What follows belongs to an exercise in optimizing a design on an open flow for small area, a short achievable clock period and few clock cycles; a production flow would make more cautious choices.
At most, simulation tests tie the RTL to the original design; equivalence was not proved.
Not every run is shown, and edits may drop behaviour that the tests do not exercise.
Function not checked in runs 1 to 4: the RTL went through the layout flow alone.

==> flow/design.v <==
module RFC_CORDIC_exp(
    input  wire        clk,
    input  wire        rst_n,
    input  wire        start,        
    input  wire        op_leak,      
    input  wire [1:0]  op_tag,
    input  wire signed [20:0] x_init,
    input  wire        abort,        
    output wire        ready,
    output wire        cond,         
    output wire        la,           
    output wire        idone,        
    output wire [1:0]  itag,
    output wire [22:0] ires,
    output wire        ishort        
    );
    reg               fb;
    reg signed [17:0] x, y, z;
    reg        [17:0] s;            
    reg        [4:0]  it;
    reg        [4:0]  idx;          
    reg               xs;
    reg        [3:0]  ei;
    reg               lk;
    reg        [1:0]  tg;
    wire [16:1] rank;
    assign rank[16] = (z >= $signed(18'sd26369)) | (z <= -$signed(18'sd26369));
    assign rank[15] = (z >= $signed(18'sd12487)) | (z <= -$signed(18'sd12487));
    assign rank[14] = (z >= $signed(18'sd6168)) | (z <= -$signed(18'sd6168));
    assign rank[13] = (z >= $signed(18'sd3075)) | (z <= -$signed(18'sd3075));
    assign rank[12] = (z >= $signed(18'sd1537)) | (z <= -$signed(18'sd1537));
    assign rank[11] = (z >= $signed(18'sd768)) | (z <= -$signed(18'sd768));
    assign rank[10] = (z >= $signed(18'sd384)) | (z <= -$signed(18'sd384));
    assign rank[9] = (z >= $signed(18'sd192)) | (z <= -$signed(18'sd192));
    assign rank[8] = (z >= $signed(18'sd96)) | (z <= -$signed(18'sd96));
    assign rank[7] = (z >= $signed(18'sd48)) | (z <= -$signed(18'sd48));
    assign rank[6] = (z >= $signed(18'sd24)) | (z <= -$signed(18'sd24));
    assign rank[5] = (z >= $signed(18'sd12)) | (z <= -$signed(18'sd12));
    assign rank[4] = (z >= $signed(18'sd6)) | (z <= -$signed(18'sd6));
    assign rank[3] = (z >= $signed(18'sd3)) | (z <= -$signed(18'sd3));
    assign rank[2] = (z >= $signed(18'sd1)) | (z <= -$signed(18'sd1));
    assign rank[1] = 1'b1;
    wire [16:1] oh;    
    assign oh[1] = rank[16];
    assign oh[2] = rank[15] & ~rank[16];
    assign oh[3] = rank[14] & ~rank[15];
    assign oh[4] = rank[13] & ~rank[14];
    assign oh[5] = rank[12] & ~rank[13];
    assign oh[6] = rank[11] & ~rank[12];
    assign oh[7] = rank[10] & ~rank[11];
    assign oh[8] = rank[9] & ~rank[10];
    assign oh[9] = rank[8] & ~rank[9];
    assign oh[10] = rank[7] & ~rank[8];
    assign oh[11] = rank[6] & ~rank[7];
    assign oh[12] = rank[5] & ~rank[6];
    assign oh[13] = rank[4] & ~rank[5];
    assign oh[14] = rank[3] & ~rank[4];
    assign oh[15] = rank[2] & ~rank[3];
    assign oh[16] = rank[1] & ~rank[2];
    wire flag = z[17];
    assign cond = fb & ((z == 18'sd0) | (z == 18'sd1) | (it == 5'd31));
    wire signed [17:0] xs1 = x >>> 1;
    wire signed [17:0] xs2 = x >>> 2;
    wire signed [17:0] xs3 = x >>> 3;
    wire signed [17:0] xs4 = x >>> 4;
    wire signed [17:0] xs5 = x >>> 5;
    wire signed [17:0] xs6 = x >>> 6;
    wire signed [17:0] xs7 = x >>> 7;
    wire signed [17:0] xs8 = x >>> 8;
    wire signed [17:0] xs9 = x >>> 9;
    wire signed [17:0] xs10 = x >>> 10;
    wire signed [17:0] xs11 = x >>> 11;
    wire signed [17:0] xs12 = x >>> 12;
    wire signed [17:0] xs13 = x >>> 13;
    wire signed [17:0] xs14 = x >>> 14;
    wire signed [17:0] xs15 = x >>> 15;
    wire signed [17:0] xs16 = x >>> 16;
    wire signed [17:0] ys1 = y >>> 1;
    wire signed [17:0] ys2 = y >>> 2;
    wire signed [17:0] ys3 = y >>> 3;
    wire signed [17:0] ys4 = y >>> 4;
    wire signed [17:0] ys5 = y >>> 5;
    wire signed [17:0] ys6 = y >>> 6;
    wire signed [17:0] ys7 = y >>> 7;
    wire signed [17:0] ys8 = y >>> 8;
    wire signed [17:0] ys9 = y >>> 9;
    wire signed [17:0] ys10 = y >>> 10;
    wire signed [17:0] ys11 = y >>> 11;
    wire signed [17:0] ys12 = y >>> 12;
    wire signed [17:0] ys13 = y >>> 13;
    wire signed [17:0] ys14 = y >>> 14;
    wire signed [17:0] ys15 = y >>> 15;
    wire signed [17:0] ys16 = y >>> 16;
    wire signed [17:0] xsh = ({18{oh[1]}} & xs1) | ({18{oh[2]}} & xs2) | ({18{oh[3]}} & xs3) | ({18{oh[4]}} & xs4) | ({18{oh[5]}} & xs5) | ({18{oh[6]}} & xs6) | ({18{oh[7]}} & xs7) | ({18{oh[8]}} & xs8) | ({18{oh[9]}} & xs9) | ({18{oh[10]}} & xs10) | ({18{oh[11]}} & xs11) | ({18{oh[12]}} & xs12) | ({18{oh[13]}} & xs13) | ({18{oh[14]}} & xs14) | ({18{oh[15]}} & xs15) | ({18{oh[16]}} & xs16);
    wire signed [17:0] ysh = ({18{oh[1]}} & ys1) | ({18{oh[2]}} & ys2) | ({18{oh[3]}} & ys3) | ({18{oh[4]}} & ys4) | ({18{oh[5]}} & ys5) | ({18{oh[6]}} & ys6) | ({18{oh[7]}} & ys7) | ({18{oh[8]}} & ys8) | ({18{oh[9]}} & ys9) | ({18{oh[10]}} & ys10) | ({18{oh[11]}} & ys11) | ({18{oh[12]}} & ys12) | ({18{oh[13]}} & ys13) | ({18{oh[14]}} & ys14) | ({18{oh[15]}} & ys15) | ({18{oh[16]}} & ys16);
    wire signed [17:0] angle = ({18{oh[1]}} & 18'd35999) | ({18{oh[2]}} & 18'd16738) | ({18{oh[3]}} & 18'd8235) | ({18{oh[4]}} & 18'd4101) | ({18{oh[5]}} & 18'd2048) | ({18{oh[6]}} & 18'd1024) | ({18{oh[7]}} & 18'd512) | ({18{oh[8]}} & 18'd256) | ({18{oh[9]}} & 18'd128) | ({18{oh[10]}} & 18'd64) | ({18{oh[11]}} & 18'd32) | ({18{oh[12]}} & 18'd16) | ({18{oh[13]}} & 18'd8) | ({18{oh[14]}} & 18'd4) | ({18{oh[15]}} & 18'd2) | ({18{oh[16]}} & 18'd1);
    wire [20:0] su0 = {~ss[20], ss[19:0]};
    wire [18:0] su2 = {~ss[20], ss[19:2]};
    wire [18:0] sw2 = sgates[19] ? su2 : 19'd0;
    wire [17:0] su3 = {~ss[20], ss[19:3]};
    wire [17:0] sw3 = sgates[18] ? su3 : 18'd0;
    wire [16:0] su4 = {~ss[20], ss[19:4]};
    wire [16:0] sw4 = sgates[17] ? su4 : 17'd0;
    wire [15:0] su5 = {~ss[20], ss[19:5]};
    wire [15:0] sw5 = sgates[16] ? su5 : 16'd0;
    wire [14:0] su6 = {~ss[20], ss[19:6]};
    wire [14:0] sw6 = sgates[15] ? su6 : 15'd0;
    wire [13:0] su7 = {~ss[20], ss[19:7]};
    wire [13:0] sw7 = sgates[14] ? su7 : 14'd0;
    wire [12:0] su8 = {~ss[20], ss[19:8]};
    wire [12:0] sw8 = sgates[13] ? su8 : 13'd0;
    wire [11:0] su9 = {~ss[20], ss[19:9]};
    wire [11:0] sw9 = sgates[12] ? su9 : sgates[11] ? ~su9 : 12'd0;
    wire [10:0] su10 = {~ss[20], ss[19:10]};
    wire [10:0] sw10 = sgates[10] ? su10 : 11'd0;
    wire [9:0] su11 = {~ss[20], ss[19:11]};
    wire [9:0] sw11 = sgates[9] ? su11 : sgates[8] ? ~su11 : 10'd0;
    wire [8:0] su12 = {~ss[20], ss[19:12]};
    wire [8:0] sw12 = sgates[7] ? su12 : sgates[6] ? ~su12 : 9'd0;
    wire [7:0] su13 = {~ss[20], ss[19:13]};
    wire [7:0] sw13 = sgates[5] ? su13 : 8'd0;
    wire [6:0] su14 = {~ss[20], ss[19:14]};
    wire [6:0] sw14 = sgates[4] ? su14 : sgates[3] ? ~su14 : 7'd0;
    wire [5:0] su15 = {~ss[20], ss[19:15]};
    wire [5:0] sw15 = sgates[2] ? su15 : 6'd0;
    wire [4:0] su16 = {~ss[20], ss[19:16]};
    wire [4:0] sw16 = sgates[1] ? su16 : sgates[0] ? ~su16 : 5'd0;
    wire [21:0] eo_e_t1 = {~eo[22], eo[21:1]};
    wire [19:0] eo_e_t3 = {~eo[22], eo[21:3]};
    wire [18:0] eo_e_t4 = {~eo[22], eo[21:4]};
    wire [17:0] eo_e_t5 = {~eo[22], eo[21:5]};
    wire [11:0] eo_e_t11_u = {~eo[22], eo[21:11]};
    wire [11:0] eo_e_t11 = ~eo_e_t11_u;
    wire [6:0] eo_e_t16 = {~eo[22], eo[21:16]};
    wire [4:0] eo_e_t18 = {~eo[22], eo[21:18]};
    wire [2:0] eo_e_t20 = {~eo[22], eo[21:20]};
    wire [20:0] eo_ie_t2 = {~eo[22], eo[21:2]};
    wire [15:0] eo_ie_t7_u = {~eo[22], eo[21:7]};
    wire [15:0] eo_ie_t7 = ~eo_ie_t7_u;
    wire [11:0] eo_ie_t11 = {~eo[22], eo[21:11]};
    wire [9:0] eo_ie_t13 = {~eo[22], eo[21:13]};
    wire [1:0] eo_ie_t21 = {~eo[22], eo[21:21]};
    wire [22:0] a0  = isc ? {2'b00, su0} : isg ? {2'b00, eo_ie_t2} : {eo[21:0], 1'b0};
    wire [22:0] a1  = isc ? {4'd0, sw2} : isg ? {7'd0, eo_ie_t7} : {1'b0, eo_e_t1};
    wire [22:0] a2  = isc ? {5'd0, sw3} : {3'd0, eo_e_t3};
    wire [22:0] a3  = isc ? {6'd0, sw4} : isg ? {11'd0, eo_ie_t11} : {4'd0, eo_e_t4};
    wire [22:0] a4  = isc ? {7'd0, sw5} : isg ? {13'd0, eo_ie_t13} : {5'd0, eo_e_t5};
    wire [22:0] a5  = isc ? {8'd0, sw6} : isg ? {21'd0, eo_ie_t21} : {11'd0, eo_e_t11};
    wire [22:0] a6  = isc ? {9'd0, sw7} : {16'd0, eo_e_t16};
    wire [22:0] a7  = isc ? {10'd0, sw8} : {18'd0, eo_e_t18};
    wire [22:0] a8  = isc ? {11'd0, sw9} : {20'd0, eo_e_t20};
    wire [22:0] a16 = isc ? {2'b00, ssc} : isg ? 23'd6780331 : 23'd5371821;
    wire [22:0] uni = a0 + a1 + a2 + a3 + a4 + a5 + a6 + a7 + a8 + sw10 + sw11 + sw12 + sw13 + sw14 + sw15 + sw16 + a16;
    wire signed [17:0] x_n = flag ? x - ysh : x + ysh;
    wire signed [17:0] y_n = flag ? y - xsh : y + xsh;
    wire        [17:0] s_n = flag ? s - xsh - ysh : s + xsh + ysh;
    wire signed [17:0] z_n = flag ? z + angle : z - angle;
    wire        [4:0]  idx_n = idx + {oh[4], oh[3], oh[2], 1'b0, oh[1]};
    wire        [4:0]  it_n = it + 5'd1;
    wire z_last = (z == -18'sd35999) | (z == -18'sd35998) | (z == -18'sd16738) | (z == -18'sd16737) | (z == -18'sd8235) | (z == -18'sd8234) | (z == -18'sd4101) | (z == -18'sd4100) | (z == -18'sd2048) | (z == -18'sd2047) | (z == -18'sd1024) | (z == -18'sd1023) | (z == -18'sd512) | (z == -18'sd511) | (z == -18'sd256) | (z == -18'sd255) | (z == -18'sd128) | (z == -18'sd127) | (z == -18'sd64) | (z == -18'sd63) | (z == -18'sd32) | (z == -18'sd31) | (z == -18'sd16) | (z == -18'sd15) | (z == -18'sd8) | (z == -18'sd7) | (z == -18'sd4) | (z == -18'sd3) | (z == -18'sd2) | (z == -18'sd1) | (z == 18'sd2) | (z == 18'sd4) | (z == 18'sd5) | (z == 18'sd8) | (z == 18'sd9) | (z == 18'sd16) | (z == 18'sd17) | (z == 18'sd32) | (z == 18'sd33) | (z == 18'sd64) | (z == 18'sd65) | (z == 18'sd128) | (z == 18'sd129) | (z == 18'sd256) | (z == 18'sd257) | (z == 18'sd512) | (z == 18'sd513) | (z == 18'sd1024) | (z == 18'sd1025) | (z == 18'sd2048) | (z == 18'sd2049) | (z == 18'sd4101) | (z == 18'sd4102) | (z == 18'sd8235) | (z == 18'sd8236) | (z == 18'sd16738) | (z == 18'sd16739) | (z == 18'sd35999) | (z == 18'sd36000);    
    assign la = fb & ~cond & (z_last | (it == 5'd30));
    reg               ib;
    reg               isc;          
    reg        [17:0] ssr;          
    reg        [19:0] sgates;       
    reg        [20:0] ssc;          
    wire signed [20:0] ss = {3'b000, ssr};
    reg signed [22:0] eo;
    reg        [3:0]  eic;
    reg               isg;
    reg        [1:0]  itg;
    reg               ish;
    wire ilast = ib & ~isc & (eic == 4'd0);
    wire ifree = ~ib | ilast;
    reg  hand;                      
    wire lah   = la & ifree;        
    wire fin   = cond & (hand | ifree);
    assign ready = ~fb | fin | lah;    
    assign idone = ilast;
    assign itag  = itg;
    assign ires  = eo;
    assign ishort = ish;
    wire        [17:0] s_h  = cond ? s : s_n;
    wire        [4:0]  idx_h = cond ? idx : idx_n;
    wire        [4:0]  it_h = cond ? it : it_n;
    wire hgp2 = (idx_h == 5'd10);
    wire hgp3 = (idx_h == 5'd1) | (idx_h == 5'd5) | (idx_h == 5'd9) | (idx_h == 5'd13) | (idx_h == 5'd17) | (idx_h == 5'd21) | (idx_h == 5'd25);
    wire hgp4 = (idx_h == 5'd5) | (idx_h == 5'd10) | (idx_h == 5'd13) | (idx_h == 5'd21);
    wire hgp5 = (idx_h == 5'd1) | (idx_h == 5'd4) | (idx_h == 5'd9) | (idx_h == 5'd10) | (idx_h == 5'd12) | (idx_h == 5'd17) | (idx_h == 5'd20) | (idx_h == 5'd25);
    wire hgp6 = (idx_h == 5'd13);
    wire hgp7 = (idx_h == 5'd8) | (idx_h == 5'd9) | (idx_h == 5'd12) | (idx_h == 5'd21) | (idx_h == 5'd24) | (idx_h == 5'd25);
    wire hgp8 = (idx_h == 5'd5) | (idx_h == 5'd20);
    wire hgp9 = (idx_h == 5'd12) | (idx_h == 5'd16) | (idx_h == 5'd24) | (idx_h == 5'd25);
    wire hgn9 = (idx_h == 5'd1) | (idx_h == 5'd13);
    wire hgp10 = (idx_h == 5'd4) | (idx_h == 5'd5);
    wire hgp11 = (idx_h == 5'd4) | (idx_h == 5'd13) | (idx_h == 5'd17);
    wire hgn11 = (idx_h == 5'd20) | (idx_h == 5'd21);
    wire hgp12 = (idx_h == 5'd1) | (idx_h == 5'd13) | (idx_h == 5'd17);
    wire hgn12 = (idx_h == 5'd9);
    wire hgp13 = (idx_h == 5'd1) | (idx_h == 5'd5) | (idx_h == 5'd10) | (idx_h == 5'd20) | (idx_h == 5'd24);
    wire hgp14 = (idx_h == 5'd4) | (idx_h == 5'd8) | (idx_h == 5'd21) | (idx_h == 5'd25);
    wire hgn14 = (idx_h == 5'd12) | (idx_h == 5'd17);
    wire hgp15 = (idx_h == 5'd1) | (idx_h == 5'd5) | (idx_h == 5'd8);
    wire hgp16 = (idx_h == 5'd4) | (idx_h == 5'd5) | (idx_h == 5'd20) | (idx_h == 5'd25);
    wire hgn16 = (idx_h == 5'd24);
    reg [20:0] hsc;
    always @(*) begin
        case (idx_h)
            5'd1: hsc = 21'd882273;
            5'd4: hsc = 21'd1014192;
            5'd5: hsc = 21'd846672;
            5'd8: hsc = 21'd1040288;
            5'd9: hsc = 21'd876289;
            5'd10: hsc = 21'd688000;
            5'd12: hsc = 21'd1005505;
            5'd13: hsc = 21'd832769;
            5'd16: hsc = 21'd1046528;
            5'd17: hsc = 21'd883905;
            5'd20: hsc = 21'd1011057;
            5'd21: hsc = 21'd843201;
            5'd24: hsc = 21'd1038193;
            5'd25: hsc = 21'd874416;
            default: hsc = 21'd1048576;
        endcase
    end
    wire [19:0] hgates = {hgp2, hgp3, hgp4, hgp5, hgp6, hgp7, hgp8, hgp9, hgn9, hgp10, hgp11, hgn11, hgp12, hgn12, hgp13, hgp14, hgn14, hgp15, hgp16, hgn16};
    always @(posedge clk or negedge rst_n) begin
        if (!rst_n)         hand <= 1'b0;
        else if (start)     hand <= 1'b0;
        else if (lah & ~abort) hand <= 1'b1;
    end
    wire        [3:0]  ei_load = lk ? (ei - it_h[3:0]) : ei;
    always @(posedge clk or negedge rst_n) begin
        if (!rst_n)                 fb <= 1'b0;
        else if (start)             fb <= 1'b1;
        else if (abort)             fb <= 1'b0;
        else if (fin)               fb <= 1'b0;
    end
    always @(posedge clk) begin
        if (start) begin
            lk <= op_leak;
            tg <= op_tag;
            it <= 5'd0;
            idx <= 5'd0;
            xs <= x_init[20];
            ei <= x_init[20] ? ~x_init[19:16] : x_init[19:16];
            x <= 18'sd65536;
            y <= 18'sd0;
            s <= 18'd65536;
            z <= {{2{x_init[20]}}, x_init[15:0]};
        end
        else if (fb & ~cond) begin
            x <= x_n;
            y <= y_n;
            s <= s_n;
            z <= z_n;
            it <= it_n;
            idx <= idx_n;
        end
    end
    wire iload = (lah | (cond & ~hand & ifree)) & ~abort;
    always @(posedge clk or negedge rst_n) begin
        if (!rst_n)                 ib <= 1'b0;
        else if (abort)             ib <= 1'b0;
        else if (iload)             ib <= 1'b1;
        else if (ilast)             ib <= 1'b0;
    end
    always @(posedge clk) begin
        if (iload) begin
            isc <= 1'b1;
            ssr <= s_h;
            sgates <= hgates;
            ssc <= hsc;
            eic <= ei_load;
            isg <= xs;
            itg <= tg;
            ish <= (it_h == 5'd0 && ei <= 4'd1) || (it_h == 5'd1 && ei == 4'd0);
        end
        else if (ib & isc) begin
            eo  <= {2'b00, uni[20:0]};
            isc <= 1'b0;
            sgates <= 20'd0;
        end
        else if (ib & ~ilast) begin
            eo <= uni;                   
            eic <= eic - 4'd1;
        end
    end
endmodule
module RFC_CORDIC_div(
    input  wire        clk,
    input  wire        rst_n,
    input  wire        start,        
    input  wire [1:0]  op_tag,
    input  wire signed [20:0] x_init,
    input  wire signed [20:0] y_init,
    output wire        ready,
    output wire        fdone,        
    output wire [1:0]  ftag,
    output wire [22:0] fres
    );
    reg               fb;
    reg signed [20:0] x;            
    reg signed [20:0] y;            
    reg               ysg;          
    reg signed [20:0] z;
    reg signed [21:0] x_tmp;        
    reg        [4:0]  it;
    reg               xs, ys;
    reg        [1:0]  tg;
    wire signed [37:0] x_tmp_extend = {3'b000, {13{x_tmp[21]}}, x_tmp};    
    function ge21;
        input [20:0] a, b;
        reg [31:0] g, l;
        integer k, w;
        begin
            g = 32'd0; l = 32'd0;
            for (k = 0; k < 21; k = k + 1) begin
                g[k] = a[k] & ~b[k];
                l[k] = ~a[k] & b[k];
            end
            for (w = 1; w < 32; w = w * 2)
                for (k = 0; k + w < 32; k = k + 2 * w) begin
                    g[k] = g[k + w] | (~l[k + w] & g[k]);
                    l[k] = l[k + w] | (~g[k + w] & l[k]);
                end
            ge21 = ~l[0];
        end
    endfunction
    wire [16:0] rk;
    assign rk[16] = ge21(y, x_tmp_extend[22:2]);
    assign rk[15] = ge21(y, x_tmp_extend[23:3]);
    assign rk[14] = ge21(y, x_tmp_extend[24:4]);
    assign rk[13] = ge21(y, x_tmp_extend[25:5]);
    assign rk[12] = ge21(y, x_tmp_extend[26:6]);
    assign rk[11] = ge21(y, x_tmp_extend[27:7]);
    assign rk[10] = ge21(y, x_tmp_extend[28:8]);
    assign rk[9] = ge21(y, x_tmp_extend[29:9]);
    assign rk[8] = ge21(y, x_tmp_extend[30:10]);
    assign rk[7] = ge21(y, x_tmp_extend[31:11]);
    assign rk[6] = ge21(y, x_tmp_extend[32:12]);
    assign rk[5] = ge21(y, x_tmp_extend[33:13]);
    assign rk[4] = ge21(y, x_tmp_extend[34:14]);
    assign rk[3] = ge21(y, x_tmp_extend[35:15]);
    assign rk[2] = ge21(y, x_tmp_extend[36:16]);
    assign rk[1] = ge21(y, x_tmp_extend[37:17]);
    assign rk[0] = ~ge21(y, x_tmp_extend[37:17]);
    wire [16:0] rank = (it == 5'd0) ? 17'h10000 : rk;
    wire [17:1] oh;
    assign oh[1] = rank[16];
    assign oh[2] = rank[15] & ~(|rank[16:16]);
    assign oh[3] = rank[14] & ~(|rank[16:15]);
    assign oh[4] = rank[13] & ~(|rank[16:14]);
    assign oh[5] = rank[12] & ~(|rank[16:13]);
    assign oh[6] = rank[11] & ~(|rank[16:12]);
    assign oh[7] = rank[10] & ~(|rank[16:11]);
    assign oh[8] = rank[9] & ~(|rank[16:10]);
    assign oh[9] = rank[8] & ~(|rank[16:9]);
    assign oh[10] = rank[7] & ~(|rank[16:8]);
    assign oh[11] = rank[6] & ~(|rank[16:7]);
    assign oh[12] = rank[5] & ~(|rank[16:6]);
    assign oh[13] = rank[4] & ~(|rank[16:5]);
    assign oh[14] = rank[3] & ~(|rank[16:4]);
    assign oh[15] = rank[2] & ~(|rank[16:3]);
    assign oh[16] = rank[1] & ~(|rank[16:2]);
    assign oh[17] = rank[0] & ~(|rank[16:1]);
    wire cond;
    wire flag = ~ysg;
    assign cond = fb & (oh[16] | oh[17] | (~ysg & (y <= 'd1)) | (it == 5'd31));
    wire signed [20:0] xs1 = x >>> 1;
    wire signed [20:0] xs2 = x >>> 2;
    wire signed [20:0] xs3 = x >>> 3;
    wire signed [20:0] xs4 = x >>> 4;
    wire signed [20:0] xs5 = x >>> 5;
    wire signed [20:0] xs6 = x >>> 6;
    wire signed [20:0] xs7 = x >>> 7;
    wire signed [20:0] xs8 = x >>> 8;
    wire signed [20:0] xs9 = x >>> 9;
    wire signed [20:0] xs10 = x >>> 10;
    wire signed [20:0] xs11 = x >>> 11;
    wire signed [20:0] xs12 = x >>> 12;
    wire signed [20:0] xs13 = x >>> 13;
    wire signed [20:0] xs14 = x >>> 14;
    wire signed [20:0] xs15 = x >>> 15;
    wire signed [20:0] xs16 = x >>> 16;
    wire signed [20:0] xs17 = x >>> 17;
    wire signed [20:0] xsh = ({21{oh[1]}} & xs1) | ({21{oh[2]}} & xs2) | ({21{oh[3]}} & xs3) | ({21{oh[4]}} & xs4) | ({21{oh[5]}} & xs5) | ({21{oh[6]}} & xs6) | ({21{oh[7]}} & xs7) | ({21{oh[8]}} & xs8) | ({21{oh[9]}} & xs9) | ({21{oh[10]}} & xs10) | ({21{oh[11]}} & xs11) | ({21{oh[12]}} & xs12) | ({21{oh[13]}} & xs13) | ({21{oh[14]}} & xs14) | ({21{oh[15]}} & xs15) | ({21{oh[16]}} & xs16) | ({21{oh[17]}} & xs17);
    wire [20:0] angle = ({21{oh[1]}} & 21'd32768) | ({21{oh[2]}} & 21'd16384) | ({21{oh[3]}} & 21'd8192) | ({21{oh[4]}} & 21'd4096) | ({21{oh[5]}} & 21'd2048) | ({21{oh[6]}} & 21'd1024) | ({21{oh[7]}} & 21'd512) | ({21{oh[8]}} & 21'd256) | ({21{oh[9]}} & 21'd128) | ({21{oh[10]}} & 21'd64) | ({21{oh[11]}} & 21'd32) | ({21{oh[12]}} & 21'd16) | ({21{oh[13]}} & 21'd8) | ({21{oh[14]}} & 21'd4) | ({21{oh[15]}} & 21'd2) | ({21{oh[16]}} & 21'd1) | ({21{oh[17]}} & 21'd1);
    wire signed [20:0] yd = y - xsh;         
    wire signed [20:0] ye = xsh - y;         
    wire cond_w = cond;
    assign ready = ~fb | cond_w;
    assign fdone = cond_w;
    assign ftag  = tg;
    assign fres  = (xs ^ ys) ? (23'd0 - {3'b0, z[19:0]}) : {3'b0, z[19:0]};
    wire signed [20:0] ax = x_init[20] ? ~x_init + 21'sd1 : x_init;    
    wire signed [20:0] ay = y_init[20] ? ~y_init + 21'sd1 : y_init;    
    always @(posedge clk or negedge rst_n) begin
        if (!rst_n)                 fb <= 1'b0;
        else if (start)             fb <= 1'b1;
        else if (cond_w)            fb <= 1'b0;
    end
    always @(posedge clk) begin
        if (start) begin
            tg <= op_tag;
            it <= 5'd0;
            xs <= x_init[20];
            ys <= y_init[20];
            x <= ay;
            y <= ax;
            ysg <= ax[20];
            z <= 21'sd0;
        end
        else if (fb & ~cond_w) begin
            y <= yd[20] ? ye : yd;                  
            ysg <= ysg ? ye[20] : yd[20];           
            z <= flag ? z + $signed(angle) : z - $signed(angle);
            x_tmp <= x + (x >>> 1);
            it <= it + 5'd1;
        end
    end
endmodule
module Dual_mode_neuron (
    input wire clk,
    input wire rstn,
    input wire mode,     
    input wire signed [26 : 0] i_in,    
    output wire signed [26 : 0] v,
    output reg signed [26:0] h_0,
    output reg done
);
function [26:0] ext;     
    input [22:0] c;
    ext = {{2{c[22]}}, c[21:0], {3{c[22]}}};
endfunction
reg  signed [26:0] Vm, m_0, n_0;      
reg  signed [26:0] ACC;              
reg         [20:0] TAH;              
reg                aflag;            
reg                pflag;            
reg                vflag;            
reg                bflag;            
reg  signed [26:0] ma, mb;
reg         [2:0]  mtag;             
reg         [44:0] pr0, pr1, pr2, pr3;
reg                psg;
reg                t1, t2, t4, t5;   
reg  signed [26:0] MO_X, MO_M, MO_N, MO_H;
reg                mvM, mvN, mvH;
wire [44:0] pr0_n, pr1_n, pr2_n, pr3_n;
mul27_cs4 mul (.a(ma), .b(mb), .r0(pr0_n), .e1r(pr1_n), .e2r(pr2_n), .e3r(pr3_n));
wire [44:0] psum = pr0 + pr1 + pr2 + pr3;
wire signed [26:0] mres = {psg, psum[44:19]};
always @(posedge clk) begin
    pr0 <= pr0_n;
    pr1 <= pr1_n;
    pr2 <= pr2_n;
    pr3 <= pr3_n;
    psg <= (ma != 27'sd0) & (mb != 27'sd0) & (ma[26] ^ mb[26]);
    if (t1) MO_X <= mres;
    if (t2) MO_M <= mres;
    if (t4) MO_N <= mres;
    if (t5) MO_H <= mres;
    if (gN && pcN == YK2) MO_N <= {PN[26], asum[25:0]};
    if (gH && pcH == HV1) MO_H <= {PH[26], bsum[25:0]};
end
wire signed [26:0] PX = t1 ? mres : MO_X;
wire signed [26:0] PM = t2 ? mres : MO_M;
wire signed [26:0] PN = t4 ? mres : MO_N;
wire signed [26:0] PH = t5 ? mres : MO_H;
always @(posedge clk or negedge rstn) begin
    if (!rstn) begin
        t1 <= 1'b0; t2 <= 1'b0; t4 <= 1'b0; t5 <= 1'b0;
    end
    else begin
        t1 <= (mtag == 3'd1); t2 <= (mtag == 3'd2); t4 <= (mtag == 3'd4); t5 <= (mtag == 3'd5);
    end
end
reg  signed [26:0] aa, ab;
reg                asub;
wire signed [26:0] asum = aa + (asub ? ~ab : ab) + {26'd0, asub};
reg  signed [26:0] ba, bb;
reg                bsub;
wire signed [26:0] bsum = ba + (bsub ? ~bb : bb) + {26'd0, bsub};
reg  signed [26:0] AO_X, AO_M, AO_N, AO_H;
reg  [20:0] SX1, SX2, SX3, SX4;
reg  [3:0]  sxv;                 
reg  [1:0]  xp;                  
reg  [20:0] SD1x, SD1y, SD2x, SD2y, SD3y;
reg         sd1xv, sd1yv, sd2xv, sd2yv, sd3yv;
reg         zfree;               
reg  [1:0]  dp;                  
reg  [22:0] R1, R2, R3, R4, RD1, RD2, RD3;
reg  [3:0]  rxv;                 
reg  [2:0]  rdv;                 
reg         e4s;                 
wire        x_ready, x_cond, x_la, x_idone, x_ishort;
wire [1:0]  x_itag;
wire [22:0] x_ires;
wire        d_ready, d_fdone;
wire [1:0]  d_ftag;
wire [22:0] d_fres;
reg         ad_start;            
reg  [20:0] ad_x;
reg         ad_leak;
reg         ad_abort;
wire [1:0]  xtag = (xp == 2'd0) ? 2'd0 : (xp == 2'd1) ? 2'd3 : (xp == 2'd2) ? 2'd2 : 2'd1;
wire [20:0] xslot = (xtag == 2'd0) ? SX1 : (xtag == 2'd1) ? SX2 : (xtag == 2'd2) ? SX3 : SX4;
wire        hx_start = mode & sxv[xtag] & ~rxv[xtag] & x_ready;
wire [1:0]  dtag = dp;
wire        dslot_ok = (dtag == 2'd0) ? (sd1xv & sd1yv) : (dtag == 2'd1) ? (sd2xv & sd2yv) : sd3yv;
wire [20:0] dx = (dtag == 2'd0) ? SD1x : (dtag == 2'd1) ? SD2x : 21'd16384;
wire [20:0] dy = (dtag == 2'd0) ? SD1y : (dtag == 2'd1) ? SD2y : SD3y;
wire        hd_start = mode & dslot_ok & ~rdv[dtag] & d_ready;
wire        xgo;                 
RFC_CORDIC_exp uexp (
    .clk(clk), .rst_n(rstn),
    .start(hx_start | (ad_start & xgo)), .op_leak(mode ? 1'b0 : ad_leak),
    .op_tag(mode ? xtag : 2'd0),
    .x_init(mode ? xslot : ad_x), .abort(ad_abort & xgo),
    .ready(x_ready), .cond(x_cond), .la(x_la),
    .idone(x_idone), .itag(x_itag), .ires(x_ires), .ishort(x_ishort)
);
RFC_CORDIC_div udiv (
    .clk(clk), .rst_n(rstn),
    .start(hd_start), .op_tag(dtag),
    .x_init(dx), .y_init(dy),
    .ready(d_ready), .fdone(d_fdone), .ftag(d_ftag), .fres(d_fres)
);
always @(posedge clk or negedge rstn) begin
    if (!rstn) begin
        xp <= 2'd0;
        dp <= 2'd0;
    end
    else begin
        if (hx_start) xp <= xp + 2'd1;
        if (hd_start) dp <= (dp == 2'd2) ? 2'd0 : dp + 2'd1;
    end
end
always @(posedge clk) begin
    if (x_idone) begin
        case (x_itag)
            2'd0: R1 <= x_ires;
            2'd1: R2 <= x_ires;
            2'd2: R3 <= e4s ? R4 : x_ires;       
            default: begin R4 <= x_ires; e4s <= x_ishort; end
        endcase
    end
    if (d_fdone) begin
        case (d_ftag)
            2'd0: RD1 <= d_fres;
            2'd1: RD2 <= d_fres;
            default: RD3 <= d_fres;
        endcase
    end
end
wire        r1_now = x_idone & (x_itag == 2'd0);
wire        r1_ok  = rxv[0] | r1_now;
wire [22:0] r1_val = r1_now ? x_ires : R1;
wire signed [26:0] e1r  = ext(r1_val);
wire signed [26:0] e2r  = ext(R2);
wire signed [26:0] e3r  = ext(R3);
wire signed [26:0] e4r  = ext(R4);
wire signed [26:0] d1r = ext(RD1);
wire signed [26:0] d2r = ext(RD2);
wire signed [26:0] d3r = ext(RD3);
wire [23:0] t2b = {e2r[26], e2r[22:0]};
wire [20:0] t3b = {e3r[26], e3r[19:0]};
wire [23:0] t2c = {e4r[26], e4r[22:0]};
wire signed [26:0] beta_n = { {6{t3b[20]}} , t3b} >>> 3;
wire signed [26:0] beta_m = { {3{t2c[23]}} , t2c} <<< 2;
wire signed [26:0] ah_ext = { {6{TAH[20]}} , TAH};
wire [20:0] sl_n   = ~{PX[26], PX[22:3]};                        
wire [20:0] ou_x1  = sl_n + 21'd1 - 21'd196608;                     
wire [20:0] ou_x23 = sl_n + 21'd1;                                  
wire signed [26:0] mneg = -PX;
wire [20:0] ou_x4  = {mneg[26], mneg[22:3]};                        
localparam [4:0]
    XT0 = 5'd0,  XT1 = 5'd1,  XT2 = 5'd2,  XT3 = 5'd3,                 
    XT4 = 5'd4,  XT5 = 5'd5,  XT6 = 5'd6,  XT7 = 5'd7,                 
    XP0 = 5'd18,                                                       
    H0 = 5'd20, H1 = 5'd21, H2 = 5'd22, H3 = 5'd23, H4 = 5'd24, H5 = 5'd25, H6 = 5'd26, H7 = 5'd27,
    AX = 5'd28, S1 = 5'd30, S2 = 5'd31;
localparam [3:0]
    YM0 = 4'd2,  YM1 = 4'd3,  YM2 = 4'd4,  YM3 = 4'd5,  YM4 = 4'd6,  YM5 = 4'd7,  YM6 = 4'd8,
    YP0 = 4'd9;                                                        
localparam [3:0]
    YN0 = 4'd0,  YN1 = 4'd1,  YN2 = 4'd2,  YN3 = 4'd3,  YN4 = 4'd4,
    YK0 = 4'd5,  YK1 = 4'd6,  YK2 = 4'd7,  YK3 = 4'd8,  YK4 = 4'd9;
localparam [2:0]
    Z0  = 3'd0, Z1  = 3'd1, Z2  = 3'd2,                                
    ZA0 = 3'd3, ZA1 = 3'd4;                                            
localparam [3:0]
    HH0 = 4'd0, HH1 = 4'd1, HH2 = 4'd2, HH3 = 4'd3, HH4 = 4'd4, HH5 = 4'd5,   
    HV1 = 4'd6, HV3 = 4'd7, HV5 = 4'd8,                                 
    HQ0 = 4'd9,                                                        
    HV2 = 4'd10;
reg [4:0] pcX;
reg [3:0] pcM;
reg [3:0] pcN;
reg [2:0] pcZ;
reg [3:0] pcH;
reg       vr;            
reg       xtb;           
reg       xfirst;        
reg       nfirst;        
reg       tah_v;         
reg       mvX;
reg               okX, umX, uaX;  reg signed [26:0] maX, mbX, aaX, abX; reg asX;
reg               okM, umM, uaM;  reg signed [26:0] maM, mbM, aaM, abM; reg asM;
reg               okN, umN, uaN;  reg signed [26:0] maN, mbN, aaN, abN; reg asN;
reg               okZ, umZ, uaZ;  reg signed [26:0] maZ, mbZ, aaZ, abZ; reg asZ;
reg               okH, umH, uaH;  reg signed [26:0] maH, mbH, aaH, abH; reg asH;
reg       sp_c1, sp_c2, sp_e0;
wire signed [26:0] tb_p   = (pcX == AX) ? 27'sd0 : e1r;
wire signed [26:0] tb_q   = (pcX == AX) ? Vm : AO_X;
wire signed [26:0] tb_n   = tb_p + tb_q + $signed(27'd26214400);
wire signed [26:0] a0_vr  = $signed(-27'b0_0111010_0000000000000000000) + $signed(27'd26214400);
wire        [20:0] x_vr   = {a0_vr[26], a0_vr[23:4]} - $signed(21'd452706);
wire               vneg   = AO_X[26];
wire        [20:0] x_newc = {tb_n[26], tb_n[23:4]} - $signed(21'd452706);
wire               espc   = tb_n >= $signed('d10485760);
wire               vnegc  = bsum[26];
wire        [3:0]  ei_newc = x_newc[20] ? ~x_newc[19:16] : x_newc[19:16];
always @(*) begin
    okX = 1'b1; umX = 1'b0; uaX = 1'b0;
    maX = 27'sd0; mbX = 27'sd0; aaX = 27'sd0; abX = 27'sd0; asX = 1'b0;
    ad_start = 1'b0; ad_x = x_newc; ad_leak = 1'b0; ad_abort = 1'b0;
    case (pcX)
    XP0: begin uaX = mode; aaX = Vm; end
    XT0: begin okX = ~(|sxv) & ~sd1xv & ~sd2xv & (vr | xfirst);
               umX = 1'b1; maX = $signed(27'd52429); mbX = Vm;
               uaX = 1'b1; aaX = Vm; abX = $signed(27'd31457280); end
    XT1: begin okX = mvX | t1; umX = 1'b1; maX = AO_X; mbX = $signed(27'd29127); end
    XT2: begin okX = mvX | t1; umX = 1'b1; maX = AO_X; mbX = $signed(27'd6554); end
    XT3: begin okX = mvX | t1; umX = 1'b1; maX = AO_X; mbX = $signed(27'd26215);
               uaX = 1'b1; aaX = Vm; abX = $signed(27'd26214400); end
    XT4: begin okX = mvX | t1; umX = 1'b1; maX = AO_X; mbX = $signed(27'd5243);
               uaX = 1'b1; aaX = Vm; abX = $signed(27'd18350080); end
    XT5: begin okX = mvX | t1; umX = 1'b1; maX = AO_X; mbX = $signed(27'd52429);
               uaX = 1'b1; aaX = $signed(-27'd25910313); abX = Vm; asX = 1'b1; end
    XT6: begin okX = mvX | t1; umX = 1'b1; maX = $signed(27'd157286); mbX = AO_X >>> 7; end
    XT7: begin okX = (mvX | t1) & ~bflag; uaX = 1'b1; aaX = Vm; abX = { {6{PX[26]}}, PX[26], PX[19:0]}; end
    H0: begin umX = 1'b1; maX = $signed(27'd524113); mbX = m_0; end
    H1: begin umX = 1'b1; maX = $signed(27'd349); mbX = Vm; end
    H2: begin umX = 1'b1; maX = $signed(27'd524025); mbX = Vm; uaX = 1'b1; aaX = MO_X; abX = $signed(27'd24466); end
    H3: begin umX = 1'b1; maX = $signed(-27'd53); mbX = m_0; uaX = 1'b1; aaX = MO_X; abX = AO_X; end
    H4: begin uaX = 1'b1; aaX = MO_X; abX = i_in; end
    H5: begin uaX = 1'b1; aaX = MO_X >>> 1; abX = AO_X; end
    H6: begin okX = r1_ok; uaX = 1'b1; aaX = e1r; abX = AO_X;
              ad_start = 1'b1; ad_x = vnegc ? x_newc : x_vr; end
    H7: begin umX = 1'b1; maX = $signed(27'd524113); mbX = m_0; end     
    AX: begin ad_start = 1'b1; ad_x = x_newc; end
    S1: ;
    S2: begin ad_abort = ~(sp_c1 & sp_e0);
              ad_start = ~(sp_c1 & sp_e0); ad_x = x_vr;
              ad_leak = sp_c1 | sp_c2; end
    default: ;
    endcase
end
always @(*) begin
    okM = 1'b1; umM = 1'b0; uaM = 1'b0;
    maM = 27'sd0; mbM = 27'sd0; aaM = 27'sd0; abM = 27'sd0; asM = 1'b0;
    case (pcM)
    YP0: begin umM = 1'b1; maM = m_0; mbM = m_0; end
    YM0: begin okM = rdv[1] & rxv[3]; uaM = 1'b1; aaM = d2r; abM = beta_m; end
    YM1: begin okM = ~pflag; umM = 1'b1; maM = AO_M; mbM = m_0; end
    YM2: begin okM = mvM | t2; uaM = 1'b1; aaM = d2r; abM = PM; asM = 1'b1; end
    YM3: begin uaM = 1'b1; aaM = AO_M >>> 7; abM = m_0; end
    YM4: begin umM = 1'b1; maM = AO_M; mbM = AO_M; end
    YM5: begin okM = mvM; umM = 1'b1; maM = MO_M; mbM = m_0; end
    YM6: begin okM = mvM | t2; end
    default: ;
    endcase
end
always @(*) begin
    okN = 1'b1; umN = 1'b0; uaN = 1'b0;
    maN = 27'sd0; mbN = 27'sd0; aaN = 27'sd0; abN = 27'sd0; asN = 1'b0;
    case (pcN)
    YN0: begin okN = rdv[0] & rxv[2]; uaN = 1'b1; aaN = d1r; abN = beta_n; end
    YN1: begin umN = 1'b1; maN = AO_N; mbN = n_0; end
    YN2: begin okN = mvN | t4; uaN = 1'b1; aaN = d1r; abN = PN; asN = 1'b1; end
    YN3: begin uaN = 1'b1; aaN = AO_N >>> 7; abN = n_0; end
    YN4: begin umN = 1'b1; maN = nfirst ? n_0 : AO_N; mbN = nfirst ? n_0 : AO_N; end
    YK0: begin okN = vflag | nfirst; uaN = 1'b1; aaN = $signed(-27'd37822136); abN = Vm; asN = 1'b1; end
    YK1: begin okN = mvN; umN = 1'b1; maN = MO_N; mbN = MO_N; end
    YK2: begin okN = mvN | t4; uaN = 1'b1; aaN = PN <<< 5; abN = PN <<< 2; end      
    YK3: begin okN = mvN; umN = 1'b1; maN = MO_N; mbN = AO_N >>> 7; end
    YK4: begin okN = (mvN | t4) & bflag & ~aflag;
               uaN = 1'b1; aaN = ACC; abN = { {4{PN[26]}}, PN[26], PN[21:0]}; end
    default: ;
    endcase
end
always @(*) begin
    okZ = 1'b1; umZ = 1'b0; uaZ = 1'b0;
    maZ = 27'sd0; mbZ = 27'sd0; aaZ = 27'sd0; abZ = 27'sd0; asZ = 1'b0;
    case (pcZ)
    Z0: begin okZ = r1_ok & zfree;
              umZ = 1'b1; maZ = e1r; mbZ = $signed(27'd70955);
              uaZ = 1'b1; aaZ = $signed(27'd524288); abZ = e1r; end
    Z1: begin umZ = 1'b1; maZ = ext(R1); mbZ = $signed(27'd317997);
              uaZ = 1'b1; aaZ = $signed(27'd524288); abZ = mres; asZ = 1'b1; end
    Z2: begin uaZ = 1'b1; aaZ = $signed(27'd524288); abZ = mres; asZ = 1'b1; end
    ZA0: begin okZ = rxv[1] & ~tah_v; umZ = 1'b1; maZ = { {3{t2b[23]}} , t2b}; mbZ = $signed(27'd36700); end
    ZA1: ;
    default: ;
    endcase
end
always @(*) begin
    okH = 1'b1; umH = 1'b0; uaH = 1'b0;
    maH = 27'sd0; mbH = 27'sd0; aaH = 27'sd0; abH = 27'sd0; asH = 1'b0;
    case (pcH)
    HQ0: begin okH = pflag; umH = 1'b1; maH = MO_M; mbH = h_0; end
    HH0: begin okH = rdv[2] & tah_v; uaH = 1'b1; aaH = ah_ext; abH = d3r; end
    HH1: begin umH = 1'b1; maH = AO_H; mbH = h_0; end
    HH2: ;
    HH3: begin okH = mvH | t5; uaH = 1'b1; aaH = ah_ext; abH = PH; asH = 1'b1; end
    HH4: begin uaH = 1'b1; aaH = AO_H >>> 7; abH = h_0; end
    HH5: begin okH = pflag; umH = 1'b1; maH = MO_M; mbH = AO_H; end
    HV1: begin okH = mvH | t5; uaH = 1'b1; aaH = PH <<< 7; abH = PH <<< 3; asH = 1'b1; end    
    HV2: begin uaH = 1'b1; aaH = $signed(27'd28898755); abH = Vm; asH = 1'b1; end
    HV3: begin okH = mvH & aflag; umH = 1'b1; maH = MO_H; mbH = AO_H >>> 7;
               uaH = 1'b1; aaH = ACC; abH = i_in; end
    HV5: begin okH = (mvH | t5) & ~vr & ~xtb & ~vflag; uaH = 1'b1; aaH = AO_H; abH = PH; end
    default: ;
    endcase
end
wire hh = mode;
wire rZ = hh & okZ, rH = hh & okH, rX = okX, rM = hh & okM, rN = hh & okN;
wire sMZ = rZ & umZ;
wire sMH = rH & umH & ~sMZ;
wire sMX = rX & umX & ~sMZ & ~(rH & umH);
wire sMM = rM & umM & ~sMZ & ~(rH & umH) & ~(rX & umX);
wire sMN = rN & umN & ~sMZ & ~(rH & umH) & ~(rX & umX) & ~(rM & umM);
wire sAZ = rZ & uaZ;
wire sAM = rM & uaM & ~sAZ;
wire sAN = rN & uaN & ~sAZ & ~(rM & uaM);
wire sAH = rH & uaH;
wire sAX = rX & uaX & ~(rH & uaH);
wire gZ = rZ & (~umZ | sMZ) & (~uaZ | sAZ);
wire gH = rH & (~umH | sMH) & (~uaH | sAH);
wire gX = rX & (~umX | sMX) & (~uaX | sAX);
wire gM = rM & (~umM | sMM) & (~uaM | sAM);
wire gN = rN & (~umN | sMN) & (~uaN | sAN);
assign xgo = gX;
always @(*) begin
    ma = sMZ ? maZ : sMH ? maH : sMX ? maX : sMM ? maM : maN;
    mb = sMZ ? mbZ : sMH ? mbH : sMX ? mbX : sMM ? mbM : mbN;
    mtag = (sMZ & gZ) ? 3'd3 : (sMH & gH) ? 3'd5 : (sMX & gX) ? 3'd1 : (sMM & gM) ? 3'd2 : (sMN & gN) ? 3'd4 : 3'd0;
    aa = sAZ ? aaZ : sAM ? aaM : aaN;
    ab = sAZ ? abZ : sAM ? abM : abN;
    asub = sAZ ? asZ : sAM ? asM : asN;
    ba = sAH ? aaH : aaX;
    bb = sAH ? abH : abX;
    bsub = sAH ? asH : asX;
end
always @(posedge clk or negedge rstn) begin
    if (!rstn) begin
        mvX <= 1'b0; mvM <= 1'b0; mvN <= 1'b0; mvH <= 1'b0;
    end
    else begin
        if (gH & umH) mvH <= 1'b0; else if (t5 | (gH && pcH == HV1)) mvH <= 1'b1;
        if (gX & umX) mvX <= 1'b0; else if (t1) mvX <= 1'b1;
        if (gM & umM) mvM <= 1'b0; else if (t2) mvM <= 1'b1;
        if (gN & umN) mvN <= 1'b0; else if (t4 | (gN && pcN == YK2)) mvN <= 1'b1;
    end
end
always @(posedge clk) begin
    if (gX & uaX) AO_X <= bsum;
    if (gM & uaM) AO_M <= asum;
    if (gN & uaN & (pcN != YK2)) AO_N <= asum;
    if (gH & uaH) AO_H <= bsum;
end
function [4:0] succX;
    input [4:0] p;
    begin
        case (p)
            5'd0: succX = 5'd1;
            5'd1: succX = 5'd2;
            5'd2: succX = 5'd3;
            5'd3: succX = 5'd4;
            5'd4: succX = 5'd5;
            5'd5: succX = 5'd6;
            5'd6: succX = 5'd7;
            5'd7: succX = 5'd8;
            5'd8: succX = 5'd9;
            5'd9: succX = 5'd10;
            5'd10: succX = 5'd11;
            5'd11: succX = 5'd12;
            5'd12: succX = 5'd13;
            5'd13: succX = 5'd14;
            5'd14: succX = 5'd15;
            5'd15: succX = 5'd16;
            5'd16: succX = 5'd17;
            5'd17: succX = 5'd18;
            5'd18: succX = 5'd19;
            5'd19: succX = 5'd20;
            5'd20: succX = 5'd21;
            5'd21: succX = 5'd22;
            5'd22: succX = 5'd23;
            5'd23: succX = 5'd24;
            5'd24: succX = 5'd25;
            5'd25: succX = 5'd26;
            5'd26: succX = 5'd27;
            5'd27: succX = 5'd28;
            5'd28: succX = 5'd29;
            5'd29: succX = 5'd30;
            5'd30: succX = 5'd31;
            default: succX = 5'd0;
        endcase
    end
endfunction
function [3:0] succ4;
    input [3:0] p;
    begin
        case (p)
            4'd0: succ4 = 4'd1;
            4'd1: succ4 = 4'd2;
            4'd2: succ4 = 4'd3;
            4'd3: succ4 = 4'd4;
            4'd4: succ4 = 4'd5;
            4'd5: succ4 = 4'd6;
            4'd6: succ4 = 4'd7;
            4'd7: succ4 = 4'd8;
            4'd8: succ4 = 4'd9;
            4'd9: succ4 = 4'd10;
            4'd10: succ4 = 4'd11;
            4'd11: succ4 = 4'd12;
            4'd12: succ4 = 4'd13;
            4'd13: succ4 = 4'd14;
            4'd14: succ4 = 4'd15;
            default: succ4 = 4'd0;
        endcase
    end
endfunction
always @(posedge clk or negedge rstn) begin
    if (!rstn) begin
        pcX <= XP0;
        pcM <= YP0;
        pcN <= YN4;
        pcZ <= Z0;
        pcH <= HQ0;
        xfirst <= 1'b1;
        nfirst <= 1'b1;
    end
    else begin
        if (gX) begin
            case (pcX)
                XP0:  pcX <= mode ? XT0 : AX;
                XT7:  begin pcX <= XT0; xfirst <= 1'b0; end
                H6:   pcX <= (vnegc & espc) ? S1 : H7;
                H7:   pcX <= H1;
                AX:   pcX <= espc ? S1 : H0;
                S2:   pcX <= H0;
                default: pcX <= succX(pcX);
            endcase
        end
        if (gM) begin
            case (pcM)
                YP0:  pcM <= YM5;
                YM6:  pcM <= YM0;
                default: pcM <= succ4(pcM);
            endcase
        end
        if (gN) begin
            case (pcN)
                YK4:  begin pcN <= YN0; nfirst <= 1'b0; end
                default: pcN <= succ4(pcN);
            endcase
        end
        if (gZ) pcZ <= (pcZ == Z0) ? Z1 : (pcZ == Z1) ? Z2 : (pcZ == Z2) ? ZA0 : (pcZ == ZA0) ? ZA1 : Z0;
        if (gH) begin
            case (pcH)
                HQ0:  pcH <= HV1;
                HH1:  pcH <= HH3;
                HH5:  pcH <= HV1;
                HV1:  pcH <= HV2;
                HV2:  pcH <= HV3;
                HV3:  pcH <= HV5;
                HV5:  pcH <= HH0;
                default: pcH <= succ4(pcH);
            endcase
        end
    end
end
always @(posedge clk) begin
    if (gX) case (pcX)
        XT1: SX1 <= ou_x1;
        XT2: SX4 <= ou_x4;
        XT3: SX3 <= ou_x23;
        XT4: SX2 <= ou_x23;
        XT5: SD1x <= { {6{PX[26]}}, PX[19:5]};
        XT6: SD2x <= { {3{PX[26]}}, PX[22:5]};
        XT7: ACC <= bsum;
        default: ;
    endcase
    if (gZ && pcZ == ZA1) TAH <= {mres[26], mres[19:0]};
    if (gN && pcN == YK4) ACC <= asum;
    if (gZ) case (pcZ)
        Z0:  SD3y <= {asum[26], asum[24:5]};
        Z1:  SD1y <= {asum[26], asum[24:5]};     
        Z2:  SD2y <= {asum[26], asum[24:5]};     
        default: ;
    endcase
end
wire [3:0] sx_set = (gX && pcX == XT1) ? 4'b0001 : (gX && pcX == XT2) ? 4'b1000 :
                    (gX && pcX == XT3) ? 4'b0100 : (gX && pcX == XT4) ? 4'b0010 : 4'b0000;
wire [3:0] rx_clr = {(gM && pcM == YM0), (gN && pcN == YN0), (gZ && pcZ == ZA0), (gZ && pcZ == Z1) | (gX && pcX == H6)};
wire [2:0] rd_clr = {(gH && pcH == HH0), (gM && pcM == YM2), (gN && pcN == YN2)};
always @(posedge clk or negedge rstn) begin
    if (!rstn) begin
        sxv <= 4'd0;
        sd1xv <= 1'b0; sd1yv <= 1'b0; sd2xv <= 1'b0; sd2yv <= 1'b0; sd3yv <= 1'b0;
        zfree <= 1'b1;
        rxv <= 4'd0; rdv <= 3'd0;
        aflag <= 1'b0; pflag <= 1'b0; vflag <= 1'b0; bflag <= 1'b0; tah_v <= 1'b0;
        vr <= 1'b0; xtb <= 1'b0;
    end
    else begin
        sxv <= (sxv & ~(hx_start ? (4'd1 << xtag) : 4'd0)) | sx_set;
        if (hd_start && dtag == 2'd0) begin sd1xv <= 1'b0; sd1yv <= 1'b0; end
        else begin
            if (gX && pcX == XT5) sd1xv <= 1'b1;
            if (gZ && pcZ == Z1)  sd1yv <= 1'b1;
        end
        if (hd_start && dtag == 2'd1) begin sd2xv <= 1'b0; sd2yv <= 1'b0; end
        else begin
            if (gX && pcX == XT6) sd2xv <= 1'b1;
            if (gZ && pcZ == Z2)  sd2yv <= 1'b1;
        end
        if (hd_start && dtag == 2'd2) sd3yv <= 1'b0;
        else if (gZ && pcZ == Z0)     sd3yv <= 1'b1;
        if (gZ && pcZ == Z0)               zfree <= 1'b0;
        else if (hd_start && dtag == 2'd2) zfree <= 1'b1;
        rxv <= (rxv | (x_idone ? (4'd1 << x_itag) : 4'd0)) & ~rx_clr;
        rdv <= (rdv | (d_fdone ? (3'd1 << d_ftag) : 3'd0)) & ~rd_clr;
        if (gN && pcN == YK4) aflag <= 1'b1;
        else if (gH && pcH == HV3) aflag <= 1'b0;
        if (gM && pcM == YM6) pflag <= 1'b1;
        else if (gH && (pcH == HH5 || pcH == HQ0)) pflag <= 1'b0;
        if (gH && pcH == HV5) vflag <= 1'b1;
        else if (gN && pcN == YK0 && !nfirst) vflag <= 1'b0;
        if (gX && pcX == XT7) bflag <= 1'b1;
        else if (gN && pcN == YK4) bflag <= 1'b0;
        if (gZ && pcZ == ZA1) tah_v <= 1'b1;
        else if (gH && pcH == HH3) tah_v <= 1'b0;
        if (gH && pcH == HV5) vr <= 1'b1;
        else if (gX && pcX == XT0) vr <= 1'b0;
        if (gX && pcX == XT0 && mode) xtb <= 1'b1;
        else if (gX && pcX == XT7) xtb <= 1'b0;
    end
end
reg x6;                  
always @(posedge clk) begin
    x6 <= gX & (pcX == H6);
    if (pcX == H6 || pcX == AX) sp_e0 <= (ei_newc == 4'd0);
    if (pcX == S1) begin sp_c1 <= x_cond; sp_c2 <= x_la; end    
end
always @(posedge clk or negedge rstn) begin
    if (!rstn) begin
        Vm    <= 0;
        m_0  <= 27'b0_0000000_0000110110001010111;
        n_0  <= 27'b0_0000000_0101000101010100110;
        h_0  <= 27'b0_0000000_1001100010011010000;
        done <= 1'b0;
    end
    else begin
        done <= 1'b0;
        if (gX) case (pcX)
            XP0: if (!mode) m_0 <= 0;
            H4:  m_0 <= AO_X;
            H6:  done <= 1'b1;                   
            H7:  Vm <= vneg ? AO_X : $signed(-27'b0_0111010_0000000000000000000);
            S1:  begin done <= 1'b1; if (x6) Vm <= AO_X; end    
            S2:  Vm <= $signed(-27'b0_0111010_0000000000000000000);
            default: ;
        endcase
        if (gH && pcH == HH5) begin h_0 <= AO_H; done <= 1'b1; end
        if (gH && pcH == HV5) Vm <= bsum;
        if (gM && pcM == YM4) m_0 <= AO_M;
        if (gN && pcN == YN4 && !nfirst) n_0 <= AO_N;
    end
end
assign v = Vm;
endmodule
module mul27_cs4(input wire [26:0] a, input wire [26:0] b, output wire [44:0] r0, output wire [44:0] e1r, output wire [44:0] e2r, output wire [44:0] e3r);
    wire [27:0] ax = {a[26], a};
    wire [28:0] bx = {b[26], b, 1'b0};    
    wire one0 = bx[1] ^ bx[0];
    wire two0 = (bx[2] ^ bx[1]) & ~(bx[1] ^ bx[0]);
    wire neg0 = bx[2];
    wire pp0_0 = (one0 & ax[0]) ^ neg0;
    wire pp0_1 = ((one0 & ax[1]) | (two0 & ax[0])) ^ neg0;
    wire pp0_2 = ((one0 & ax[2]) | (two0 & ax[1])) ^ neg0;
    wire pp0_3 = ((one0 & ax[3]) | (two0 & ax[2])) ^ neg0;
    wire pp0_4 = ((one0 & ax[4]) | (two0 & ax[3])) ^ neg0;
    wire pp0_5 = ((one0 & ax[5]) | (two0 & ax[4])) ^ neg0;
    wire pp0_6 = ((one0 & ax[6]) | (two0 & ax[5])) ^ neg0;
    wire pp0_7 = ((one0 & ax[7]) | (two0 & ax[6])) ^ neg0;
    wire pp0_8 = ((one0 & ax[8]) | (two0 & ax[7])) ^ neg0;
    wire pp0_9 = ((one0 & ax[9]) | (two0 & ax[8])) ^ neg0;
    wire pp0_10 = ((one0 & ax[10]) | (two0 & ax[9])) ^ neg0;
    wire pp0_11 = ((one0 & ax[11]) | (two0 & ax[10])) ^ neg0;
    wire pp0_12 = ((one0 & ax[12]) | (two0 & ax[11])) ^ neg0;
    wire pp0_13 = ((one0 & ax[13]) | (two0 & ax[12])) ^ neg0;
    wire pp0_14 = ((one0 & ax[14]) | (two0 & ax[13])) ^ neg0;
    wire pp0_15 = ((one0 & ax[15]) | (two0 & ax[14])) ^ neg0;
    wire pp0_16 = ((one0 & ax[16]) | (two0 & ax[15])) ^ neg0;
    wire pp0_17 = ((one0 & ax[17]) | (two0 & ax[16])) ^ neg0;
    wire pp0_18 = ((one0 & ax[18]) | (two0 & ax[17])) ^ neg0;
    wire pp0_19 = ((one0 & ax[19]) | (two0 & ax[18])) ^ neg0;
    wire pp0_20 = ((one0 & ax[20]) | (two0 & ax[19])) ^ neg0;
    wire pp0_21 = ((one0 & ax[21]) | (two0 & ax[20])) ^ neg0;
    wire pp0_22 = ((one0 & ax[22]) | (two0 & ax[21])) ^ neg0;
    wire pp0_23 = ((one0 & ax[23]) | (two0 & ax[22])) ^ neg0;
    wire pp0_24 = ((one0 & ax[24]) | (two0 & ax[23])) ^ neg0;
    wire pp0_25 = ((one0 & ax[25]) | (two0 & ax[24])) ^ neg0;
    wire pp0_26 = ((one0 & ax[26]) | (two0 & ax[25])) ^ neg0;
    wire pp0_27 = ~(((one0 & ax[27]) | (two0 & ax[26])) ^ neg0);
    wire one1 = bx[3] ^ bx[2];
    wire two1 = (bx[4] ^ bx[3]) & ~(bx[3] ^ bx[2]);
    wire neg1 = bx[4];
    wire pp1_0 = (one1 & ax[0]) ^ neg1;
    wire pp1_1 = ((one1 & ax[1]) | (two1 & ax[0])) ^ neg1;
    wire pp1_2 = ((one1 & ax[2]) | (two1 & ax[1])) ^ neg1;
    wire pp1_3 = ((one1 & ax[3]) | (two1 & ax[2])) ^ neg1;
    wire pp1_4 = ((one1 & ax[4]) | (two1 & ax[3])) ^ neg1;
    wire pp1_5 = ((one1 & ax[5]) | (two1 & ax[4])) ^ neg1;
    wire pp1_6 = ((one1 & ax[6]) | (two1 & ax[5])) ^ neg1;
    wire pp1_7 = ((one1 & ax[7]) | (two1 & ax[6])) ^ neg1;
    wire pp1_8 = ((one1 & ax[8]) | (two1 & ax[7])) ^ neg1;
    wire pp1_9 = ((one1 & ax[9]) | (two1 & ax[8])) ^ neg1;
    wire pp1_10 = ((one1 & ax[10]) | (two1 & ax[9])) ^ neg1;
    wire pp1_11 = ((one1 & ax[11]) | (two1 & ax[10])) ^ neg1;
    wire pp1_12 = ((one1 & ax[12]) | (two1 & ax[11])) ^ neg1;
    wire pp1_13 = ((one1 & ax[13]) | (two1 & ax[12])) ^ neg1;
    wire pp1_14 = ((one1 & ax[14]) | (two1 & ax[13])) ^ neg1;
    wire pp1_15 = ((one1 & ax[15]) | (two1 & ax[14])) ^ neg1;
    wire pp1_16 = ((one1 & ax[16]) | (two1 & ax[15])) ^ neg1;
    wire pp1_17 = ((one1 & ax[17]) | (two1 & ax[16])) ^ neg1;
    wire pp1_18 = ((one1 & ax[18]) | (two1 & ax[17])) ^ neg1;
    wire pp1_19 = ((one1 & ax[19]) | (two1 & ax[18])) ^ neg1;
    wire pp1_20 = ((one1 & ax[20]) | (two1 & ax[19])) ^ neg1;
    wire pp1_21 = ((one1 & ax[21]) | (two1 & ax[20])) ^ neg1;
    wire pp1_22 = ((one1 & ax[22]) | (two1 & ax[21])) ^ neg1;
    wire pp1_23 = ((one1 & ax[23]) | (two1 & ax[22])) ^ neg1;
    wire pp1_24 = ((one1 & ax[24]) | (two1 & ax[23])) ^ neg1;
    wire pp1_25 = ((one1 & ax[25]) | (two1 & ax[24])) ^ neg1;
    wire pp1_26 = ((one1 & ax[26]) | (two1 & ax[25])) ^ neg1;
    wire pp1_27 = ~(((one1 & ax[27]) | (two1 & ax[26])) ^ neg1);
    wire one2 = bx[5] ^ bx[4];
    wire two2 = (bx[6] ^ bx[5]) & ~(bx[5] ^ bx[4]);
    wire neg2 = bx[6];
    wire pp2_0 = (one2 & ax[0]) ^ neg2;
    wire pp2_1 = ((one2 & ax[1]) | (two2 & ax[0])) ^ neg2;
    wire pp2_2 = ((one2 & ax[2]) | (two2 & ax[1])) ^ neg2;
    wire pp2_3 = ((one2 & ax[3]) | (two2 & ax[2])) ^ neg2;
    wire pp2_4 = ((one2 & ax[4]) | (two2 & ax[3])) ^ neg2;
    wire pp2_5 = ((one2 & ax[5]) | (two2 & ax[4])) ^ neg2;
    wire pp2_6 = ((one2 & ax[6]) | (two2 & ax[5])) ^ neg2;
    wire pp2_7 = ((one2 & ax[7]) | (two2 & ax[6])) ^ neg2;
    wire pp2_8 = ((one2 & ax[8]) | (two2 & ax[7])) ^ neg2;
    wire pp2_9 = ((one2 & ax[9]) | (two2 & ax[8])) ^ neg2;
    wire pp2_10 = ((one2 & ax[10]) | (two2 & ax[9])) ^ neg2;
    wire pp2_11 = ((one2 & ax[11]) | (two2 & ax[10])) ^ neg2;
    wire pp2_12 = ((one2 & ax[12]) | (two2 & ax[11])) ^ neg2;
    wire pp2_13 = ((one2 & ax[13]) | (two2 & ax[12])) ^ neg2;
    wire pp2_14 = ((one2 & ax[14]) | (two2 & ax[13])) ^ neg2;
    wire pp2_15 = ((one2 & ax[15]) | (two2 & ax[14])) ^ neg2;
    wire pp2_16 = ((one2 & ax[16]) | (two2 & ax[15])) ^ neg2;
    wire pp2_17 = ((one2 & ax[17]) | (two2 & ax[16])) ^ neg2;
    wire pp2_18 = ((one2 & ax[18]) | (two2 & ax[17])) ^ neg2;
    wire pp2_19 = ((one2 & ax[19]) | (two2 & ax[18])) ^ neg2;
    wire pp2_20 = ((one2 & ax[20]) | (two2 & ax[19])) ^ neg2;
    wire pp2_21 = ((one2 & ax[21]) | (two2 & ax[20])) ^ neg2;
    wire pp2_22 = ((one2 & ax[22]) | (two2 & ax[21])) ^ neg2;
    wire pp2_23 = ((one2 & ax[23]) | (two2 & ax[22])) ^ neg2;
    wire pp2_24 = ((one2 & ax[24]) | (two2 & ax[23])) ^ neg2;
    wire pp2_25 = ((one2 & ax[25]) | (two2 & ax[24])) ^ neg2;
    wire pp2_26 = ((one2 & ax[26]) | (two2 & ax[25])) ^ neg2;
    wire pp2_27 = ~(((one2 & ax[27]) | (two2 & ax[26])) ^ neg2);
    wire one3 = bx[7] ^ bx[6];
    wire two3 = (bx[8] ^ bx[7]) & ~(bx[7] ^ bx[6]);
    wire neg3 = bx[8];
    wire pp3_0 = (one3 & ax[0]) ^ neg3;
    wire pp3_1 = ((one3 & ax[1]) | (two3 & ax[0])) ^ neg3;
    wire pp3_2 = ((one3 & ax[2]) | (two3 & ax[1])) ^ neg3;
    wire pp3_3 = ((one3 & ax[3]) | (two3 & ax[2])) ^ neg3;
    wire pp3_4 = ((one3 & ax[4]) | (two3 & ax[3])) ^ neg3;
    wire pp3_5 = ((one3 & ax[5]) | (two3 & ax[4])) ^ neg3;
    wire pp3_6 = ((one3 & ax[6]) | (two3 & ax[5])) ^ neg3;
    wire pp3_7 = ((one3 & ax[7]) | (two3 & ax[6])) ^ neg3;
    wire pp3_8 = ((one3 & ax[8]) | (two3 & ax[7])) ^ neg3;
    wire pp3_9 = ((one3 & ax[9]) | (two3 & ax[8])) ^ neg3;
    wire pp3_10 = ((one3 & ax[10]) | (two3 & ax[9])) ^ neg3;
    wire pp3_11 = ((one3 & ax[11]) | (two3 & ax[10])) ^ neg3;
    wire pp3_12 = ((one3 & ax[12]) | (two3 & ax[11])) ^ neg3;
    wire pp3_13 = ((one3 & ax[13]) | (two3 & ax[12])) ^ neg3;
    wire pp3_14 = ((one3 & ax[14]) | (two3 & ax[13])) ^ neg3;
    wire pp3_15 = ((one3 & ax[15]) | (two3 & ax[14])) ^ neg3;
    wire pp3_16 = ((one3 & ax[16]) | (two3 & ax[15])) ^ neg3;
    wire pp3_17 = ((one3 & ax[17]) | (two3 & ax[16])) ^ neg3;
    wire pp3_18 = ((one3 & ax[18]) | (two3 & ax[17])) ^ neg3;
    wire pp3_19 = ((one3 & ax[19]) | (two3 & ax[18])) ^ neg3;
    wire pp3_20 = ((one3 & ax[20]) | (two3 & ax[19])) ^ neg3;
    wire pp3_21 = ((one3 & ax[21]) | (two3 & ax[20])) ^ neg3;
    wire pp3_22 = ((one3 & ax[22]) | (two3 & ax[21])) ^ neg3;
    wire pp3_23 = ((one3 & ax[23]) | (two3 & ax[22])) ^ neg3;
    wire pp3_24 = ((one3 & ax[24]) | (two3 & ax[23])) ^ neg3;
    wire pp3_25 = ((one3 & ax[25]) | (two3 & ax[24])) ^ neg3;
    wire pp3_26 = ((one3 & ax[26]) | (two3 & ax[25])) ^ neg3;
    wire pp3_27 = ~(((one3 & ax[27]) | (two3 & ax[26])) ^ neg3);
    wire one4 = bx[9] ^ bx[8];
    wire two4 = (bx[10] ^ bx[9]) & ~(bx[9] ^ bx[8]);
    wire neg4 = bx[10];
    wire pp4_0 = (one4 & ax[0]) ^ neg4;
    wire pp4_1 = ((one4 & ax[1]) | (two4 & ax[0])) ^ neg4;
    wire pp4_2 = ((one4 & ax[2]) | (two4 & ax[1])) ^ neg4;
    wire pp4_3 = ((one4 & ax[3]) | (two4 & ax[2])) ^ neg4;
    wire pp4_4 = ((one4 & ax[4]) | (two4 & ax[3])) ^ neg4;
    wire pp4_5 = ((one4 & ax[5]) | (two4 & ax[4])) ^ neg4;
    wire pp4_6 = ((one4 & ax[6]) | (two4 & ax[5])) ^ neg4;
    wire pp4_7 = ((one4 & ax[7]) | (two4 & ax[6])) ^ neg4;
    wire pp4_8 = ((one4 & ax[8]) | (two4 & ax[7])) ^ neg4;
    wire pp4_9 = ((one4 & ax[9]) | (two4 & ax[8])) ^ neg4;
    wire pp4_10 = ((one4 & ax[10]) | (two4 & ax[9])) ^ neg4;
    wire pp4_11 = ((one4 & ax[11]) | (two4 & ax[10])) ^ neg4;
    wire pp4_12 = ((one4 & ax[12]) | (two4 & ax[11])) ^ neg4;
    wire pp4_13 = ((one4 & ax[13]) | (two4 & ax[12])) ^ neg4;
    wire pp4_14 = ((one4 & ax[14]) | (two4 & ax[13])) ^ neg4;
    wire pp4_15 = ((one4 & ax[15]) | (two4 & ax[14])) ^ neg4;
    wire pp4_16 = ((one4 & ax[16]) | (two4 & ax[15])) ^ neg4;
    wire pp4_17 = ((one4 & ax[17]) | (two4 & ax[16])) ^ neg4;
    wire pp4_18 = ((one4 & ax[18]) | (two4 & ax[17])) ^ neg4;
    wire pp4_19 = ((one4 & ax[19]) | (two4 & ax[18])) ^ neg4;
    wire pp4_20 = ((one4 & ax[20]) | (two4 & ax[19])) ^ neg4;
    wire pp4_21 = ((one4 & ax[21]) | (two4 & ax[20])) ^ neg4;
    wire pp4_22 = ((one4 & ax[22]) | (two4 & ax[21])) ^ neg4;
    wire pp4_23 = ((one4 & ax[23]) | (two4 & ax[22])) ^ neg4;
    wire pp4_24 = ((one4 & ax[24]) | (two4 & ax[23])) ^ neg4;
    wire pp4_25 = ((one4 & ax[25]) | (two4 & ax[24])) ^ neg4;
    wire pp4_26 = ((one4 & ax[26]) | (two4 & ax[25])) ^ neg4;
    wire pp4_27 = ~(((one4 & ax[27]) | (two4 & ax[26])) ^ neg4);
    wire one5 = bx[11] ^ bx[10];
    wire two5 = (bx[12] ^ bx[11]) & ~(bx[11] ^ bx[10]);
    wire neg5 = bx[12];
    wire pp5_0 = (one5 & ax[0]) ^ neg5;
    wire pp5_1 = ((one5 & ax[1]) | (two5 & ax[0])) ^ neg5;
    wire pp5_2 = ((one5 & ax[2]) | (two5 & ax[1])) ^ neg5;
    wire pp5_3 = ((one5 & ax[3]) | (two5 & ax[2])) ^ neg5;
    wire pp5_4 = ((one5 & ax[4]) | (two5 & ax[3])) ^ neg5;
    wire pp5_5 = ((one5 & ax[5]) | (two5 & ax[4])) ^ neg5;
    wire pp5_6 = ((one5 & ax[6]) | (two5 & ax[5])) ^ neg5;
    wire pp5_7 = ((one5 & ax[7]) | (two5 & ax[6])) ^ neg5;
    wire pp5_8 = ((one5 & ax[8]) | (two5 & ax[7])) ^ neg5;
    wire pp5_9 = ((one5 & ax[9]) | (two5 & ax[8])) ^ neg5;
    wire pp5_10 = ((one5 & ax[10]) | (two5 & ax[9])) ^ neg5;
    wire pp5_11 = ((one5 & ax[11]) | (two5 & ax[10])) ^ neg5;
    wire pp5_12 = ((one5 & ax[12]) | (two5 & ax[11])) ^ neg5;
    wire pp5_13 = ((one5 & ax[13]) | (two5 & ax[12])) ^ neg5;
    wire pp5_14 = ((one5 & ax[14]) | (two5 & ax[13])) ^ neg5;
    wire pp5_15 = ((one5 & ax[15]) | (two5 & ax[14])) ^ neg5;
    wire pp5_16 = ((one5 & ax[16]) | (two5 & ax[15])) ^ neg5;
    wire pp5_17 = ((one5 & ax[17]) | (two5 & ax[16])) ^ neg5;
    wire pp5_18 = ((one5 & ax[18]) | (two5 & ax[17])) ^ neg5;
    wire pp5_19 = ((one5 & ax[19]) | (two5 & ax[18])) ^ neg5;
    wire pp5_20 = ((one5 & ax[20]) | (two5 & ax[19])) ^ neg5;
    wire pp5_21 = ((one5 & ax[21]) | (two5 & ax[20])) ^ neg5;
    wire pp5_22 = ((one5 & ax[22]) | (two5 & ax[21])) ^ neg5;
    wire pp5_23 = ((one5 & ax[23]) | (two5 & ax[22])) ^ neg5;
    wire pp5_24 = ((one5 & ax[24]) | (two5 & ax[23])) ^ neg5;
    wire pp5_25 = ((one5 & ax[25]) | (two5 & ax[24])) ^ neg5;
    wire pp5_26 = ((one5 & ax[26]) | (two5 & ax[25])) ^ neg5;
    wire pp5_27 = ~(((one5 & ax[27]) | (two5 & ax[26])) ^ neg5);
    wire one6 = bx[13] ^ bx[12];
    wire two6 = (bx[14] ^ bx[13]) & ~(bx[13] ^ bx[12]);
    wire neg6 = bx[14];
    wire pp6_0 = (one6 & ax[0]) ^ neg6;
    wire pp6_1 = ((one6 & ax[1]) | (two6 & ax[0])) ^ neg6;
    wire pp6_2 = ((one6 & ax[2]) | (two6 & ax[1])) ^ neg6;
    wire pp6_3 = ((one6 & ax[3]) | (two6 & ax[2])) ^ neg6;
    wire pp6_4 = ((one6 & ax[4]) | (two6 & ax[3])) ^ neg6;
    wire pp6_5 = ((one6 & ax[5]) | (two6 & ax[4])) ^ neg6;
    wire pp6_6 = ((one6 & ax[6]) | (two6 & ax[5])) ^ neg6;
    wire pp6_7 = ((one6 & ax[7]) | (two6 & ax[6])) ^ neg6;
    wire pp6_8 = ((one6 & ax[8]) | (two6 & ax[7])) ^ neg6;
    wire pp6_9 = ((one6 & ax[9]) | (two6 & ax[8])) ^ neg6;
    wire pp6_10 = ((one6 & ax[10]) | (two6 & ax[9])) ^ neg6;
    wire pp6_11 = ((one6 & ax[11]) | (two6 & ax[10])) ^ neg6;
    wire pp6_12 = ((one6 & ax[12]) | (two6 & ax[11])) ^ neg6;
    wire pp6_13 = ((one6 & ax[13]) | (two6 & ax[12])) ^ neg6;
    wire pp6_14 = ((one6 & ax[14]) | (two6 & ax[13])) ^ neg6;
    wire pp6_15 = ((one6 & ax[15]) | (two6 & ax[14])) ^ neg6;
    wire pp6_16 = ((one6 & ax[16]) | (two6 & ax[15])) ^ neg6;
    wire pp6_17 = ((one6 & ax[17]) | (two6 & ax[16])) ^ neg6;
    wire pp6_18 = ((one6 & ax[18]) | (two6 & ax[17])) ^ neg6;
    wire pp6_19 = ((one6 & ax[19]) | (two6 & ax[18])) ^ neg6;
    wire pp6_20 = ((one6 & ax[20]) | (two6 & ax[19])) ^ neg6;
    wire pp6_21 = ((one6 & ax[21]) | (two6 & ax[20])) ^ neg6;
    wire pp6_22 = ((one6 & ax[22]) | (two6 & ax[21])) ^ neg6;
    wire pp6_23 = ((one6 & ax[23]) | (two6 & ax[22])) ^ neg6;
    wire pp6_24 = ((one6 & ax[24]) | (two6 & ax[23])) ^ neg6;
    wire pp6_25 = ((one6 & ax[25]) | (two6 & ax[24])) ^ neg6;
    wire pp6_26 = ((one6 & ax[26]) | (two6 & ax[25])) ^ neg6;
    wire pp6_27 = ~(((one6 & ax[27]) | (two6 & ax[26])) ^ neg6);
    wire one7 = bx[15] ^ bx[14];
    wire two7 = (bx[16] ^ bx[15]) & ~(bx[15] ^ bx[14]);
    wire neg7 = bx[16];
    wire pp7_0 = (one7 & ax[0]) ^ neg7;
    wire pp7_1 = ((one7 & ax[1]) | (two7 & ax[0])) ^ neg7;
    wire pp7_2 = ((one7 & ax[2]) | (two7 & ax[1])) ^ neg7;
    wire pp7_3 = ((one7 & ax[3]) | (two7 & ax[2])) ^ neg7;
    wire pp7_4 = ((one7 & ax[4]) | (two7 & ax[3])) ^ neg7;
    wire pp7_5 = ((one7 & ax[5]) | (two7 & ax[4])) ^ neg7;
    wire pp7_6 = ((one7 & ax[6]) | (two7 & ax[5])) ^ neg7;
    wire pp7_7 = ((one7 & ax[7]) | (two7 & ax[6])) ^ neg7;
    wire pp7_8 = ((one7 & ax[8]) | (two7 & ax[7])) ^ neg7;
    wire pp7_9 = ((one7 & ax[9]) | (two7 & ax[8])) ^ neg7;
    wire pp7_10 = ((one7 & ax[10]) | (two7 & ax[9])) ^ neg7;
    wire pp7_11 = ((one7 & ax[11]) | (two7 & ax[10])) ^ neg7;
    wire pp7_12 = ((one7 & ax[12]) | (two7 & ax[11])) ^ neg7;
    wire pp7_13 = ((one7 & ax[13]) | (two7 & ax[12])) ^ neg7;
    wire pp7_14 = ((one7 & ax[14]) | (two7 & ax[13])) ^ neg7;
    wire pp7_15 = ((one7 & ax[15]) | (two7 & ax[14])) ^ neg7;
    wire pp7_16 = ((one7 & ax[16]) | (two7 & ax[15])) ^ neg7;
    wire pp7_17 = ((one7 & ax[17]) | (two7 & ax[16])) ^ neg7;
    wire pp7_18 = ((one7 & ax[18]) | (two7 & ax[17])) ^ neg7;
    wire pp7_19 = ((one7 & ax[19]) | (two7 & ax[18])) ^ neg7;
    wire pp7_20 = ((one7 & ax[20]) | (two7 & ax[19])) ^ neg7;
    wire pp7_21 = ((one7 & ax[21]) | (two7 & ax[20])) ^ neg7;
    wire pp7_22 = ((one7 & ax[22]) | (two7 & ax[21])) ^ neg7;
    wire pp7_23 = ((one7 & ax[23]) | (two7 & ax[22])) ^ neg7;
    wire pp7_24 = ((one7 & ax[24]) | (two7 & ax[23])) ^ neg7;
    wire pp7_25 = ((one7 & ax[25]) | (two7 & ax[24])) ^ neg7;
    wire pp7_26 = ((one7 & ax[26]) | (two7 & ax[25])) ^ neg7;
    wire pp7_27 = ~(((one7 & ax[27]) | (two7 & ax[26])) ^ neg7);
    wire one8 = bx[17] ^ bx[16];
    wire two8 = (bx[18] ^ bx[17]) & ~(bx[17] ^ bx[16]);
    wire neg8 = bx[18];
    wire pp8_0 = (one8 & ax[0]) ^ neg8;
    wire pp8_1 = ((one8 & ax[1]) | (two8 & ax[0])) ^ neg8;
    wire pp8_2 = ((one8 & ax[2]) | (two8 & ax[1])) ^ neg8;
    wire pp8_3 = ((one8 & ax[3]) | (two8 & ax[2])) ^ neg8;
    wire pp8_4 = ((one8 & ax[4]) | (two8 & ax[3])) ^ neg8;
    wire pp8_5 = ((one8 & ax[5]) | (two8 & ax[4])) ^ neg8;
    wire pp8_6 = ((one8 & ax[6]) | (two8 & ax[5])) ^ neg8;
    wire pp8_7 = ((one8 & ax[7]) | (two8 & ax[6])) ^ neg8;
    wire pp8_8 = ((one8 & ax[8]) | (two8 & ax[7])) ^ neg8;
    wire pp8_9 = ((one8 & ax[9]) | (two8 & ax[8])) ^ neg8;
    wire pp8_10 = ((one8 & ax[10]) | (two8 & ax[9])) ^ neg8;
    wire pp8_11 = ((one8 & ax[11]) | (two8 & ax[10])) ^ neg8;
    wire pp8_12 = ((one8 & ax[12]) | (two8 & ax[11])) ^ neg8;
    wire pp8_13 = ((one8 & ax[13]) | (two8 & ax[12])) ^ neg8;
    wire pp8_14 = ((one8 & ax[14]) | (two8 & ax[13])) ^ neg8;
    wire pp8_15 = ((one8 & ax[15]) | (two8 & ax[14])) ^ neg8;
    wire pp8_16 = ((one8 & ax[16]) | (two8 & ax[15])) ^ neg8;
    wire pp8_17 = ((one8 & ax[17]) | (two8 & ax[16])) ^ neg8;
    wire pp8_18 = ((one8 & ax[18]) | (two8 & ax[17])) ^ neg8;
    wire pp8_19 = ((one8 & ax[19]) | (two8 & ax[18])) ^ neg8;
    wire pp8_20 = ((one8 & ax[20]) | (two8 & ax[19])) ^ neg8;
    wire pp8_21 = ((one8 & ax[21]) | (two8 & ax[20])) ^ neg8;
    wire pp8_22 = ((one8 & ax[22]) | (two8 & ax[21])) ^ neg8;
    wire pp8_23 = ((one8 & ax[23]) | (two8 & ax[22])) ^ neg8;
    wire pp8_24 = ((one8 & ax[24]) | (two8 & ax[23])) ^ neg8;
    wire pp8_25 = ((one8 & ax[25]) | (two8 & ax[24])) ^ neg8;
    wire pp8_26 = ((one8 & ax[26]) | (two8 & ax[25])) ^ neg8;
    wire pp8_27 = ~(((one8 & ax[27]) | (two8 & ax[26])) ^ neg8);
    wire one9 = bx[19] ^ bx[18];
    wire two9 = (bx[20] ^ bx[19]) & ~(bx[19] ^ bx[18]);
    wire neg9 = bx[20];
    wire pp9_0 = (one9 & ax[0]) ^ neg9;
    wire pp9_1 = ((one9 & ax[1]) | (two9 & ax[0])) ^ neg9;
    wire pp9_2 = ((one9 & ax[2]) | (two9 & ax[1])) ^ neg9;
    wire pp9_3 = ((one9 & ax[3]) | (two9 & ax[2])) ^ neg9;
    wire pp9_4 = ((one9 & ax[4]) | (two9 & ax[3])) ^ neg9;
    wire pp9_5 = ((one9 & ax[5]) | (two9 & ax[4])) ^ neg9;
    wire pp9_6 = ((one9 & ax[6]) | (two9 & ax[5])) ^ neg9;
    wire pp9_7 = ((one9 & ax[7]) | (two9 & ax[6])) ^ neg9;
    wire pp9_8 = ((one9 & ax[8]) | (two9 & ax[7])) ^ neg9;
    wire pp9_9 = ((one9 & ax[9]) | (two9 & ax[8])) ^ neg9;
    wire pp9_10 = ((one9 & ax[10]) | (two9 & ax[9])) ^ neg9;
    wire pp9_11 = ((one9 & ax[11]) | (two9 & ax[10])) ^ neg9;
    wire pp9_12 = ((one9 & ax[12]) | (two9 & ax[11])) ^ neg9;
    wire pp9_13 = ((one9 & ax[13]) | (two9 & ax[12])) ^ neg9;
    wire pp9_14 = ((one9 & ax[14]) | (two9 & ax[13])) ^ neg9;
    wire pp9_15 = ((one9 & ax[15]) | (two9 & ax[14])) ^ neg9;
    wire pp9_16 = ((one9 & ax[16]) | (two9 & ax[15])) ^ neg9;
    wire pp9_17 = ((one9 & ax[17]) | (two9 & ax[16])) ^ neg9;
    wire pp9_18 = ((one9 & ax[18]) | (two9 & ax[17])) ^ neg9;
    wire pp9_19 = ((one9 & ax[19]) | (two9 & ax[18])) ^ neg9;
    wire pp9_20 = ((one9 & ax[20]) | (two9 & ax[19])) ^ neg9;
    wire pp9_21 = ((one9 & ax[21]) | (two9 & ax[20])) ^ neg9;
    wire pp9_22 = ((one9 & ax[22]) | (two9 & ax[21])) ^ neg9;
    wire pp9_23 = ((one9 & ax[23]) | (two9 & ax[22])) ^ neg9;
    wire pp9_24 = ((one9 & ax[24]) | (two9 & ax[23])) ^ neg9;
    wire pp9_25 = ((one9 & ax[25]) | (two9 & ax[24])) ^ neg9;
    wire pp9_26 = ((one9 & ax[26]) | (two9 & ax[25])) ^ neg9;
    wire one10 = bx[21] ^ bx[20];
    wire two10 = (bx[22] ^ bx[21]) & ~(bx[21] ^ bx[20]);
    wire neg10 = bx[22];
    wire pp10_0 = (one10 & ax[0]) ^ neg10;
    wire pp10_1 = ((one10 & ax[1]) | (two10 & ax[0])) ^ neg10;
    wire pp10_2 = ((one10 & ax[2]) | (two10 & ax[1])) ^ neg10;
    wire pp10_3 = ((one10 & ax[3]) | (two10 & ax[2])) ^ neg10;
    wire pp10_4 = ((one10 & ax[4]) | (two10 & ax[3])) ^ neg10;
    wire pp10_5 = ((one10 & ax[5]) | (two10 & ax[4])) ^ neg10;
    wire pp10_6 = ((one10 & ax[6]) | (two10 & ax[5])) ^ neg10;
    wire pp10_7 = ((one10 & ax[7]) | (two10 & ax[6])) ^ neg10;
    wire pp10_8 = ((one10 & ax[8]) | (two10 & ax[7])) ^ neg10;
    wire pp10_9 = ((one10 & ax[9]) | (two10 & ax[8])) ^ neg10;
    wire pp10_10 = ((one10 & ax[10]) | (two10 & ax[9])) ^ neg10;
    wire pp10_11 = ((one10 & ax[11]) | (two10 & ax[10])) ^ neg10;
    wire pp10_12 = ((one10 & ax[12]) | (two10 & ax[11])) ^ neg10;
    wire pp10_13 = ((one10 & ax[13]) | (two10 & ax[12])) ^ neg10;
    wire pp10_14 = ((one10 & ax[14]) | (two10 & ax[13])) ^ neg10;
    wire pp10_15 = ((one10 & ax[15]) | (two10 & ax[14])) ^ neg10;
    wire pp10_16 = ((one10 & ax[16]) | (two10 & ax[15])) ^ neg10;
    wire pp10_17 = ((one10 & ax[17]) | (two10 & ax[16])) ^ neg10;
    wire pp10_18 = ((one10 & ax[18]) | (two10 & ax[17])) ^ neg10;
    wire pp10_19 = ((one10 & ax[19]) | (two10 & ax[18])) ^ neg10;
    wire pp10_20 = ((one10 & ax[20]) | (two10 & ax[19])) ^ neg10;
    wire pp10_21 = ((one10 & ax[21]) | (two10 & ax[20])) ^ neg10;
    wire pp10_22 = ((one10 & ax[22]) | (two10 & ax[21])) ^ neg10;
    wire pp10_23 = ((one10 & ax[23]) | (two10 & ax[22])) ^ neg10;
    wire pp10_24 = ((one10 & ax[24]) | (two10 & ax[23])) ^ neg10;
    wire one11 = bx[23] ^ bx[22];
    wire two11 = (bx[24] ^ bx[23]) & ~(bx[23] ^ bx[22]);
    wire neg11 = bx[24];
    wire pp11_0 = (one11 & ax[0]) ^ neg11;
    wire pp11_1 = ((one11 & ax[1]) | (two11 & ax[0])) ^ neg11;
    wire pp11_2 = ((one11 & ax[2]) | (two11 & ax[1])) ^ neg11;
    wire pp11_3 = ((one11 & ax[3]) | (two11 & ax[2])) ^ neg11;
    wire pp11_4 = ((one11 & ax[4]) | (two11 & ax[3])) ^ neg11;
    wire pp11_5 = ((one11 & ax[5]) | (two11 & ax[4])) ^ neg11;
    wire pp11_6 = ((one11 & ax[6]) | (two11 & ax[5])) ^ neg11;
    wire pp11_7 = ((one11 & ax[7]) | (two11 & ax[6])) ^ neg11;
    wire pp11_8 = ((one11 & ax[8]) | (two11 & ax[7])) ^ neg11;
    wire pp11_9 = ((one11 & ax[9]) | (two11 & ax[8])) ^ neg11;
    wire pp11_10 = ((one11 & ax[10]) | (two11 & ax[9])) ^ neg11;
    wire pp11_11 = ((one11 & ax[11]) | (two11 & ax[10])) ^ neg11;
    wire pp11_12 = ((one11 & ax[12]) | (two11 & ax[11])) ^ neg11;
    wire pp11_13 = ((one11 & ax[13]) | (two11 & ax[12])) ^ neg11;
    wire pp11_14 = ((one11 & ax[14]) | (two11 & ax[13])) ^ neg11;
    wire pp11_15 = ((one11 & ax[15]) | (two11 & ax[14])) ^ neg11;
    wire pp11_16 = ((one11 & ax[16]) | (two11 & ax[15])) ^ neg11;
    wire pp11_17 = ((one11 & ax[17]) | (two11 & ax[16])) ^ neg11;
    wire pp11_18 = ((one11 & ax[18]) | (two11 & ax[17])) ^ neg11;
    wire pp11_19 = ((one11 & ax[19]) | (two11 & ax[18])) ^ neg11;
    wire pp11_20 = ((one11 & ax[20]) | (two11 & ax[19])) ^ neg11;
    wire pp11_21 = ((one11 & ax[21]) | (two11 & ax[20])) ^ neg11;
    wire pp11_22 = ((one11 & ax[22]) | (two11 & ax[21])) ^ neg11;
    wire one12 = bx[25] ^ bx[24];
    wire two12 = (bx[26] ^ bx[25]) & ~(bx[25] ^ bx[24]);
    wire neg12 = bx[26];
    wire pp12_0 = (one12 & ax[0]) ^ neg12;
    wire pp12_1 = ((one12 & ax[1]) | (two12 & ax[0])) ^ neg12;
    wire pp12_2 = ((one12 & ax[2]) | (two12 & ax[1])) ^ neg12;
    wire pp12_3 = ((one12 & ax[3]) | (two12 & ax[2])) ^ neg12;
    wire pp12_4 = ((one12 & ax[4]) | (two12 & ax[3])) ^ neg12;
    wire pp12_5 = ((one12 & ax[5]) | (two12 & ax[4])) ^ neg12;
    wire pp12_6 = ((one12 & ax[6]) | (two12 & ax[5])) ^ neg12;
    wire pp12_7 = ((one12 & ax[7]) | (two12 & ax[6])) ^ neg12;
    wire pp12_8 = ((one12 & ax[8]) | (two12 & ax[7])) ^ neg12;
    wire pp12_9 = ((one12 & ax[9]) | (two12 & ax[8])) ^ neg12;
    wire pp12_10 = ((one12 & ax[10]) | (two12 & ax[9])) ^ neg12;
    wire pp12_11 = ((one12 & ax[11]) | (two12 & ax[10])) ^ neg12;
    wire pp12_12 = ((one12 & ax[12]) | (two12 & ax[11])) ^ neg12;
    wire pp12_13 = ((one12 & ax[13]) | (two12 & ax[12])) ^ neg12;
    wire pp12_14 = ((one12 & ax[14]) | (two12 & ax[13])) ^ neg12;
    wire pp12_15 = ((one12 & ax[15]) | (two12 & ax[14])) ^ neg12;
    wire pp12_16 = ((one12 & ax[16]) | (two12 & ax[15])) ^ neg12;
    wire pp12_17 = ((one12 & ax[17]) | (two12 & ax[16])) ^ neg12;
    wire pp12_18 = ((one12 & ax[18]) | (two12 & ax[17])) ^ neg12;
    wire pp12_19 = ((one12 & ax[19]) | (two12 & ax[18])) ^ neg12;
    wire pp12_20 = ((one12 & ax[20]) | (two12 & ax[19])) ^ neg12;
    wire one13 = bx[27] ^ bx[26];
    wire two13 = (bx[28] ^ bx[27]) & ~(bx[27] ^ bx[26]);
    wire neg13 = bx[28];
    wire pp13_0 = (one13 & ax[0]) ^ neg13;
    wire pp13_1 = ((one13 & ax[1]) | (two13 & ax[0])) ^ neg13;
    wire pp13_2 = ((one13 & ax[2]) | (two13 & ax[1])) ^ neg13;
    wire pp13_3 = ((one13 & ax[3]) | (two13 & ax[2])) ^ neg13;
    wire pp13_4 = ((one13 & ax[4]) | (two13 & ax[3])) ^ neg13;
    wire pp13_5 = ((one13 & ax[5]) | (two13 & ax[4])) ^ neg13;
    wire pp13_6 = ((one13 & ax[6]) | (two13 & ax[5])) ^ neg13;
    wire pp13_7 = ((one13 & ax[7]) | (two13 & ax[6])) ^ neg13;
    wire pp13_8 = ((one13 & ax[8]) | (two13 & ax[7])) ^ neg13;
    wire pp13_9 = ((one13 & ax[9]) | (two13 & ax[8])) ^ neg13;
    wire pp13_10 = ((one13 & ax[10]) | (two13 & ax[9])) ^ neg13;
    wire pp13_11 = ((one13 & ax[11]) | (two13 & ax[10])) ^ neg13;
    wire pp13_12 = ((one13 & ax[12]) | (two13 & ax[11])) ^ neg13;
    wire pp13_13 = ((one13 & ax[13]) | (two13 & ax[12])) ^ neg13;
    wire pp13_14 = ((one13 & ax[14]) | (two13 & ax[13])) ^ neg13;
    wire pp13_15 = ((one13 & ax[15]) | (two13 & ax[14])) ^ neg13;
    wire pp13_16 = ((one13 & ax[16]) | (two13 & ax[15])) ^ neg13;
    wire pp13_17 = ((one13 & ax[17]) | (two13 & ax[16])) ^ neg13;
    wire pp13_18 = ((one13 & ax[18]) | (two13 & ax[17])) ^ neg13;
    wire hs1 = pp0_24 ^ pp1_22;
    wire hc2 = pp0_24 & pp1_22;
    wire hs3 = pp0_25 ^ pp1_23;
    wire hc4 = pp0_25 & pp1_23;
    wire fs5 = pp0_26 ^ pp1_24 ^ pp2_22;
    wire fc6 = (pp0_26 & pp1_24) | (pp0_26 & pp2_22) | (pp1_24 & pp2_22);
    wire hs7 = pp3_20 ^ pp4_18;
    wire hc8 = pp3_20 & pp4_18;
    wire fs9 = pp0_27 ^ pp1_25 ^ pp2_23;
    wire fc10 = (pp0_27 & pp1_25) | (pp0_27 & pp2_23) | (pp1_25 & pp2_23);
    wire fs11 = pp3_21 ^ pp4_19 ^ pp5_17;
    wire fc12 = (pp3_21 & pp4_19) | (pp3_21 & pp5_17) | (pp4_19 & pp5_17);
    wire fs13 = pp1_26 ^ pp2_24 ^ pp3_22;
    wire fc14 = (pp1_26 & pp2_24) | (pp1_26 & pp3_22) | (pp2_24 & pp3_22);
    wire hs15 = pp4_20 ^ pp5_18;
    wire hc16 = pp4_20 & pp5_18;
    wire fs17 = pp1_27 ^ pp2_25 ^ pp3_23;
    wire fc18 = (pp1_27 & pp2_25) | (pp1_27 & pp3_23) | (pp2_25 & pp3_23);
    wire hs19 = pp2_26 ^ pp3_24;
    wire hc20 = pp2_26 & pp3_24;
    wire hs21 = pp0_16 ^ pp1_14;
    wire hc22 = pp0_16 & pp1_14;
    wire hs23 = pp0_17 ^ pp1_15;
    wire hc24 = pp0_17 & pp1_15;
    wire fs25 = pp0_18 ^ pp1_16 ^ pp2_14;
    wire fc26 = (pp0_18 & pp1_16) | (pp0_18 & pp2_14) | (pp1_16 & pp2_14);
    wire hs27 = pp3_12 ^ pp4_10;
    wire hc28 = pp3_12 & pp4_10;
    wire fs29 = pp0_19 ^ pp1_17 ^ pp2_15;
    wire fc30 = (pp0_19 & pp1_17) | (pp0_19 & pp2_15) | (pp1_17 & pp2_15);
    wire hs31 = pp3_13 ^ pp4_11;
    wire hc32 = pp3_13 & pp4_11;
    wire fs33 = pp0_20 ^ pp1_18 ^ pp2_16;
    wire fc34 = (pp0_20 & pp1_18) | (pp0_20 & pp2_16) | (pp1_18 & pp2_16);
    wire fs35 = pp3_14 ^ pp4_12 ^ pp5_10;
    wire fc36 = (pp3_14 & pp4_12) | (pp3_14 & pp5_10) | (pp4_12 & pp5_10);
    wire hs37 = pp6_8 ^ pp7_6;
    wire hc38 = pp6_8 & pp7_6;
    wire fs39 = pp0_21 ^ pp1_19 ^ pp2_17;
    wire fc40 = (pp0_21 & pp1_19) | (pp0_21 & pp2_17) | (pp1_19 & pp2_17);
    wire fs41 = pp3_15 ^ pp4_13 ^ pp5_11;
    wire fc42 = (pp3_15 & pp4_13) | (pp3_15 & pp5_11) | (pp4_13 & pp5_11);
    wire hs43 = pp6_9 ^ pp7_7;
    wire hc44 = pp6_9 & pp7_7;
    wire fs45 = pp0_22 ^ pp1_20 ^ pp2_18;
    wire fc46 = (pp0_22 & pp1_20) | (pp0_22 & pp2_18) | (pp1_20 & pp2_18);
    wire fs47 = pp3_16 ^ pp4_14 ^ pp5_12;
    wire fc48 = (pp3_16 & pp4_14) | (pp3_16 & pp5_12) | (pp4_14 & pp5_12);
    wire fs49 = pp6_10 ^ pp7_8 ^ pp8_6;
    wire fc50 = (pp6_10 & pp7_8) | (pp6_10 & pp8_6) | (pp7_8 & pp8_6);
    wire hs51 = pp9_4 ^ pp10_2;
    wire hc52 = pp9_4 & pp10_2;
    wire fs53 = pp0_23 ^ pp1_21 ^ pp2_19;
    wire fc54 = (pp0_23 & pp1_21) | (pp0_23 & pp2_19) | (pp1_21 & pp2_19);
    wire fs55 = pp3_17 ^ pp4_15 ^ pp5_13;
    wire fc56 = (pp3_17 & pp4_15) | (pp3_17 & pp5_13) | (pp4_15 & pp5_13);
    wire fs57 = pp6_11 ^ pp7_9 ^ pp8_7;
    wire fc58 = (pp6_11 & pp7_9) | (pp6_11 & pp8_7) | (pp7_9 & pp8_7);
    wire hs59 = pp9_5 ^ pp10_3;
    wire hc60 = pp9_5 & pp10_3;
    wire fs61 = pp2_20 ^ pp3_18 ^ pp4_16;
    wire fc62 = (pp2_20 & pp3_18) | (pp2_20 & pp4_16) | (pp3_18 & pp4_16);
    wire fs63 = pp5_14 ^ pp6_12 ^ pp7_10;
    wire fc64 = (pp5_14 & pp6_12) | (pp5_14 & pp7_10) | (pp6_12 & pp7_10);
    wire fs65 = pp8_8 ^ pp9_6 ^ pp10_4;
    wire fc66 = (pp8_8 & pp9_6) | (pp8_8 & pp10_4) | (pp9_6 & pp10_4);
    wire fs67 = pp11_2 ^ pp12_0 ^ neg12;
    wire fc68 = (pp11_2 & pp12_0) | (pp11_2 & neg12) | (pp12_0 & neg12);
    wire fs69 = pp2_21 ^ pp3_19 ^ pp4_17;
    wire fc70 = (pp2_21 & pp3_19) | (pp2_21 & pp4_17) | (pp3_19 & pp4_17);
    wire fs71 = pp5_15 ^ pp6_13 ^ pp7_11;
    wire fc72 = (pp5_15 & pp6_13) | (pp5_15 & pp7_11) | (pp6_13 & pp7_11);
    wire fs73 = pp8_9 ^ pp9_7 ^ pp10_5;
    wire fc74 = (pp8_9 & pp9_7) | (pp8_9 & pp10_5) | (pp9_7 & pp10_5);
    wire fs75 = pp11_3 ^ pp12_1 ^ hs3;
    wire fc76 = (pp11_3 & pp12_1) | (pp11_3 & hs3) | (pp12_1 & hs3);
    wire fs77 = pp5_16 ^ pp6_14 ^ pp7_12;
    wire fc78 = (pp5_16 & pp6_14) | (pp5_16 & pp7_12) | (pp6_14 & pp7_12);
    wire fs79 = pp8_10 ^ pp9_8 ^ pp10_6;
    wire fc80 = (pp8_10 & pp9_8) | (pp8_10 & pp10_6) | (pp9_8 & pp10_6);
    wire fs81 = pp11_4 ^ pp12_2 ^ pp13_0;
    wire fc82 = (pp11_4 & pp12_2) | (pp11_4 & pp13_0) | (pp12_2 & pp13_0);
    wire fs83 = neg13 ^ fs5 ^ hs7;
    wire fc84 = (neg13 & fs5) | (neg13 & hs7) | (fs5 & hs7);
    wire fs85 = pp6_15 ^ pp7_13 ^ pp8_11;
    wire fc86 = (pp6_15 & pp7_13) | (pp6_15 & pp8_11) | (pp7_13 & pp8_11);
    wire fs87 = pp9_9 ^ pp10_7 ^ pp11_5;
    wire fc88 = (pp9_9 & pp10_7) | (pp9_9 & pp11_5) | (pp10_7 & pp11_5);
    wire fs89 = pp12_3 ^ pp13_1 ^ 1'b1;
    wire fc90 = (pp12_3 & pp13_1) | (pp12_3 & 1'b1) | (pp13_1 & 1'b1);
    wire fs91 = fs9 ^ fs11 ^ fc6;
    wire fc92 = (fs9 & fs11) | (fs9 & fc6) | (fs11 & fc6);
    wire fs93 = pp6_16 ^ pp7_14 ^ pp8_12;
    wire fc94 = (pp6_16 & pp7_14) | (pp6_16 & pp8_12) | (pp7_14 & pp8_12);
    wire fs95 = pp9_10 ^ pp10_8 ^ pp11_6;
    wire fc96 = (pp9_10 & pp10_8) | (pp9_10 & pp11_6) | (pp10_8 & pp11_6);
    wire fs97 = pp12_4 ^ pp13_2 ^ 1'b1;
    wire fc98 = (pp12_4 & pp13_2) | (pp12_4 & 1'b1) | (pp13_2 & 1'b1);
    wire fs99 = fs13 ^ hs15 ^ fc10;
    wire fc100 = (fs13 & hs15) | (fs13 & fc10) | (hs15 & fc10);
    wire fs101 = pp4_21 ^ pp5_19 ^ pp6_17;
    wire fc102 = (pp4_21 & pp5_19) | (pp4_21 & pp6_17) | (pp5_19 & pp6_17);
    wire fs103 = pp7_15 ^ pp8_13 ^ pp9_11;
    wire fc104 = (pp7_15 & pp8_13) | (pp7_15 & pp9_11) | (pp8_13 & pp9_11);
    wire fs105 = pp10_9 ^ pp11_7 ^ pp12_5;
    wire fc106 = (pp10_9 & pp11_7) | (pp10_9 & pp12_5) | (pp11_7 & pp12_5);
    wire fs107 = pp13_3 ^ fs17 ^ fc14;
    wire fc108 = (pp13_3 & fs17) | (pp13_3 & fc14) | (fs17 & fc14);
    wire fs109 = pp4_22 ^ pp5_20 ^ pp6_18;
    wire fc110 = (pp4_22 & pp5_20) | (pp4_22 & pp6_18) | (pp5_20 & pp6_18);
    wire fs111 = pp7_16 ^ pp8_14 ^ pp9_12;
    wire fc112 = (pp7_16 & pp8_14) | (pp7_16 & pp9_12) | (pp8_14 & pp9_12);
    wire fs113 = pp10_10 ^ pp11_8 ^ pp12_6;
    wire fc114 = (pp10_10 & pp11_8) | (pp10_10 & pp12_6) | (pp11_8 & pp12_6);
    wire fs115 = pp13_4 ^ 1'b1 ^ hs19;
    wire fc116 = (pp13_4 & 1'b1) | (pp13_4 & hs19) | (1'b1 & hs19);
    wire fs117 = pp2_27 ^ pp3_25 ^ pp4_23;
    wire fc118 = (pp2_27 & pp3_25) | (pp2_27 & pp4_23) | (pp3_25 & pp4_23);
    wire fs119 = pp5_21 ^ pp6_19 ^ pp7_17;
    wire fc120 = (pp5_21 & pp6_19) | (pp5_21 & pp7_17) | (pp6_19 & pp7_17);
    wire fs121 = pp8_15 ^ pp9_13 ^ pp10_11;
    wire fc122 = (pp8_15 & pp9_13) | (pp8_15 & pp10_11) | (pp9_13 & pp10_11);
    wire fs123 = pp11_9 ^ pp12_7 ^ pp13_5;
    wire fc124 = (pp11_9 & pp12_7) | (pp11_9 & pp13_5) | (pp12_7 & pp13_5);
    wire fs125 = pp3_26 ^ pp4_24 ^ pp5_22;
    wire fc126 = (pp3_26 & pp4_24) | (pp3_26 & pp5_22) | (pp4_24 & pp5_22);
    wire fs127 = pp6_20 ^ pp7_18 ^ pp8_16;
    wire fc128 = (pp6_20 & pp7_18) | (pp6_20 & pp8_16) | (pp7_18 & pp8_16);
    wire fs129 = pp9_14 ^ pp10_12 ^ pp11_10;
    wire fc130 = (pp9_14 & pp10_12) | (pp9_14 & pp11_10) | (pp10_12 & pp11_10);
    wire hs131 = pp12_8 ^ pp13_6;
    wire hc132 = pp12_8 & pp13_6;
    wire fs133 = pp3_27 ^ pp4_25 ^ pp5_23;
    wire fc134 = (pp3_27 & pp4_25) | (pp3_27 & pp5_23) | (pp4_25 & pp5_23);
    wire fs135 = pp6_21 ^ pp7_19 ^ pp8_17;
    wire fc136 = (pp6_21 & pp7_19) | (pp6_21 & pp8_17) | (pp7_19 & pp8_17);
    wire fs137 = pp9_15 ^ pp10_13 ^ pp11_11;
    wire fc138 = (pp9_15 & pp10_13) | (pp9_15 & pp11_11) | (pp10_13 & pp11_11);
    wire fs139 = pp4_26 ^ pp5_24 ^ pp6_22;
    wire fc140 = (pp4_26 & pp5_24) | (pp4_26 & pp6_22) | (pp5_24 & pp6_22);
    wire fs141 = pp7_20 ^ pp8_18 ^ pp9_16;
    wire fc142 = (pp7_20 & pp8_18) | (pp7_20 & pp9_16) | (pp8_18 & pp9_16);
    wire hs143 = pp10_14 ^ pp11_12;
    wire hc144 = pp10_14 & pp11_12;
    wire fs145 = pp4_27 ^ pp5_25 ^ pp6_23;
    wire fc146 = (pp4_27 & pp5_25) | (pp4_27 & pp6_23) | (pp5_25 & pp6_23);
    wire fs147 = pp7_21 ^ pp8_19 ^ pp9_17;
    wire fc148 = (pp7_21 & pp8_19) | (pp7_21 & pp9_17) | (pp8_19 & pp9_17);
    wire fs149 = pp5_26 ^ pp6_24 ^ pp7_22;
    wire fc150 = (pp5_26 & pp6_24) | (pp5_26 & pp7_22) | (pp6_24 & pp7_22);
    wire hs151 = pp8_20 ^ pp9_18;
    wire hc152 = pp8_20 & pp9_18;
    wire fs153 = pp5_27 ^ pp6_25 ^ pp7_23;
    wire fc154 = (pp5_27 & pp6_25) | (pp5_27 & pp7_23) | (pp6_25 & pp7_23);
    wire hs155 = pp6_26 ^ pp7_24;
    wire hc156 = pp6_26 & pp7_24;
    wire hs157 = pp0_10 ^ pp1_8;
    wire hc158 = pp0_10 & pp1_8;
    wire hs159 = pp0_11 ^ pp1_9;
    wire hc160 = pp0_11 & pp1_9;
    wire fs161 = pp0_12 ^ pp1_10 ^ pp2_8;
    wire fc162 = (pp0_12 & pp1_10) | (pp0_12 & pp2_8) | (pp1_10 & pp2_8);
    wire hs163 = pp3_6 ^ pp4_4;
    wire hc164 = pp3_6 & pp4_4;
    wire fs165 = pp0_13 ^ pp1_11 ^ pp2_9;
    wire fc166 = (pp0_13 & pp1_11) | (pp0_13 & pp2_9) | (pp1_11 & pp2_9);
    wire hs167 = pp3_7 ^ pp4_5;
    wire hc168 = pp3_7 & pp4_5;
    wire fs169 = pp0_14 ^ pp1_12 ^ pp2_10;
    wire fc170 = (pp0_14 & pp1_12) | (pp0_14 & pp2_10) | (pp1_12 & pp2_10);
    wire fs171 = pp3_8 ^ pp4_6 ^ pp5_4;
    wire fc172 = (pp3_8 & pp4_6) | (pp3_8 & pp5_4) | (pp4_6 & pp5_4);
    wire hs173 = pp6_2 ^ pp7_0;
    wire hc174 = pp6_2 & pp7_0;
    wire fs175 = pp0_15 ^ pp1_13 ^ pp2_11;
    wire fc176 = (pp0_15 & pp1_13) | (pp0_15 & pp2_11) | (pp1_13 & pp2_11);
    wire fs177 = pp3_9 ^ pp4_7 ^ pp5_5;
    wire fc178 = (pp3_9 & pp4_7) | (pp3_9 & pp5_5) | (pp4_7 & pp5_5);
    wire hs179 = pp6_3 ^ pp7_1;
    wire hc180 = pp6_3 & pp7_1;
    wire fs181 = pp2_12 ^ pp3_10 ^ pp4_8;
    wire fc182 = (pp2_12 & pp3_10) | (pp2_12 & pp4_8) | (pp3_10 & pp4_8);
    wire fs183 = pp5_6 ^ pp6_4 ^ pp7_2;
    wire fc184 = (pp5_6 & pp6_4) | (pp5_6 & pp7_2) | (pp6_4 & pp7_2);
    wire fs185 = pp8_0 ^ neg8 ^ hs21;
    wire fc186 = (pp8_0 & neg8) | (pp8_0 & hs21) | (neg8 & hs21);
    wire fs187 = pp2_13 ^ pp3_11 ^ pp4_9;
    wire fc188 = (pp2_13 & pp3_11) | (pp2_13 & pp4_9) | (pp3_11 & pp4_9);
    wire fs189 = pp5_7 ^ pp6_5 ^ pp7_3;
    wire fc190 = (pp5_7 & pp6_5) | (pp5_7 & pp7_3) | (pp6_5 & pp7_3);
    wire fs191 = pp8_1 ^ hs23 ^ hc22;
    wire fc192 = (pp8_1 & hs23) | (pp8_1 & hc22) | (hs23 & hc22);
    wire fs193 = pp5_8 ^ pp6_6 ^ pp7_4;
    wire fc194 = (pp5_8 & pp6_6) | (pp5_8 & pp7_4) | (pp6_6 & pp7_4);
    wire fs195 = pp8_2 ^ pp9_0 ^ neg9;
    wire fc196 = (pp8_2 & pp9_0) | (pp8_2 & neg9) | (pp9_0 & neg9);
    wire fs197 = fs25 ^ hs27 ^ hc24;
    wire fc198 = (fs25 & hs27) | (fs25 & hc24) | (hs27 & hc24);
    wire fs199 = pp5_9 ^ pp6_7 ^ pp7_5;
    wire fc200 = (pp5_9 & pp6_7) | (pp5_9 & pp7_5) | (pp6_7 & pp7_5);
    wire fs201 = pp8_3 ^ pp9_1 ^ fs29;
    wire fc202 = (pp8_3 & pp9_1) | (pp8_3 & fs29) | (pp9_1 & fs29);
    wire fs203 = hs31 ^ fc26 ^ hc28;
    wire fc204 = (hs31 & fc26) | (hs31 & hc28) | (fc26 & hc28);
    wire fs205 = pp8_4 ^ pp9_2 ^ pp10_0;
    wire fc206 = (pp8_4 & pp9_2) | (pp8_4 & pp10_0) | (pp9_2 & pp10_0);
    wire fs207 = neg10 ^ fs33 ^ fs35;
    wire fc208 = (neg10 & fs33) | (neg10 & fs35) | (fs33 & fs35);
    wire fs209 = hs37 ^ fc30 ^ hc32;
    wire fc210 = (hs37 & fc30) | (hs37 & hc32) | (fc30 & hc32);
    wire fs211 = pp8_5 ^ pp9_3 ^ pp10_1;
    wire fc212 = (pp8_5 & pp9_3) | (pp8_5 & pp10_1) | (pp9_3 & pp10_1);
    wire fs213 = fs39 ^ fs41 ^ hs43;
    wire fc214 = (fs39 & fs41) | (fs39 & hs43) | (fs41 & hs43);
    wire fs215 = fc34 ^ fc36 ^ hc38;
    wire fc216 = (fc34 & fc36) | (fc34 & hc38) | (fc36 & hc38);
    wire fs217 = pp11_0 ^ neg11 ^ fs45;
    wire fc218 = (pp11_0 & neg11) | (pp11_0 & fs45) | (neg11 & fs45);
    wire fs219 = fs47 ^ fs49 ^ hs51;
    wire fc220 = (fs47 & fs49) | (fs47 & hs51) | (fs49 & hs51);
    wire fs221 = fc40 ^ fc42 ^ hc44;
    wire fc222 = (fc40 & fc42) | (fc40 & hc44) | (fc42 & hc44);
    wire fs223 = pp11_1 ^ fs53 ^ fs55;
    wire fc224 = (pp11_1 & fs53) | (pp11_1 & fs55) | (fs53 & fs55);
    wire fs225 = fs57 ^ hs59 ^ fc46;
    wire fc226 = (fs57 & hs59) | (fs57 & fc46) | (hs59 & fc46);
    wire fs227 = fc48 ^ fc50 ^ hc52;
    wire fc228 = (fc48 & fc50) | (fc48 & hc52) | (fc50 & hc52);
    wire fs229 = hs1 ^ fs61 ^ fs63;
    wire fc230 = (hs1 & fs61) | (hs1 & fs63) | (fs61 & fs63);
    wire fs231 = fs65 ^ fs67 ^ fc54;
    wire fc232 = (fs65 & fs67) | (fs65 & fc54) | (fs67 & fc54);
    wire fs233 = fc56 ^ fc58 ^ hc60;
    wire fc234 = (fc56 & fc58) | (fc56 & hc60) | (fc58 & hc60);
    wire fs235 = hc2 ^ fs69 ^ fs71;
    wire fc236 = (hc2 & fs69) | (hc2 & fs71) | (fs69 & fs71);
    wire fs237 = fs73 ^ fs75 ^ fc62;
    wire fc238 = (fs73 & fs75) | (fs73 & fc62) | (fs75 & fc62);
    wire fs239 = fc64 ^ fc66 ^ fc68;
    wire fc240 = (fc64 & fc66) | (fc64 & fc68) | (fc66 & fc68);
    wire fs241 = hc4 ^ fs77 ^ fs79;
    wire fc242 = (hc4 & fs77) | (hc4 & fs79) | (fs77 & fs79);
    wire fs243 = fs81 ^ fs83 ^ fc70;
    wire fc244 = (fs81 & fs83) | (fs81 & fc70) | (fs83 & fc70);
    wire fs245 = fc72 ^ fc74 ^ fc76;
    wire fc246 = (fc72 & fc74) | (fc72 & fc76) | (fc74 & fc76);
    wire fs247 = hc8 ^ fs85 ^ fs87;
    wire fc248 = (hc8 & fs85) | (hc8 & fs87) | (fs85 & fs87);
    wire fs249 = fs89 ^ fs91 ^ fc78;
    wire fc250 = (fs89 & fs91) | (fs89 & fc78) | (fs91 & fc78);
    wire fs251 = fc80 ^ fc82 ^ fc84;
    wire fc252 = (fc80 & fc82) | (fc80 & fc84) | (fc82 & fc84);
    wire fs253 = fc12 ^ fs93 ^ fs95;
    wire fc254 = (fc12 & fs93) | (fc12 & fs95) | (fs93 & fs95);
    wire fs255 = fs97 ^ fs99 ^ fc86;
    wire fc256 = (fs97 & fs99) | (fs97 & fc86) | (fs99 & fc86);
    wire fs257 = fc88 ^ fc90 ^ fc92;
    wire fc258 = (fc88 & fc90) | (fc88 & fc92) | (fc90 & fc92);
    wire fs259 = hc16 ^ fs101 ^ fs103;
    wire fc260 = (hc16 & fs101) | (hc16 & fs103) | (fs101 & fs103);
    wire fs261 = fs105 ^ fs107 ^ fc94;
    wire fc262 = (fs105 & fs107) | (fs105 & fc94) | (fs107 & fc94);
    wire fs263 = fc96 ^ fc98 ^ fc100;
    wire fc264 = (fc96 & fc98) | (fc96 & fc100) | (fc98 & fc100);
    wire fs265 = fc18 ^ fs109 ^ fs111;
    wire fc266 = (fc18 & fs109) | (fc18 & fs111) | (fs109 & fs111);
    wire fs267 = fs113 ^ fs115 ^ fc102;
    wire fc268 = (fs113 & fs115) | (fs113 & fc102) | (fs115 & fc102);
    wire fs269 = fc104 ^ fc106 ^ fc108;
    wire fc270 = (fc104 & fc106) | (fc104 & fc108) | (fc106 & fc108);
    wire fs271 = hc20 ^ fs117 ^ fs119;
    wire fc272 = (hc20 & fs117) | (hc20 & fs119) | (fs117 & fs119);
    wire fs273 = fs121 ^ fs123 ^ fc110;
    wire fc274 = (fs121 & fs123) | (fs121 & fc110) | (fs123 & fc110);
    wire fs275 = fc112 ^ fc114 ^ fc116;
    wire fc276 = (fc112 & fc114) | (fc112 & fc116) | (fc114 & fc116);
    wire fs277 = 1'b1 ^ fs125 ^ fs127;
    wire fc278 = (1'b1 & fs125) | (1'b1 & fs127) | (fs125 & fs127);
    wire fs279 = fs129 ^ hs131 ^ fc118;
    wire fc280 = (fs129 & hs131) | (fs129 & fc118) | (hs131 & fc118);
    wire fs281 = fc120 ^ fc122 ^ fc124;
    wire fc282 = (fc120 & fc122) | (fc120 & fc124) | (fc122 & fc124);
    wire fs283 = pp12_9 ^ pp13_7 ^ fs133;
    wire fc284 = (pp12_9 & pp13_7) | (pp12_9 & fs133) | (pp13_7 & fs133);
    wire fs285 = fs135 ^ fs137 ^ fc126;
    wire fc286 = (fs135 & fs137) | (fs135 & fc126) | (fs137 & fc126);
    wire fs287 = fc128 ^ fc130 ^ hc132;
    wire fc288 = (fc128 & fc130) | (fc128 & hc132) | (fc130 & hc132);
    wire fs289 = pp12_10 ^ pp13_8 ^ 1'b1;
    wire fc290 = (pp12_10 & pp13_8) | (pp12_10 & 1'b1) | (pp13_8 & 1'b1);
    wire fs291 = fs139 ^ fs141 ^ hs143;
    wire fc292 = (fs139 & fs141) | (fs139 & hs143) | (fs141 & hs143);
    wire fs293 = fc134 ^ fc136 ^ fc138;
    wire fc294 = (fc134 & fc136) | (fc134 & fc138) | (fc136 & fc138);
    wire fs295 = pp10_15 ^ pp11_13 ^ pp12_11;
    wire fc296 = (pp10_15 & pp11_13) | (pp10_15 & pp12_11) | (pp11_13 & pp12_11);
    wire fs297 = pp13_9 ^ fs145 ^ fs147;
    wire fc298 = (pp13_9 & fs145) | (pp13_9 & fs147) | (fs145 & fs147);
    wire fs299 = fc140 ^ fc142 ^ hc144;
    wire fc300 = (fc140 & fc142) | (fc140 & hc144) | (fc142 & hc144);
    wire fs301 = pp10_16 ^ pp11_14 ^ pp12_12;
    wire fc302 = (pp10_16 & pp11_14) | (pp10_16 & pp12_12) | (pp11_14 & pp12_12);
    wire fs303 = pp13_10 ^ 1'b1 ^ fs149;
    wire fc304 = (pp13_10 & 1'b1) | (pp13_10 & fs149) | (1'b1 & fs149);
    wire fs305 = hs151 ^ fc146 ^ fc148;
    wire fc306 = (hs151 & fc146) | (hs151 & fc148) | (fc146 & fc148);
    wire fs307 = pp8_21 ^ pp9_19 ^ pp10_17;
    wire fc308 = (pp8_21 & pp9_19) | (pp8_21 & pp10_17) | (pp9_19 & pp10_17);
    wire fs309 = pp11_15 ^ pp12_13 ^ pp13_11;
    wire fc310 = (pp11_15 & pp12_13) | (pp11_15 & pp13_11) | (pp12_13 & pp13_11);
    wire fs311 = fs153 ^ fc150 ^ hc152;
    wire fc312 = (fs153 & fc150) | (fs153 & hc152) | (fc150 & hc152);
    wire fs313 = pp8_22 ^ pp9_20 ^ pp10_18;
    wire fc314 = (pp8_22 & pp9_20) | (pp8_22 & pp10_18) | (pp9_20 & pp10_18);
    wire fs315 = pp11_16 ^ pp12_14 ^ pp13_12;
    wire fc316 = (pp11_16 & pp12_14) | (pp11_16 & pp13_12) | (pp12_14 & pp13_12);
    wire fs317 = 1'b1 ^ hs155 ^ fc154;
    wire fc318 = (1'b1 & hs155) | (1'b1 & fc154) | (hs155 & fc154);
    wire fs319 = pp6_27 ^ pp7_25 ^ pp8_23;
    wire fc320 = (pp6_27 & pp7_25) | (pp6_27 & pp8_23) | (pp7_25 & pp8_23);
    wire fs321 = pp9_21 ^ pp10_19 ^ pp11_17;
    wire fc322 = (pp9_21 & pp10_19) | (pp9_21 & pp11_17) | (pp10_19 & pp11_17);
    wire fs323 = pp12_15 ^ pp13_13 ^ hc156;
    wire fc324 = (pp12_15 & pp13_13) | (pp12_15 & hc156) | (pp13_13 & hc156);
    wire fs325 = pp7_26 ^ pp8_24 ^ pp9_22;
    wire fc326 = (pp7_26 & pp8_24) | (pp7_26 & pp9_22) | (pp8_24 & pp9_22);
    wire fs327 = pp10_20 ^ pp11_18 ^ pp12_16;
    wire fc328 = (pp10_20 & pp11_18) | (pp10_20 & pp12_16) | (pp11_18 & pp12_16);
    wire hs329 = pp13_14 ^ 1'b1;
    wire hc330 = pp13_14 & 1'b1;
    wire fs331 = pp7_27 ^ pp8_25 ^ pp9_23;
    wire fc332 = (pp7_27 & pp8_25) | (pp7_27 & pp9_23) | (pp8_25 & pp9_23);
    wire fs333 = pp10_21 ^ pp11_19 ^ pp12_17;
    wire fc334 = (pp10_21 & pp11_19) | (pp10_21 & pp12_17) | (pp11_19 & pp12_17);
    wire fs335 = pp8_26 ^ pp9_24 ^ pp10_22;
    wire fc336 = (pp8_26 & pp9_24) | (pp8_26 & pp10_22) | (pp9_24 & pp10_22);
    wire hs337 = pp11_20 ^ pp12_18;
    wire hc338 = pp11_20 & pp12_18;
    wire fs339 = pp8_27 ^ pp9_25 ^ pp10_23;
    wire fc340 = (pp8_27 & pp9_25) | (pp8_27 & pp10_23) | (pp9_25 & pp10_23);
    wire hs341 = pp9_26 ^ pp10_24;
    wire hc342 = pp9_26 & pp10_24;
    wire hs343 = pp0_6 ^ pp1_4;
    wire hc344 = pp0_6 & pp1_4;
    wire hs345 = pp0_7 ^ pp1_5;
    wire hc346 = pp0_7 & pp1_5;
    wire fs347 = pp0_8 ^ pp1_6 ^ pp2_4;
    wire fc348 = (pp0_8 & pp1_6) | (pp0_8 & pp2_4) | (pp1_6 & pp2_4);
    wire hs349 = pp3_2 ^ pp4_0;
    wire hc350 = pp3_2 & pp4_0;
    wire fs351 = pp0_9 ^ pp1_7 ^ pp2_5;
    wire fc352 = (pp0_9 & pp1_7) | (pp0_9 & pp2_5) | (pp1_7 & pp2_5);
    wire hs353 = pp3_3 ^ pp4_1;
    wire hc354 = pp3_3 & pp4_1;
    wire fs355 = pp2_6 ^ pp3_4 ^ pp4_2;
    wire fc356 = (pp2_6 & pp3_4) | (pp2_6 & pp4_2) | (pp3_4 & pp4_2);
    wire fs357 = pp5_0 ^ neg5 ^ hs157;
    wire fc358 = (pp5_0 & neg5) | (pp5_0 & hs157) | (neg5 & hs157);
    wire fs359 = pp2_7 ^ pp3_5 ^ pp4_3;
    wire fc360 = (pp2_7 & pp3_5) | (pp2_7 & pp4_3) | (pp3_5 & pp4_3);
    wire fs361 = pp5_1 ^ hs159 ^ hc158;
    wire fc362 = (pp5_1 & hs159) | (pp5_1 & hc158) | (hs159 & hc158);
    wire fs363 = pp5_2 ^ pp6_0 ^ neg6;
    wire fc364 = (pp5_2 & pp6_0) | (pp5_2 & neg6) | (pp6_0 & neg6);
    wire fs365 = fs161 ^ hs163 ^ hc160;
    wire fc366 = (fs161 & hs163) | (fs161 & hc160) | (hs163 & hc160);
    wire fs367 = pp5_3 ^ pp6_1 ^ fs165;
    wire fc368 = (pp5_3 & pp6_1) | (pp5_3 & fs165) | (pp6_1 & fs165);
    wire fs369 = hs167 ^ fc162 ^ hc164;
    wire fc370 = (hs167 & fc162) | (hs167 & hc164) | (fc162 & hc164);
    wire fs371 = neg7 ^ fs169 ^ fs171;
    wire fc372 = (neg7 & fs169) | (neg7 & fs171) | (fs169 & fs171);
    wire fs373 = hs173 ^ fc166 ^ hc168;
    wire fc374 = (hs173 & fc166) | (hs173 & hc168) | (fc166 & hc168);
    wire fs375 = fs175 ^ fs177 ^ hs179;
    wire fc376 = (fs175 & fs177) | (fs175 & hs179) | (fs177 & hs179);
    wire fs377 = fc170 ^ fc172 ^ hc174;
    wire fc378 = (fc170 & fc172) | (fc170 & hc174) | (fc172 & hc174);
    wire fs379 = fs181 ^ fs183 ^ fs185;
    wire fc380 = (fs181 & fs183) | (fs181 & fs185) | (fs183 & fs185);
    wire fs381 = fc176 ^ fc178 ^ hc180;
    wire fc382 = (fc176 & fc178) | (fc176 & hc180) | (fc178 & hc180);
    wire fs383 = fs187 ^ fs189 ^ fs191;
    wire fc384 = (fs187 & fs189) | (fs187 & fs191) | (fs189 & fs191);
    wire fs385 = fc182 ^ fc184 ^ fc186;
    wire fc386 = (fc182 & fc184) | (fc182 & fc186) | (fc184 & fc186);
    wire fs387 = fs193 ^ fs195 ^ fs197;
    wire fc388 = (fs193 & fs195) | (fs193 & fs197) | (fs195 & fs197);
    wire fs389 = fc188 ^ fc190 ^ fc192;
    wire fc390 = (fc188 & fc190) | (fc188 & fc192) | (fc190 & fc192);
    wire fs391 = fs199 ^ fs201 ^ fs203;
    wire fc392 = (fs199 & fs201) | (fs199 & fs203) | (fs201 & fs203);
    wire fs393 = fc194 ^ fc196 ^ fc198;
    wire fc394 = (fc194 & fc196) | (fc194 & fc198) | (fc196 & fc198);
    wire fs395 = fs205 ^ fs207 ^ fs209;
    wire fc396 = (fs205 & fs207) | (fs205 & fs209) | (fs207 & fs209);
    wire fs397 = fc200 ^ fc202 ^ fc204;
    wire fc398 = (fc200 & fc202) | (fc200 & fc204) | (fc202 & fc204);
    wire fs399 = fs211 ^ fs213 ^ fs215;
    wire fc400 = (fs211 & fs213) | (fs211 & fs215) | (fs213 & fs215);
    wire fs401 = fc206 ^ fc208 ^ fc210;
    wire fc402 = (fc206 & fc208) | (fc206 & fc210) | (fc208 & fc210);
    wire fs403 = fs217 ^ fs219 ^ fs221;
    wire fc404 = (fs217 & fs219) | (fs217 & fs221) | (fs219 & fs221);
    wire fs405 = fc212 ^ fc214 ^ fc216;
    wire fc406 = (fc212 & fc214) | (fc212 & fc216) | (fc214 & fc216);
    wire fs407 = fs223 ^ fs225 ^ fs227;
    wire fc408 = (fs223 & fs225) | (fs223 & fs227) | (fs225 & fs227);
    wire fs409 = fc218 ^ fc220 ^ fc222;
    wire fc410 = (fc218 & fc220) | (fc218 & fc222) | (fc220 & fc222);
    wire fs411 = fs229 ^ fs231 ^ fs233;
    wire fc412 = (fs229 & fs231) | (fs229 & fs233) | (fs231 & fs233);
    wire fs413 = fc224 ^ fc226 ^ fc228;
    wire fc414 = (fc224 & fc226) | (fc224 & fc228) | (fc226 & fc228);
    wire fs415 = fs235 ^ fs237 ^ fs239;
    wire fc416 = (fs235 & fs237) | (fs235 & fs239) | (fs237 & fs239);
    wire fs417 = fc230 ^ fc232 ^ fc234;
    wire fc418 = (fc230 & fc232) | (fc230 & fc234) | (fc232 & fc234);
    wire fs419 = fs241 ^ fs243 ^ fs245;
    wire fc420 = (fs241 & fs243) | (fs241 & fs245) | (fs243 & fs245);
    wire fs421 = fc236 ^ fc238 ^ fc240;
    wire fc422 = (fc236 & fc238) | (fc236 & fc240) | (fc238 & fc240);
    wire fs423 = fs247 ^ fs249 ^ fs251;
    wire fc424 = (fs247 & fs249) | (fs247 & fs251) | (fs249 & fs251);
    wire fs425 = fc242 ^ fc244 ^ fc246;
    wire fc426 = (fc242 & fc244) | (fc242 & fc246) | (fc244 & fc246);
    wire fs427 = fs253 ^ fs255 ^ fs257;
    wire fc428 = (fs253 & fs255) | (fs253 & fs257) | (fs255 & fs257);
    wire fs429 = fc248 ^ fc250 ^ fc252;
    wire fc430 = (fc248 & fc250) | (fc248 & fc252) | (fc250 & fc252);
    wire fs431 = fs259 ^ fs261 ^ fs263;
    wire fc432 = (fs259 & fs261) | (fs259 & fs263) | (fs261 & fs263);
    wire fs433 = fc254 ^ fc256 ^ fc258;
    wire fc434 = (fc254 & fc256) | (fc254 & fc258) | (fc256 & fc258);
    wire fs435 = fs265 ^ fs267 ^ fs269;
    wire fc436 = (fs265 & fs267) | (fs265 & fs269) | (fs267 & fs269);
    wire fs437 = fc260 ^ fc262 ^ fc264;
    wire fc438 = (fc260 & fc262) | (fc260 & fc264) | (fc262 & fc264);
    wire fs439 = fs271 ^ fs273 ^ fs275;
    wire fc440 = (fs271 & fs273) | (fs271 & fs275) | (fs273 & fs275);
    wire fs441 = fc266 ^ fc268 ^ fc270;
    wire fc442 = (fc266 & fc268) | (fc266 & fc270) | (fc268 & fc270);
    wire fs443 = fs277 ^ fs279 ^ fs281;
    wire fc444 = (fs277 & fs279) | (fs277 & fs281) | (fs279 & fs281);
    wire fs445 = fc272 ^ fc274 ^ fc276;
    wire fc446 = (fc272 & fc274) | (fc272 & fc276) | (fc274 & fc276);
    wire fs447 = fs283 ^ fs285 ^ fs287;
    wire fc448 = (fs283 & fs285) | (fs283 & fs287) | (fs285 & fs287);
    wire fs449 = fc278 ^ fc280 ^ fc282;
    wire fc450 = (fc278 & fc280) | (fc278 & fc282) | (fc280 & fc282);
    wire fs451 = fs289 ^ fs291 ^ fs293;
    wire fc452 = (fs289 & fs291) | (fs289 & fs293) | (fs291 & fs293);
    wire fs453 = fc284 ^ fc286 ^ fc288;
    wire fc454 = (fc284 & fc286) | (fc284 & fc288) | (fc286 & fc288);
    wire fs455 = fs295 ^ fs297 ^ fs299;
    wire fc456 = (fs295 & fs297) | (fs295 & fs299) | (fs297 & fs299);
    wire fs457 = fc290 ^ fc292 ^ fc294;
    wire fc458 = (fc290 & fc292) | (fc290 & fc294) | (fc292 & fc294);
    wire fs459 = fs301 ^ fs303 ^ fs305;
    wire fc460 = (fs301 & fs303) | (fs301 & fs305) | (fs303 & fs305);
    wire fs461 = fc296 ^ fc298 ^ fc300;
    wire fc462 = (fc296 & fc298) | (fc296 & fc300) | (fc298 & fc300);
    wire fs463 = fs307 ^ fs309 ^ fs311;
    wire fc464 = (fs307 & fs309) | (fs307 & fs311) | (fs309 & fs311);
    wire fs465 = fc302 ^ fc304 ^ fc306;
    wire fc466 = (fc302 & fc304) | (fc302 & fc306) | (fc304 & fc306);
    wire fs467 = fs313 ^ fs315 ^ fs317;
    wire fc468 = (fs313 & fs315) | (fs313 & fs317) | (fs315 & fs317);
    wire fs469 = fc308 ^ fc310 ^ fc312;
    wire fc470 = (fc308 & fc310) | (fc308 & fc312) | (fc310 & fc312);
    wire fs471 = fs319 ^ fs321 ^ fs323;
    wire fc472 = (fs319 & fs321) | (fs319 & fs323) | (fs321 & fs323);
    wire fs473 = fc314 ^ fc316 ^ fc318;
    wire fc474 = (fc314 & fc316) | (fc314 & fc318) | (fc316 & fc318);
    wire fs475 = fs325 ^ fs327 ^ hs329;
    wire fc476 = (fs325 & fs327) | (fs325 & hs329) | (fs327 & hs329);
    wire fs477 = fc320 ^ fc322 ^ fc324;
    wire fc478 = (fc320 & fc322) | (fc320 & fc324) | (fc322 & fc324);
    wire fs479 = pp13_15 ^ fs331 ^ fs333;
    wire fc480 = (pp13_15 & fs331) | (pp13_15 & fs333) | (fs331 & fs333);
    wire fs481 = fc326 ^ fc328 ^ hc330;
    wire fc482 = (fc326 & fc328) | (fc326 & hc330) | (fc328 & hc330);
    wire fs483 = pp13_16 ^ 1'b1 ^ fs335;
    wire fc484 = (pp13_16 & 1'b1) | (pp13_16 & fs335) | (1'b1 & fs335);
    wire fs485 = hs337 ^ fc332 ^ fc334;
    wire fc486 = (hs337 & fc332) | (hs337 & fc334) | (fc332 & fc334);
    wire fs487 = pp11_21 ^ pp12_19 ^ pp13_17;
    wire fc488 = (pp11_21 & pp12_19) | (pp11_21 & pp13_17) | (pp12_19 & pp13_17);
    wire fs489 = fs339 ^ fc336 ^ hc338;
    wire fc490 = (fs339 & fc336) | (fs339 & hc338) | (fc336 & hc338);
    wire fs491 = pp11_22 ^ pp12_20 ^ pp13_18;
    wire fc492 = (pp11_22 & pp12_20) | (pp11_22 & pp13_18) | (pp12_20 & pp13_18);
    wire fs493 = 1'b1 ^ hs341 ^ fc340;
    wire fc494 = (1'b1 & hs341) | (1'b1 & fc340) | (hs341 & fc340);
    assign r0 = {fs491, fs487, fs483, fs479, fs475, fs471, fs467, fs463, fs459, fs455, fs451, fs447, fs443, fs439, fs435, fs431, fs427, fs423, fs419, fs415, fs411, fs407, fs403, fs399, fs395, fs391, fs387, fs383, fs379, fs375, fs371, fs367, fs363, fs359, fs355, fs351, neg4, pp2_3, pp2_2, pp0_5, pp0_4, pp0_3, pp0_2, pp0_1, pp0_0};
    assign e1r = {fs493, fs489, fs485, fs481, fs477, fs473, fs469, fs465, fs461, fs457, fs453, fs449, fs445, fs441, fs437, fs433, fs429, fs425, fs421, fs417, fs413, fs409, fs405, fs401, fs397, fs393, fs389, fs385, fs381, fs377, fs373, fs369, fs365, fs361, fs357, hs353, fs347, pp3_1, pp3_0, pp1_3, pp1_2, pp1_1, pp1_0, 1'b0, neg0};
    assign e2r = {fc488, fc484, fc480, fc476, fc472, fc468, fc464, fc460, fc456, fc452, fc448, fc444, fc440, fc436, fc432, fc428, fc424, fc420, fc416, fc412, fc408, fc404, fc400, fc396, fc392, fc388, fc384, fc380, fc376, fc372, fc368, fc364, fc360, fc356, fc352, fc348, hs349, hs345, neg3, pp2_1, pp2_0, 1'b0, neg1, 1'b0, 1'b0};
    assign e3r = {fc490, fc486, fc482, fc478, fc474, fc470, fc466, fc462, fc458, fc454, fc450, fc446, fc442, fc438, fc434, fc430, fc426, fc422, fc418, fc414, fc410, fc406, fc402, fc398, fc394, fc390, fc386, fc382, fc378, fc374, fc370, fc366, fc362, fc358, hc354, hc350, hc346, hc344, hs343, 1'b0, neg2, 1'b0, 1'b0, 1'b0, 1'b0};
endmodule
==> flow/run.sh <==
#!/bin/bash
# synth_recipe.tcl (not shown) runs the flow's synth.tcl, then flattens the netlist and writes it again
# the make line also repeats each setting of config.mk as NAME=value (left out here)
make -C /OpenROAD-flow-scripts/flow DESIGN_CONFIG=/design/flow/config.mk WORK_HOME=/design/flow/orfs CLKGATE_MAP_FILE= SYNTH_SCRIPT=/design/flow/synth_recipe.tcl finish
==> flow/config.mk <==
export PLATFORM = sky130hd
export DESIGN_NAME = Dual_mode_neuron
export DESIGN_NICKNAME = Dual_mode_neuron
export VERILOG_FILES = /design/flow/design.v
export SDC_FILE = /design/flow/constraint.sdc
export NUM_CORES = 8
export LEC_CHECK = 0
export CAP_MARGIN = 20
export CORE_MARGIN = 2
export CORE_UTILIZATION = 40
export PLACE_DENSITY = 0.75
export SETUP_SLACK_MARGIN = 3
export SLEW_MARGIN = 20
==> flow/constraint.sdc <==
create_clock -name core_clock -period 11.0 [get_ports {clk}]
set_input_delay 2.2000 -clock core_clock [delete_from_list [all_inputs] [get_ports {clk}]]
set_output_delay 2.2000 -clock core_clock [all_outputs]
set_load 0.01 [all_outputs]
Run 1, clock tree branches:
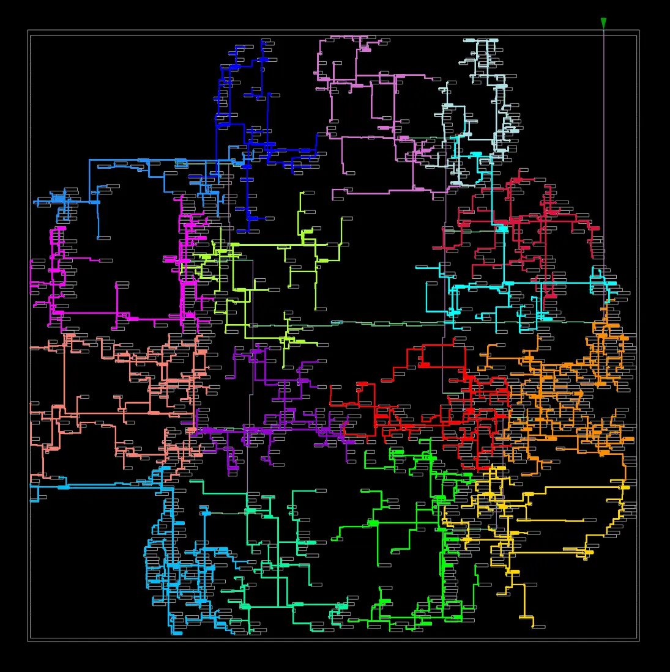
H-tree levels: 4
TritonCTS sink count: 1210
Inserted Clock Buffers: 150

Run 1, met2 routing:
Bar = 200 um.
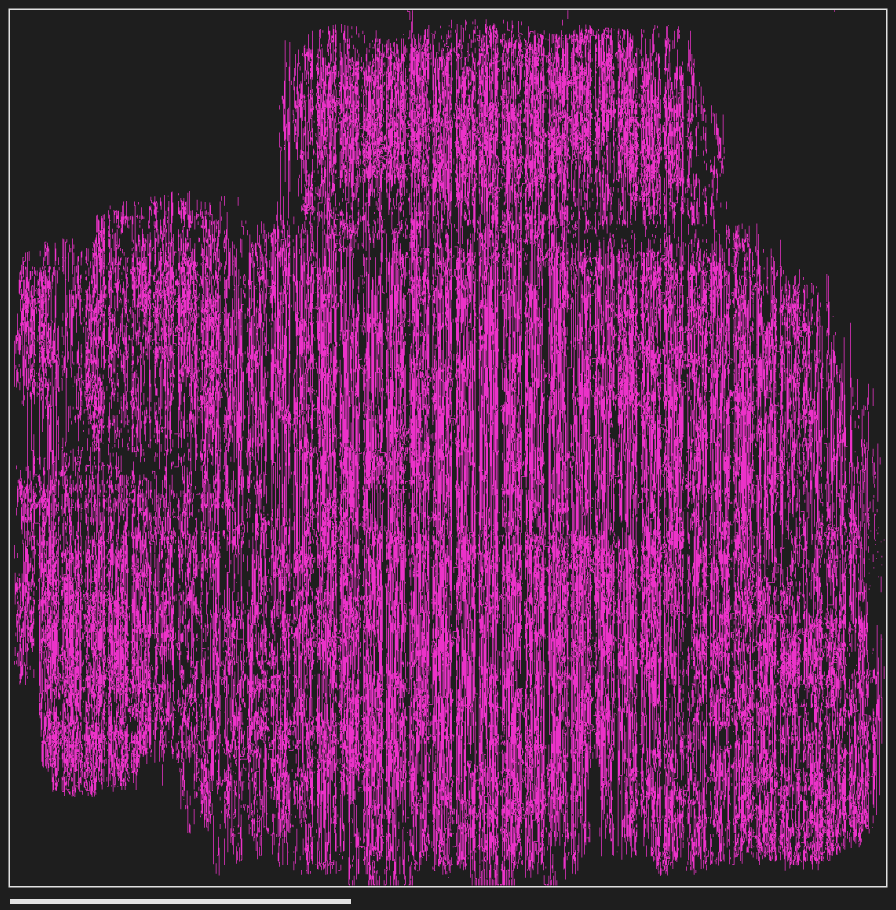
share of all routed wire	40%
main direction	vertical
longest straight run	169 um

==> summary.md, run 1 <==
| Metric | Value |
|---|---|
| Total nets after synthesis | 12782 |
| Hold Path Origin | uexp.tg[1] |
| Max-Cap Viols | 0 |
| Max stage delay cell, worst path | o211ai_1 |
| Register bit count reported by yosys | 1210 |
| TritonCTS clock tree | built |
| Ys Warns | 3 |
| Hold Path Class | reg2reg |
| Top Ports | 85 |
| Leading cell type in the layout, fill and taps excluded | nand2_1 |
| CTS Root Cell | clkbuf_16 |
| Count leader, synth | nand2_1 |
| R2R Setup Slk | 3.00 ns |
| Critical path data arrival time | 8.64 ns |
| Initial Utilization | 40.31% |
| Mapped cell area | 0.1037 mm2 |
| Hold EP | uexp.itg[1] |
| Reg-to-Reg End | ACC[26] |
| Post-CTS Resized | 154 |
| Number of synthesized flops with an enable pin | 668 |
| Post-synthesis cell count | 11772 |
| Routed Antenna Nets | 0 |
| Fmax | 125.1 MHz |
| Layout Area Growth over Synthesis | 13.88% |
| Seq/Total Area, Yosys | 30.66% |
| DRC | 0 |
| Total Negative Setup Slacks | 0 ns |
| Max clock buf depth | 3 |
| Routability cong. | 1.130 |
| Initial antenna violation count | 61 |
| Wirelength, routed | 538.9 mm |
| Worst hold path depth | 0 |
| Clock transition at path regs | 0.06 ns |
| Final net count | 12759 |
| Largest net degree at the start of global routing | 113 |
| Fin crit share | 72.69% |
| Row count | 186 |
| First DRT Iteration DRCs | 18602 |
| Crit-path max FO | 6 |
| Hpwl dp | 400.2 mm |
| Core region area | 0.2574 mm2 |
| Fraction of final layout cells with drive strength greater than 1 | 12.70% |
| Unrepaired setup endpoints after global routing | true |
| CP max stage delay | 0.61 ns |
| Post-CTS Setup Inserts | 50 |
| Register Area | 0.03182 mm2 |
| GR Util All Layers | 39.47% |
| Status | no timing/DRC/antenna violations |
| Share of the synthesized area in the top cell type | 19.33% |
| Synth unique cells | 123 |
| DR WL/cell | 35.20 um |
| Worst skew pair latency | 0.90 ns |
| Vias in the first global route | 94540 |
| TritonRoute pass-1 iters | 14 |
| Worst R2R Start | pr2[20] |
| First-pass GRT wire length | 743.2 mm |
| Register-to-Register Path Depth | 30 |
| Final Hold Viols | 0 |
| Worst-Margin Slew | 1.408 ns |
| Final setup viols | 0 |
| Buffers on Ports | 84 |
| Vias/cell | 6.706 |
| DR vias | 102669 |
| Fillers | 24561 |
| Post-synth top area cell | edfxtp_1 |
| Final Slew Violations | 0 |
| Crit. End Element | flop |
| Die H | 513.3 um |
| Total global routing overflow | 0 |
| Most common library cells after synthesis | 1098 x nand2_1, 897 x nor2_1, 807 x o21ai_0, 795 x a21oi_1, 709 x clkbuf_1 |
| Synth Area per Inst | 8.813 um2 |
| Max-slew headroom | 6.140% |
| Synth top area cells | edfxtp_1 19%, fa_1 9.7%, dfxtp_1 7.2% |
| Clk_skew | 0.09381 ns |
| # hold bufs at CTS | 0 |
| CP Launch Type | flop |
| Commonest cells after routing, fill and taps aside | 1086 x nand2_1, 866 x nor2_1, 765 x o21ai_0 |
| Fin crit period | 7.995 ns |
| Die area | 0.2635 mm2 |
| Top_reg_cell synth | edfxtp_1 |
| Crit Path Category | reg2reg |
| Synth async-reset ratio | 14.13% |
| Width of the die | 513.3 um |
| Worst EP required | 11.64 ns |
| Multi-input combinational cell area | 0.06823 mm2 |
Run 1, clock network drawn from the DEF:
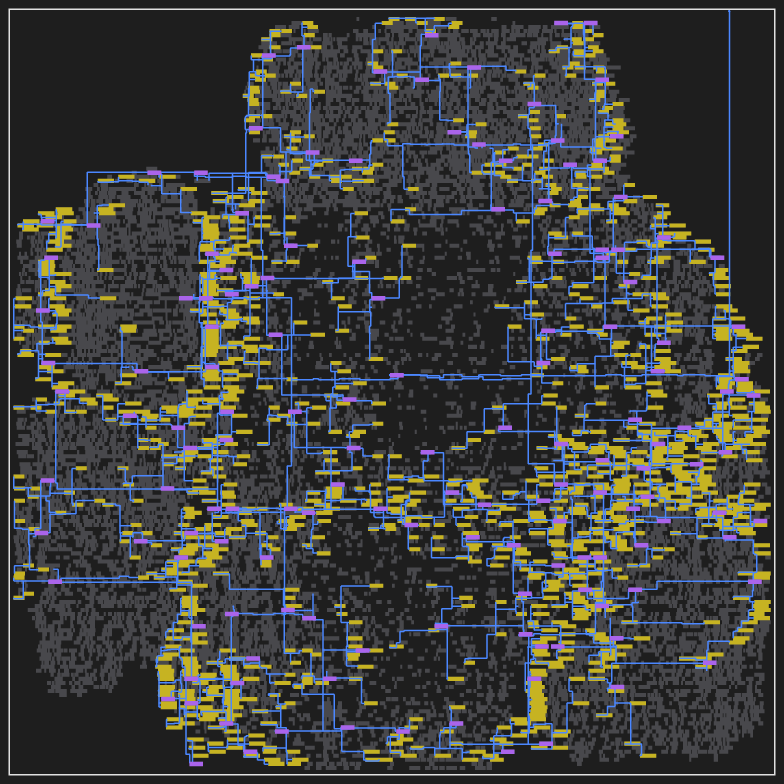
[clock drivers] purple | count: 150
[flip-flops] yellow | count: 1210
[clock wires] blue | length: 19500 um
routed clock nets	151
flops lie	all over the die

run 1: how the worst max path moves through the flow:
stage / slack [ns] / cells past startpoint / startpoint / end
after floorplan: 3.10 / 27 / mode / uexp.z[4]
after global placement: 1.0 / 20 / mode / pr0[29]
after detailed placement: 0.93 / 22 / mode / pr0[26]
after CTS: 3.00 / 29 / pr0[20] / uexp.z[4]
after global routing: 2.91 / 27 / uexp.z[17] / uexp.ssr[17]
final: 3.00 / 30 / pr2[20] / ACC[26]
run 1: registers in the layout, indices dropped and copies added (netlist names), 40 cells and up:
signal  count
pr3        40
pr1        44
pr2        42
pr0        45
run 1: metrics by stage:
stage          cells  util (%)  hold WS [ns]  area (um2)  worst slack [ns]
3_3_place_gp   14802     42.55        0.4059      109500            0.9993
2_1_floorplan  11772         -        0.4003      103800             3.096
6_report       15310     45.90        0.4207      118100             3.005
3_5_place_dp   14805     42.58        0.4057      109600            0.9327
4_1_cts        15137     45.06        0.4209      116000             2.997
5_1_grt        15266     45.86        0.4307      118000             2.914
run 1: cells by family (layout without fill, tap and decap cells):
group                      count (synthesis)  count (layout)  share of synthesized area, %
AOI/OAI and AO/OA                       3435            3435                         22.17
xor gates and xnor gates                 803             803                         6.786
adders and majority gates               1041            1041                         16.03
buffers and inverters                   1567            1672                         5.777
DFF                                     1210            1210                         30.66
muxes                                    341             341                         3.420
other                                      0              48                             0
and+or+nand+nor                         3375            3376                         15.15
run 1: worst max-delay path: cells and delay by family (launching register included):
kind            cells  cell delay (ns)
xor+xnor            2             0.44
buf+inv             4             0.72
mux                 1             0.28
simple gates        7             0.82
compound gates     12             3.33
fa+ha+maj           4             1.81
flops               1             0.32
run 1: cell type report:
class | instances | area share, %
multi-input combinational | 8996 | 57.75
clock buffer | 179 | 3.329
tap | 3384 | 3.584
sequential | 1210 | 26.93
inverter | 678 | 2.203
clock inverter | 102 | 1.150
antenna | 48 | 0.1017
timing repair buffer | 713 | 4.957
run 1: metal layers:
layer / part of all wire (%) / global-route usage [%]
met1: 37 / 49.49
met2: 40 / 55.42
met3: 14 / 14.28
met4: 9.0 / 29.05
met5: 0.046 / 0
Run 1, wiring heat map:
The die is cut into 26 by 26 equal tiles; dark purple is low, yellow is high, scaled to the fullest tile. Values are wire area over tile area, all layers added.
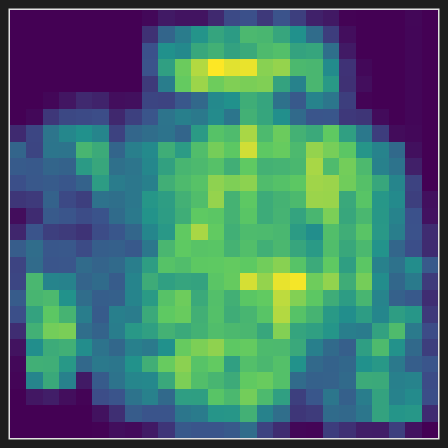

==> run 2, diff against run 1 <==
--- a/flow/design.v
+++ b/flow/design.v
@@ -479,9 +479,13 @@
 reg  signed [26:0] aa, ab;
 reg                asub;
 wire signed [26:0] asum = aa + (asub ? ~ab : ab) + {26'd0, asub};
+wire signed [26:0] zsum = (pcZ == Z0) ? $signed(27'd524288) + e1r : $signed(27'd524288) - mres;
 reg  signed [26:0] ba, bb;
 reg                bsub;
 wire signed [26:0] bsum = ba + (bsub ? ~bb : bb) + {26'd0, bsub};
+reg  signed [26:0] aaX, abX;         
+reg                asX;
+wire signed [26:0] xsum = aaX + (asX ? ~abX : abX) + {26'd0, asX};
 reg  signed [26:0] AO_X, AO_M, AO_N, AO_H;
 reg  [20:0] SX1, SX2, SX3, SX4;
 reg  [3:0]  sxv;                 
@@ -606,10 +610,10 @@
 reg       nfirst;        
 reg       tah_v;         
 reg       mvX;
-reg               okX, umX, uaX;  reg signed [26:0] maX, mbX, aaX, abX; reg asX;
+reg               okX, umX, uaX;  reg signed [26:0] maX, mbX;
 reg               okM, umM, uaM;  reg signed [26:0] maM, mbM, aaM, abM; reg asM;
 reg               okN, umN, uaN;  reg signed [26:0] maN, mbN, aaN, abN; reg asN;
-reg               okZ, umZ, uaZ;  reg signed [26:0] maZ, mbZ, aaZ, abZ; reg asZ;
+reg               okZ, umZ;  reg signed [26:0] maZ, mbZ;
 reg               okH, umH, uaH;  reg signed [26:0] maH, mbH, aaH, abH; reg asH;
 reg       sp_c1, sp_c2, sp_e0;
 wire signed [26:0] tb_p   = (pcX == AX) ? 27'sd0 : e1r;
@@ -620,7 +624,7 @@
 wire               vneg   = AO_X[26];
 wire        [20:0] x_newc = {tb_n[26], tb_n[23:4]} - $signed(21'd452706);
 wire               espc   = tb_n >= $signed('d10485760);
-wire               vnegc  = bsum[26];
+wire               vnegc  = xsum[26];
 wire        [3:0]  ei_newc = x_newc[20] ? ~x_newc[19:16] : x_newc[19:16];
 always @(*) begin
     okX = 1'b1; umX = 1'b0; uaX = 1'b0;
@@ -640,7 +644,7 @@
     XT5: begin okX = mvX | t1; umX = 1'b1; maX = AO_X; mbX = $signed(27'd52429);
                uaX = 1'b1; aaX = $signed(-27'd25910313); abX = Vm; asX = 1'b1; end
     XT6: begin okX = mvX | t1; umX = 1'b1; maX = $signed(27'd157286); mbX = AO_X >>> 7; end
-    XT7: begin okX = (mvX | t1) & ~bflag; uaX = 1'b1; aaX = Vm; abX = { {6{PX[26]}}, PX[26], PX[19:0]}; end
+    XT7: begin okX = mvX & ~bflag; uaX = 1'b1; aaX = Vm; abX = { {6{MO_X[26]}}, MO_X[26], MO_X[19:0]}; end
     H0: begin umX = 1'b1; maX = $signed(27'd524113); mbX = m_0; end
     H1: begin umX = 1'b1; maX = $signed(27'd349); mbX = Vm; end
     H2: begin umX = 1'b1; maX = $signed(27'd524025); mbX = Vm; uaX = 1'b1; aaX = MO_X; abX = $signed(27'd24466); end
@@ -692,15 +696,12 @@
     endcase
 end
 always @(*) begin
-    okZ = 1'b1; umZ = 1'b0; uaZ = 1'b0;
-    maZ = 27'sd0; mbZ = 27'sd0; aaZ = 27'sd0; abZ = 27'sd0; asZ = 1'b0;
+    okZ = 1'b1; umZ = 1'b0;
+    maZ = 27'sd0; mbZ = 27'sd0;
     case (pcZ)
-    Z0: begin okZ = r1_ok & zfree;
-              umZ = 1'b1; maZ = e1r; mbZ = $signed(27'd70955);
-              uaZ = 1'b1; aaZ = $signed(27'd524288); abZ = e1r; end
-    Z1: begin umZ = 1'b1; maZ = ext(R1); mbZ = $signed(27'd317997);
-              uaZ = 1'b1; aaZ = $signed(27'd524288); abZ = mres; asZ = 1'b1; end
-    Z2: begin uaZ = 1'b1; aaZ = $signed(27'd524288); abZ = mres; asZ = 1'b1; end
+    Z0: begin okZ = r1_ok & zfree; umZ = 1'b1; maZ = e1r; mbZ = $signed(27'd70955); end
+    Z1: begin umZ = 1'b1; maZ = ext(R1); mbZ = $signed(27'd317997); end
+    Z2: ;
     ZA0: begin okZ = rxv[1] & ~tah_v; umZ = 1'b1; maZ = { {3{t2b[23]}} , t2b}; mbZ = $signed(27'd36700); end
     ZA1: ;
     default: ;
@@ -732,12 +733,11 @@
 wire sMX = rX & umX & ~sMZ & ~(rH & umH);
 wire sMM = rM & umM & ~sMZ & ~(rH & umH) & ~(rX & umX);
 wire sMN = rN & umN & ~sMZ & ~(rH & umH) & ~(rX & umX) & ~(rM & umM);
-wire sAZ = rZ & uaZ;
-wire sAM = rM & uaM & ~sAZ;
-wire sAN = rN & uaN & ~sAZ & ~(rM & uaM);
+wire sAM = rM & uaM;
+wire sAN = rN & uaN & ~(rM & uaM);
 wire sAH = rH & uaH;
-wire sAX = rX & uaX & ~(rH & uaH);
-wire gZ = rZ & (~umZ | sMZ) & (~uaZ | sAZ);
+wire sAX = rX & uaX;
+wire gZ = rZ & (~umZ | sMZ);
 wire gH = rH & (~umH | sMH) & (~uaH | sAH);
 wire gX = rX & (~umX | sMX) & (~uaX | sAX);
 wire gM = rM & (~umM | sMM) & (~uaM | sAM);
@@ -747,12 +747,12 @@
     ma = sMZ ? maZ : sMH ? maH : sMX ? maX : sMM ? maM : maN;
     mb = sMZ ? mbZ : sMH ? mbH : sMX ? mbX : sMM ? mbM : mbN;
     mtag = (sMZ & gZ) ? 3'd3 : (sMH & gH) ? 3'd5 : (sMX & gX) ? 3'd1 : (sMM & gM) ? 3'd2 : (sMN & gN) ? 3'd4 : 3'd0;
-    aa = sAZ ? aaZ : sAM ? aaM : aaN;
-    ab = sAZ ? abZ : sAM ? abM : abN;
-    asub = sAZ ? asZ : sAM ? asM : asN;
-    ba = sAH ? aaH : aaX;
-    bb = sAH ? abH : abX;
-    bsub = sAH ? asH : asX;
+    aa = sAM ? aaM : aaN;
+    ab = sAM ? abM : abN;
+    asub = sAM ? asM : asN;
+    ba = aaH;
+    bb = abH;
+    bsub = asH;
 end
 always @(posedge clk or negedge rstn) begin
     if (!rstn) begin
@@ -766,7 +766,7 @@
     end
 end
 always @(posedge clk) begin
-    if (gX & uaX) AO_X <= bsum;
+    if (gX & uaX) AO_X <= xsum;
     if (gM & uaM) AO_M <= asum;
     if (gN & uaN & (pcN != YK2)) AO_N <= asum;
     if (gH & uaH) AO_H <= bsum;
@@ -891,15 +891,15 @@
         XT4: SX2 <= ou_x23;
         XT5: SD1x <= { {6{PX[26]}}, PX[19:5]};
         XT6: SD2x <= { {3{PX[26]}}, PX[22:5]};
-        XT7: ACC <= bsum;
+        XT7: ACC <= xsum;
         default: ;
     endcase
     if (gZ && pcZ == ZA1) TAH <= {mres[26], mres[19:0]};
     if (gN && pcN == YK4) ACC <= asum;
     if (gZ) case (pcZ)
-        Z0:  SD3y <= {asum[26], asum[24:5]};
-        Z1:  SD1y <= {asum[26], asum[24:5]};     
-        Z2:  SD2y <= {asum[26], asum[24:5]};     
+        Z0:  SD3y <= {zsum[26], zsum[24:5]};
+        Z1:  SD1y <= {zsum[26], zsum[24:5]};     
+        Z2:  SD2y <= {zsum[26], zsum[24:5]};     
         default: ;
     endcase
 end
--- a/flow/config.mk
+++ b/flow/config.mk
@@ -9,5 +9,5 @@
 export CORE_MARGIN = 2
 export CORE_UTILIZATION = 40
 export PLACE_DENSITY = 0.75
-export SETUP_SLACK_MARGIN = 3
+export SETUP_SLACK_MARGIN = 3.5
 export SLEW_MARGIN = 20
Run 2, wiring heat map:
The die is cut into 26 by 26 equal tiles; dark purple is low, yellow is high, scaled to the fullest tile. Values are wire area over tile area, all layers added.
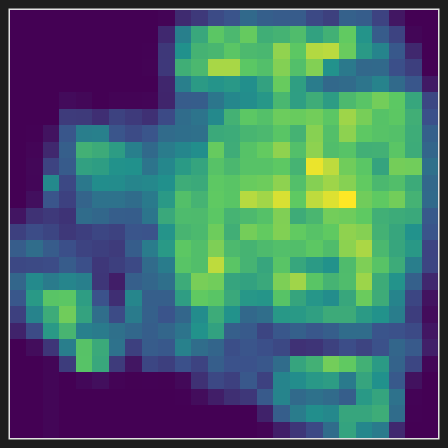
tiles over half the peak	40%
fullest tile	0.98
nearly empty tiles	20%

Run 2, clock tree branches:
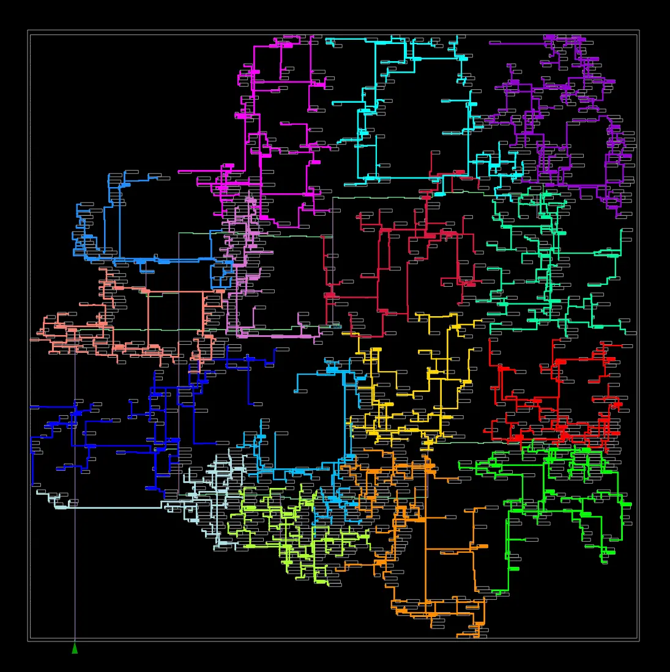
Inserted Clock Buffers: 151
CTS Root Cell: clkbuf_16
Seq cells: 1210

==> run 2 against run 1 <==
  * Still clean on timing, DRC and antenna
  * Highest routed layer unchanged
  * Clock skew fell by 0.018 ns
  * Sequential share of layout area shrank 0.54 points
  * Fmax rose by 0.36%
==> summary.md, run 2 <==
| Metric | Value |
|---|---|
| Status | no timing/DRC/antenna violations |
| Max clock buf depth | 3 (unchanged) |
| Fmax | 125.5 MHz (+0.36%) |
| Ys Warns | 3 (unchanged) |
| Post-synth top area cell | edfxtp_1 |
| Total Negative Setup Slacks | 0 ns (unchanged) |
| Total global routing overflow | 0 (unchanged) |
| Critical path data arrival time | 8.59 ns (-0.05 ns) |
| Routability cong. | 1.142 (+1.1%) |
| Synth top area cells | edfxtp_1 19%, fa_1 9.6%, dfxtp_1 7.1% |
| Dpl ws | 1.325 ns (+0.3923 ns) |
| Commonest cells after routing, fill and taps aside | 1082 x nand2_1, 905 x nor2_1, 812 x o21ai_0 |
| DR WL/cell | 34.29 um (-2.6%) |
| Hpwl dp | 388.5 mm (-2.9%) |
| Die H | 515.4 um (+0.41%) |
| Largest net degree at the start of global routing | 77 (-32%) |
| Max stage delay cell, worst path | a222oi_1 |
| Crit. End Element | flop |
| Row count | 187 (+0.54%) |
| Clk_skew | 0.07565 ns (-0.01815 ns) |
| Worst EP required | 11.63 ns (about the same) |
| Final Hold Viols | 0 (unchanged) |
| Max FFs per register | 45 (unchanged) |
| CP Launch Type | flop |
| TritonRoute pass-1 iters | 14 (unchanged) |
| CP delay by family, top | compound AO/OA/AOI/OAI gates |
| Vias in the first global route | 95776 (+1.3%) |
| Regs by FF count | pr0 (45), pr1 (44), pr2 (42) |
| Wirelength, routed | 535.7 mm (-0.60%) |
| Synth Area per Inst | 8.797 um2 (-0.18%) |
| Top Ports | 85 (unchanged) |
| Initial antenna violation count | 54 (-11%) |
| Unrepaired setup endpoints after global routing | true |
| Crit Path Category | reg2reg |
| Core region area | 0.2599 mm2 (+0.99%) |
| First DRT Iteration DRCs | 20359 (+9.4%) |
| TritonCTS sink count | 1210 (unchanged) |
| First-pass GRT wire length | 734.6 mm (-1.2%) |
| R2R Setup Slk | 3.03 ns (+0.03 ns) |
| Die area | 0.2656 mm2 (+0.82%) |
| Synth async-reset ratio | 14.13% (unchanged) |
| Crit-path max FO | 5 (-1) |
| Fin crit share | 72.42% (-0.26 points) |
| Initial Utilization | 40.24% (-0.066 points) |
| TritonCTS clock tree | built |
| Seq/Total Area, Yosys | 30.41% (-0.25 points) |
| Layout Area Growth over Synthesis | 15.28% |
| Count leader, synth | nand2_1 |
| Synth unique cells | 122 (-0.81%) |
| Fin crit period | 7.967 ns (-0.02871 ns) |
| DRC | 0 (unchanged) |
| Final setup viols | 0 (unchanged) |
| Routed Antenna Nets | 0 (unchanged) |
| Worst Slack Setup Final | 3.033 ns (+0.02871 ns) |
| Worst-Margin Slew | 1.406 ns (-0.001824 ns) |
| Fraction of final layout cells with drive strength greater than 1 | 13.90% (+1.2 points) |
| Most common library cells after synthesis | 1089 x nand2_1, 947 x nor2_1, 865 x o21ai_0, 808 x a21oi_1, 724 x clkbuf_1 |
| Worst skew pair latency | 0.89 ns (about the same) |
| Max-slew headroom | 6.261% (+0.12 points) |
| Biggest register | pr0 |
| Total nets after synthesis | 12929 (+1.2%) |
| Final net count | 12971 (+1.7%) |
| Mapped cell area | 0.1046 mm2 (+0.83%) |
| CP Buf/Inv Count | 2 (-2) |
| GR Util All Layers | 38.58% (-0.89 points) |
| DR vias | 105616 (+2.9%) |
| Vias/cell | 6.760 (+0.80%) |
| Width of the die | 515.4 um (+0.41%) |
| Register bit count reported by yosys | 1210 (unchanged) |
| Top_reg_cell synth | edfxtp_1 |
| Max-Cap Viols | 0 (unchanged) |
| Final Slew Violations | 0 (unchanged) |
| H-tree levels | 4 (unchanged) |
| Number of synthesized flops with an enable pin | 668 (unchanged) |
| Buffers on Ports | 84 (unchanged) |
| CP max stage delay | 0.88 ns (+0.27 ns) |
| Post-synthesis cell count | 11891 (+1.0%) |
| Hold Path Class | reg2reg |
| Leading cell type in the layout, fill and taps excluded | nand2_1 |
| Share of the synthesized area in the top cell type | 19.18% (-0.16 points) |
| Clock transition at path regs | 0.06 ns (about the same) |
Run 2, clock network drawn from the DEF:
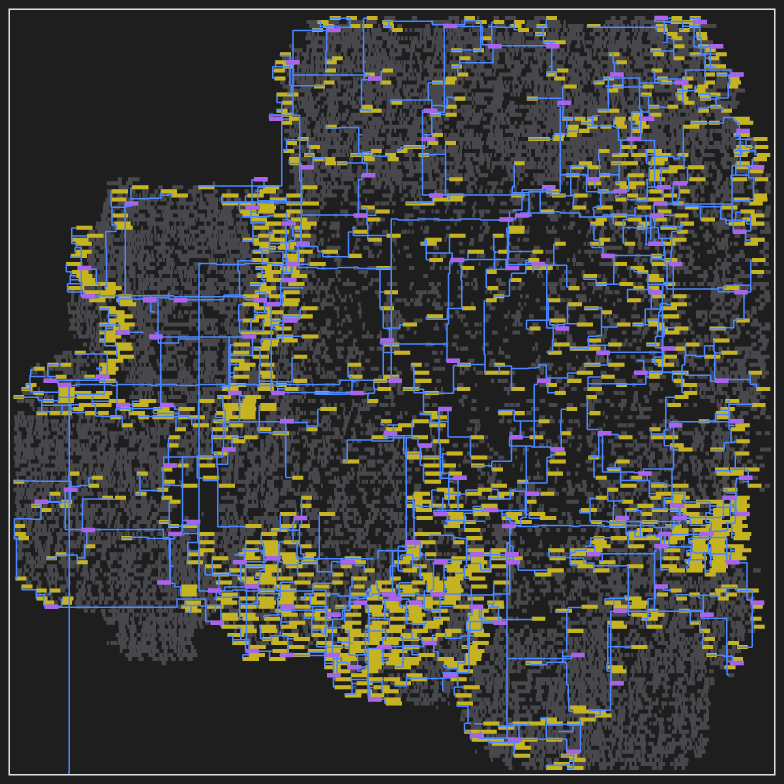
[clock wires] blue | length: 19800 um
[clock drivers] purple | count: 151
[flip-flops] yellow | count: 1210
flops lie	all over the die

Run 2, met2 routing:
Bar = 200 um.
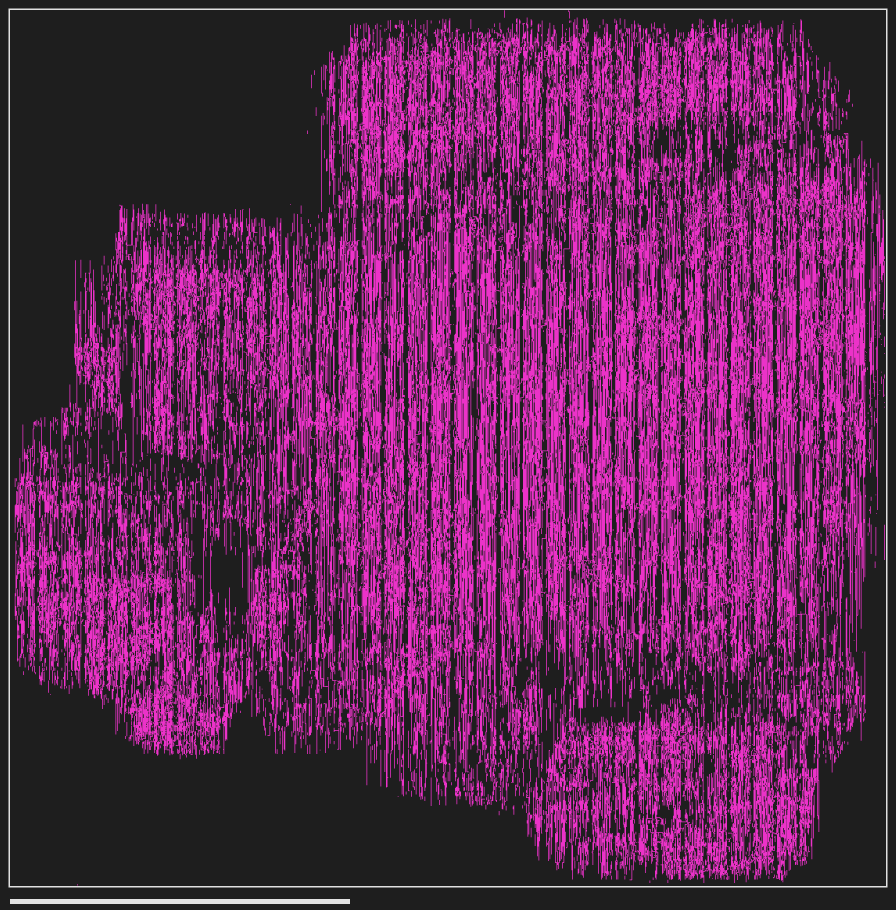
main direction	vertical
longest straight run	149 um
nets with wire on the layer	10585
wire length on this layer	211 mm
share of all routed wire	39%

[run 2: path summary, 6_finish.rpt]
check | start | cells after the start | to
worst max-delay path | pr0[25] | 28 | ACC[26]
worst min-delay path | uexp.tg[1] | 0 | uexp.itg[1]
worst max register to register | pr0[25] | 28 | ACC[26]
worst min register to register | uexp.tg[1] | 0 | uexp.itg[1]
max in group asynchronous | rstn | 2 | pcZ[1]
min in group asynchronous | rstn | 1 | m_0[20]
[run 2: metrics by stage]
stage	instances	hold slack (ns)	util [%]	cell area, um2
after CTS	15419	0.4247	45.39	118000
after global placement	14965	0.4076	42.30	110000
after global routing	15563	0.4394	46.33	120400
after detailed placement	14968	0.4093	42.31	110000
final	15624	0.4241	46.39	120600
after floorplan	11891	0.4003	-	104700
[run 2: final cells by class]
type,count,area (um2)
multi-input cells,9114,69830
diodes,64,160.2
fillers,24504,139400
inverters,686,2685
flip-flops and latches,1210,31820
repair inverters,2,13.76
well taps,3496,4374
clock buffers,189,4033
repair buffers,768,6384
clock inverters,95,1281
[run 2: routing by layer]
metal	wire [um]	part of all wire (%)	global-route usage, %
met1	193900	36	47.78
met2	211400	39	53.40
met3	81900	15	16.51
met4	47870	8.9	27.16
met5	536	0.10	0.6575
[run 2: repair_timing]
item	4_1_cts	5_1_grt
pin swaps	87	160
resized for setup	291	313
endpoints found under the setup margin	348	221
buffers inserted	162	118
hold buffers	0	0
cloned	5	6
[run 2: cells by family after synthesis]
logic type	Yosys count	share of synthesized area, %
simple gates	3381	14.91
flops	1210	30.41
fa+ha+maj	1050	16.06
buf+inv	1570	5.746
mux	396	3.952
xor+xnor	817	6.861
compound gates	3467	22.06
Run 2, zoomed window:
Bar = 10 um. Region (116, 116) to (141, 141) um. Cells in grey, sequential cells in the stronger grey; small squares are vias.
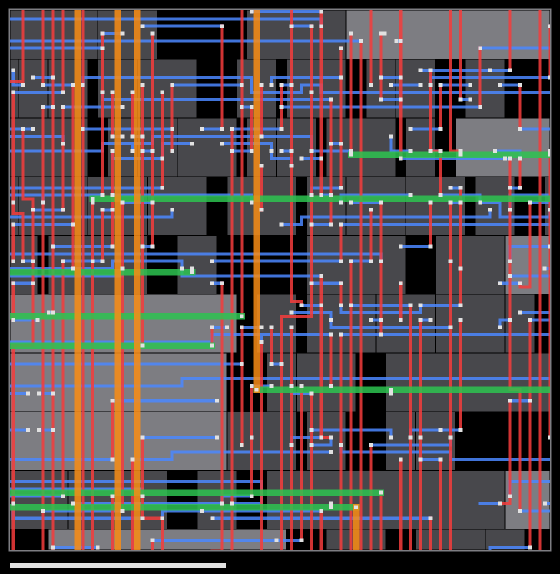

==> run 3, diff against run 2 <==
--- a/flow/config.mk
+++ b/flow/config.mk
@@ -7,7 +7,7 @@
 export LEC_CHECK = 0
 export CAP_MARGIN = 20
 export CORE_MARGIN = 2
-export CORE_UTILIZATION = 40
+export CORE_UTILIZATION = 50
 export PLACE_DENSITY = 0.75
 export SETUP_SLACK_MARGIN = 3.5
 export SLEW_MARGIN = 20
Run 3, zoomed window:
Bar = 10 um. Region (103, 103) to (128, 128) um. Cells in grey, sequential cells in the stronger grey; small squares are vias.
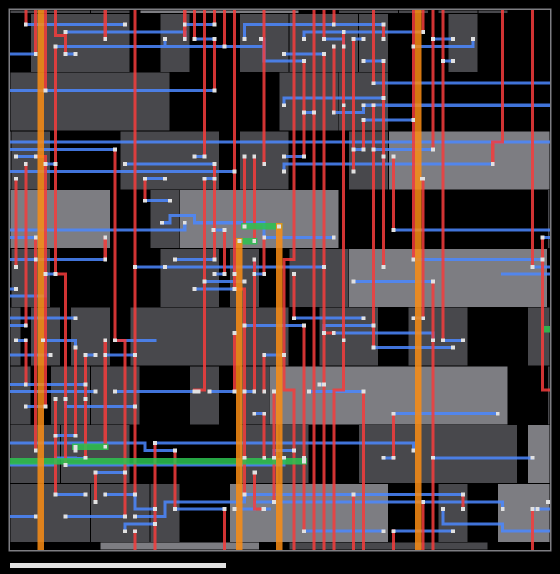
layer	colour
metal 1	blue
metal 3	green
metal 2	red
metal 4	orange
cells with their middle in the window	42
netlist names of flops here include	uexp.x (3)
sequential cells in the window	6

Run 3, clock tree branches:
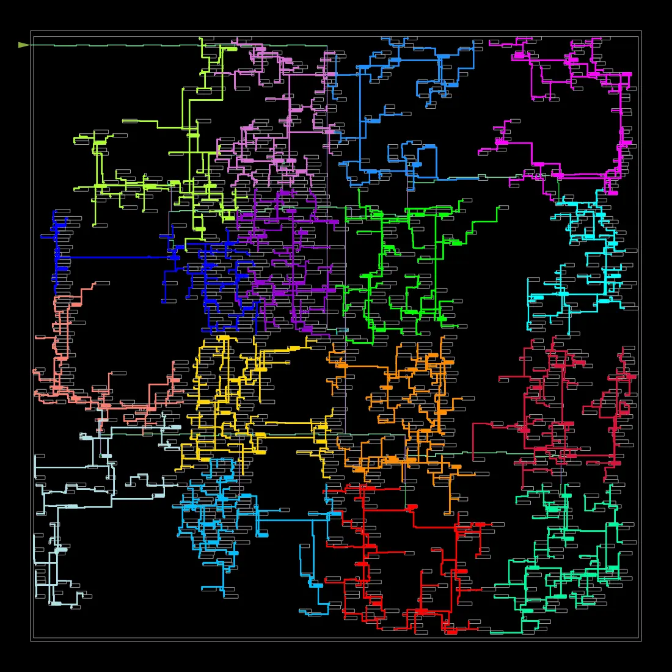
Inserted Clock Buffers: 149

Run 3, met2 routing:
Bar = 100 um.
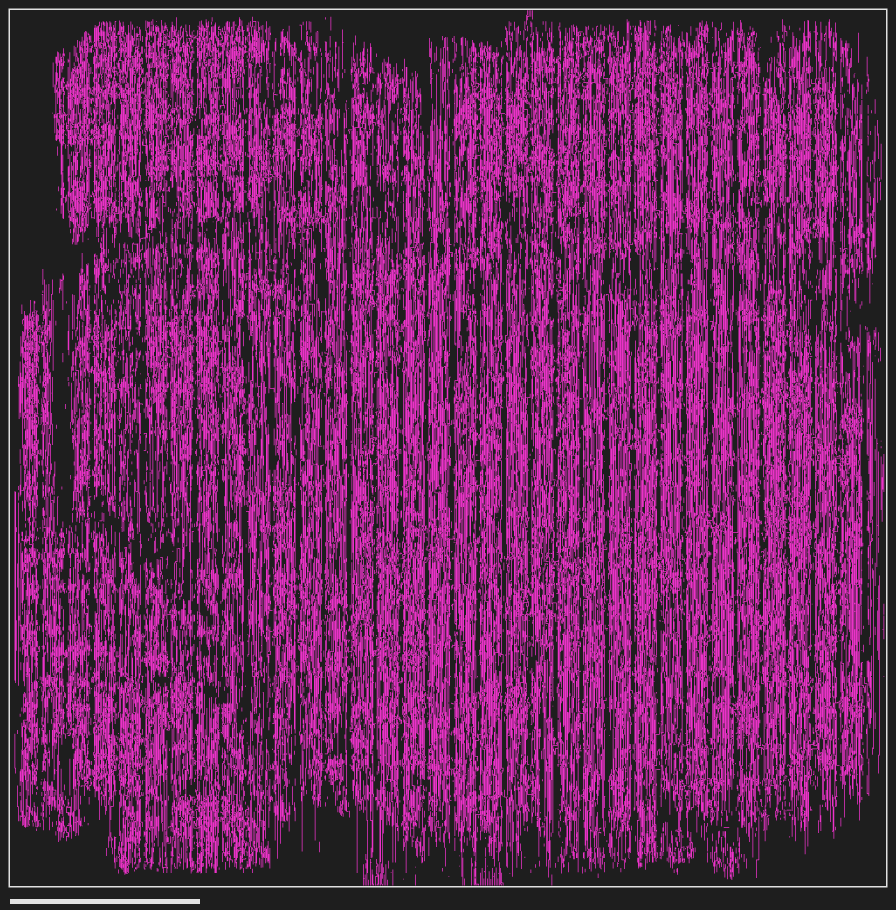
nets with wire on the layer	10879
wire length on this layer	212 mm
share of all routed wire	40%
longest straight run	117 um
main direction	vertical

Run 3, wiring heat map:
The die is cut into 23 by 23 equal tiles; dark purple is low, yellow is high, scaled to the fullest tile. Values are wire area over tile area, all layers added.
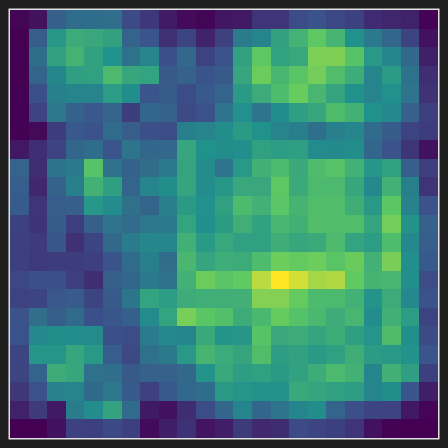
wirelength, routed: 526.0 mm
GR Util All Layers: 47.64%
DR vias: 107317
DR WL/cell: 35.29 um

==> run 3 against run 2 <==
  * Area after synthesis unchanged
  * Die area shrank 20%
  * Critical path depth up 4
  * Fmax down 1.0%
  * Worst hold slack worse by 0.0032 ns
  * Synthesized cell count did not move
  * Worst setup slack lost 0.081 ns
  * Non-clock buffer count down 9
  * Critical path type unchanged
  * Critical endpoint unchanged
  * Highest routed layer unchanged
==> summary.md, run 3 <==
| Metric | Value |
|---|---|
| Total global routing overflow | 0 (unchanged) |
| Synth Area per Inst | 8.797 um2 (unchanged) |
| CTS Root Cell | clkbuf_16 |
| Register Area | 0.03182 mm2 (about the same) |
| TritonCTS clock tree | built |
| Routability cong. | 1.156 (+1.3%) |
| Worst hold path depth | 0 (unchanged) |
| Multi-input combinational cell area | 0.06958 mm2 (-0.37%) |
| Fin crit share | 73.16% (+0.74 points) |
| Share of the synthesized area in the top cell type | 19.18% (unchanged) |
| Post-synth top area cell | edfxtp_1 |
| CP delay by family, top | compound AO/OA/AOI/OAI gates |
| H-tree levels | 4 (unchanged) |
| Number of synthesized flops with an enable pin | 668 (unchanged) |
| Finished Layout Cells | 14906 (-4.6%) |
| Top_reg_cell synth | edfxtp_1 |
| Reg-to-Reg End | ACC[26] |
| Worst EP required | 11.58 ns (-0.05 ns) |
| Final setup viols | 0 (unchanged) |
| Register bit count reported by yosys | 1210 (unchanged) |
| Hold EP | uexp.itg[0] |
| Most common library cells after synthesis | 1089 x nand2_1, 947 x nor2_1, 865 x o21ai_0, 808 x a21oi_1, 724 x clkbuf_1 |
| TritonCTS sink count | 1210 (unchanged) |
| CP Launch Type | flop |
| Die H | 461.4 um (-10%) |
| Total Negative Setup Slacks | 0 ns (unchanged) |
| Status | no timing/DRC/antenna violations |
| Final Slew Violations | 0 (unchanged) |
| Hpwl dp | 379.6 mm (-2.3%) |
| # hold bufs at CTS | 0 (unchanged) |
| Buffers on Ports | 84 (unchanged) |
| Synth async-reset ratio | 14.13% (unchanged) |
| Row count | 167 (-11%) |
| Worst hold slack | 0.4209 ns (-0.003186 ns) |
| Clk_skew | 0.04750 ns (-0.02815 ns) |
| Commonest cells after routing, fill and taps aside | 1078 x nand2_1, 901 x nor2_1, 804 x o21ai_0 |
| Ys Warns | 3 (unchanged) |
| First DRT Iteration DRCs | 19845 (-2.5%) |
| Unrepaired setup endpoints after global routing | true |
| Hold Path Class | reg2reg |
| Max FFs per register | 45 (unchanged) |
| Total nets after synthesis | 12929 (unchanged) |
| Routed Antenna Nets | 0 (unchanged) |
| Crit. End Element | flop |
| Final Hold Viols | 0 (unchanged) |
| Vias/cell | 7.200 (+6.5%) |
| TritonRoute pass-1 iters | 14 (unchanged) |
| Inst Count DP | 14268 (-4.7%) |
| First-pass GRT wire length | 732.7 mm (-0.26%) |
| Regs by FF count | pr0 (45), pr1 (44), pr2 (42) |
| Biggest register | pr0 |
| Max-slew headroom | 6.616% (+0.35 points) |
| Hold Path Origin | uexp.tg[0] |
| Crit Path Category | reg2reg |
| Fmax | 124.3 MHz (-1.0%) |
| Top Ports | 85 (unchanged) |
| Core region area | 0.2075 mm2 (-20%) |
| Synth unique cells | 122 (unchanged) |
| Largest net degree at the start of global routing | 73 (-5.2%) |
| Post-synthesis cell count | 11891 (unchanged) |
## run 3: cell count changes in the layout (fill, tap and decap cells not counted), sizes merged, moves of 3 or more
cell / change
clkinv: -4
bufinv: -3
clkbuf: -3
diode: +9
clkinvlp: -9
nor2: +3
clkdlybuf4s50: +3
## run 3: per-stage QoR
stage               utilization (%)  area [um2]  worst slack (ns)
finish                        57.44      119200             2.952
global placement              52.63      109200             1.229
global route                  57.36      119000             2.816
detailed placement            52.63      109200             1.334
CTS                           56.13      116500             3.066
floorplan                         -      104700             3.479
## run 3: how the worst max path moves through the flow
stage,end,startpoint,cells after the start
after detailed placement,ACC[26],pr0[4],34
after global routing,ACC[26],pr0[4],34
final,ACC[26],pr0[4],32
after global placement,ACC[26],pr0[4],34
after floorplan,pr0[27],mode,24
after CTS,ACC[26],pr2[12],32
## run 3: cell families after synthesis
family,share of synthesized area [%]
AO/OA/AOI/OAI,22.06
XOR/XNOR,6.861
adder cells (fa/ha/maj),16.06
buffers and inverters,5.746
flip-flops,30.41
multiplexers,3.952
AND/OR/NAND/NOR,14.91
## run 3: final cells by class
type	count	area share, %
diodes	73	0.1533
clock buffers	193	3.480
clock inverters	81	0.7359
inverters	686	2.259
multi-input cells	9114	58.38
flip-flops and latches	1210	26.70
well taps	2788	2.927
repair buffers	759	5.363
repair inverters	2	0.008398
## run 3: per-layer routing
metal  GRT usage [%]  share of wire, %  wire length, um  vias up
li1                -                 -                -    43365
met1           57.36                35           182000    51374
met2           67.69                40           211500     9686
met3           18.92                15            79010     2858
met4           36.81                10            53130       34
met5          0.4592             0.077              403        -
## run 3: what timing repair did
action                                  CTS  global route
buffers inserted                        148           128
pin swaps                                50           139
gates cloned                              2            10
endpoints found under the setup margin  328           220
gates resized for setup                 237           319
Run 3, clock network drawn from the DEF:
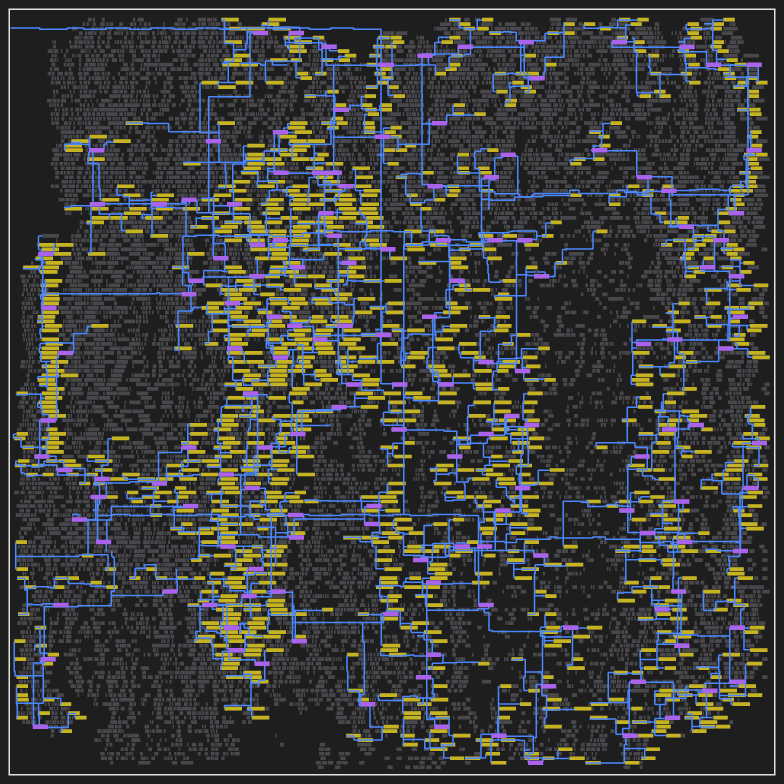

==> run 4, diff against run 3 <==
--- a/flow/config.mk
+++ b/flow/config.mk
@@ -5,9 +5,10 @@
 export SDC_FILE = /design/flow/constraint.sdc
 export NUM_CORES = 8
 export LEC_CHECK = 0
-export CAP_MARGIN = 20
+export CAP_MARGIN = 30
 export CORE_MARGIN = 2
-export CORE_UTILIZATION = 50
+export CORE_UTILIZATION = 40
+export CTS_BUF_LIST = sky130_fd_sc_hd__clkbuf_8
 export PLACE_DENSITY = 0.75
 export SETUP_SLACK_MARGIN = 3.5
-export SLEW_MARGIN = 20
+export SLEW_MARGIN = 30
Run 4, clock network drawn from the DEF:
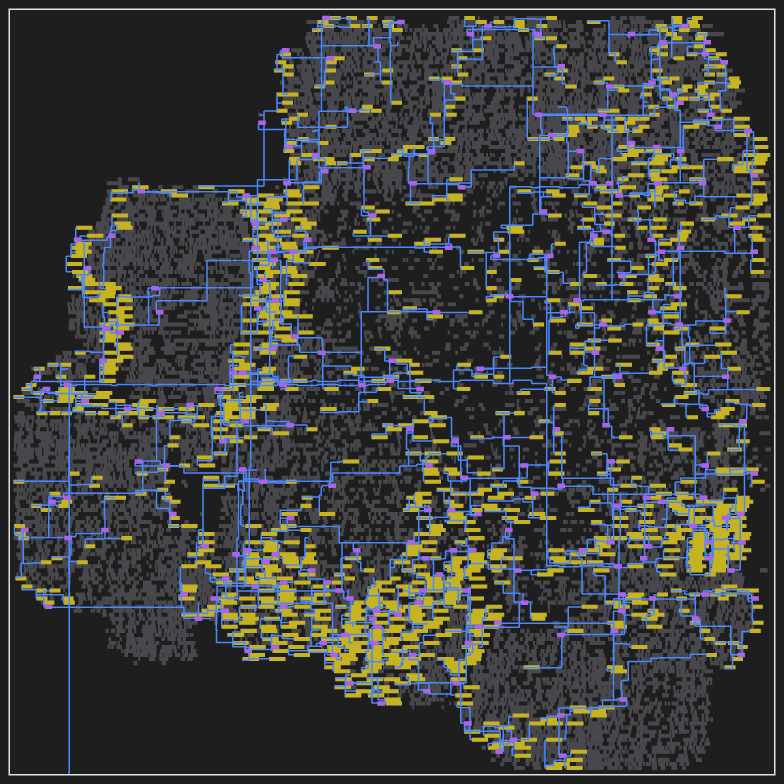
[clock drivers] purple | count: 227
[flip-flops] yellow | count: 1210
[clock wires] blue | length: 21.5 mm
flops lie	all over the die

Run 4, zoomed window:
Bar = 10 um. Region (116, 116) to (141, 141) um. Cells in grey, sequential cells in the stronger grey; small squares are vias.
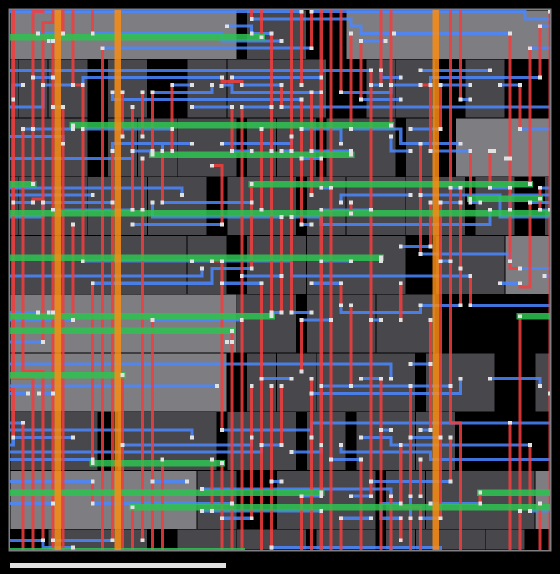
layer	colour
metal 1	blue
metal 4	orange
metal 3	green
metal 2	red
cells with their middle in the window	53
sequential cells in the window	5
most frequent	a21oi_1 (8)
netlist names of flops here include	uexp.z (5)

==> run 4 against run 3 <==
  * Wire length increased by 2.1%
  * Register-to-register slack lost 0.06 ns
  * Fmax down 0.77%
  * Core utilization fell by 11 points
  * Via count fell by 0.87%
  * Area after synthesis unchanged
  * Synthesized cell count did not move
  * Final cell count is 5.8% higher
  * Non-clock buffer count is 20 higher
  * Clock skew rose by 0.12 ns
  * Highest routed layer unchanged
==> summary.md, run 4 <==
| Metric | Value |
|---|---|
| Status | no timing/DRC/antenna violations |
| Post-synthesis cell count | 11891 (unchanged) |
| Non-Filler Cell Area, Final | 0.1204 mm2 (+1.0%) |
| Inserted Clock Buffers | 227 (+52%) |
| Ys Warns | 3 (unchanged) |
| Crit-path max FO | 9 |
| Fin util | 46.32% (-11 points) |
| Unrepaired setup endpoints after global routing | true |
| # hold bufs at CTS | 0 (unchanged) |
| Count leader, synth | nand2_1 |
| Biggest register | pr0 |
| Area post-placement | 0.1102 mm2 (+0.93%) |
| Max FFs per register | 45 (unchanged) |
| Max clock buf depth | 4 |
| TritonCTS sink count | 1210 (unchanged) |
| Worst hold slack | 0.4223 ns (+0.001427 ns) |
| Worst-Margin Slew | 1.326 ns |
| Worst Slack Setup Final | 2.890 ns (-0.06227 ns) |
| Vias/cell | 6.744 (-6.3%) |
| Layout Area Growth over Synthesis | 15.10% |
| Crit Path Category | reg2reg |
| Routed Antenna Nets | 0 (unchanged) |
| Max-slew headroom | 11.60% (+5.0 points) |
| Die area | 0.2656 mm2 |
| Die H | 515.4 um (+12%) |
| Row count | 187 (+12%) |
| Inst Count DP | 14990 (+5.1%) |
| Max stage delay cell, worst path | a222oi_1 |
| CP Launch Type | flop |
| Clock transition at path regs | 0.07 ns |
| Commonest cells after routing, fill and taps aside | 1079 x nand2_1, 905 x nor2_1, 804 x o21ai_0 |
| Total Negative Setup Slacks | 0 ns (unchanged) |
| Initial antenna violation count | 59 |
| Buffers on Ports | 84 (unchanged) |
| DRC | 0 |
| Synth top area cells | edfxtp_1 19%, fa_1 9.6%, dfxtp_1 7.1% |
| Top_reg_cell synth | edfxtp_1 |
| Core region area | 0.2599 mm2 (+25%) |
| Synth async-reset ratio | 14.13% (unchanged) |
| Fraction of final layout cells with drive strength greater than 1 | 14.74% |
| Crit. End Element | flop |
| Synth Area per Inst | 8.797 um2 (unchanged) |
| Leading cell type in the layout, fill and taps excluded | nand2_1 |
| Width of the die | 515.4 um |
| First DRT Iteration DRCs | 20838 (+5.0%) |
| Hpwl dp | 388.7 mm (+2.4%) |
| CTS Root Cell | clkbuf_8 |
| Worst EP required | 11.87 ns (+0.29 ns) |
| Register bit count reported by yosys | 1210 (unchanged) |
| Number of synthesized flops with an enable pin | 668 (unchanged) |
| Hold Path Class | reg2reg |
| Mapped cell area | 0.1046 mm2 |
| Register Area | 0.03182 mm2 (about the same) |
| Fmax | 123.3 MHz (-0.77%) |
| Worst skew pair latency | 1.18 ns |
| TritonCTS clock tree | built |
| Top Ports | 85 (unchanged) |
| Seq/Total Area, Yosys | 30.41% |
| Multi-input combinational cell area | 0.06980 mm2 (+0.32%) |
| Dpl ws | 1.432 ns (+0.09842 ns) |
| Total global routing overflow | 0 (unchanged) |
| Vias in the first global route | 97120 |
| H-tree levels | 4 (unchanged) |
| Finished Layout Cells | 15774 (+5.8%) |
| Final Slew Violations | 0 (unchanged) |
| CP max stage delay | 0.85 ns |
| Final net count | 13055 |
| Clk_skew | 0.1663 ns (+0.1188 ns) |
| First-pass GRT wire length | 742.4 mm (+1.3%) |
| Fillers | 24556 |
| Max-Cap Viols | 0 |
| Final setup viols | 0 (unchanged) |
| Largest net degree at the start of global routing | 77 (+5.5%) |
| Routability cong. | 1.142 (-1.2%) |
| Post-synth top area cell | edfxtp_1 |
| Final Hold Viols | 0 (unchanged) |
| Regs by FF count | pr0 (45), pr1 (44), pr2 (42) |
| Fin crit share | 73.73% (+0.57 points) |
| TritonRoute pass-1 iters | 15 (+1) |
| Synth unique cells | 122 (unchanged) |
| Fin crit period | 8.110 ns |
| Initial Utilization | 40.24% |
| Most common library cells after synthesis | 1089 x nand2_1, 947 x nor2_1, 865 x o21ai_0, 808 x a21oi_1, 724 x clkbuf_1 |
| Total nets after synthesis | 12929 (unchanged) |
| Share of the synthesized area in the top cell type | 19.18% (unchanged) |
| Critical path data arrival time | 8.98 ns |
Run 4, met2 routing:
Bar = 200 um.
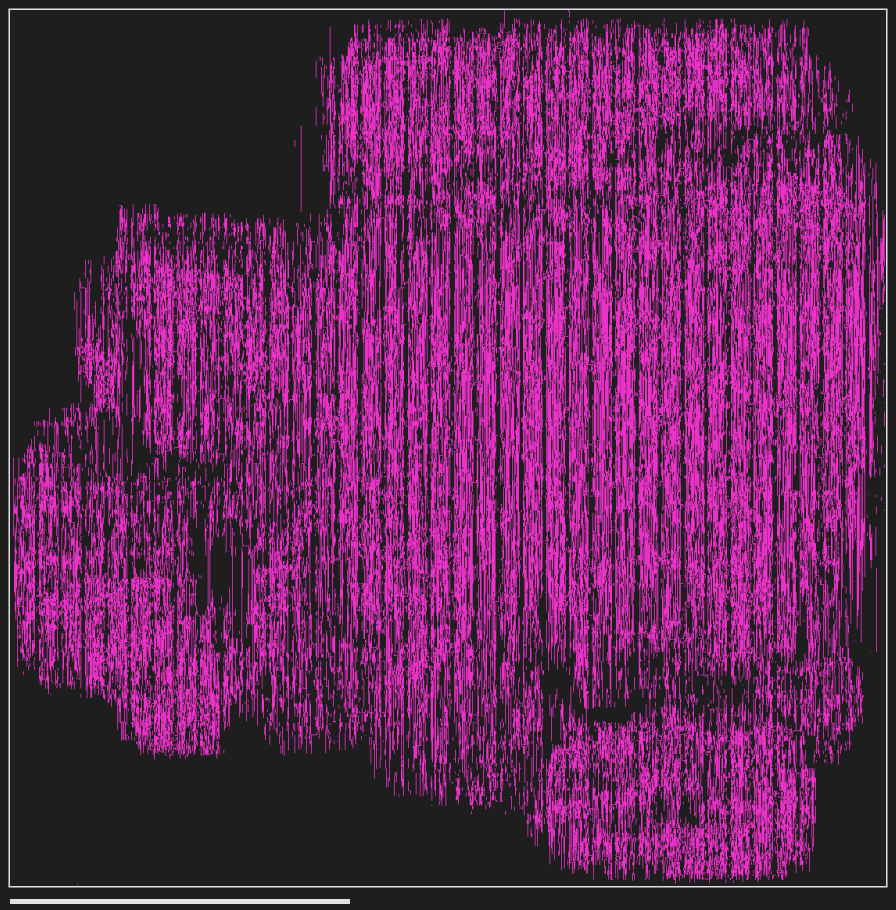
main direction	vertical
nets with wire on the layer	10717
longest straight run	184 um
wire length on this layer	210 mm

Run 4, wiring heat map:
The die is cut into 26 by 26 equal tiles; dark purple is low, yellow is high, scaled to the fullest tile. Values are wire area over tile area, all layers added.
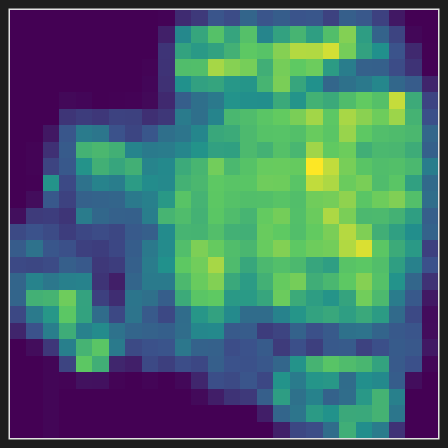
GR Util All Layers: 38.82%
DR WL/cell: 34.05 um
DR vias: 106380
wirelength, routed: 537.1 mm

-- run 4: final cells by class --
class	instances	area share, %
diodes	64	0.1330
clock buffers	260	2.972
well taps	3496	3.633
clock inverters	166	1.153
flip-flops and latches	1210	26.43
inverters	686	2.249
repair inverters	1	0.004157
repair buffers	779	5.455
multi-input cells	9112	57.97
-- run 4: critical path: cells and delay by family (launching register included) --
| family | cells | cell delay [ns] |
|---|---|---|
| compound gates | 15 | 3.95 |
| simple gates | 3 | 0.66 |
| mux | 2 | 0.57 |
| xor+xnor | 2 | 0.58 |
| flops | 1 | 0.32 |
| fa+ha+maj | 4 | 1.72 |
-- run 4: cell families after synthesis --
group / Yosys count / synth area share (%)
buffers and inverters: 1570 / 5.746
and+or+nand+nor: 3381 / 14.91
muxes: 396 / 3.952
AOI/OAI and AO/OA: 3467 / 22.06
xor gates and xnor gates: 817 / 6.861
DFF: 1210 / 30.41
adders and majority gates: 1050 / 16.06
-- run 4: final timing paths --
path | from | to | slack [ns] | cells past startpoint
worst max-delay path | pr0[18] | ACC[26] | 2.89 | 26
min in group asynchronous | rstn | n_0[13] | 1.16 | 1
max in group asynchronous | rstn | pcZ[1] | 8.24 | 2
worst max register to register | pr0[18] | ACC[26] | 2.89 | 26
worst min register to register | uexp.tg[1] | uexp.itg[1] | 0.42 | 0
worst min-delay path | uexp.tg[1] | uexp.itg[1] | 0.42 | 0
-- run 4: repair_timing --
action / 4_1_cts / 5_1_grt
gates cloned: 6 / 4
gates resized for setup: 272 / 338
pin swaps: 96 / 161
endpoints found under the setup margin: 306 / 213
buffers inserted: 164 / 117
-- run 4: metal layers --
metal  vias up  GRT usage, %  wire length, um
li1      43596             -                -
met1     50997         48.08           194300
met2      9294         53.40           210300
met3      2470         17.28            83670
met4        23         27.00            48610
met5         -        0.2009              276
Run 4, clock tree branches:
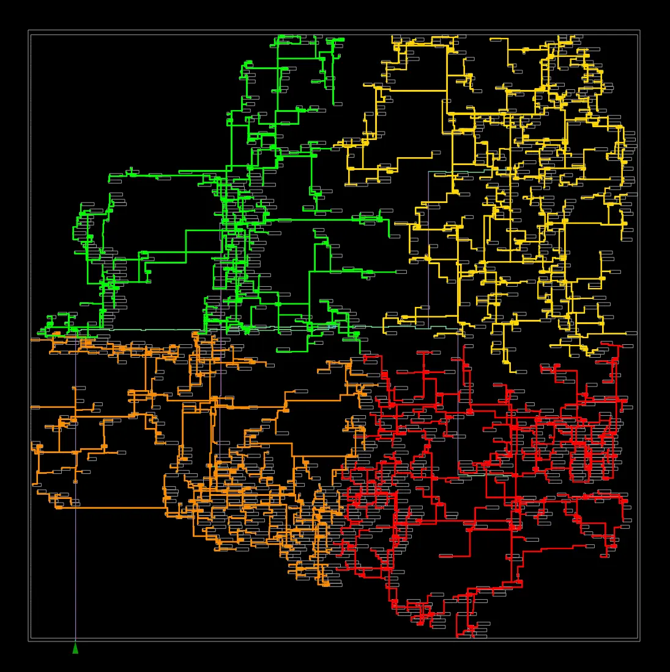

==> run 5, diff against run 4 <==
--- a/flow/design.v
+++ b/flow/design.v
@@ -461,7 +461,7 @@
     if (t2) MO_M <= mres;
     if (t4) MO_N <= mres;
     if (t5) MO_H <= mres;
-    if (gN && pcN == YK2) MO_N <= {PN[26], asum[25:0]};
+    if (gN && pcN == YK2) MO_N <= {PN[26], nsum[25:0]};
     if (gH && pcH == HV1) MO_H <= {PH[26], bsum[25:0]};
 end
 wire signed [26:0] PX = t1 ? mres : MO_X;
@@ -479,6 +479,9 @@
 reg  signed [26:0] aa, ab;
 reg                asub;
 wire signed [26:0] asum = aa + (asub ? ~ab : ab) + {26'd0, asub};
+reg  signed [26:0] aaN, abN;         
+reg                asN;
+wire signed [26:0] nsum = aaN + (asN ? ~abN : abN) + {26'd0, asN};
 wire signed [26:0] zsum = (pcZ == Z0) ? $signed(27'd524288) + e1r : $signed(27'd524288) - mres;
 reg  signed [26:0] ba, bb;
 reg                bsub;
@@ -612,7 +615,7 @@
 reg       mvX;
 reg               okX, umX, uaX;  reg signed [26:0] maX, mbX;
 reg               okM, umM, uaM;  reg signed [26:0] maM, mbM, aaM, abM; reg asM;
-reg               okN, umN, uaN;  reg signed [26:0] maN, mbN, aaN, abN; reg asN;
+reg               okN, umN, uaN;  reg signed [26:0] maN, mbN;
 reg               okZ, umZ;  reg signed [26:0] maZ, mbZ;
 reg               okH, umH, uaH;  reg signed [26:0] maH, mbH, aaH, abH; reg asH;
 reg       sp_c1, sp_c2, sp_e0;
@@ -734,7 +737,7 @@
 wire sMM = rM & umM & ~sMZ & ~(rH & umH) & ~(rX & umX);
 wire sMN = rN & umN & ~sMZ & ~(rH & umH) & ~(rX & umX) & ~(rM & umM);
 wire sAM = rM & uaM;
-wire sAN = rN & uaN & ~(rM & uaM);
+wire sAN = rN & uaN;
 wire sAH = rH & uaH;
 wire sAX = rX & uaX;
 wire gZ = rZ & (~umZ | sMZ);
@@ -747,9 +750,9 @@
     ma = sMZ ? maZ : sMH ? maH : sMX ? maX : sMM ? maM : maN;
     mb = sMZ ? mbZ : sMH ? mbH : sMX ? mbX : sMM ? mbM : mbN;
     mtag = (sMZ & gZ) ? 3'd3 : (sMH & gH) ? 3'd5 : (sMX & gX) ? 3'd1 : (sMM & gM) ? 3'd2 : (sMN & gN) ? 3'd4 : 3'd0;
-    aa = sAM ? aaM : aaN;
-    ab = sAM ? abM : abN;
-    asub = sAM ? asM : asN;
+    aa = aaM;
+    ab = abM;
+    asub = asM;
     ba = aaH;
     bb = abH;
     bsub = asH;
@@ -768,7 +771,7 @@
 always @(posedge clk) begin
     if (gX & uaX) AO_X <= xsum;
     if (gM & uaM) AO_M <= asum;
-    if (gN & uaN & (pcN != YK2)) AO_N <= asum;
+    if (gN & uaN & (pcN != YK2)) AO_N <= nsum;
     if (gH & uaH) AO_H <= bsum;
 end
 function [4:0] succX;
@@ -895,7 +898,7 @@
         default: ;
     endcase
     if (gZ && pcZ == ZA1) TAH <= {mres[26], mres[19:0]};
-    if (gN && pcN == YK4) ACC <= asum;
+    if (gN && pcN == YK4) ACC <= nsum;
     if (gZ) case (pcZ)
         Z0:  SD3y <= {zsum[26], zsum[24:5]};
         Z1:  SD1y <= {zsum[26], zsum[24:5]};     
--- a/flow/config.mk
+++ b/flow/config.mk
@@ -5,10 +5,10 @@
 export SDC_FILE = /design/flow/constraint.sdc
 export NUM_CORES = 8
 export LEC_CHECK = 0
+export ABC_AREA = 1
 export CAP_MARGIN = 30
 export CORE_MARGIN = 2
 export CORE_UTILIZATION = 40
-export CTS_BUF_LIST = sky130_fd_sc_hd__clkbuf_8
 export PLACE_DENSITY = 0.75
 export SETUP_SLACK_MARGIN = 3.5
 export SLEW_MARGIN = 30
Run 5, clock tree branches:
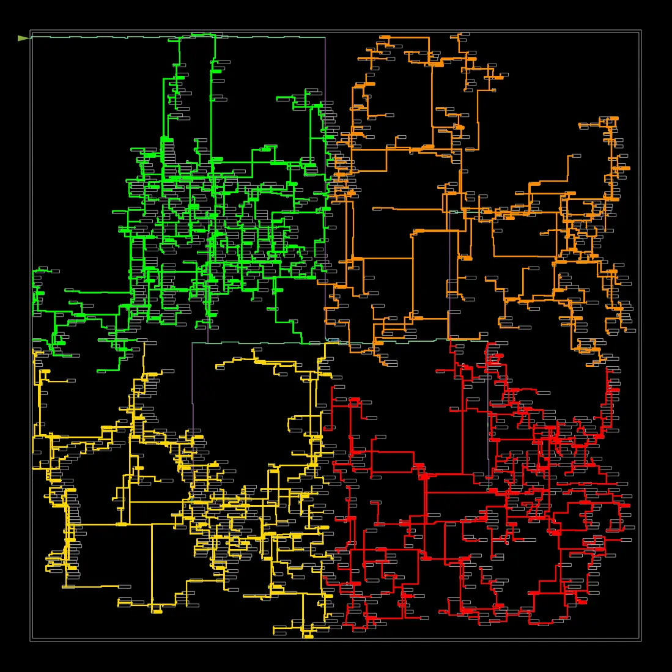
Inserted Clock Buffers: 156

Run 5, clock network drawn from the DEF:
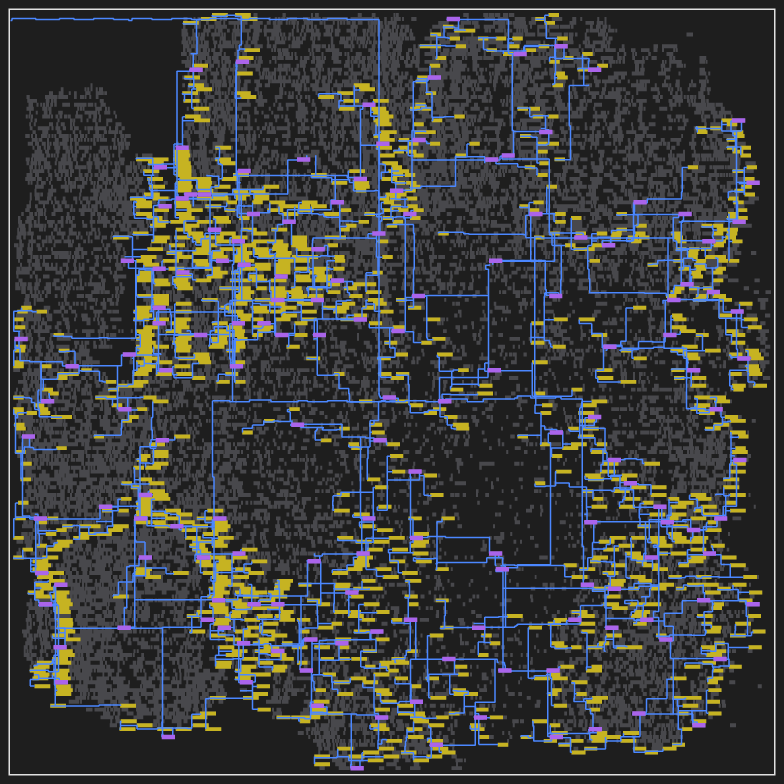
clk_skew: 0.06558 ns

==> run 5 against run 4 <==
  * Critical path depth rose by 1
  * Critical endpoint is now pr0[27]
  * Count of clock-buffer cells in the layout fell by 49
  * Highest routed layer unchanged
  * Worst setup slack improved by 0.62 ns
  * Die area rose by 6.8%
  * Worst hold slack got worse by 0.00054 ns
  * Via count rose by 13%
  * Sequential share of layout area fell by 0.85 points
==> summary.md, run 5 <==
| Metric | Value |
|---|---|
| Register bit count reported by yosys | 1210 (unchanged) |
| Total nets after synthesis | 16393 (+27%) |
| First DRT Iteration DRCs | 18852 (-9.5%) |
| Final Slew Violations | 0 (unchanged) |
| TritonCTS clock tree | built |
| Most common library cells after synthesis | 3760 x nand2_1, 1770 x inv_1, 1180 x nor2_1, 1138 x o21ai_0, 1101 x nand3_1 |
| Area post-placement | 0.1173 mm2 (+6.4%) |
| Fin util | 44.64% (-1.7 points) |
| Crit-path max FO | 30 (+21) |
| Worst skew pair latency | 0.92 ns (-0.26 ns) |
| Largest net degree at the start of global routing | 80 (+3.9%) |
| Share of the synthesized area in the top cell type | 17.95% (-1.2 points) |
| Max-Cap Viols | 0 (unchanged) |
| Register Area | 0.03181 mm2 (about the same) |
| TritonRoute pass-1 iters | 9 (-6) |
| GRT met3 Usage | 13.90% (-3.4 points) |
| # hold bufs at CTS | 0 (unchanged) |
| Dpl ws | 1.755 ns (+0.3232 ns) |
| Most used routing layer | met2 |
| Non-Filler Cell Area, Final | 0.1244 mm2 (+3.3%) |
| Max stage delay cell, worst path | a21oi_1 |
| First-pass GRT wire length | 848.4 mm (+14%) |
| Ys Warns | 3 (unchanged) |
| Status | no timing/DRC/antenna violations |
| Wire length on met2 | 254.3 mm (+21%) |
| Die area | 0.2836 mm2 (+6.8%) |
| Leading cell type in the layout, fill and taps excluded | nand2_1 |
| DRC | 0 (unchanged) |
| Synth Area in XOR/XNOR | 4.820% (-2.0 points) |
| Top Ports | 85 (unchanged) |
| TritonCTS sink count | 1210 (unchanged) |
| CP max stage delay | 0.67 ns (-0.18 ns) |
| Adder-cell share of the synthesized area | 14.94% (-1.1 points) |
| Synth Area per Inst | 7.289 um2 (-17%) |
| Buffers on Ports | 84 (unchanged) |
| Vias/cell | 6.211 (-7.9%) |
| Final net count | 16411 (+26%) |
| Multi-input combinational cell area | 0.07080 mm2 (+1.4%) |
| Initial Utilization | 40.10% (-0.14 points) |
| Max FFs per register | 45 (unchanged) |
| Core region area | 0.2787 mm2 (+7.2%) |
| Worst-Margin Slew | 1.252 ns (-0.07405 ns) |
| Biggest register | pr0 |
| Routed length on met3 | 81.01 mm (-3.2%) |
| Wirelength, routed | 619.5 mm (+15%) |
| Post-synthesis cell count | 15330 (+29%) |
| Worst Slack Setup Final | 3.508 ns (+0.6176 ns) |
| Worst EP required | 11.77 ns (-0.10 ns) |
| Vias in the first global route | 108361 (+12%) |
| Clock transition at path regs | 0.06 ns (about the same) |
| Fraction of final layout cells with drive strength greater than 1 | 8.408% (-6.3 points) |
| Commonest cells after routing, fill and taps aside | 3740 x nand2_1, 1743 x inv_1, 1136 x nor2_1 |
| Synth unique cells | 92 (-25%) |
| Layout Area Growth over Synthesis | 11.31% |
| Top_reg_cell synth | edfxtp_1 |
| Row count | 194 (+3.7%) |
| Regs by FF count | pr0 (45), pr1 (44), pr2 (42) |
| Crit Path Category | reg2reg |
| Met2 Track Usage GR | 60.18% (+6.8 points) |
| Count leader, synth | nand2_1 |
| Crit. End Element | flop |
| Fmax | 133.5 MHz (+8.2%) |
| Die H | 532.6 um (+3.3%) |
| Hpwl dp | 478.4 mm (+23%) |
| Max-slew headroom | 15.94% (+4.3 points) |
| Number of synthesized flops with an enable pin | 668 (unchanged) |
| Total Negative Setup Slacks | 0 ns (unchanged) |
| Hold Path Class | reg2reg |
| CP Launch Type | flop |
| Total global routing overflow | 0 (unchanged) |
| Max clock buf depth | 4 (unchanged) |
| Synth top area cells | edfxtp_1 18%, nand2_1 13%, fa_1 9.0% |
| CTS Root Cell | clkbuf_16 |
| Largest family of logic cells by synthesized area | simple AND/OR/NAND/NOR gates |
| Fillers | 28460 (+16%) |
| Fin crit share | 68.11% (-5.6 points) |
| Uppermost layer routed | met5 |
| Width of the die | 532.6 um (+3.3%) |
| H-tree levels | 4 (unchanged) |
| Fin crit period | 7.492 ns (-0.6176 ns) |
| GR Util met1 | 52.58% (+4.5 points) |
| Routability cong. | 1.125 (-1.5%) |
| Routed Antenna Nets | 0 (unchanged) |
| Mapped cell area | 0.1117 mm2 (+6.8%) |
| Synth Area in Simple Gates | 25.15% (+10 points) |
| CP delay by family, top | simple AND/OR/NAND/NOR gates |
| Final Hold Viols | 0 (unchanged) |
| Critical path data arrival time | 8.26 ns (-0.72 ns) |
| Multiplexer area fraction after synthesis | 0.04479% (-3.9 points) |
| Post-synth top area cell | edfxtp_1 |
| Initial antenna violation count | 92 (+56%) |
| Compound-gate portion of the synthesized area | 17.45% (-4.6 points) |
| M1 wire length | 230.8 mm (+19%) |
| CP Buf/Inv Count | 6 (+6) |
| Unrepaired setup endpoints after global routing | false |
| Synth async-reset ratio | 14.13% (unchanged) |
| DR vias | 119746 (+13%) |
| Seq/Total Area, Yosys | 28.46% (-1.9 points) |
| Final setup viols | 0 (unchanged) |
Testbench counts for the RTL of run 5, summed over its fixed seeds: cycles 489,012.
Run 5, zoomed window:
Bar = 10 um. Region (121, 121) to (146, 146) um. Cells in grey, sequential cells in the stronger grey; small squares are vias.
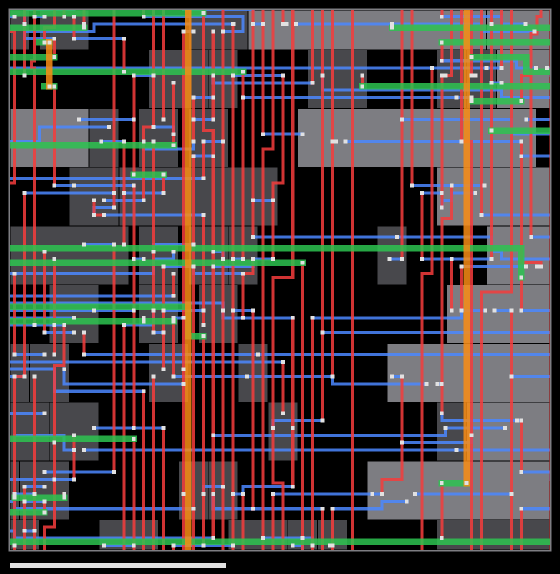

Run 5, wiring heat map:
The die is cut into 27 by 27 equal tiles; dark purple is low, yellow is high, scaled to the fullest tile. Values are wire area over tile area, all layers added.
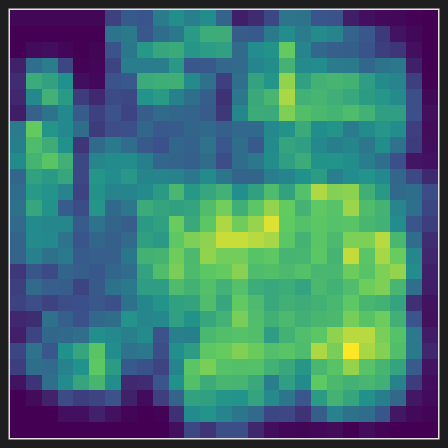
DR WL/cell: 32.13 um
GR Util All Layers: 42.03%

[run 5: cell types whose count changed in the layout (fill, tap and decap cells not counted), sizes merged, moves of 99 or more]
cell / change
nor2b: -99
nor2: +278
a21o: -130
a222oi: -229
inv: +1109
o22ai: +236
xnor2: -521
nand3: +683
xor2: +320
buf: -226
nand2: +2728
o21ai: +309
mux2: -136
mux2i: -255
[run 5: logic make-up (layout without fill, tap and decap cells)]
| family | Yosys count | in the layout |
|---|---|---|
| simple gates | 6665 | 6667 |
| compound gates | 3221 | 3221 |
| buf+inv | 2581 | 2722 |
| flops | 1210 | 1210 |
| fa+ha+maj | 1033 | 1033 |
| xor+xnor | 615 | 615 |
| mux | 5 | 5 |
| other cells | 0 | 84 |
[run 5: what timing repair did]
action	CTS	global route
pin swaps	4	9
gates cloned	4	5
buffers inserted	29	88
hold endpoints to repair	0	0
gates resized for setup	71	159
setup endpoints to repair	182	145
[run 5: final timing paths]
kind	from	to	slack (ns)	cells past startpoint
max	pcX[0]	pr0[27]	3.51	27
min	uexp.tg[0]	uexp.itg[0]	0.42	0
max reg2reg	pcX[0]	pr0[27]	3.51	27
min reg2reg	uexp.tg[0]	uexp.itg[0]	0.42	0
max in group asynchronous	rstn	Vm[8]	7.79	3
min in group asynchronous	rstn	h_0[5]	1.29	1
[run 5: final cells by class]
| cell class | count | share of cell area, % |
|---|---|---|
| Clock inverter | 72 | 0.6639 |
| Clock buffer | 211 | 3.458 |
| Timing Repair inverter | 6 | 0.02615 |
| Inverter | 1885 | 5.819 |
| Antenna cell | 84 | 0.1690 |
| Tap cell | 3724 | 3.746 |
| Multi-Input combinational cell | 11541 | 56.92 |
| Timing Repair Buffer | 548 | 3.619 |
| Sequential cell | 1210 | 25.58 |
[run 5: through the flow]
| stage | hold WS, ns | cells |
|---|---|---|
| after detailed placement | 0.4074 | 18784 |
| after floorplan | 0.4003 | 15330 |
| after global placement | 0.4025 | 18780 |
| final | 0.4218 | 19281 |
| after global routing | 0.4350 | 19210 |
| after CTS | 0.4214 | 19100 |
Run 5, met2 routing:
Bar = 200 um.
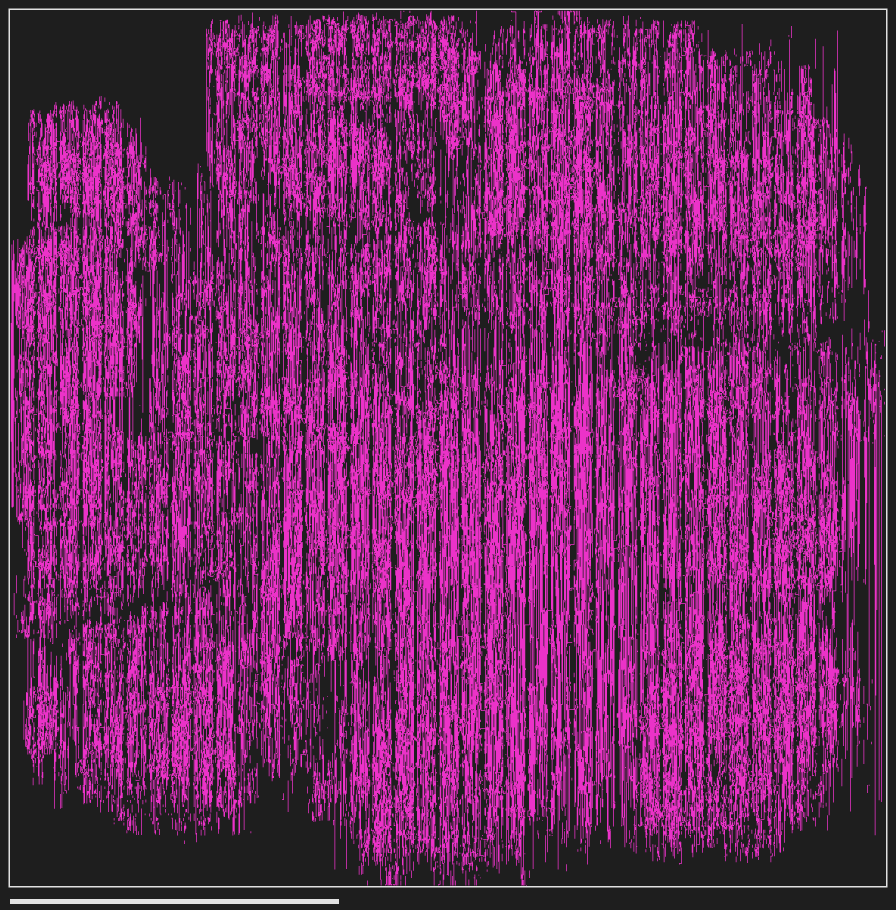

==> run 6: too many edits to list; what changed since run 5 <==
flow/design.v: 1899 -> 2200 lines; modules unchanged: 1
  RFC_CORDIC_exp: edited, 289 -> 300 lines
  Dual_mode_neuron: edited, 566 -> 775 lines
  mul27_cs3: new, 992 lines
  removed: mul27_cs4
--- a/flow/config.mk
+++ b/flow/config.mk
@@ -6,5 +6,4 @@
 export NUM_CORES = 8
 export LEC_CHECK = 0
-export ABC_AREA = 1
 export CAP_MARGIN = 30
 export CORE_MARGIN = 2
Run 6, met2 routing:
Bar = 200 um.
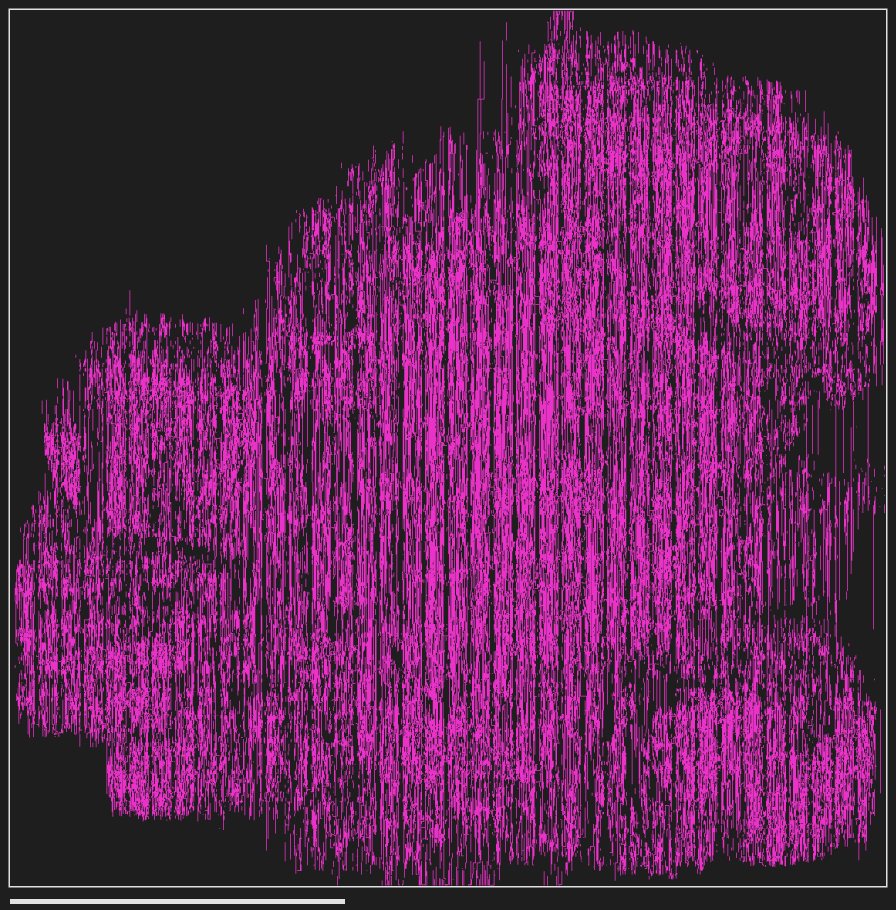
main direction	vertical
wire length on this layer	202 mm
nets with wire on the layer	10783

Run 6, clock tree branches:
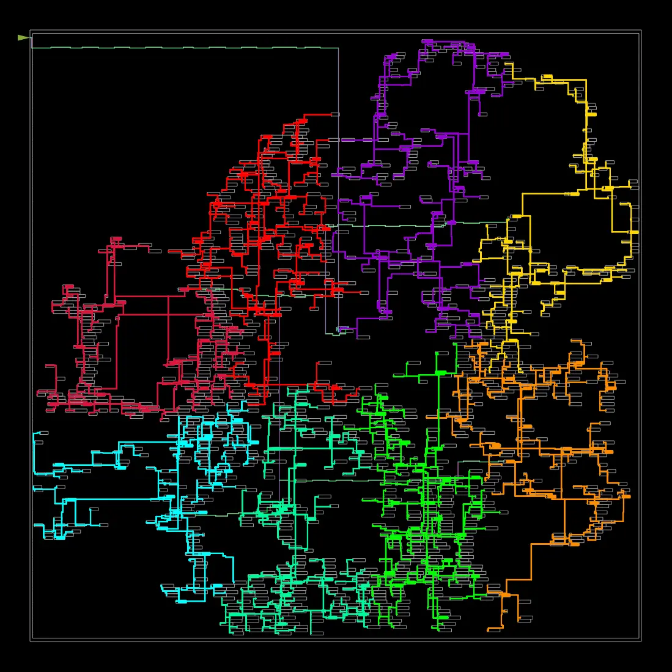
TritonCTS sink count: 1247
Inserted Clock Buffers: 159
Seq cells: 1247

==> run 6 against run 5 <==
  * Critical path depth down 8
  * Register-to-register slack worse by 0.17 ns
  * Flip-flop and latch count up 37
  * Worst setup slack worse by 0.17 ns
  * Critical endpoint is now pr1[27]
==> summary.md, run 6 <==
| Metric | Value |
|---|---|
| Die area | 0.2729 mm2 (-3.8%) |
| Critical path cell sequence | buf_4, buf_4, a222oi_1, nor2_1, nor3_1, o22ai_1, a21oi_2, buf_4, nand2b_1, buf_4, nor2_1, a21oi_1, fa_1, inv_1, fa_1, inv_1, fa_1, fa_1, fa_1 |
| Crit Path Category | reg2reg |
| Max-Cap Viols | 0 (unchanged) |
| CTS Root Cell | clkbuf_16 |
| Total global routing overflow | 0 (unchanged) |
| Worst-Margin Slew | 1.204 ns (-0.04825 ns) |
| Inst Count DP | 15354 (-18%) |
| Core region area | 0.2677 mm2 (-3.9%) |
| Vias/cell | 6.627 (+6.7%) |
| R2R Setup Slk | 3.34 ns (-0.17 ns) |
| Dpl ws | 1.539 ns (-0.2160 ns) |
| Synth async-reset ratio | 19.89% (+5.8 points) |
| DR WL/cell | 32.17 um (+0.13%) |
| Worst skew pair latency | 0.90 ns (-0.02 ns) |
| Die H | 522.4 um (-1.9%) |
| Initial antenna violation count | 68 (-26%) |
| Ys Warns | 3 (unchanged) |
| Clk_skew | 0.08881 ns (+0.02323 ns) |
| CP delay by family, top | adder cells |
| CP most frequent cell | fa_1 |
| Fmax | 130.5 MHz (-2.2%) |
| CP max stage delay | 0.94 ns (+0.27 ns) |
| Non-Filler Cell Area, Final | 0.1214 mm2 (-2.4%) |
| Unrepaired setup endpoints after global routing | true |
| Buffers on Ports | 84 (unchanged) |
| Final net count | 13219 (-19%) |
| Mapped cell area | 0.1075 mm2 (-3.8%) |
| Final Hold Viols | 0 (unchanged) |
| Final Slew Violations | 0 (unchanged) |
| Clock transition at path regs | 0.06 ns (about the same) |
| Share of the synthesized area in the top cell type | 18.66% (+0.71 points) |
| Hold Path Class | reg2reg |
| Top_reg_cell synth | edfxtp_1 |
| Top Ports | 85 (unchanged) |
| Fin crit share | 69.66% (+1.6 points) |
| Post-synth top area cell | edfxtp_1 |
| Status | no timing/DRC/antenna violations |
| Biggest register | pr0 |
| Initial Utilization | 40.15% (+0.052 points) |
| Worst Slack Setup Final | 3.337 ns (-0.1706 ns) |
| Fin crit period | 7.663 ns (+0.1706 ns) |
| Multi-input combinational cell area | 0.07014 mm2 (-0.94%) |
| Total nets after synthesis | 13292 (-19%) |
| Hpwl dp | 376.1 mm (-21%) |
| Row count | 190 (-2.1%) |
| Commonest cells after routing, fill and taps aside | 1098 x nand2_1, 909 x nor2_1, 871 x a21oi_1 |
| First-pass GRT wire length | 714.5 mm (-16%) |
| Worst EP required | 11.69 ns (-0.08 ns) |
| Crit. End Element | flop |
| Seq/Total Area, Yosys | 30.66% (+2.2 points) |
| Routability cong. | 1.134 (+0.83%) |
| Synth unique cells | 116 (+26%) |
| Post-synthesis cell count | 12228 (-20%) |
| Leading cell type in the layout, fill and taps excluded | nand2_1 |
| DRC | 0 (unchanged) |
| CP Launch Type | flop |
| Max FFs per register | 45 (unchanged) |
| Total Negative Setup Slacks | 0 ns (unchanged) |
| Vias in the first global route | 95189 (-12%) |
| H-tree levels | 4 (unchanged) |
| Finished Layout Cells | 15879 (-18%) |
| Final setup viols | 0 (unchanged) |
| TritonRoute pass-1 iters | 19 (+10) |
| Crit-path max FO | 51 (+70%) |
| Wirelength, routed | 510.9 mm (-18%) |
| Fraction of final layout cells with drive strength greater than 1 | 11.84% (+3.4 points) |
| Worst hold slack | 0.4293 ns (+0.007535 ns) |
| GR Util All Layers | 36.06% (-6.0 points) |
| Synth top area cells | edfxtp_1 19%, fa_1 9.3%, ha_1 6.2% |
| Fin util | 45.35% (+0.71 points) |
| Regs by FF count | pr0 (45), pr1 (44), pr2 (42) |
| DR vias | 105234 (-12%) |
| Synth Area per Inst | 8.790 um2 (+21%) |
| TritonCTS clock tree | built |
| Register bit count reported by yosys | 1247 (+3.1%) |
| Area post-placement | 0.1131 mm2 (-3.6%) |
| Critical path data arrival time | 8.36 ns (+0.10 ns) |
| Largest net degree at the start of global routing | 88 (+10%) |
| Count leader, synth | nand2_1 |
| Most common library cells after synthesis | 1105 x nand2_1, 936 x nor2_1, 890 x a21oi_1, 817 x o21ai_0, 754 x inv_1 |
| Routed Antenna Nets | 0 (unchanged) |
| Layout Area Growth over Synthesis | 12.95% |
| Fillers | 25587 (-10%) |
| First DRT Iteration DRCs | 19614 (+4.0%) |
| Number of synthesized flops with an enable pin | 668 (unchanged) |
| Width of the die | 522.4 um (-1.9%) |
| Register Area | 0.03297 mm2 (+3.6%) |
| Max stage delay cell, worst path | a222oi_1 |
| CP Buf/Inv Count | 6 (unchanged) |
| Max-slew headroom | 19.69% (+3.7 points) |
| Max clock buf depth | 4 (unchanged) |
Testbench counts for the RTL of run 6, summed over its fixed seeds: cycles 489,012.
Run 6, zoomed window:
Bar = 10 um. Region (118, 118) to (143, 143) um. Cells in grey, sequential cells in the stronger grey; small squares are vias.
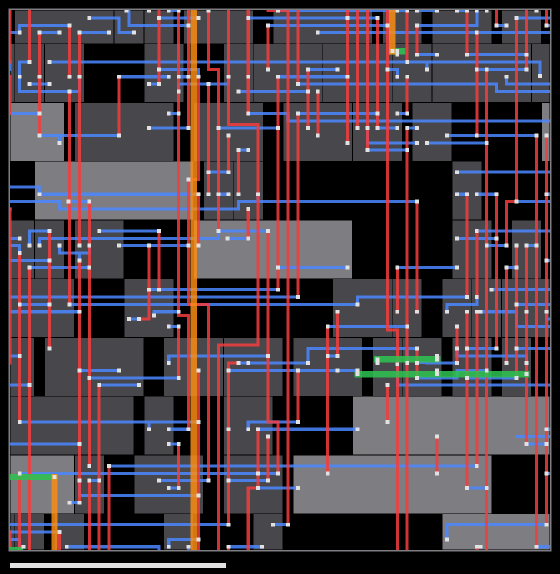
layer	colour
metal 3	green
metal 4	orange
metal 1	blue
metal 2	red
cells with their middle in the window	58
most frequent	nor2_1 (11), inv_1 (6)
netlist names of flops here include	uexp.it (2)
sequential cells in the window	4

Run 6, wiring heat map:
The die is cut into 26 by 26 equal tiles; dark purple is low, yellow is high, scaled to the fullest tile. Values are wire area over tile area, all layers added.
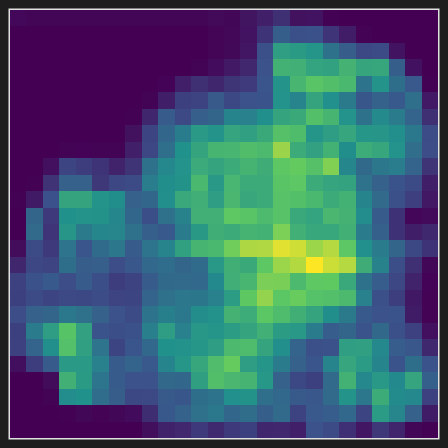
emptiest ninth of the die	top left
densest ninth of the die	middle
nearly empty tiles	21%
mean over tiles	0.35
tiles over half the peak	29%
fullest tile	1.1

## run 6: cell count changes in the layout (fill, tap and decap cells not counted), moves of 171 or more
| cell | previous run | this run |
|---|---|---|
| nand2_1 | 3740 | 1098 |
| inv_1 | 1743 | 741 |
| nand3_1 | 1097 | 518 |
| xnor2_1 | 113 | 601 |
| o21ai_0 | 1102 | 776 |
| xor2_1 | 474 | 200 |
| nor2_1 | 1136 | 909 |
| o22ai_1 | 288 | 75 |
| a222oi_1 | 0 | 207 |
| mux2_2 | 0 | 171 |
## run 6: what timing repair did
action,in CTS,in global routing
cloned,6,2
hold buffers,0,0
pin swaps,11,35
resized for setup,117,173
setup buffers,55,126
endpoints found under the setup margin,159,139
## run 6: worst paths after layout
path,startpoint,end,cells past startpoint
min reg2reg,uexp.xs,uexp.isg,0
max in group asynchronous,rstn,pcM[2],3
min,uexp.xs,uexp.isg,0
max reg2reg,sH[7],pr1[27],19
min in group asynchronous,rstn,udiv.fb,1
max,sH[7],pr1[27],19
## run 6: area by class of cell
type / count / area share (%)
multi-input combinational: 9324 / 57.77
sequential: 1247 / 27.15
timing repair buffer: 639 / 4.412
tap: 3552 / 3.661
clock buffer: 192 / 3.594
inverter: 784 / 2.503
clock inverter: 87 / 0.7905
antenna: 54 / 0.1113
## run 6: cells by family (layout without fill, tap and decap cells)
| kind of cell | count (synthesis) | in the layout | share of synthesized area [%] |
|---|---|---|---|
| AND/OR/NAND/NOR | 3578 | 3580 | 15.60 |
| AO/OA/AOI/OAI | 3497 | 3498 | 21.78 |
| buffers and inverters | 1661 | 1702 | 5.903 |
| flip-flops | 1247 | 1247 | 30.66 |
| adder cells (fa/ha/maj) | 1072 | 1072 | 15.89 |
| XOR/XNOR | 841 | 842 | 6.880 |
| multiplexers | 332 | 332 | 3.291 |
| other | 0 | 54 | 0 |
## run 6: metal layers
layer	up-vias	wire length (um)	global-route usage, %	part of all wire, %
li1	44173	-	-	-
met1	50494	187100	45.91	37
met2	8481	202200	50.15	40
met3	2060	77450	14.24	15
met4	26	43400	23.57	8.5
met5	-	794	0.9477	0.16
Run 6, clock network drawn from the DEF:
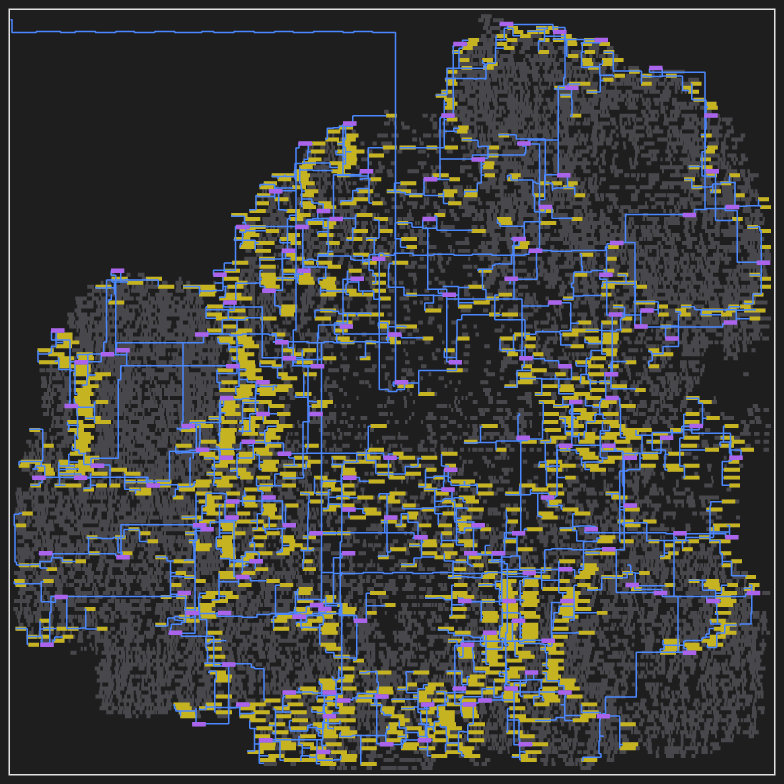

==> run 7, diff against run 6 <==
--- a/flow/config.mk
+++ b/flow/config.mk
@@ -5,6 +5,7 @@
 export SDC_FILE = /design/flow/constraint.sdc
 export NUM_CORES = 8
 export LEC_CHECK = 0
+export ABC_AREA = 1
 export CAP_MARGIN = 30
 export CORE_MARGIN = 2
 export CORE_UTILIZATION = 40
Run 7, clock network drawn from the DEF:
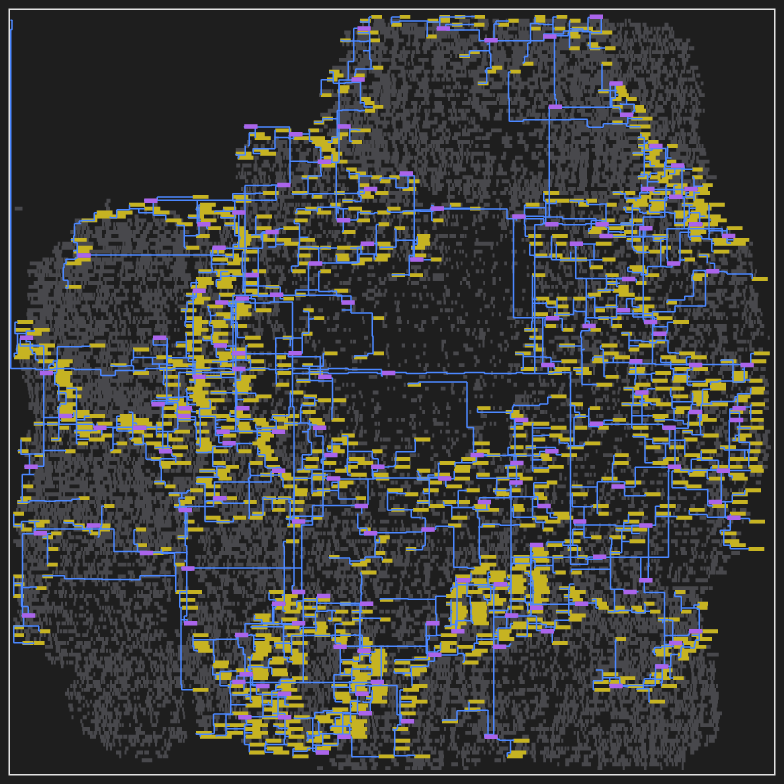
[clock drivers] purple | count: 157
[flip-flops] yellow | count: 1247
[clock wires] blue | length: 20.3 mm
routed clock nets	158
flops lie	all over the die

Run 7, clock tree branches:
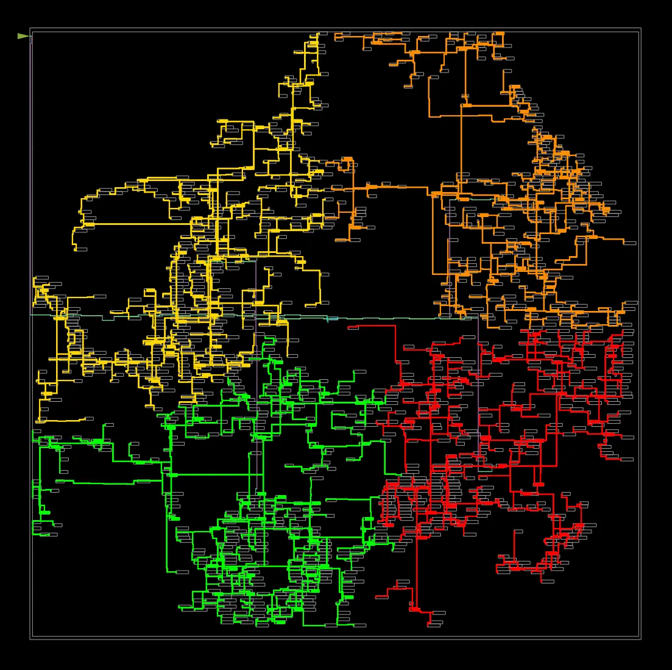
Inserted Clock Buffers: 157

==> run 7 against run 6 <==
  * Still clean on timing, DRC and antenna
  * Flip-flop and latch count is the same
  * Worst hold slack improved by 0.031 ns
  * Design area rose by 1.7%
  * Core utilization decreased by 0.69 points
  * Via count grew 9.6%
  * Largest cell class unchanged
  * Non-clock buffer count fell by 156
  * Wire length up 9.6%
  * Critical path depth up 5
==> summary.md, run 7 <==
| Metric | Value |
|---|---|
| Max stage delay cell, worst path | fa_1 |
| Initial Utilization | 40.19% (about the same) |
| Total nets after synthesis | 15918 (+20%) |
| Fraction of final layout cells with drive strength greater than 1 | 7.859% (-4.0 points) |
| TritonCTS clock tree | built |
| Buffers on Ports | 84 (unchanged) |
| Top_reg_cell synth | edfxtp_1 |
| Unrepaired setup endpoints after global routing | true |
| Die H | 531.1 um (+1.7%) |
| Width of the die | 531.1 um (+1.7%) |
| Clock transition at path regs | 0.06 ns (about the same) |
| Register Area | 0.03296 mm2 (about the same) |
| Non-Filler Cell Area, Final | 0.1235 mm2 (+1.7%) |
| Fin crit period | 7.558 ns (-0.1054 ns) |
| Synth unique cells | 97 (-16%) |
| Crit path depth | 24 (+5) |
| Row count | 193 (+1.6%) |
| Core region area | 0.2765 mm2 (+3.3%) |
| Synth top area cells | edfxtp_1 18%, nand2_1 11%, fa_1 9.0% |
| H-tree levels | 4 (unchanged) |
| Routability cong. | 1.127 (-0.63%) |
| Fin util | 44.66% (-0.69 points) |
| Hpwl dp | 435.9 mm (+16%) |
| Routed Antenna Nets | 0 (unchanged) |
| TritonRoute pass-1 iters | 10 (-9) |
| Worst EP required | 11.72 ns (+0.03 ns) |
| GR Util All Layers | 38.44% (+2.4 points) |
| TritonCTS sink count | 1247 (unchanged) |
| Vias/cell | 6.145 (-7.3%) |
| DRC | 0 (unchanged) |
| Max-slew headroom | 16.81% (-2.9 points) |
| Share of the synthesized area in the top cell type | 18.05% (-0.61 points) |
| Ys Warns | 3 (unchanged) |
| Crit. End Element | flop |
| # hold bufs at CTS | 0 (unchanged) |
| Largest net degree at the start of global routing | 88 (unchanged) |
| Most common library cells after synthesis | 3272 x nand2_1, 1801 x inv_1, 1267 x nor2_1, 1233 x o21ai_0, 853 x a21oi_1 |
| Worst hold slack | 0.4600 ns (+0.03066 ns) |
| Final Slew Violations | 0 (unchanged) |
| Fin crit share | 68.71% (-0.96 points) |
| Vias in the first global route | 103642 (+8.9%) |
| First DRT Iteration DRCs | 18609 (-5.1%) |
| Critical path cell sequence | clkdlybuf4s15_2, buf_12, inv_2, a21oi_1, nand2_2, inv_1, nor2_1, nand2_2, buf_6, nor2_1, nor2_4, buf_4, nand2_1, nand2_1, buf_4, nand2_2, buf_4, o22ai_1, xor2_1, fa_1, fa_1, inv_1, fa_1, fa_1 |
| Mapped cell area | 0.1111 mm2 (+3.4%) |
| Total global routing overflow | 0 (unchanged) |
| Worst Slack Setup Final | 3.442 ns (+0.1054 ns) |
| Final setup viols | 0 (unchanged) |
| Hold Path Class | reg2reg |
| Fillers | 27867 (+8.9%) |
| Register-to-Register Path Depth | 26 (+7) |
| Post-synthesis cell count | 14854 (+21%) |
| Crit Path Category | in2reg |
| DR vias | 115329 (+9.6%) |
| Register bit count reported by yosys | 1247 (unchanged) |
| CTS Root Cell | clkbuf_16 |
| Fmax | 132.3 MHz (+1.4%) |
| Total Negative Setup Slacks | 0 ns (unchanged) |
| Final net count | 15913 (+20%) |
| Post-synth top area cell | edfxtp_1 |
| Number of synthesized flops with an enable pin | 668 (unchanged) |
| Area post-placement | 0.1163 mm2 (+2.8%) |
| DR WL/cell | 29.83 um (-7.3%) |
| CP Buf/Inv Count | 9 (+3) |
| Max FFs per register | 45 (unchanged) |
| First-pass GRT wire length | 778.5 mm (+9.0%) |
| Worst hold path depth | 2 (+2) |
| CP most frequent cell | fa_1 |
| Initial antenna violation count | 83 (+22%) |
| Synth Area per Inst | 7.482 um2 (-15%) |
| Max clock buf depth | 4 (unchanged) |
| Dpl ws | 1.013 ns (-0.5264 ns) |
| Commonest cells after routing, fill and taps aside | 3250 x nand2_1, 1777 x inv_1, 1236 x nor2_1 |
| Worst skew pair latency | 0.90 ns (about the same) |
| Inst Count DP | 18268 (+19%) |
| Seq/Total Area, Yosys | 29.65% (-1.0 points) |
| CP max stage delay | 0.52 ns (-0.42 ns) |
| Biggest register | pr0 |
| CP delay by family, top | buffers and inverters |
| Top Ports | 85 (unchanged) |
| Multi-input combinational cell area | 0.06902 mm2 (-1.6%) |
| Crit-path max FO | 24 (-53%) |
| Wirelength, routed | 559.7 mm (+9.6%) |
| Die area | 0.2821 mm2 (+3.4%) |
| Critical path data arrival time | 8.28 ns (-0.08 ns) |
| Status | no timing/DRC/antenna violations |
| Synth async-reset ratio | 19.89% (unchanged) |
| Finished Layout Cells | 18767 (+18%) |
| Worst-Margin Slew | 1.248 ns (+0.04417 ns) |
| Clk_skew | 0.06119 ns (-0.02762 ns) |
| Layout Area Growth over Synthesis | 11.12% |
| Max-Cap Viols | 0 (unchanged) |
| Final Hold Viols | 0 (unchanged) |
| Leading cell type in the layout, fill and taps excluded | nand2_1 |
| CP Launch Type | input pin |
| Regs by FF count | pr0 (45), pr1 (44), pr2 (42) |
| Count leader, synth | nand2_1 |
Run 7, zoomed window:
Bar = 10 um. Region (120, 120) to (145, 145) um. Cells in grey, sequential cells in the stronger grey; small squares are vias.
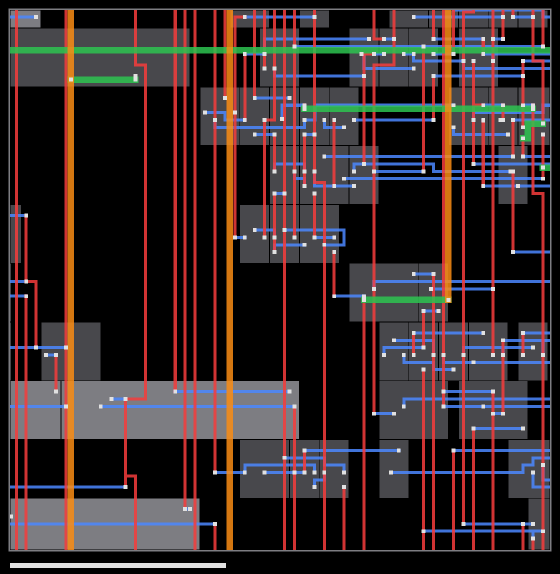
layer	colour
metal 2	red
metal 4	orange
metal 1	blue
metal 3	green
netlist names of flops here include	uexp.ei (2)
sequential cells in the window	2
most frequent	nand2_1 (9), inv_1 (6), nor2_1 (6)
cells with their middle in the window	39

Run 7, wiring heat map:
The die is cut into 27 by 27 equal tiles; dark purple is low, yellow is high, scaled to the fullest tile. Values are wire area over tile area, all layers added.
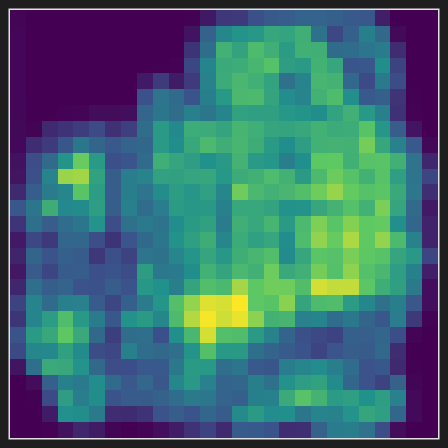
tiles over half the peak	36%
emptiest ninth of the die	top left
nearly empty tiles	15%

run 7: cell count changes after synthesis, moves of 207 or more:
| cell | change |
|---|---|
| o22ai_1 | +370 |
| o21ai_0 | +416 |
| a222oi_1 | -207 |
| inv_1 | +1047 |
| xor2_1 | +480 |
| clkbuf_1 | -327 |
| nor2_1 | +331 |
| xnor2_1 | -514 |
| nand2_1 | +2167 |
run 7: logic make-up after synthesis:
family,after synthesis,synth area share (%)
mux,6,0.05854
simple gates,5785,21.84
fa+ha+maj,1034,15.03
compound gates,3418,18.05
buf+inv,2556,8.985
xor+xnor,808,6.394
flops,1247,29.65
run 7: per-layer routing:
| layer | part of all wire (%) | global-route usage, % | up-vias |
|---|---|---|---|
| li1 | - | - | 49786 |
| met1 | 39 | 50.74 | 55062 |
| met2 | 40 | 53.94 | 8646 |
| met3 | 14 | 14.10 | 1803 |
| met4 | 6.6 | 21.20 | 32 |
| met5 | 0.039 | 0.3248 | - |
run 7: final timing paths:
path	slack [ns]	startpoint	end
setup / recovery	3.44	mode	pr1[28]
max in group asynchronous	7.44	rstn	n_0[10]
min in group asynchronous	1.31	rstn	sM[4]
setup reg to reg	3.47	pr1[2]	Vm[16]
hold reg to reg	0.46	uexp.s[3]	uexp.s[3]
hold / removal	0.46	uexp.s[3]	uexp.s[3]
run 7: final cells by class:
type / count / share of cell area (%)
well taps: 3705 / 3.754
diodes: 85 / 0.1722
multi-input cells: 11053 / 55.89
clock inverters: 81 / 0.7305
inverters: 1904 / 5.935
flip-flops and latches: 1247 / 26.69
clock buffers: 206 / 3.498
repair inverters: 3 / 0.01621
repair buffers: 483 / 3.316
run 7: what timing repair did:
action                                  4_1_cts  5_1_grt
pin swaps                                     8       12
buffers inserted                             31       88
gates resized for setup                      95      116
cloned                                        6        1
endpoints found under the setup margin      146      102
Run 7, met2 routing:
Bar = 200 um.
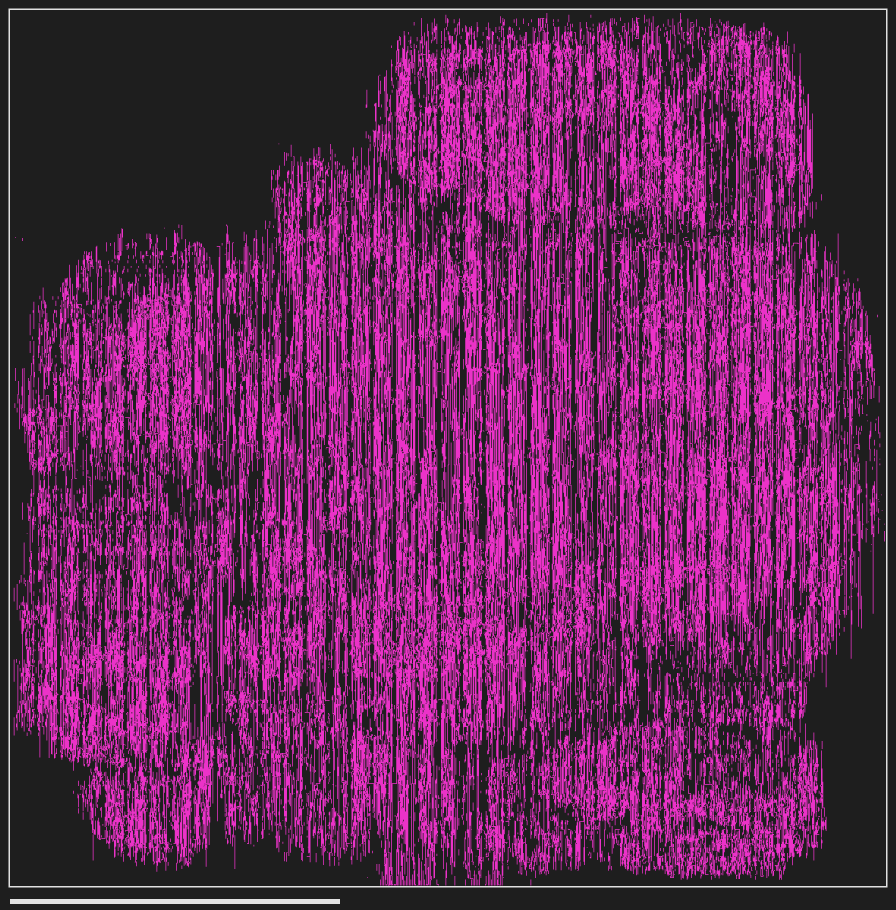

==> run 8, diff against run 7 <==
--- a/flow/config.mk
+++ b/flow/config.mk
@@ -9,6 +9,6 @@
 export CAP_MARGIN = 30
 export CORE_MARGIN = 2
 export CORE_UTILIZATION = 40
-export PLACE_DENSITY = 0.75
+export PLACE_DENSITY = 0.65
 export SETUP_SLACK_MARGIN = 3.5
 export SLEW_MARGIN = 30
Run 8, met2 routing:
Bar = 200 um.
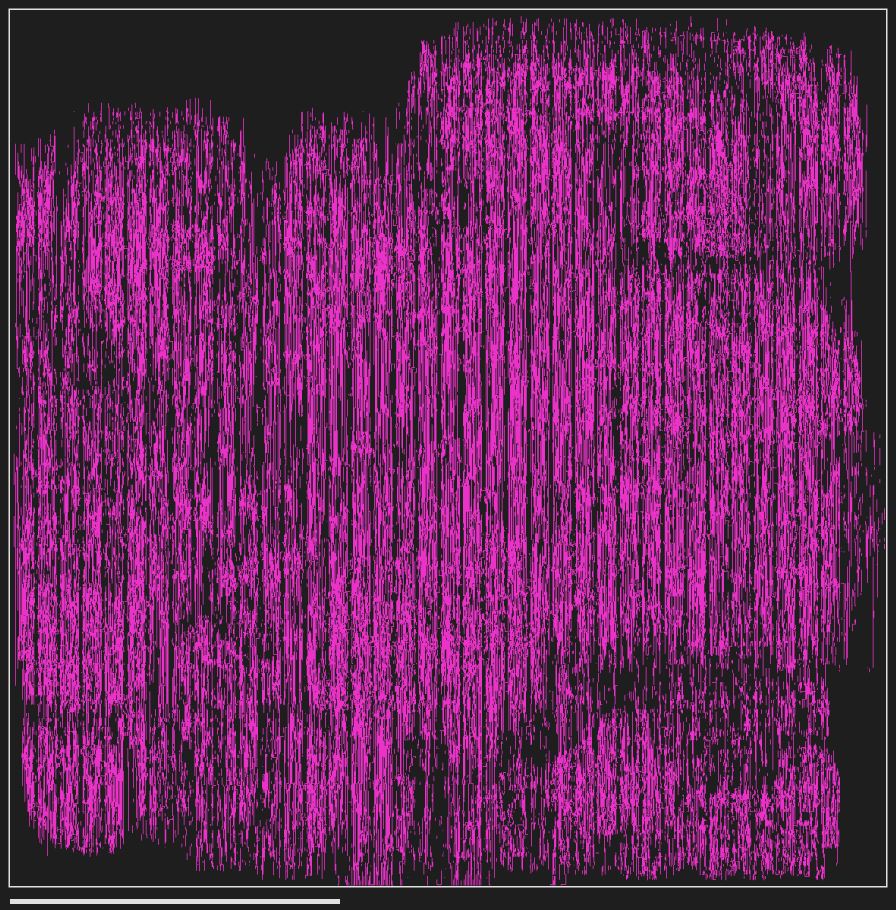
nets with wire on the layer	12625
main direction	vertical

Run 8, clock network drawn from the DEF:
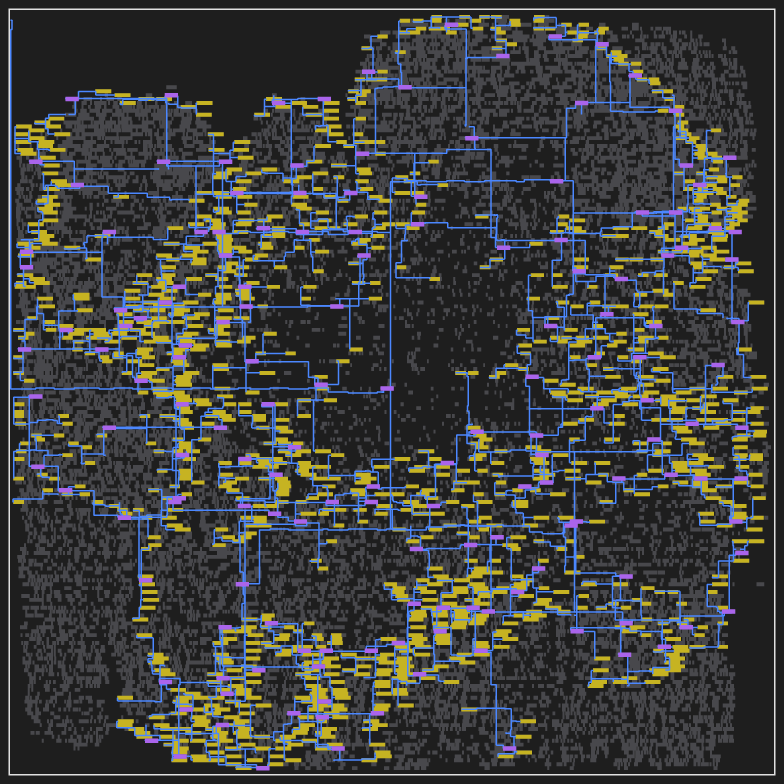
[clock wires] blue | length: 20.9 mm
[flip-flops] yellow | count: 1247
[clock drivers] purple | count: 159
routed clock nets	160

Run 8, wiring heat map:
The die is cut into 27 by 27 equal tiles; dark purple is low, yellow is high, scaled to the fullest tile. Values are wire area over tile area, all layers added.
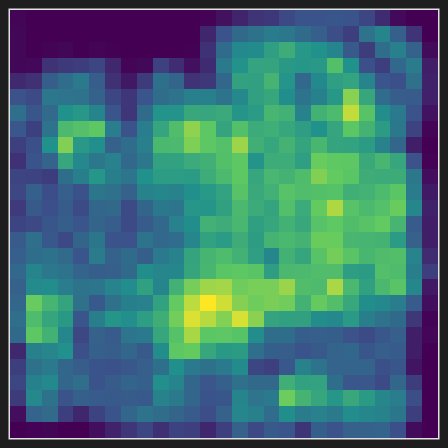
tiles over half the peak	35%
fullest tile	0.90
mean over tiles	0.36
nearly empty tiles	8.0%

Run 8, clock tree branches:
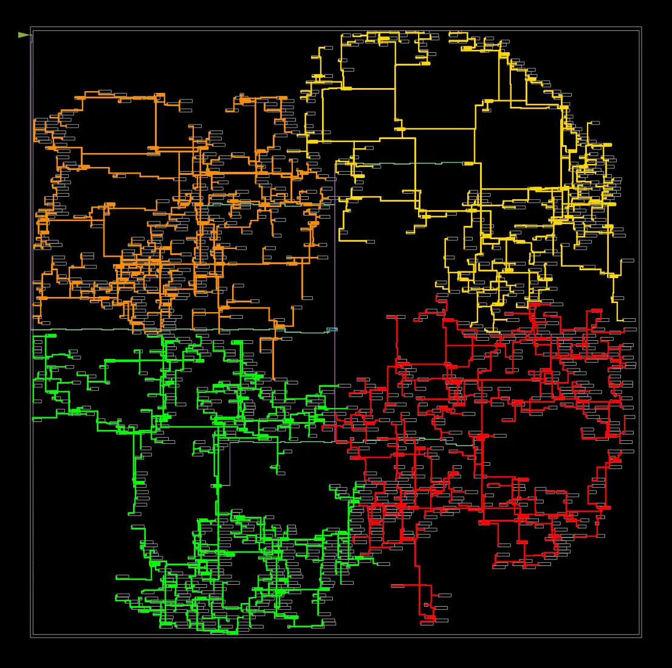
Inserted Clock Buffers: 159

==> run 8 against run 7 <==
  * Still clean on timing, DRC and antenna
  * Clock skew up 0.0059 ns
  * Count of clock-buffer cells in the layout decreased by 9
  * Register-to-register slack improved by 0.05 ns
  * Design area barely moved
  * Final cell count is essentially flat
  * Critical path type unchanged
  * Largest cell class unchanged
==> summary.md, run 8 <==
| Metric | Value |
|---|---|
| Worst EP required | 11.71 ns (about the same) |
| Routability cong. | 1.112 (-1.3%) |
| DR WL/cell | 30.84 um (+3.4%) |
| Vias in the first global route | 103756 (+0.11%) |
| Max clock buf depth | 4 (unchanged) |
| Top_reg_cell synth | edfxtp_1 |
| Post-synthesis cell count | 14854 (unchanged) |
| Row count | 193 (unchanged) |
| Synth top area cells | edfxtp_1 18%, nand2_1 11%, fa_1 9.0% |
| Worst Slack Setup Final | 3.518 ns (+0.07603 ns) |
| Dpl ws | 1.189 ns (+0.1765 ns) |
| Final Hold Viols | 0 (unchanged) |
| Share of the synthesized area in the top cell type | 18.05% (unchanged) |
| Crit Path Category | in2reg |
| Final Slew Violations | 0 (unchanged) |
| Fraction of final layout cells with drive strength greater than 1 | 7.876% (+0.017 points) |
| Worst R2R Start | nfirst |
| TritonCTS sink count | 1247 (unchanged) |
| Total Negative Setup Slacks | 0 ns (unchanged) |
| Hold Path Class | reg2reg |
| Width of the die | 531.1 um (unchanged) |
| Initial Utilization | 40.19% (unchanged) |
| Initial antenna violation count | 90 (+8.4%) |
| Buffers on Ports | 84 (unchanged) |
| Biggest register | pr0 |
| Largest net degree at the start of global routing | 141 (+60%) |
| CP Buf/Inv Count | 7 (-2) |
| Count leader, synth | nand2_1 |
| Clk_skew | 0.06705 ns (+0.005860 ns) |
| Commonest cells after routing, fill and taps aside | 3256 x nand2_1, 1778 x inv_1, 1237 x nor2_1 |
| Mapped cell area | 0.1111 mm2 (unchanged) |
| DRC | 0 (unchanged) |
| Layout Area Growth over Synthesis | 11.02% (about the same) |
| GR Util All Layers | 39.89% (+1.4 points) |
| DR vias | 113919 (-1.2%) |
| Max-slew headroom | 14.22% (-2.6 points) |
| Die H | 531.1 um (unchanged) |
| Core region area | 0.2765 mm2 (unchanged) |
| Max FFs per register | 45 (unchanged) |
| Synth unique cells | 97 (unchanged) |
| Synth async-reset ratio | 19.89% (unchanged) |
| CP Launch Type | input pin |
| Total global routing overflow | 0 (unchanged) |
| Worst-Margin Slew | 1.287 ns (+0.03888 ns) |
| Total nets after synthesis | 15918 (unchanged) |
| CP delay by family, top | adder cells |
| TritonCTS clock tree | built |
| First-pass GRT wire length | 799.9 mm (+2.7%) |
| Number of synthesized flops with an enable pin | 668 (unchanged) |
| Hpwl dp | 456.4 mm (+4.7%) |
| Regs by FF count | pr0 (45), pr1 (44), pr2 (42) |
| Critical path cell sequence | clkbuf_4, nand2_4, inv_2, nand2_8, inv_8, nor2_1, nand2_2, buf_6, a21oi_1, nor3_1, nand2_1, inv_2, o22ai_1, xor2_1, fa_1, inv_1, fa_1, inv_1, fa_1, fa_1 |
| Most common library cells after synthesis | 3272 x nand2_1, 1801 x inv_1, 1267 x nor2_1, 1233 x o21ai_0, 853 x a21oi_1 |
| Ys Warns | 3 (unchanged) |
| Routed Antenna Nets | 0 (unchanged) |
| Unrepaired setup endpoints after global routing | true |
| Final net count | 15916 (+0.019%) |
| Synth Area per Inst | 7.482 um2 (unchanged) |
| Seq/Total Area, Yosys | 29.65% (unchanged) |
| Crit-path max FO | 26 (+8.3%) |
| CP max stage delay | 0.90 ns (+0.38 ns) |
| Status | no timing/DRC/antenna violations |
| Post-synth top area cell | edfxtp_1 |
| R2R Setup Slk | 3.52 ns (+0.05 ns) |
| Top Ports | 85 (unchanged) |
| Vias/cell | 6.074 (-1.2%) |
| Worst skew pair latency | 0.90 ns (about the same) |
| CTS Root Cell | clkbuf_16 |
| Die area | 0.2821 mm2 (unchanged) |
| CP Launch Point | mode |
| Fin crit share | 68.01% (-0.69 points) |
| Register bit count reported by yosys | 1247 (unchanged) |
| TritonRoute pass-1 iters | 10 (unchanged) |
| Leading cell type in the layout, fill and taps excluded | nand2_1 |
| Critical path data arrival time | 8.20 ns (-0.08 ns) |
| Clock transition at path regs | 0.06 ns (about the same) |
| Final setup viols | 0 (unchanged) |
| Max-Cap Viols | 0 (unchanged) |
| Hold Path Origin | uexp.tg[0] |
| Wirelength, routed | 578.5 mm (+3.3%) |
| Fin crit period | 7.482 ns (-0.07603 ns) |
| Crit. End Element | flop |
| Fmax | 133.7 MHz (+1.0%) |
| Max stage delay cell, worst path | nor3_1 |
| H-tree levels | 4 (unchanged) |
| Fillers | 28272 (+1.5%) |
| First DRT Iteration DRCs | 17992 (-3.3%) |
| CP most frequent cell | fa_1 |
==> run 8: what timing repair did <==
action | in CTS | in global routing
gates resized for setup | 59 | 79
endpoints found under the hold margin | 0 | 0
buffers inserted | 10 | 88
gates cloned | 2 | 2
endpoints found under the setup margin | 136 | 88
hold buffers | 0 | 0
pin swaps | 5 | 7
==> run 8: path summary, 6_finish.rpt <==
path,end,cells after the start
setup / recovery,pr1[30],20
hold / removal,uexp.itg[0],0
setup reg to reg,pr1[27],16
hold reg to reg,uexp.itg[0],0
max in group asynchronous,pcN[3],2
min in group asynchronous,h_0[24],1
==> run 8: layer usage <==
layer	part of all wire, %	global-route usage (%)
met2	41	56.89
met4	6.4	21.32
met1	40	52.63
met3	13	13.89
met5	0.082	0.1709
==> run 8: through the flow <==
| stage | instances | util (%) | hold WS [ns] | instance area [um2] |
|---|---|---|---|---|
| after floorplan | 14854 | - | 0.4003 | 111100 |
| after global placement | 18287 | 42.05 | 0.4033 | 116300 |
| after detailed placement | 18293 | 42.13 | 0.4061 | 116500 |
| after CTS | 18596 | 44.21 | 0.4207 | 122200 |
| after global routing | 18695 | 44.57 | 0.4292 | 123200 |
| final | 18755 | 44.62 | 0.4215 | 123400 |
==> run 8: logic make-up (layout without fill, tap and decap cells) <==
logic type	count (synthesis)	count (layout)	share of synthesized area [%]
compound gates	3418	3418	18.05
xor+xnor	808	808	6.394
fa+ha+maj	1034	1034	15.03
buf+inv	2556	2682	8.985
flops	1247	1247	29.65
mux	6	6	0.05854
other cells	0	68	0
simple gates	5785	5787	21.84
==> run 8: layout make-up <==
type	instances	area [um2]	area share (%)
inverter	1904	7276	5.897
sequential	1247	32960	26.71
antenna	68	170.2	0.1379
timing repair inverter	2	12.51	0.01014
clock buffer	197	4349	3.525
clock inverter	94	1086	0.8802
tap	3705	4636	3.757
multi-input combinational	11053	68840	55.79
timing repair buffer	485	4058	3.289

separate check: timing with driven ports:
In the flow no input, the clock included, has a driving cell. The finished layouts below were timed again as built, in two steps. Step 1 assumes that a clkbuf_16 drives the clock port and a buf_2 every other input. Step 2 moves the port delays by t, midway between the first and last clock arrival at a register: inputs arrive t later, outputs are due t later. That takes back most of the time a late clock gives input paths. Slacks: ideal / step 1 / step 2; pairs: ideal / step 1.
run	t (ns)	slack for setup (ns)	hold slack, ns	worst setup path at the end	worst slew at a driven data input, ns
run 1	0.961	3.005 / 3.005 / 2.206	0.421 / 0.421 / 0.421	input to register	0.04
run 2	0.959	3.033 / 3.033 / 2.540	0.424 / 0.424 / 0.424	input to register	0.07
run 3	0.931	2.952 / 2.952 / 2.670	0.421 / 0.421 / 0.421	input to register	0.08
run 4	1.197	2.890 / 2.890 / 2.355	0.422 / 0.422 / 0.422	input to register	0.08
run 5	0.996	3.508 / 3.508 / 2.649	0.422 / 0.422 / 0.422	input to register	0.18
run 6	0.960	3.337 / 3.337 / 2.590	0.429 / 0.429 / 0.429	input to register	0.05
run 7	0.966	3.442 / 3.474 / 2.548	0.460 / 0.460 / 0.460	input to register	0.05
run 8	0.966	3.518 / 3.523 / 2.618	0.421 / 0.421 / 0.421	input to register	0.05
After both steps setup and hold are still met in every run listed. For run 8, which loses most, drivers alone change the setup slack by +0.005 ns; drivers and shift together by -0.900 ns.
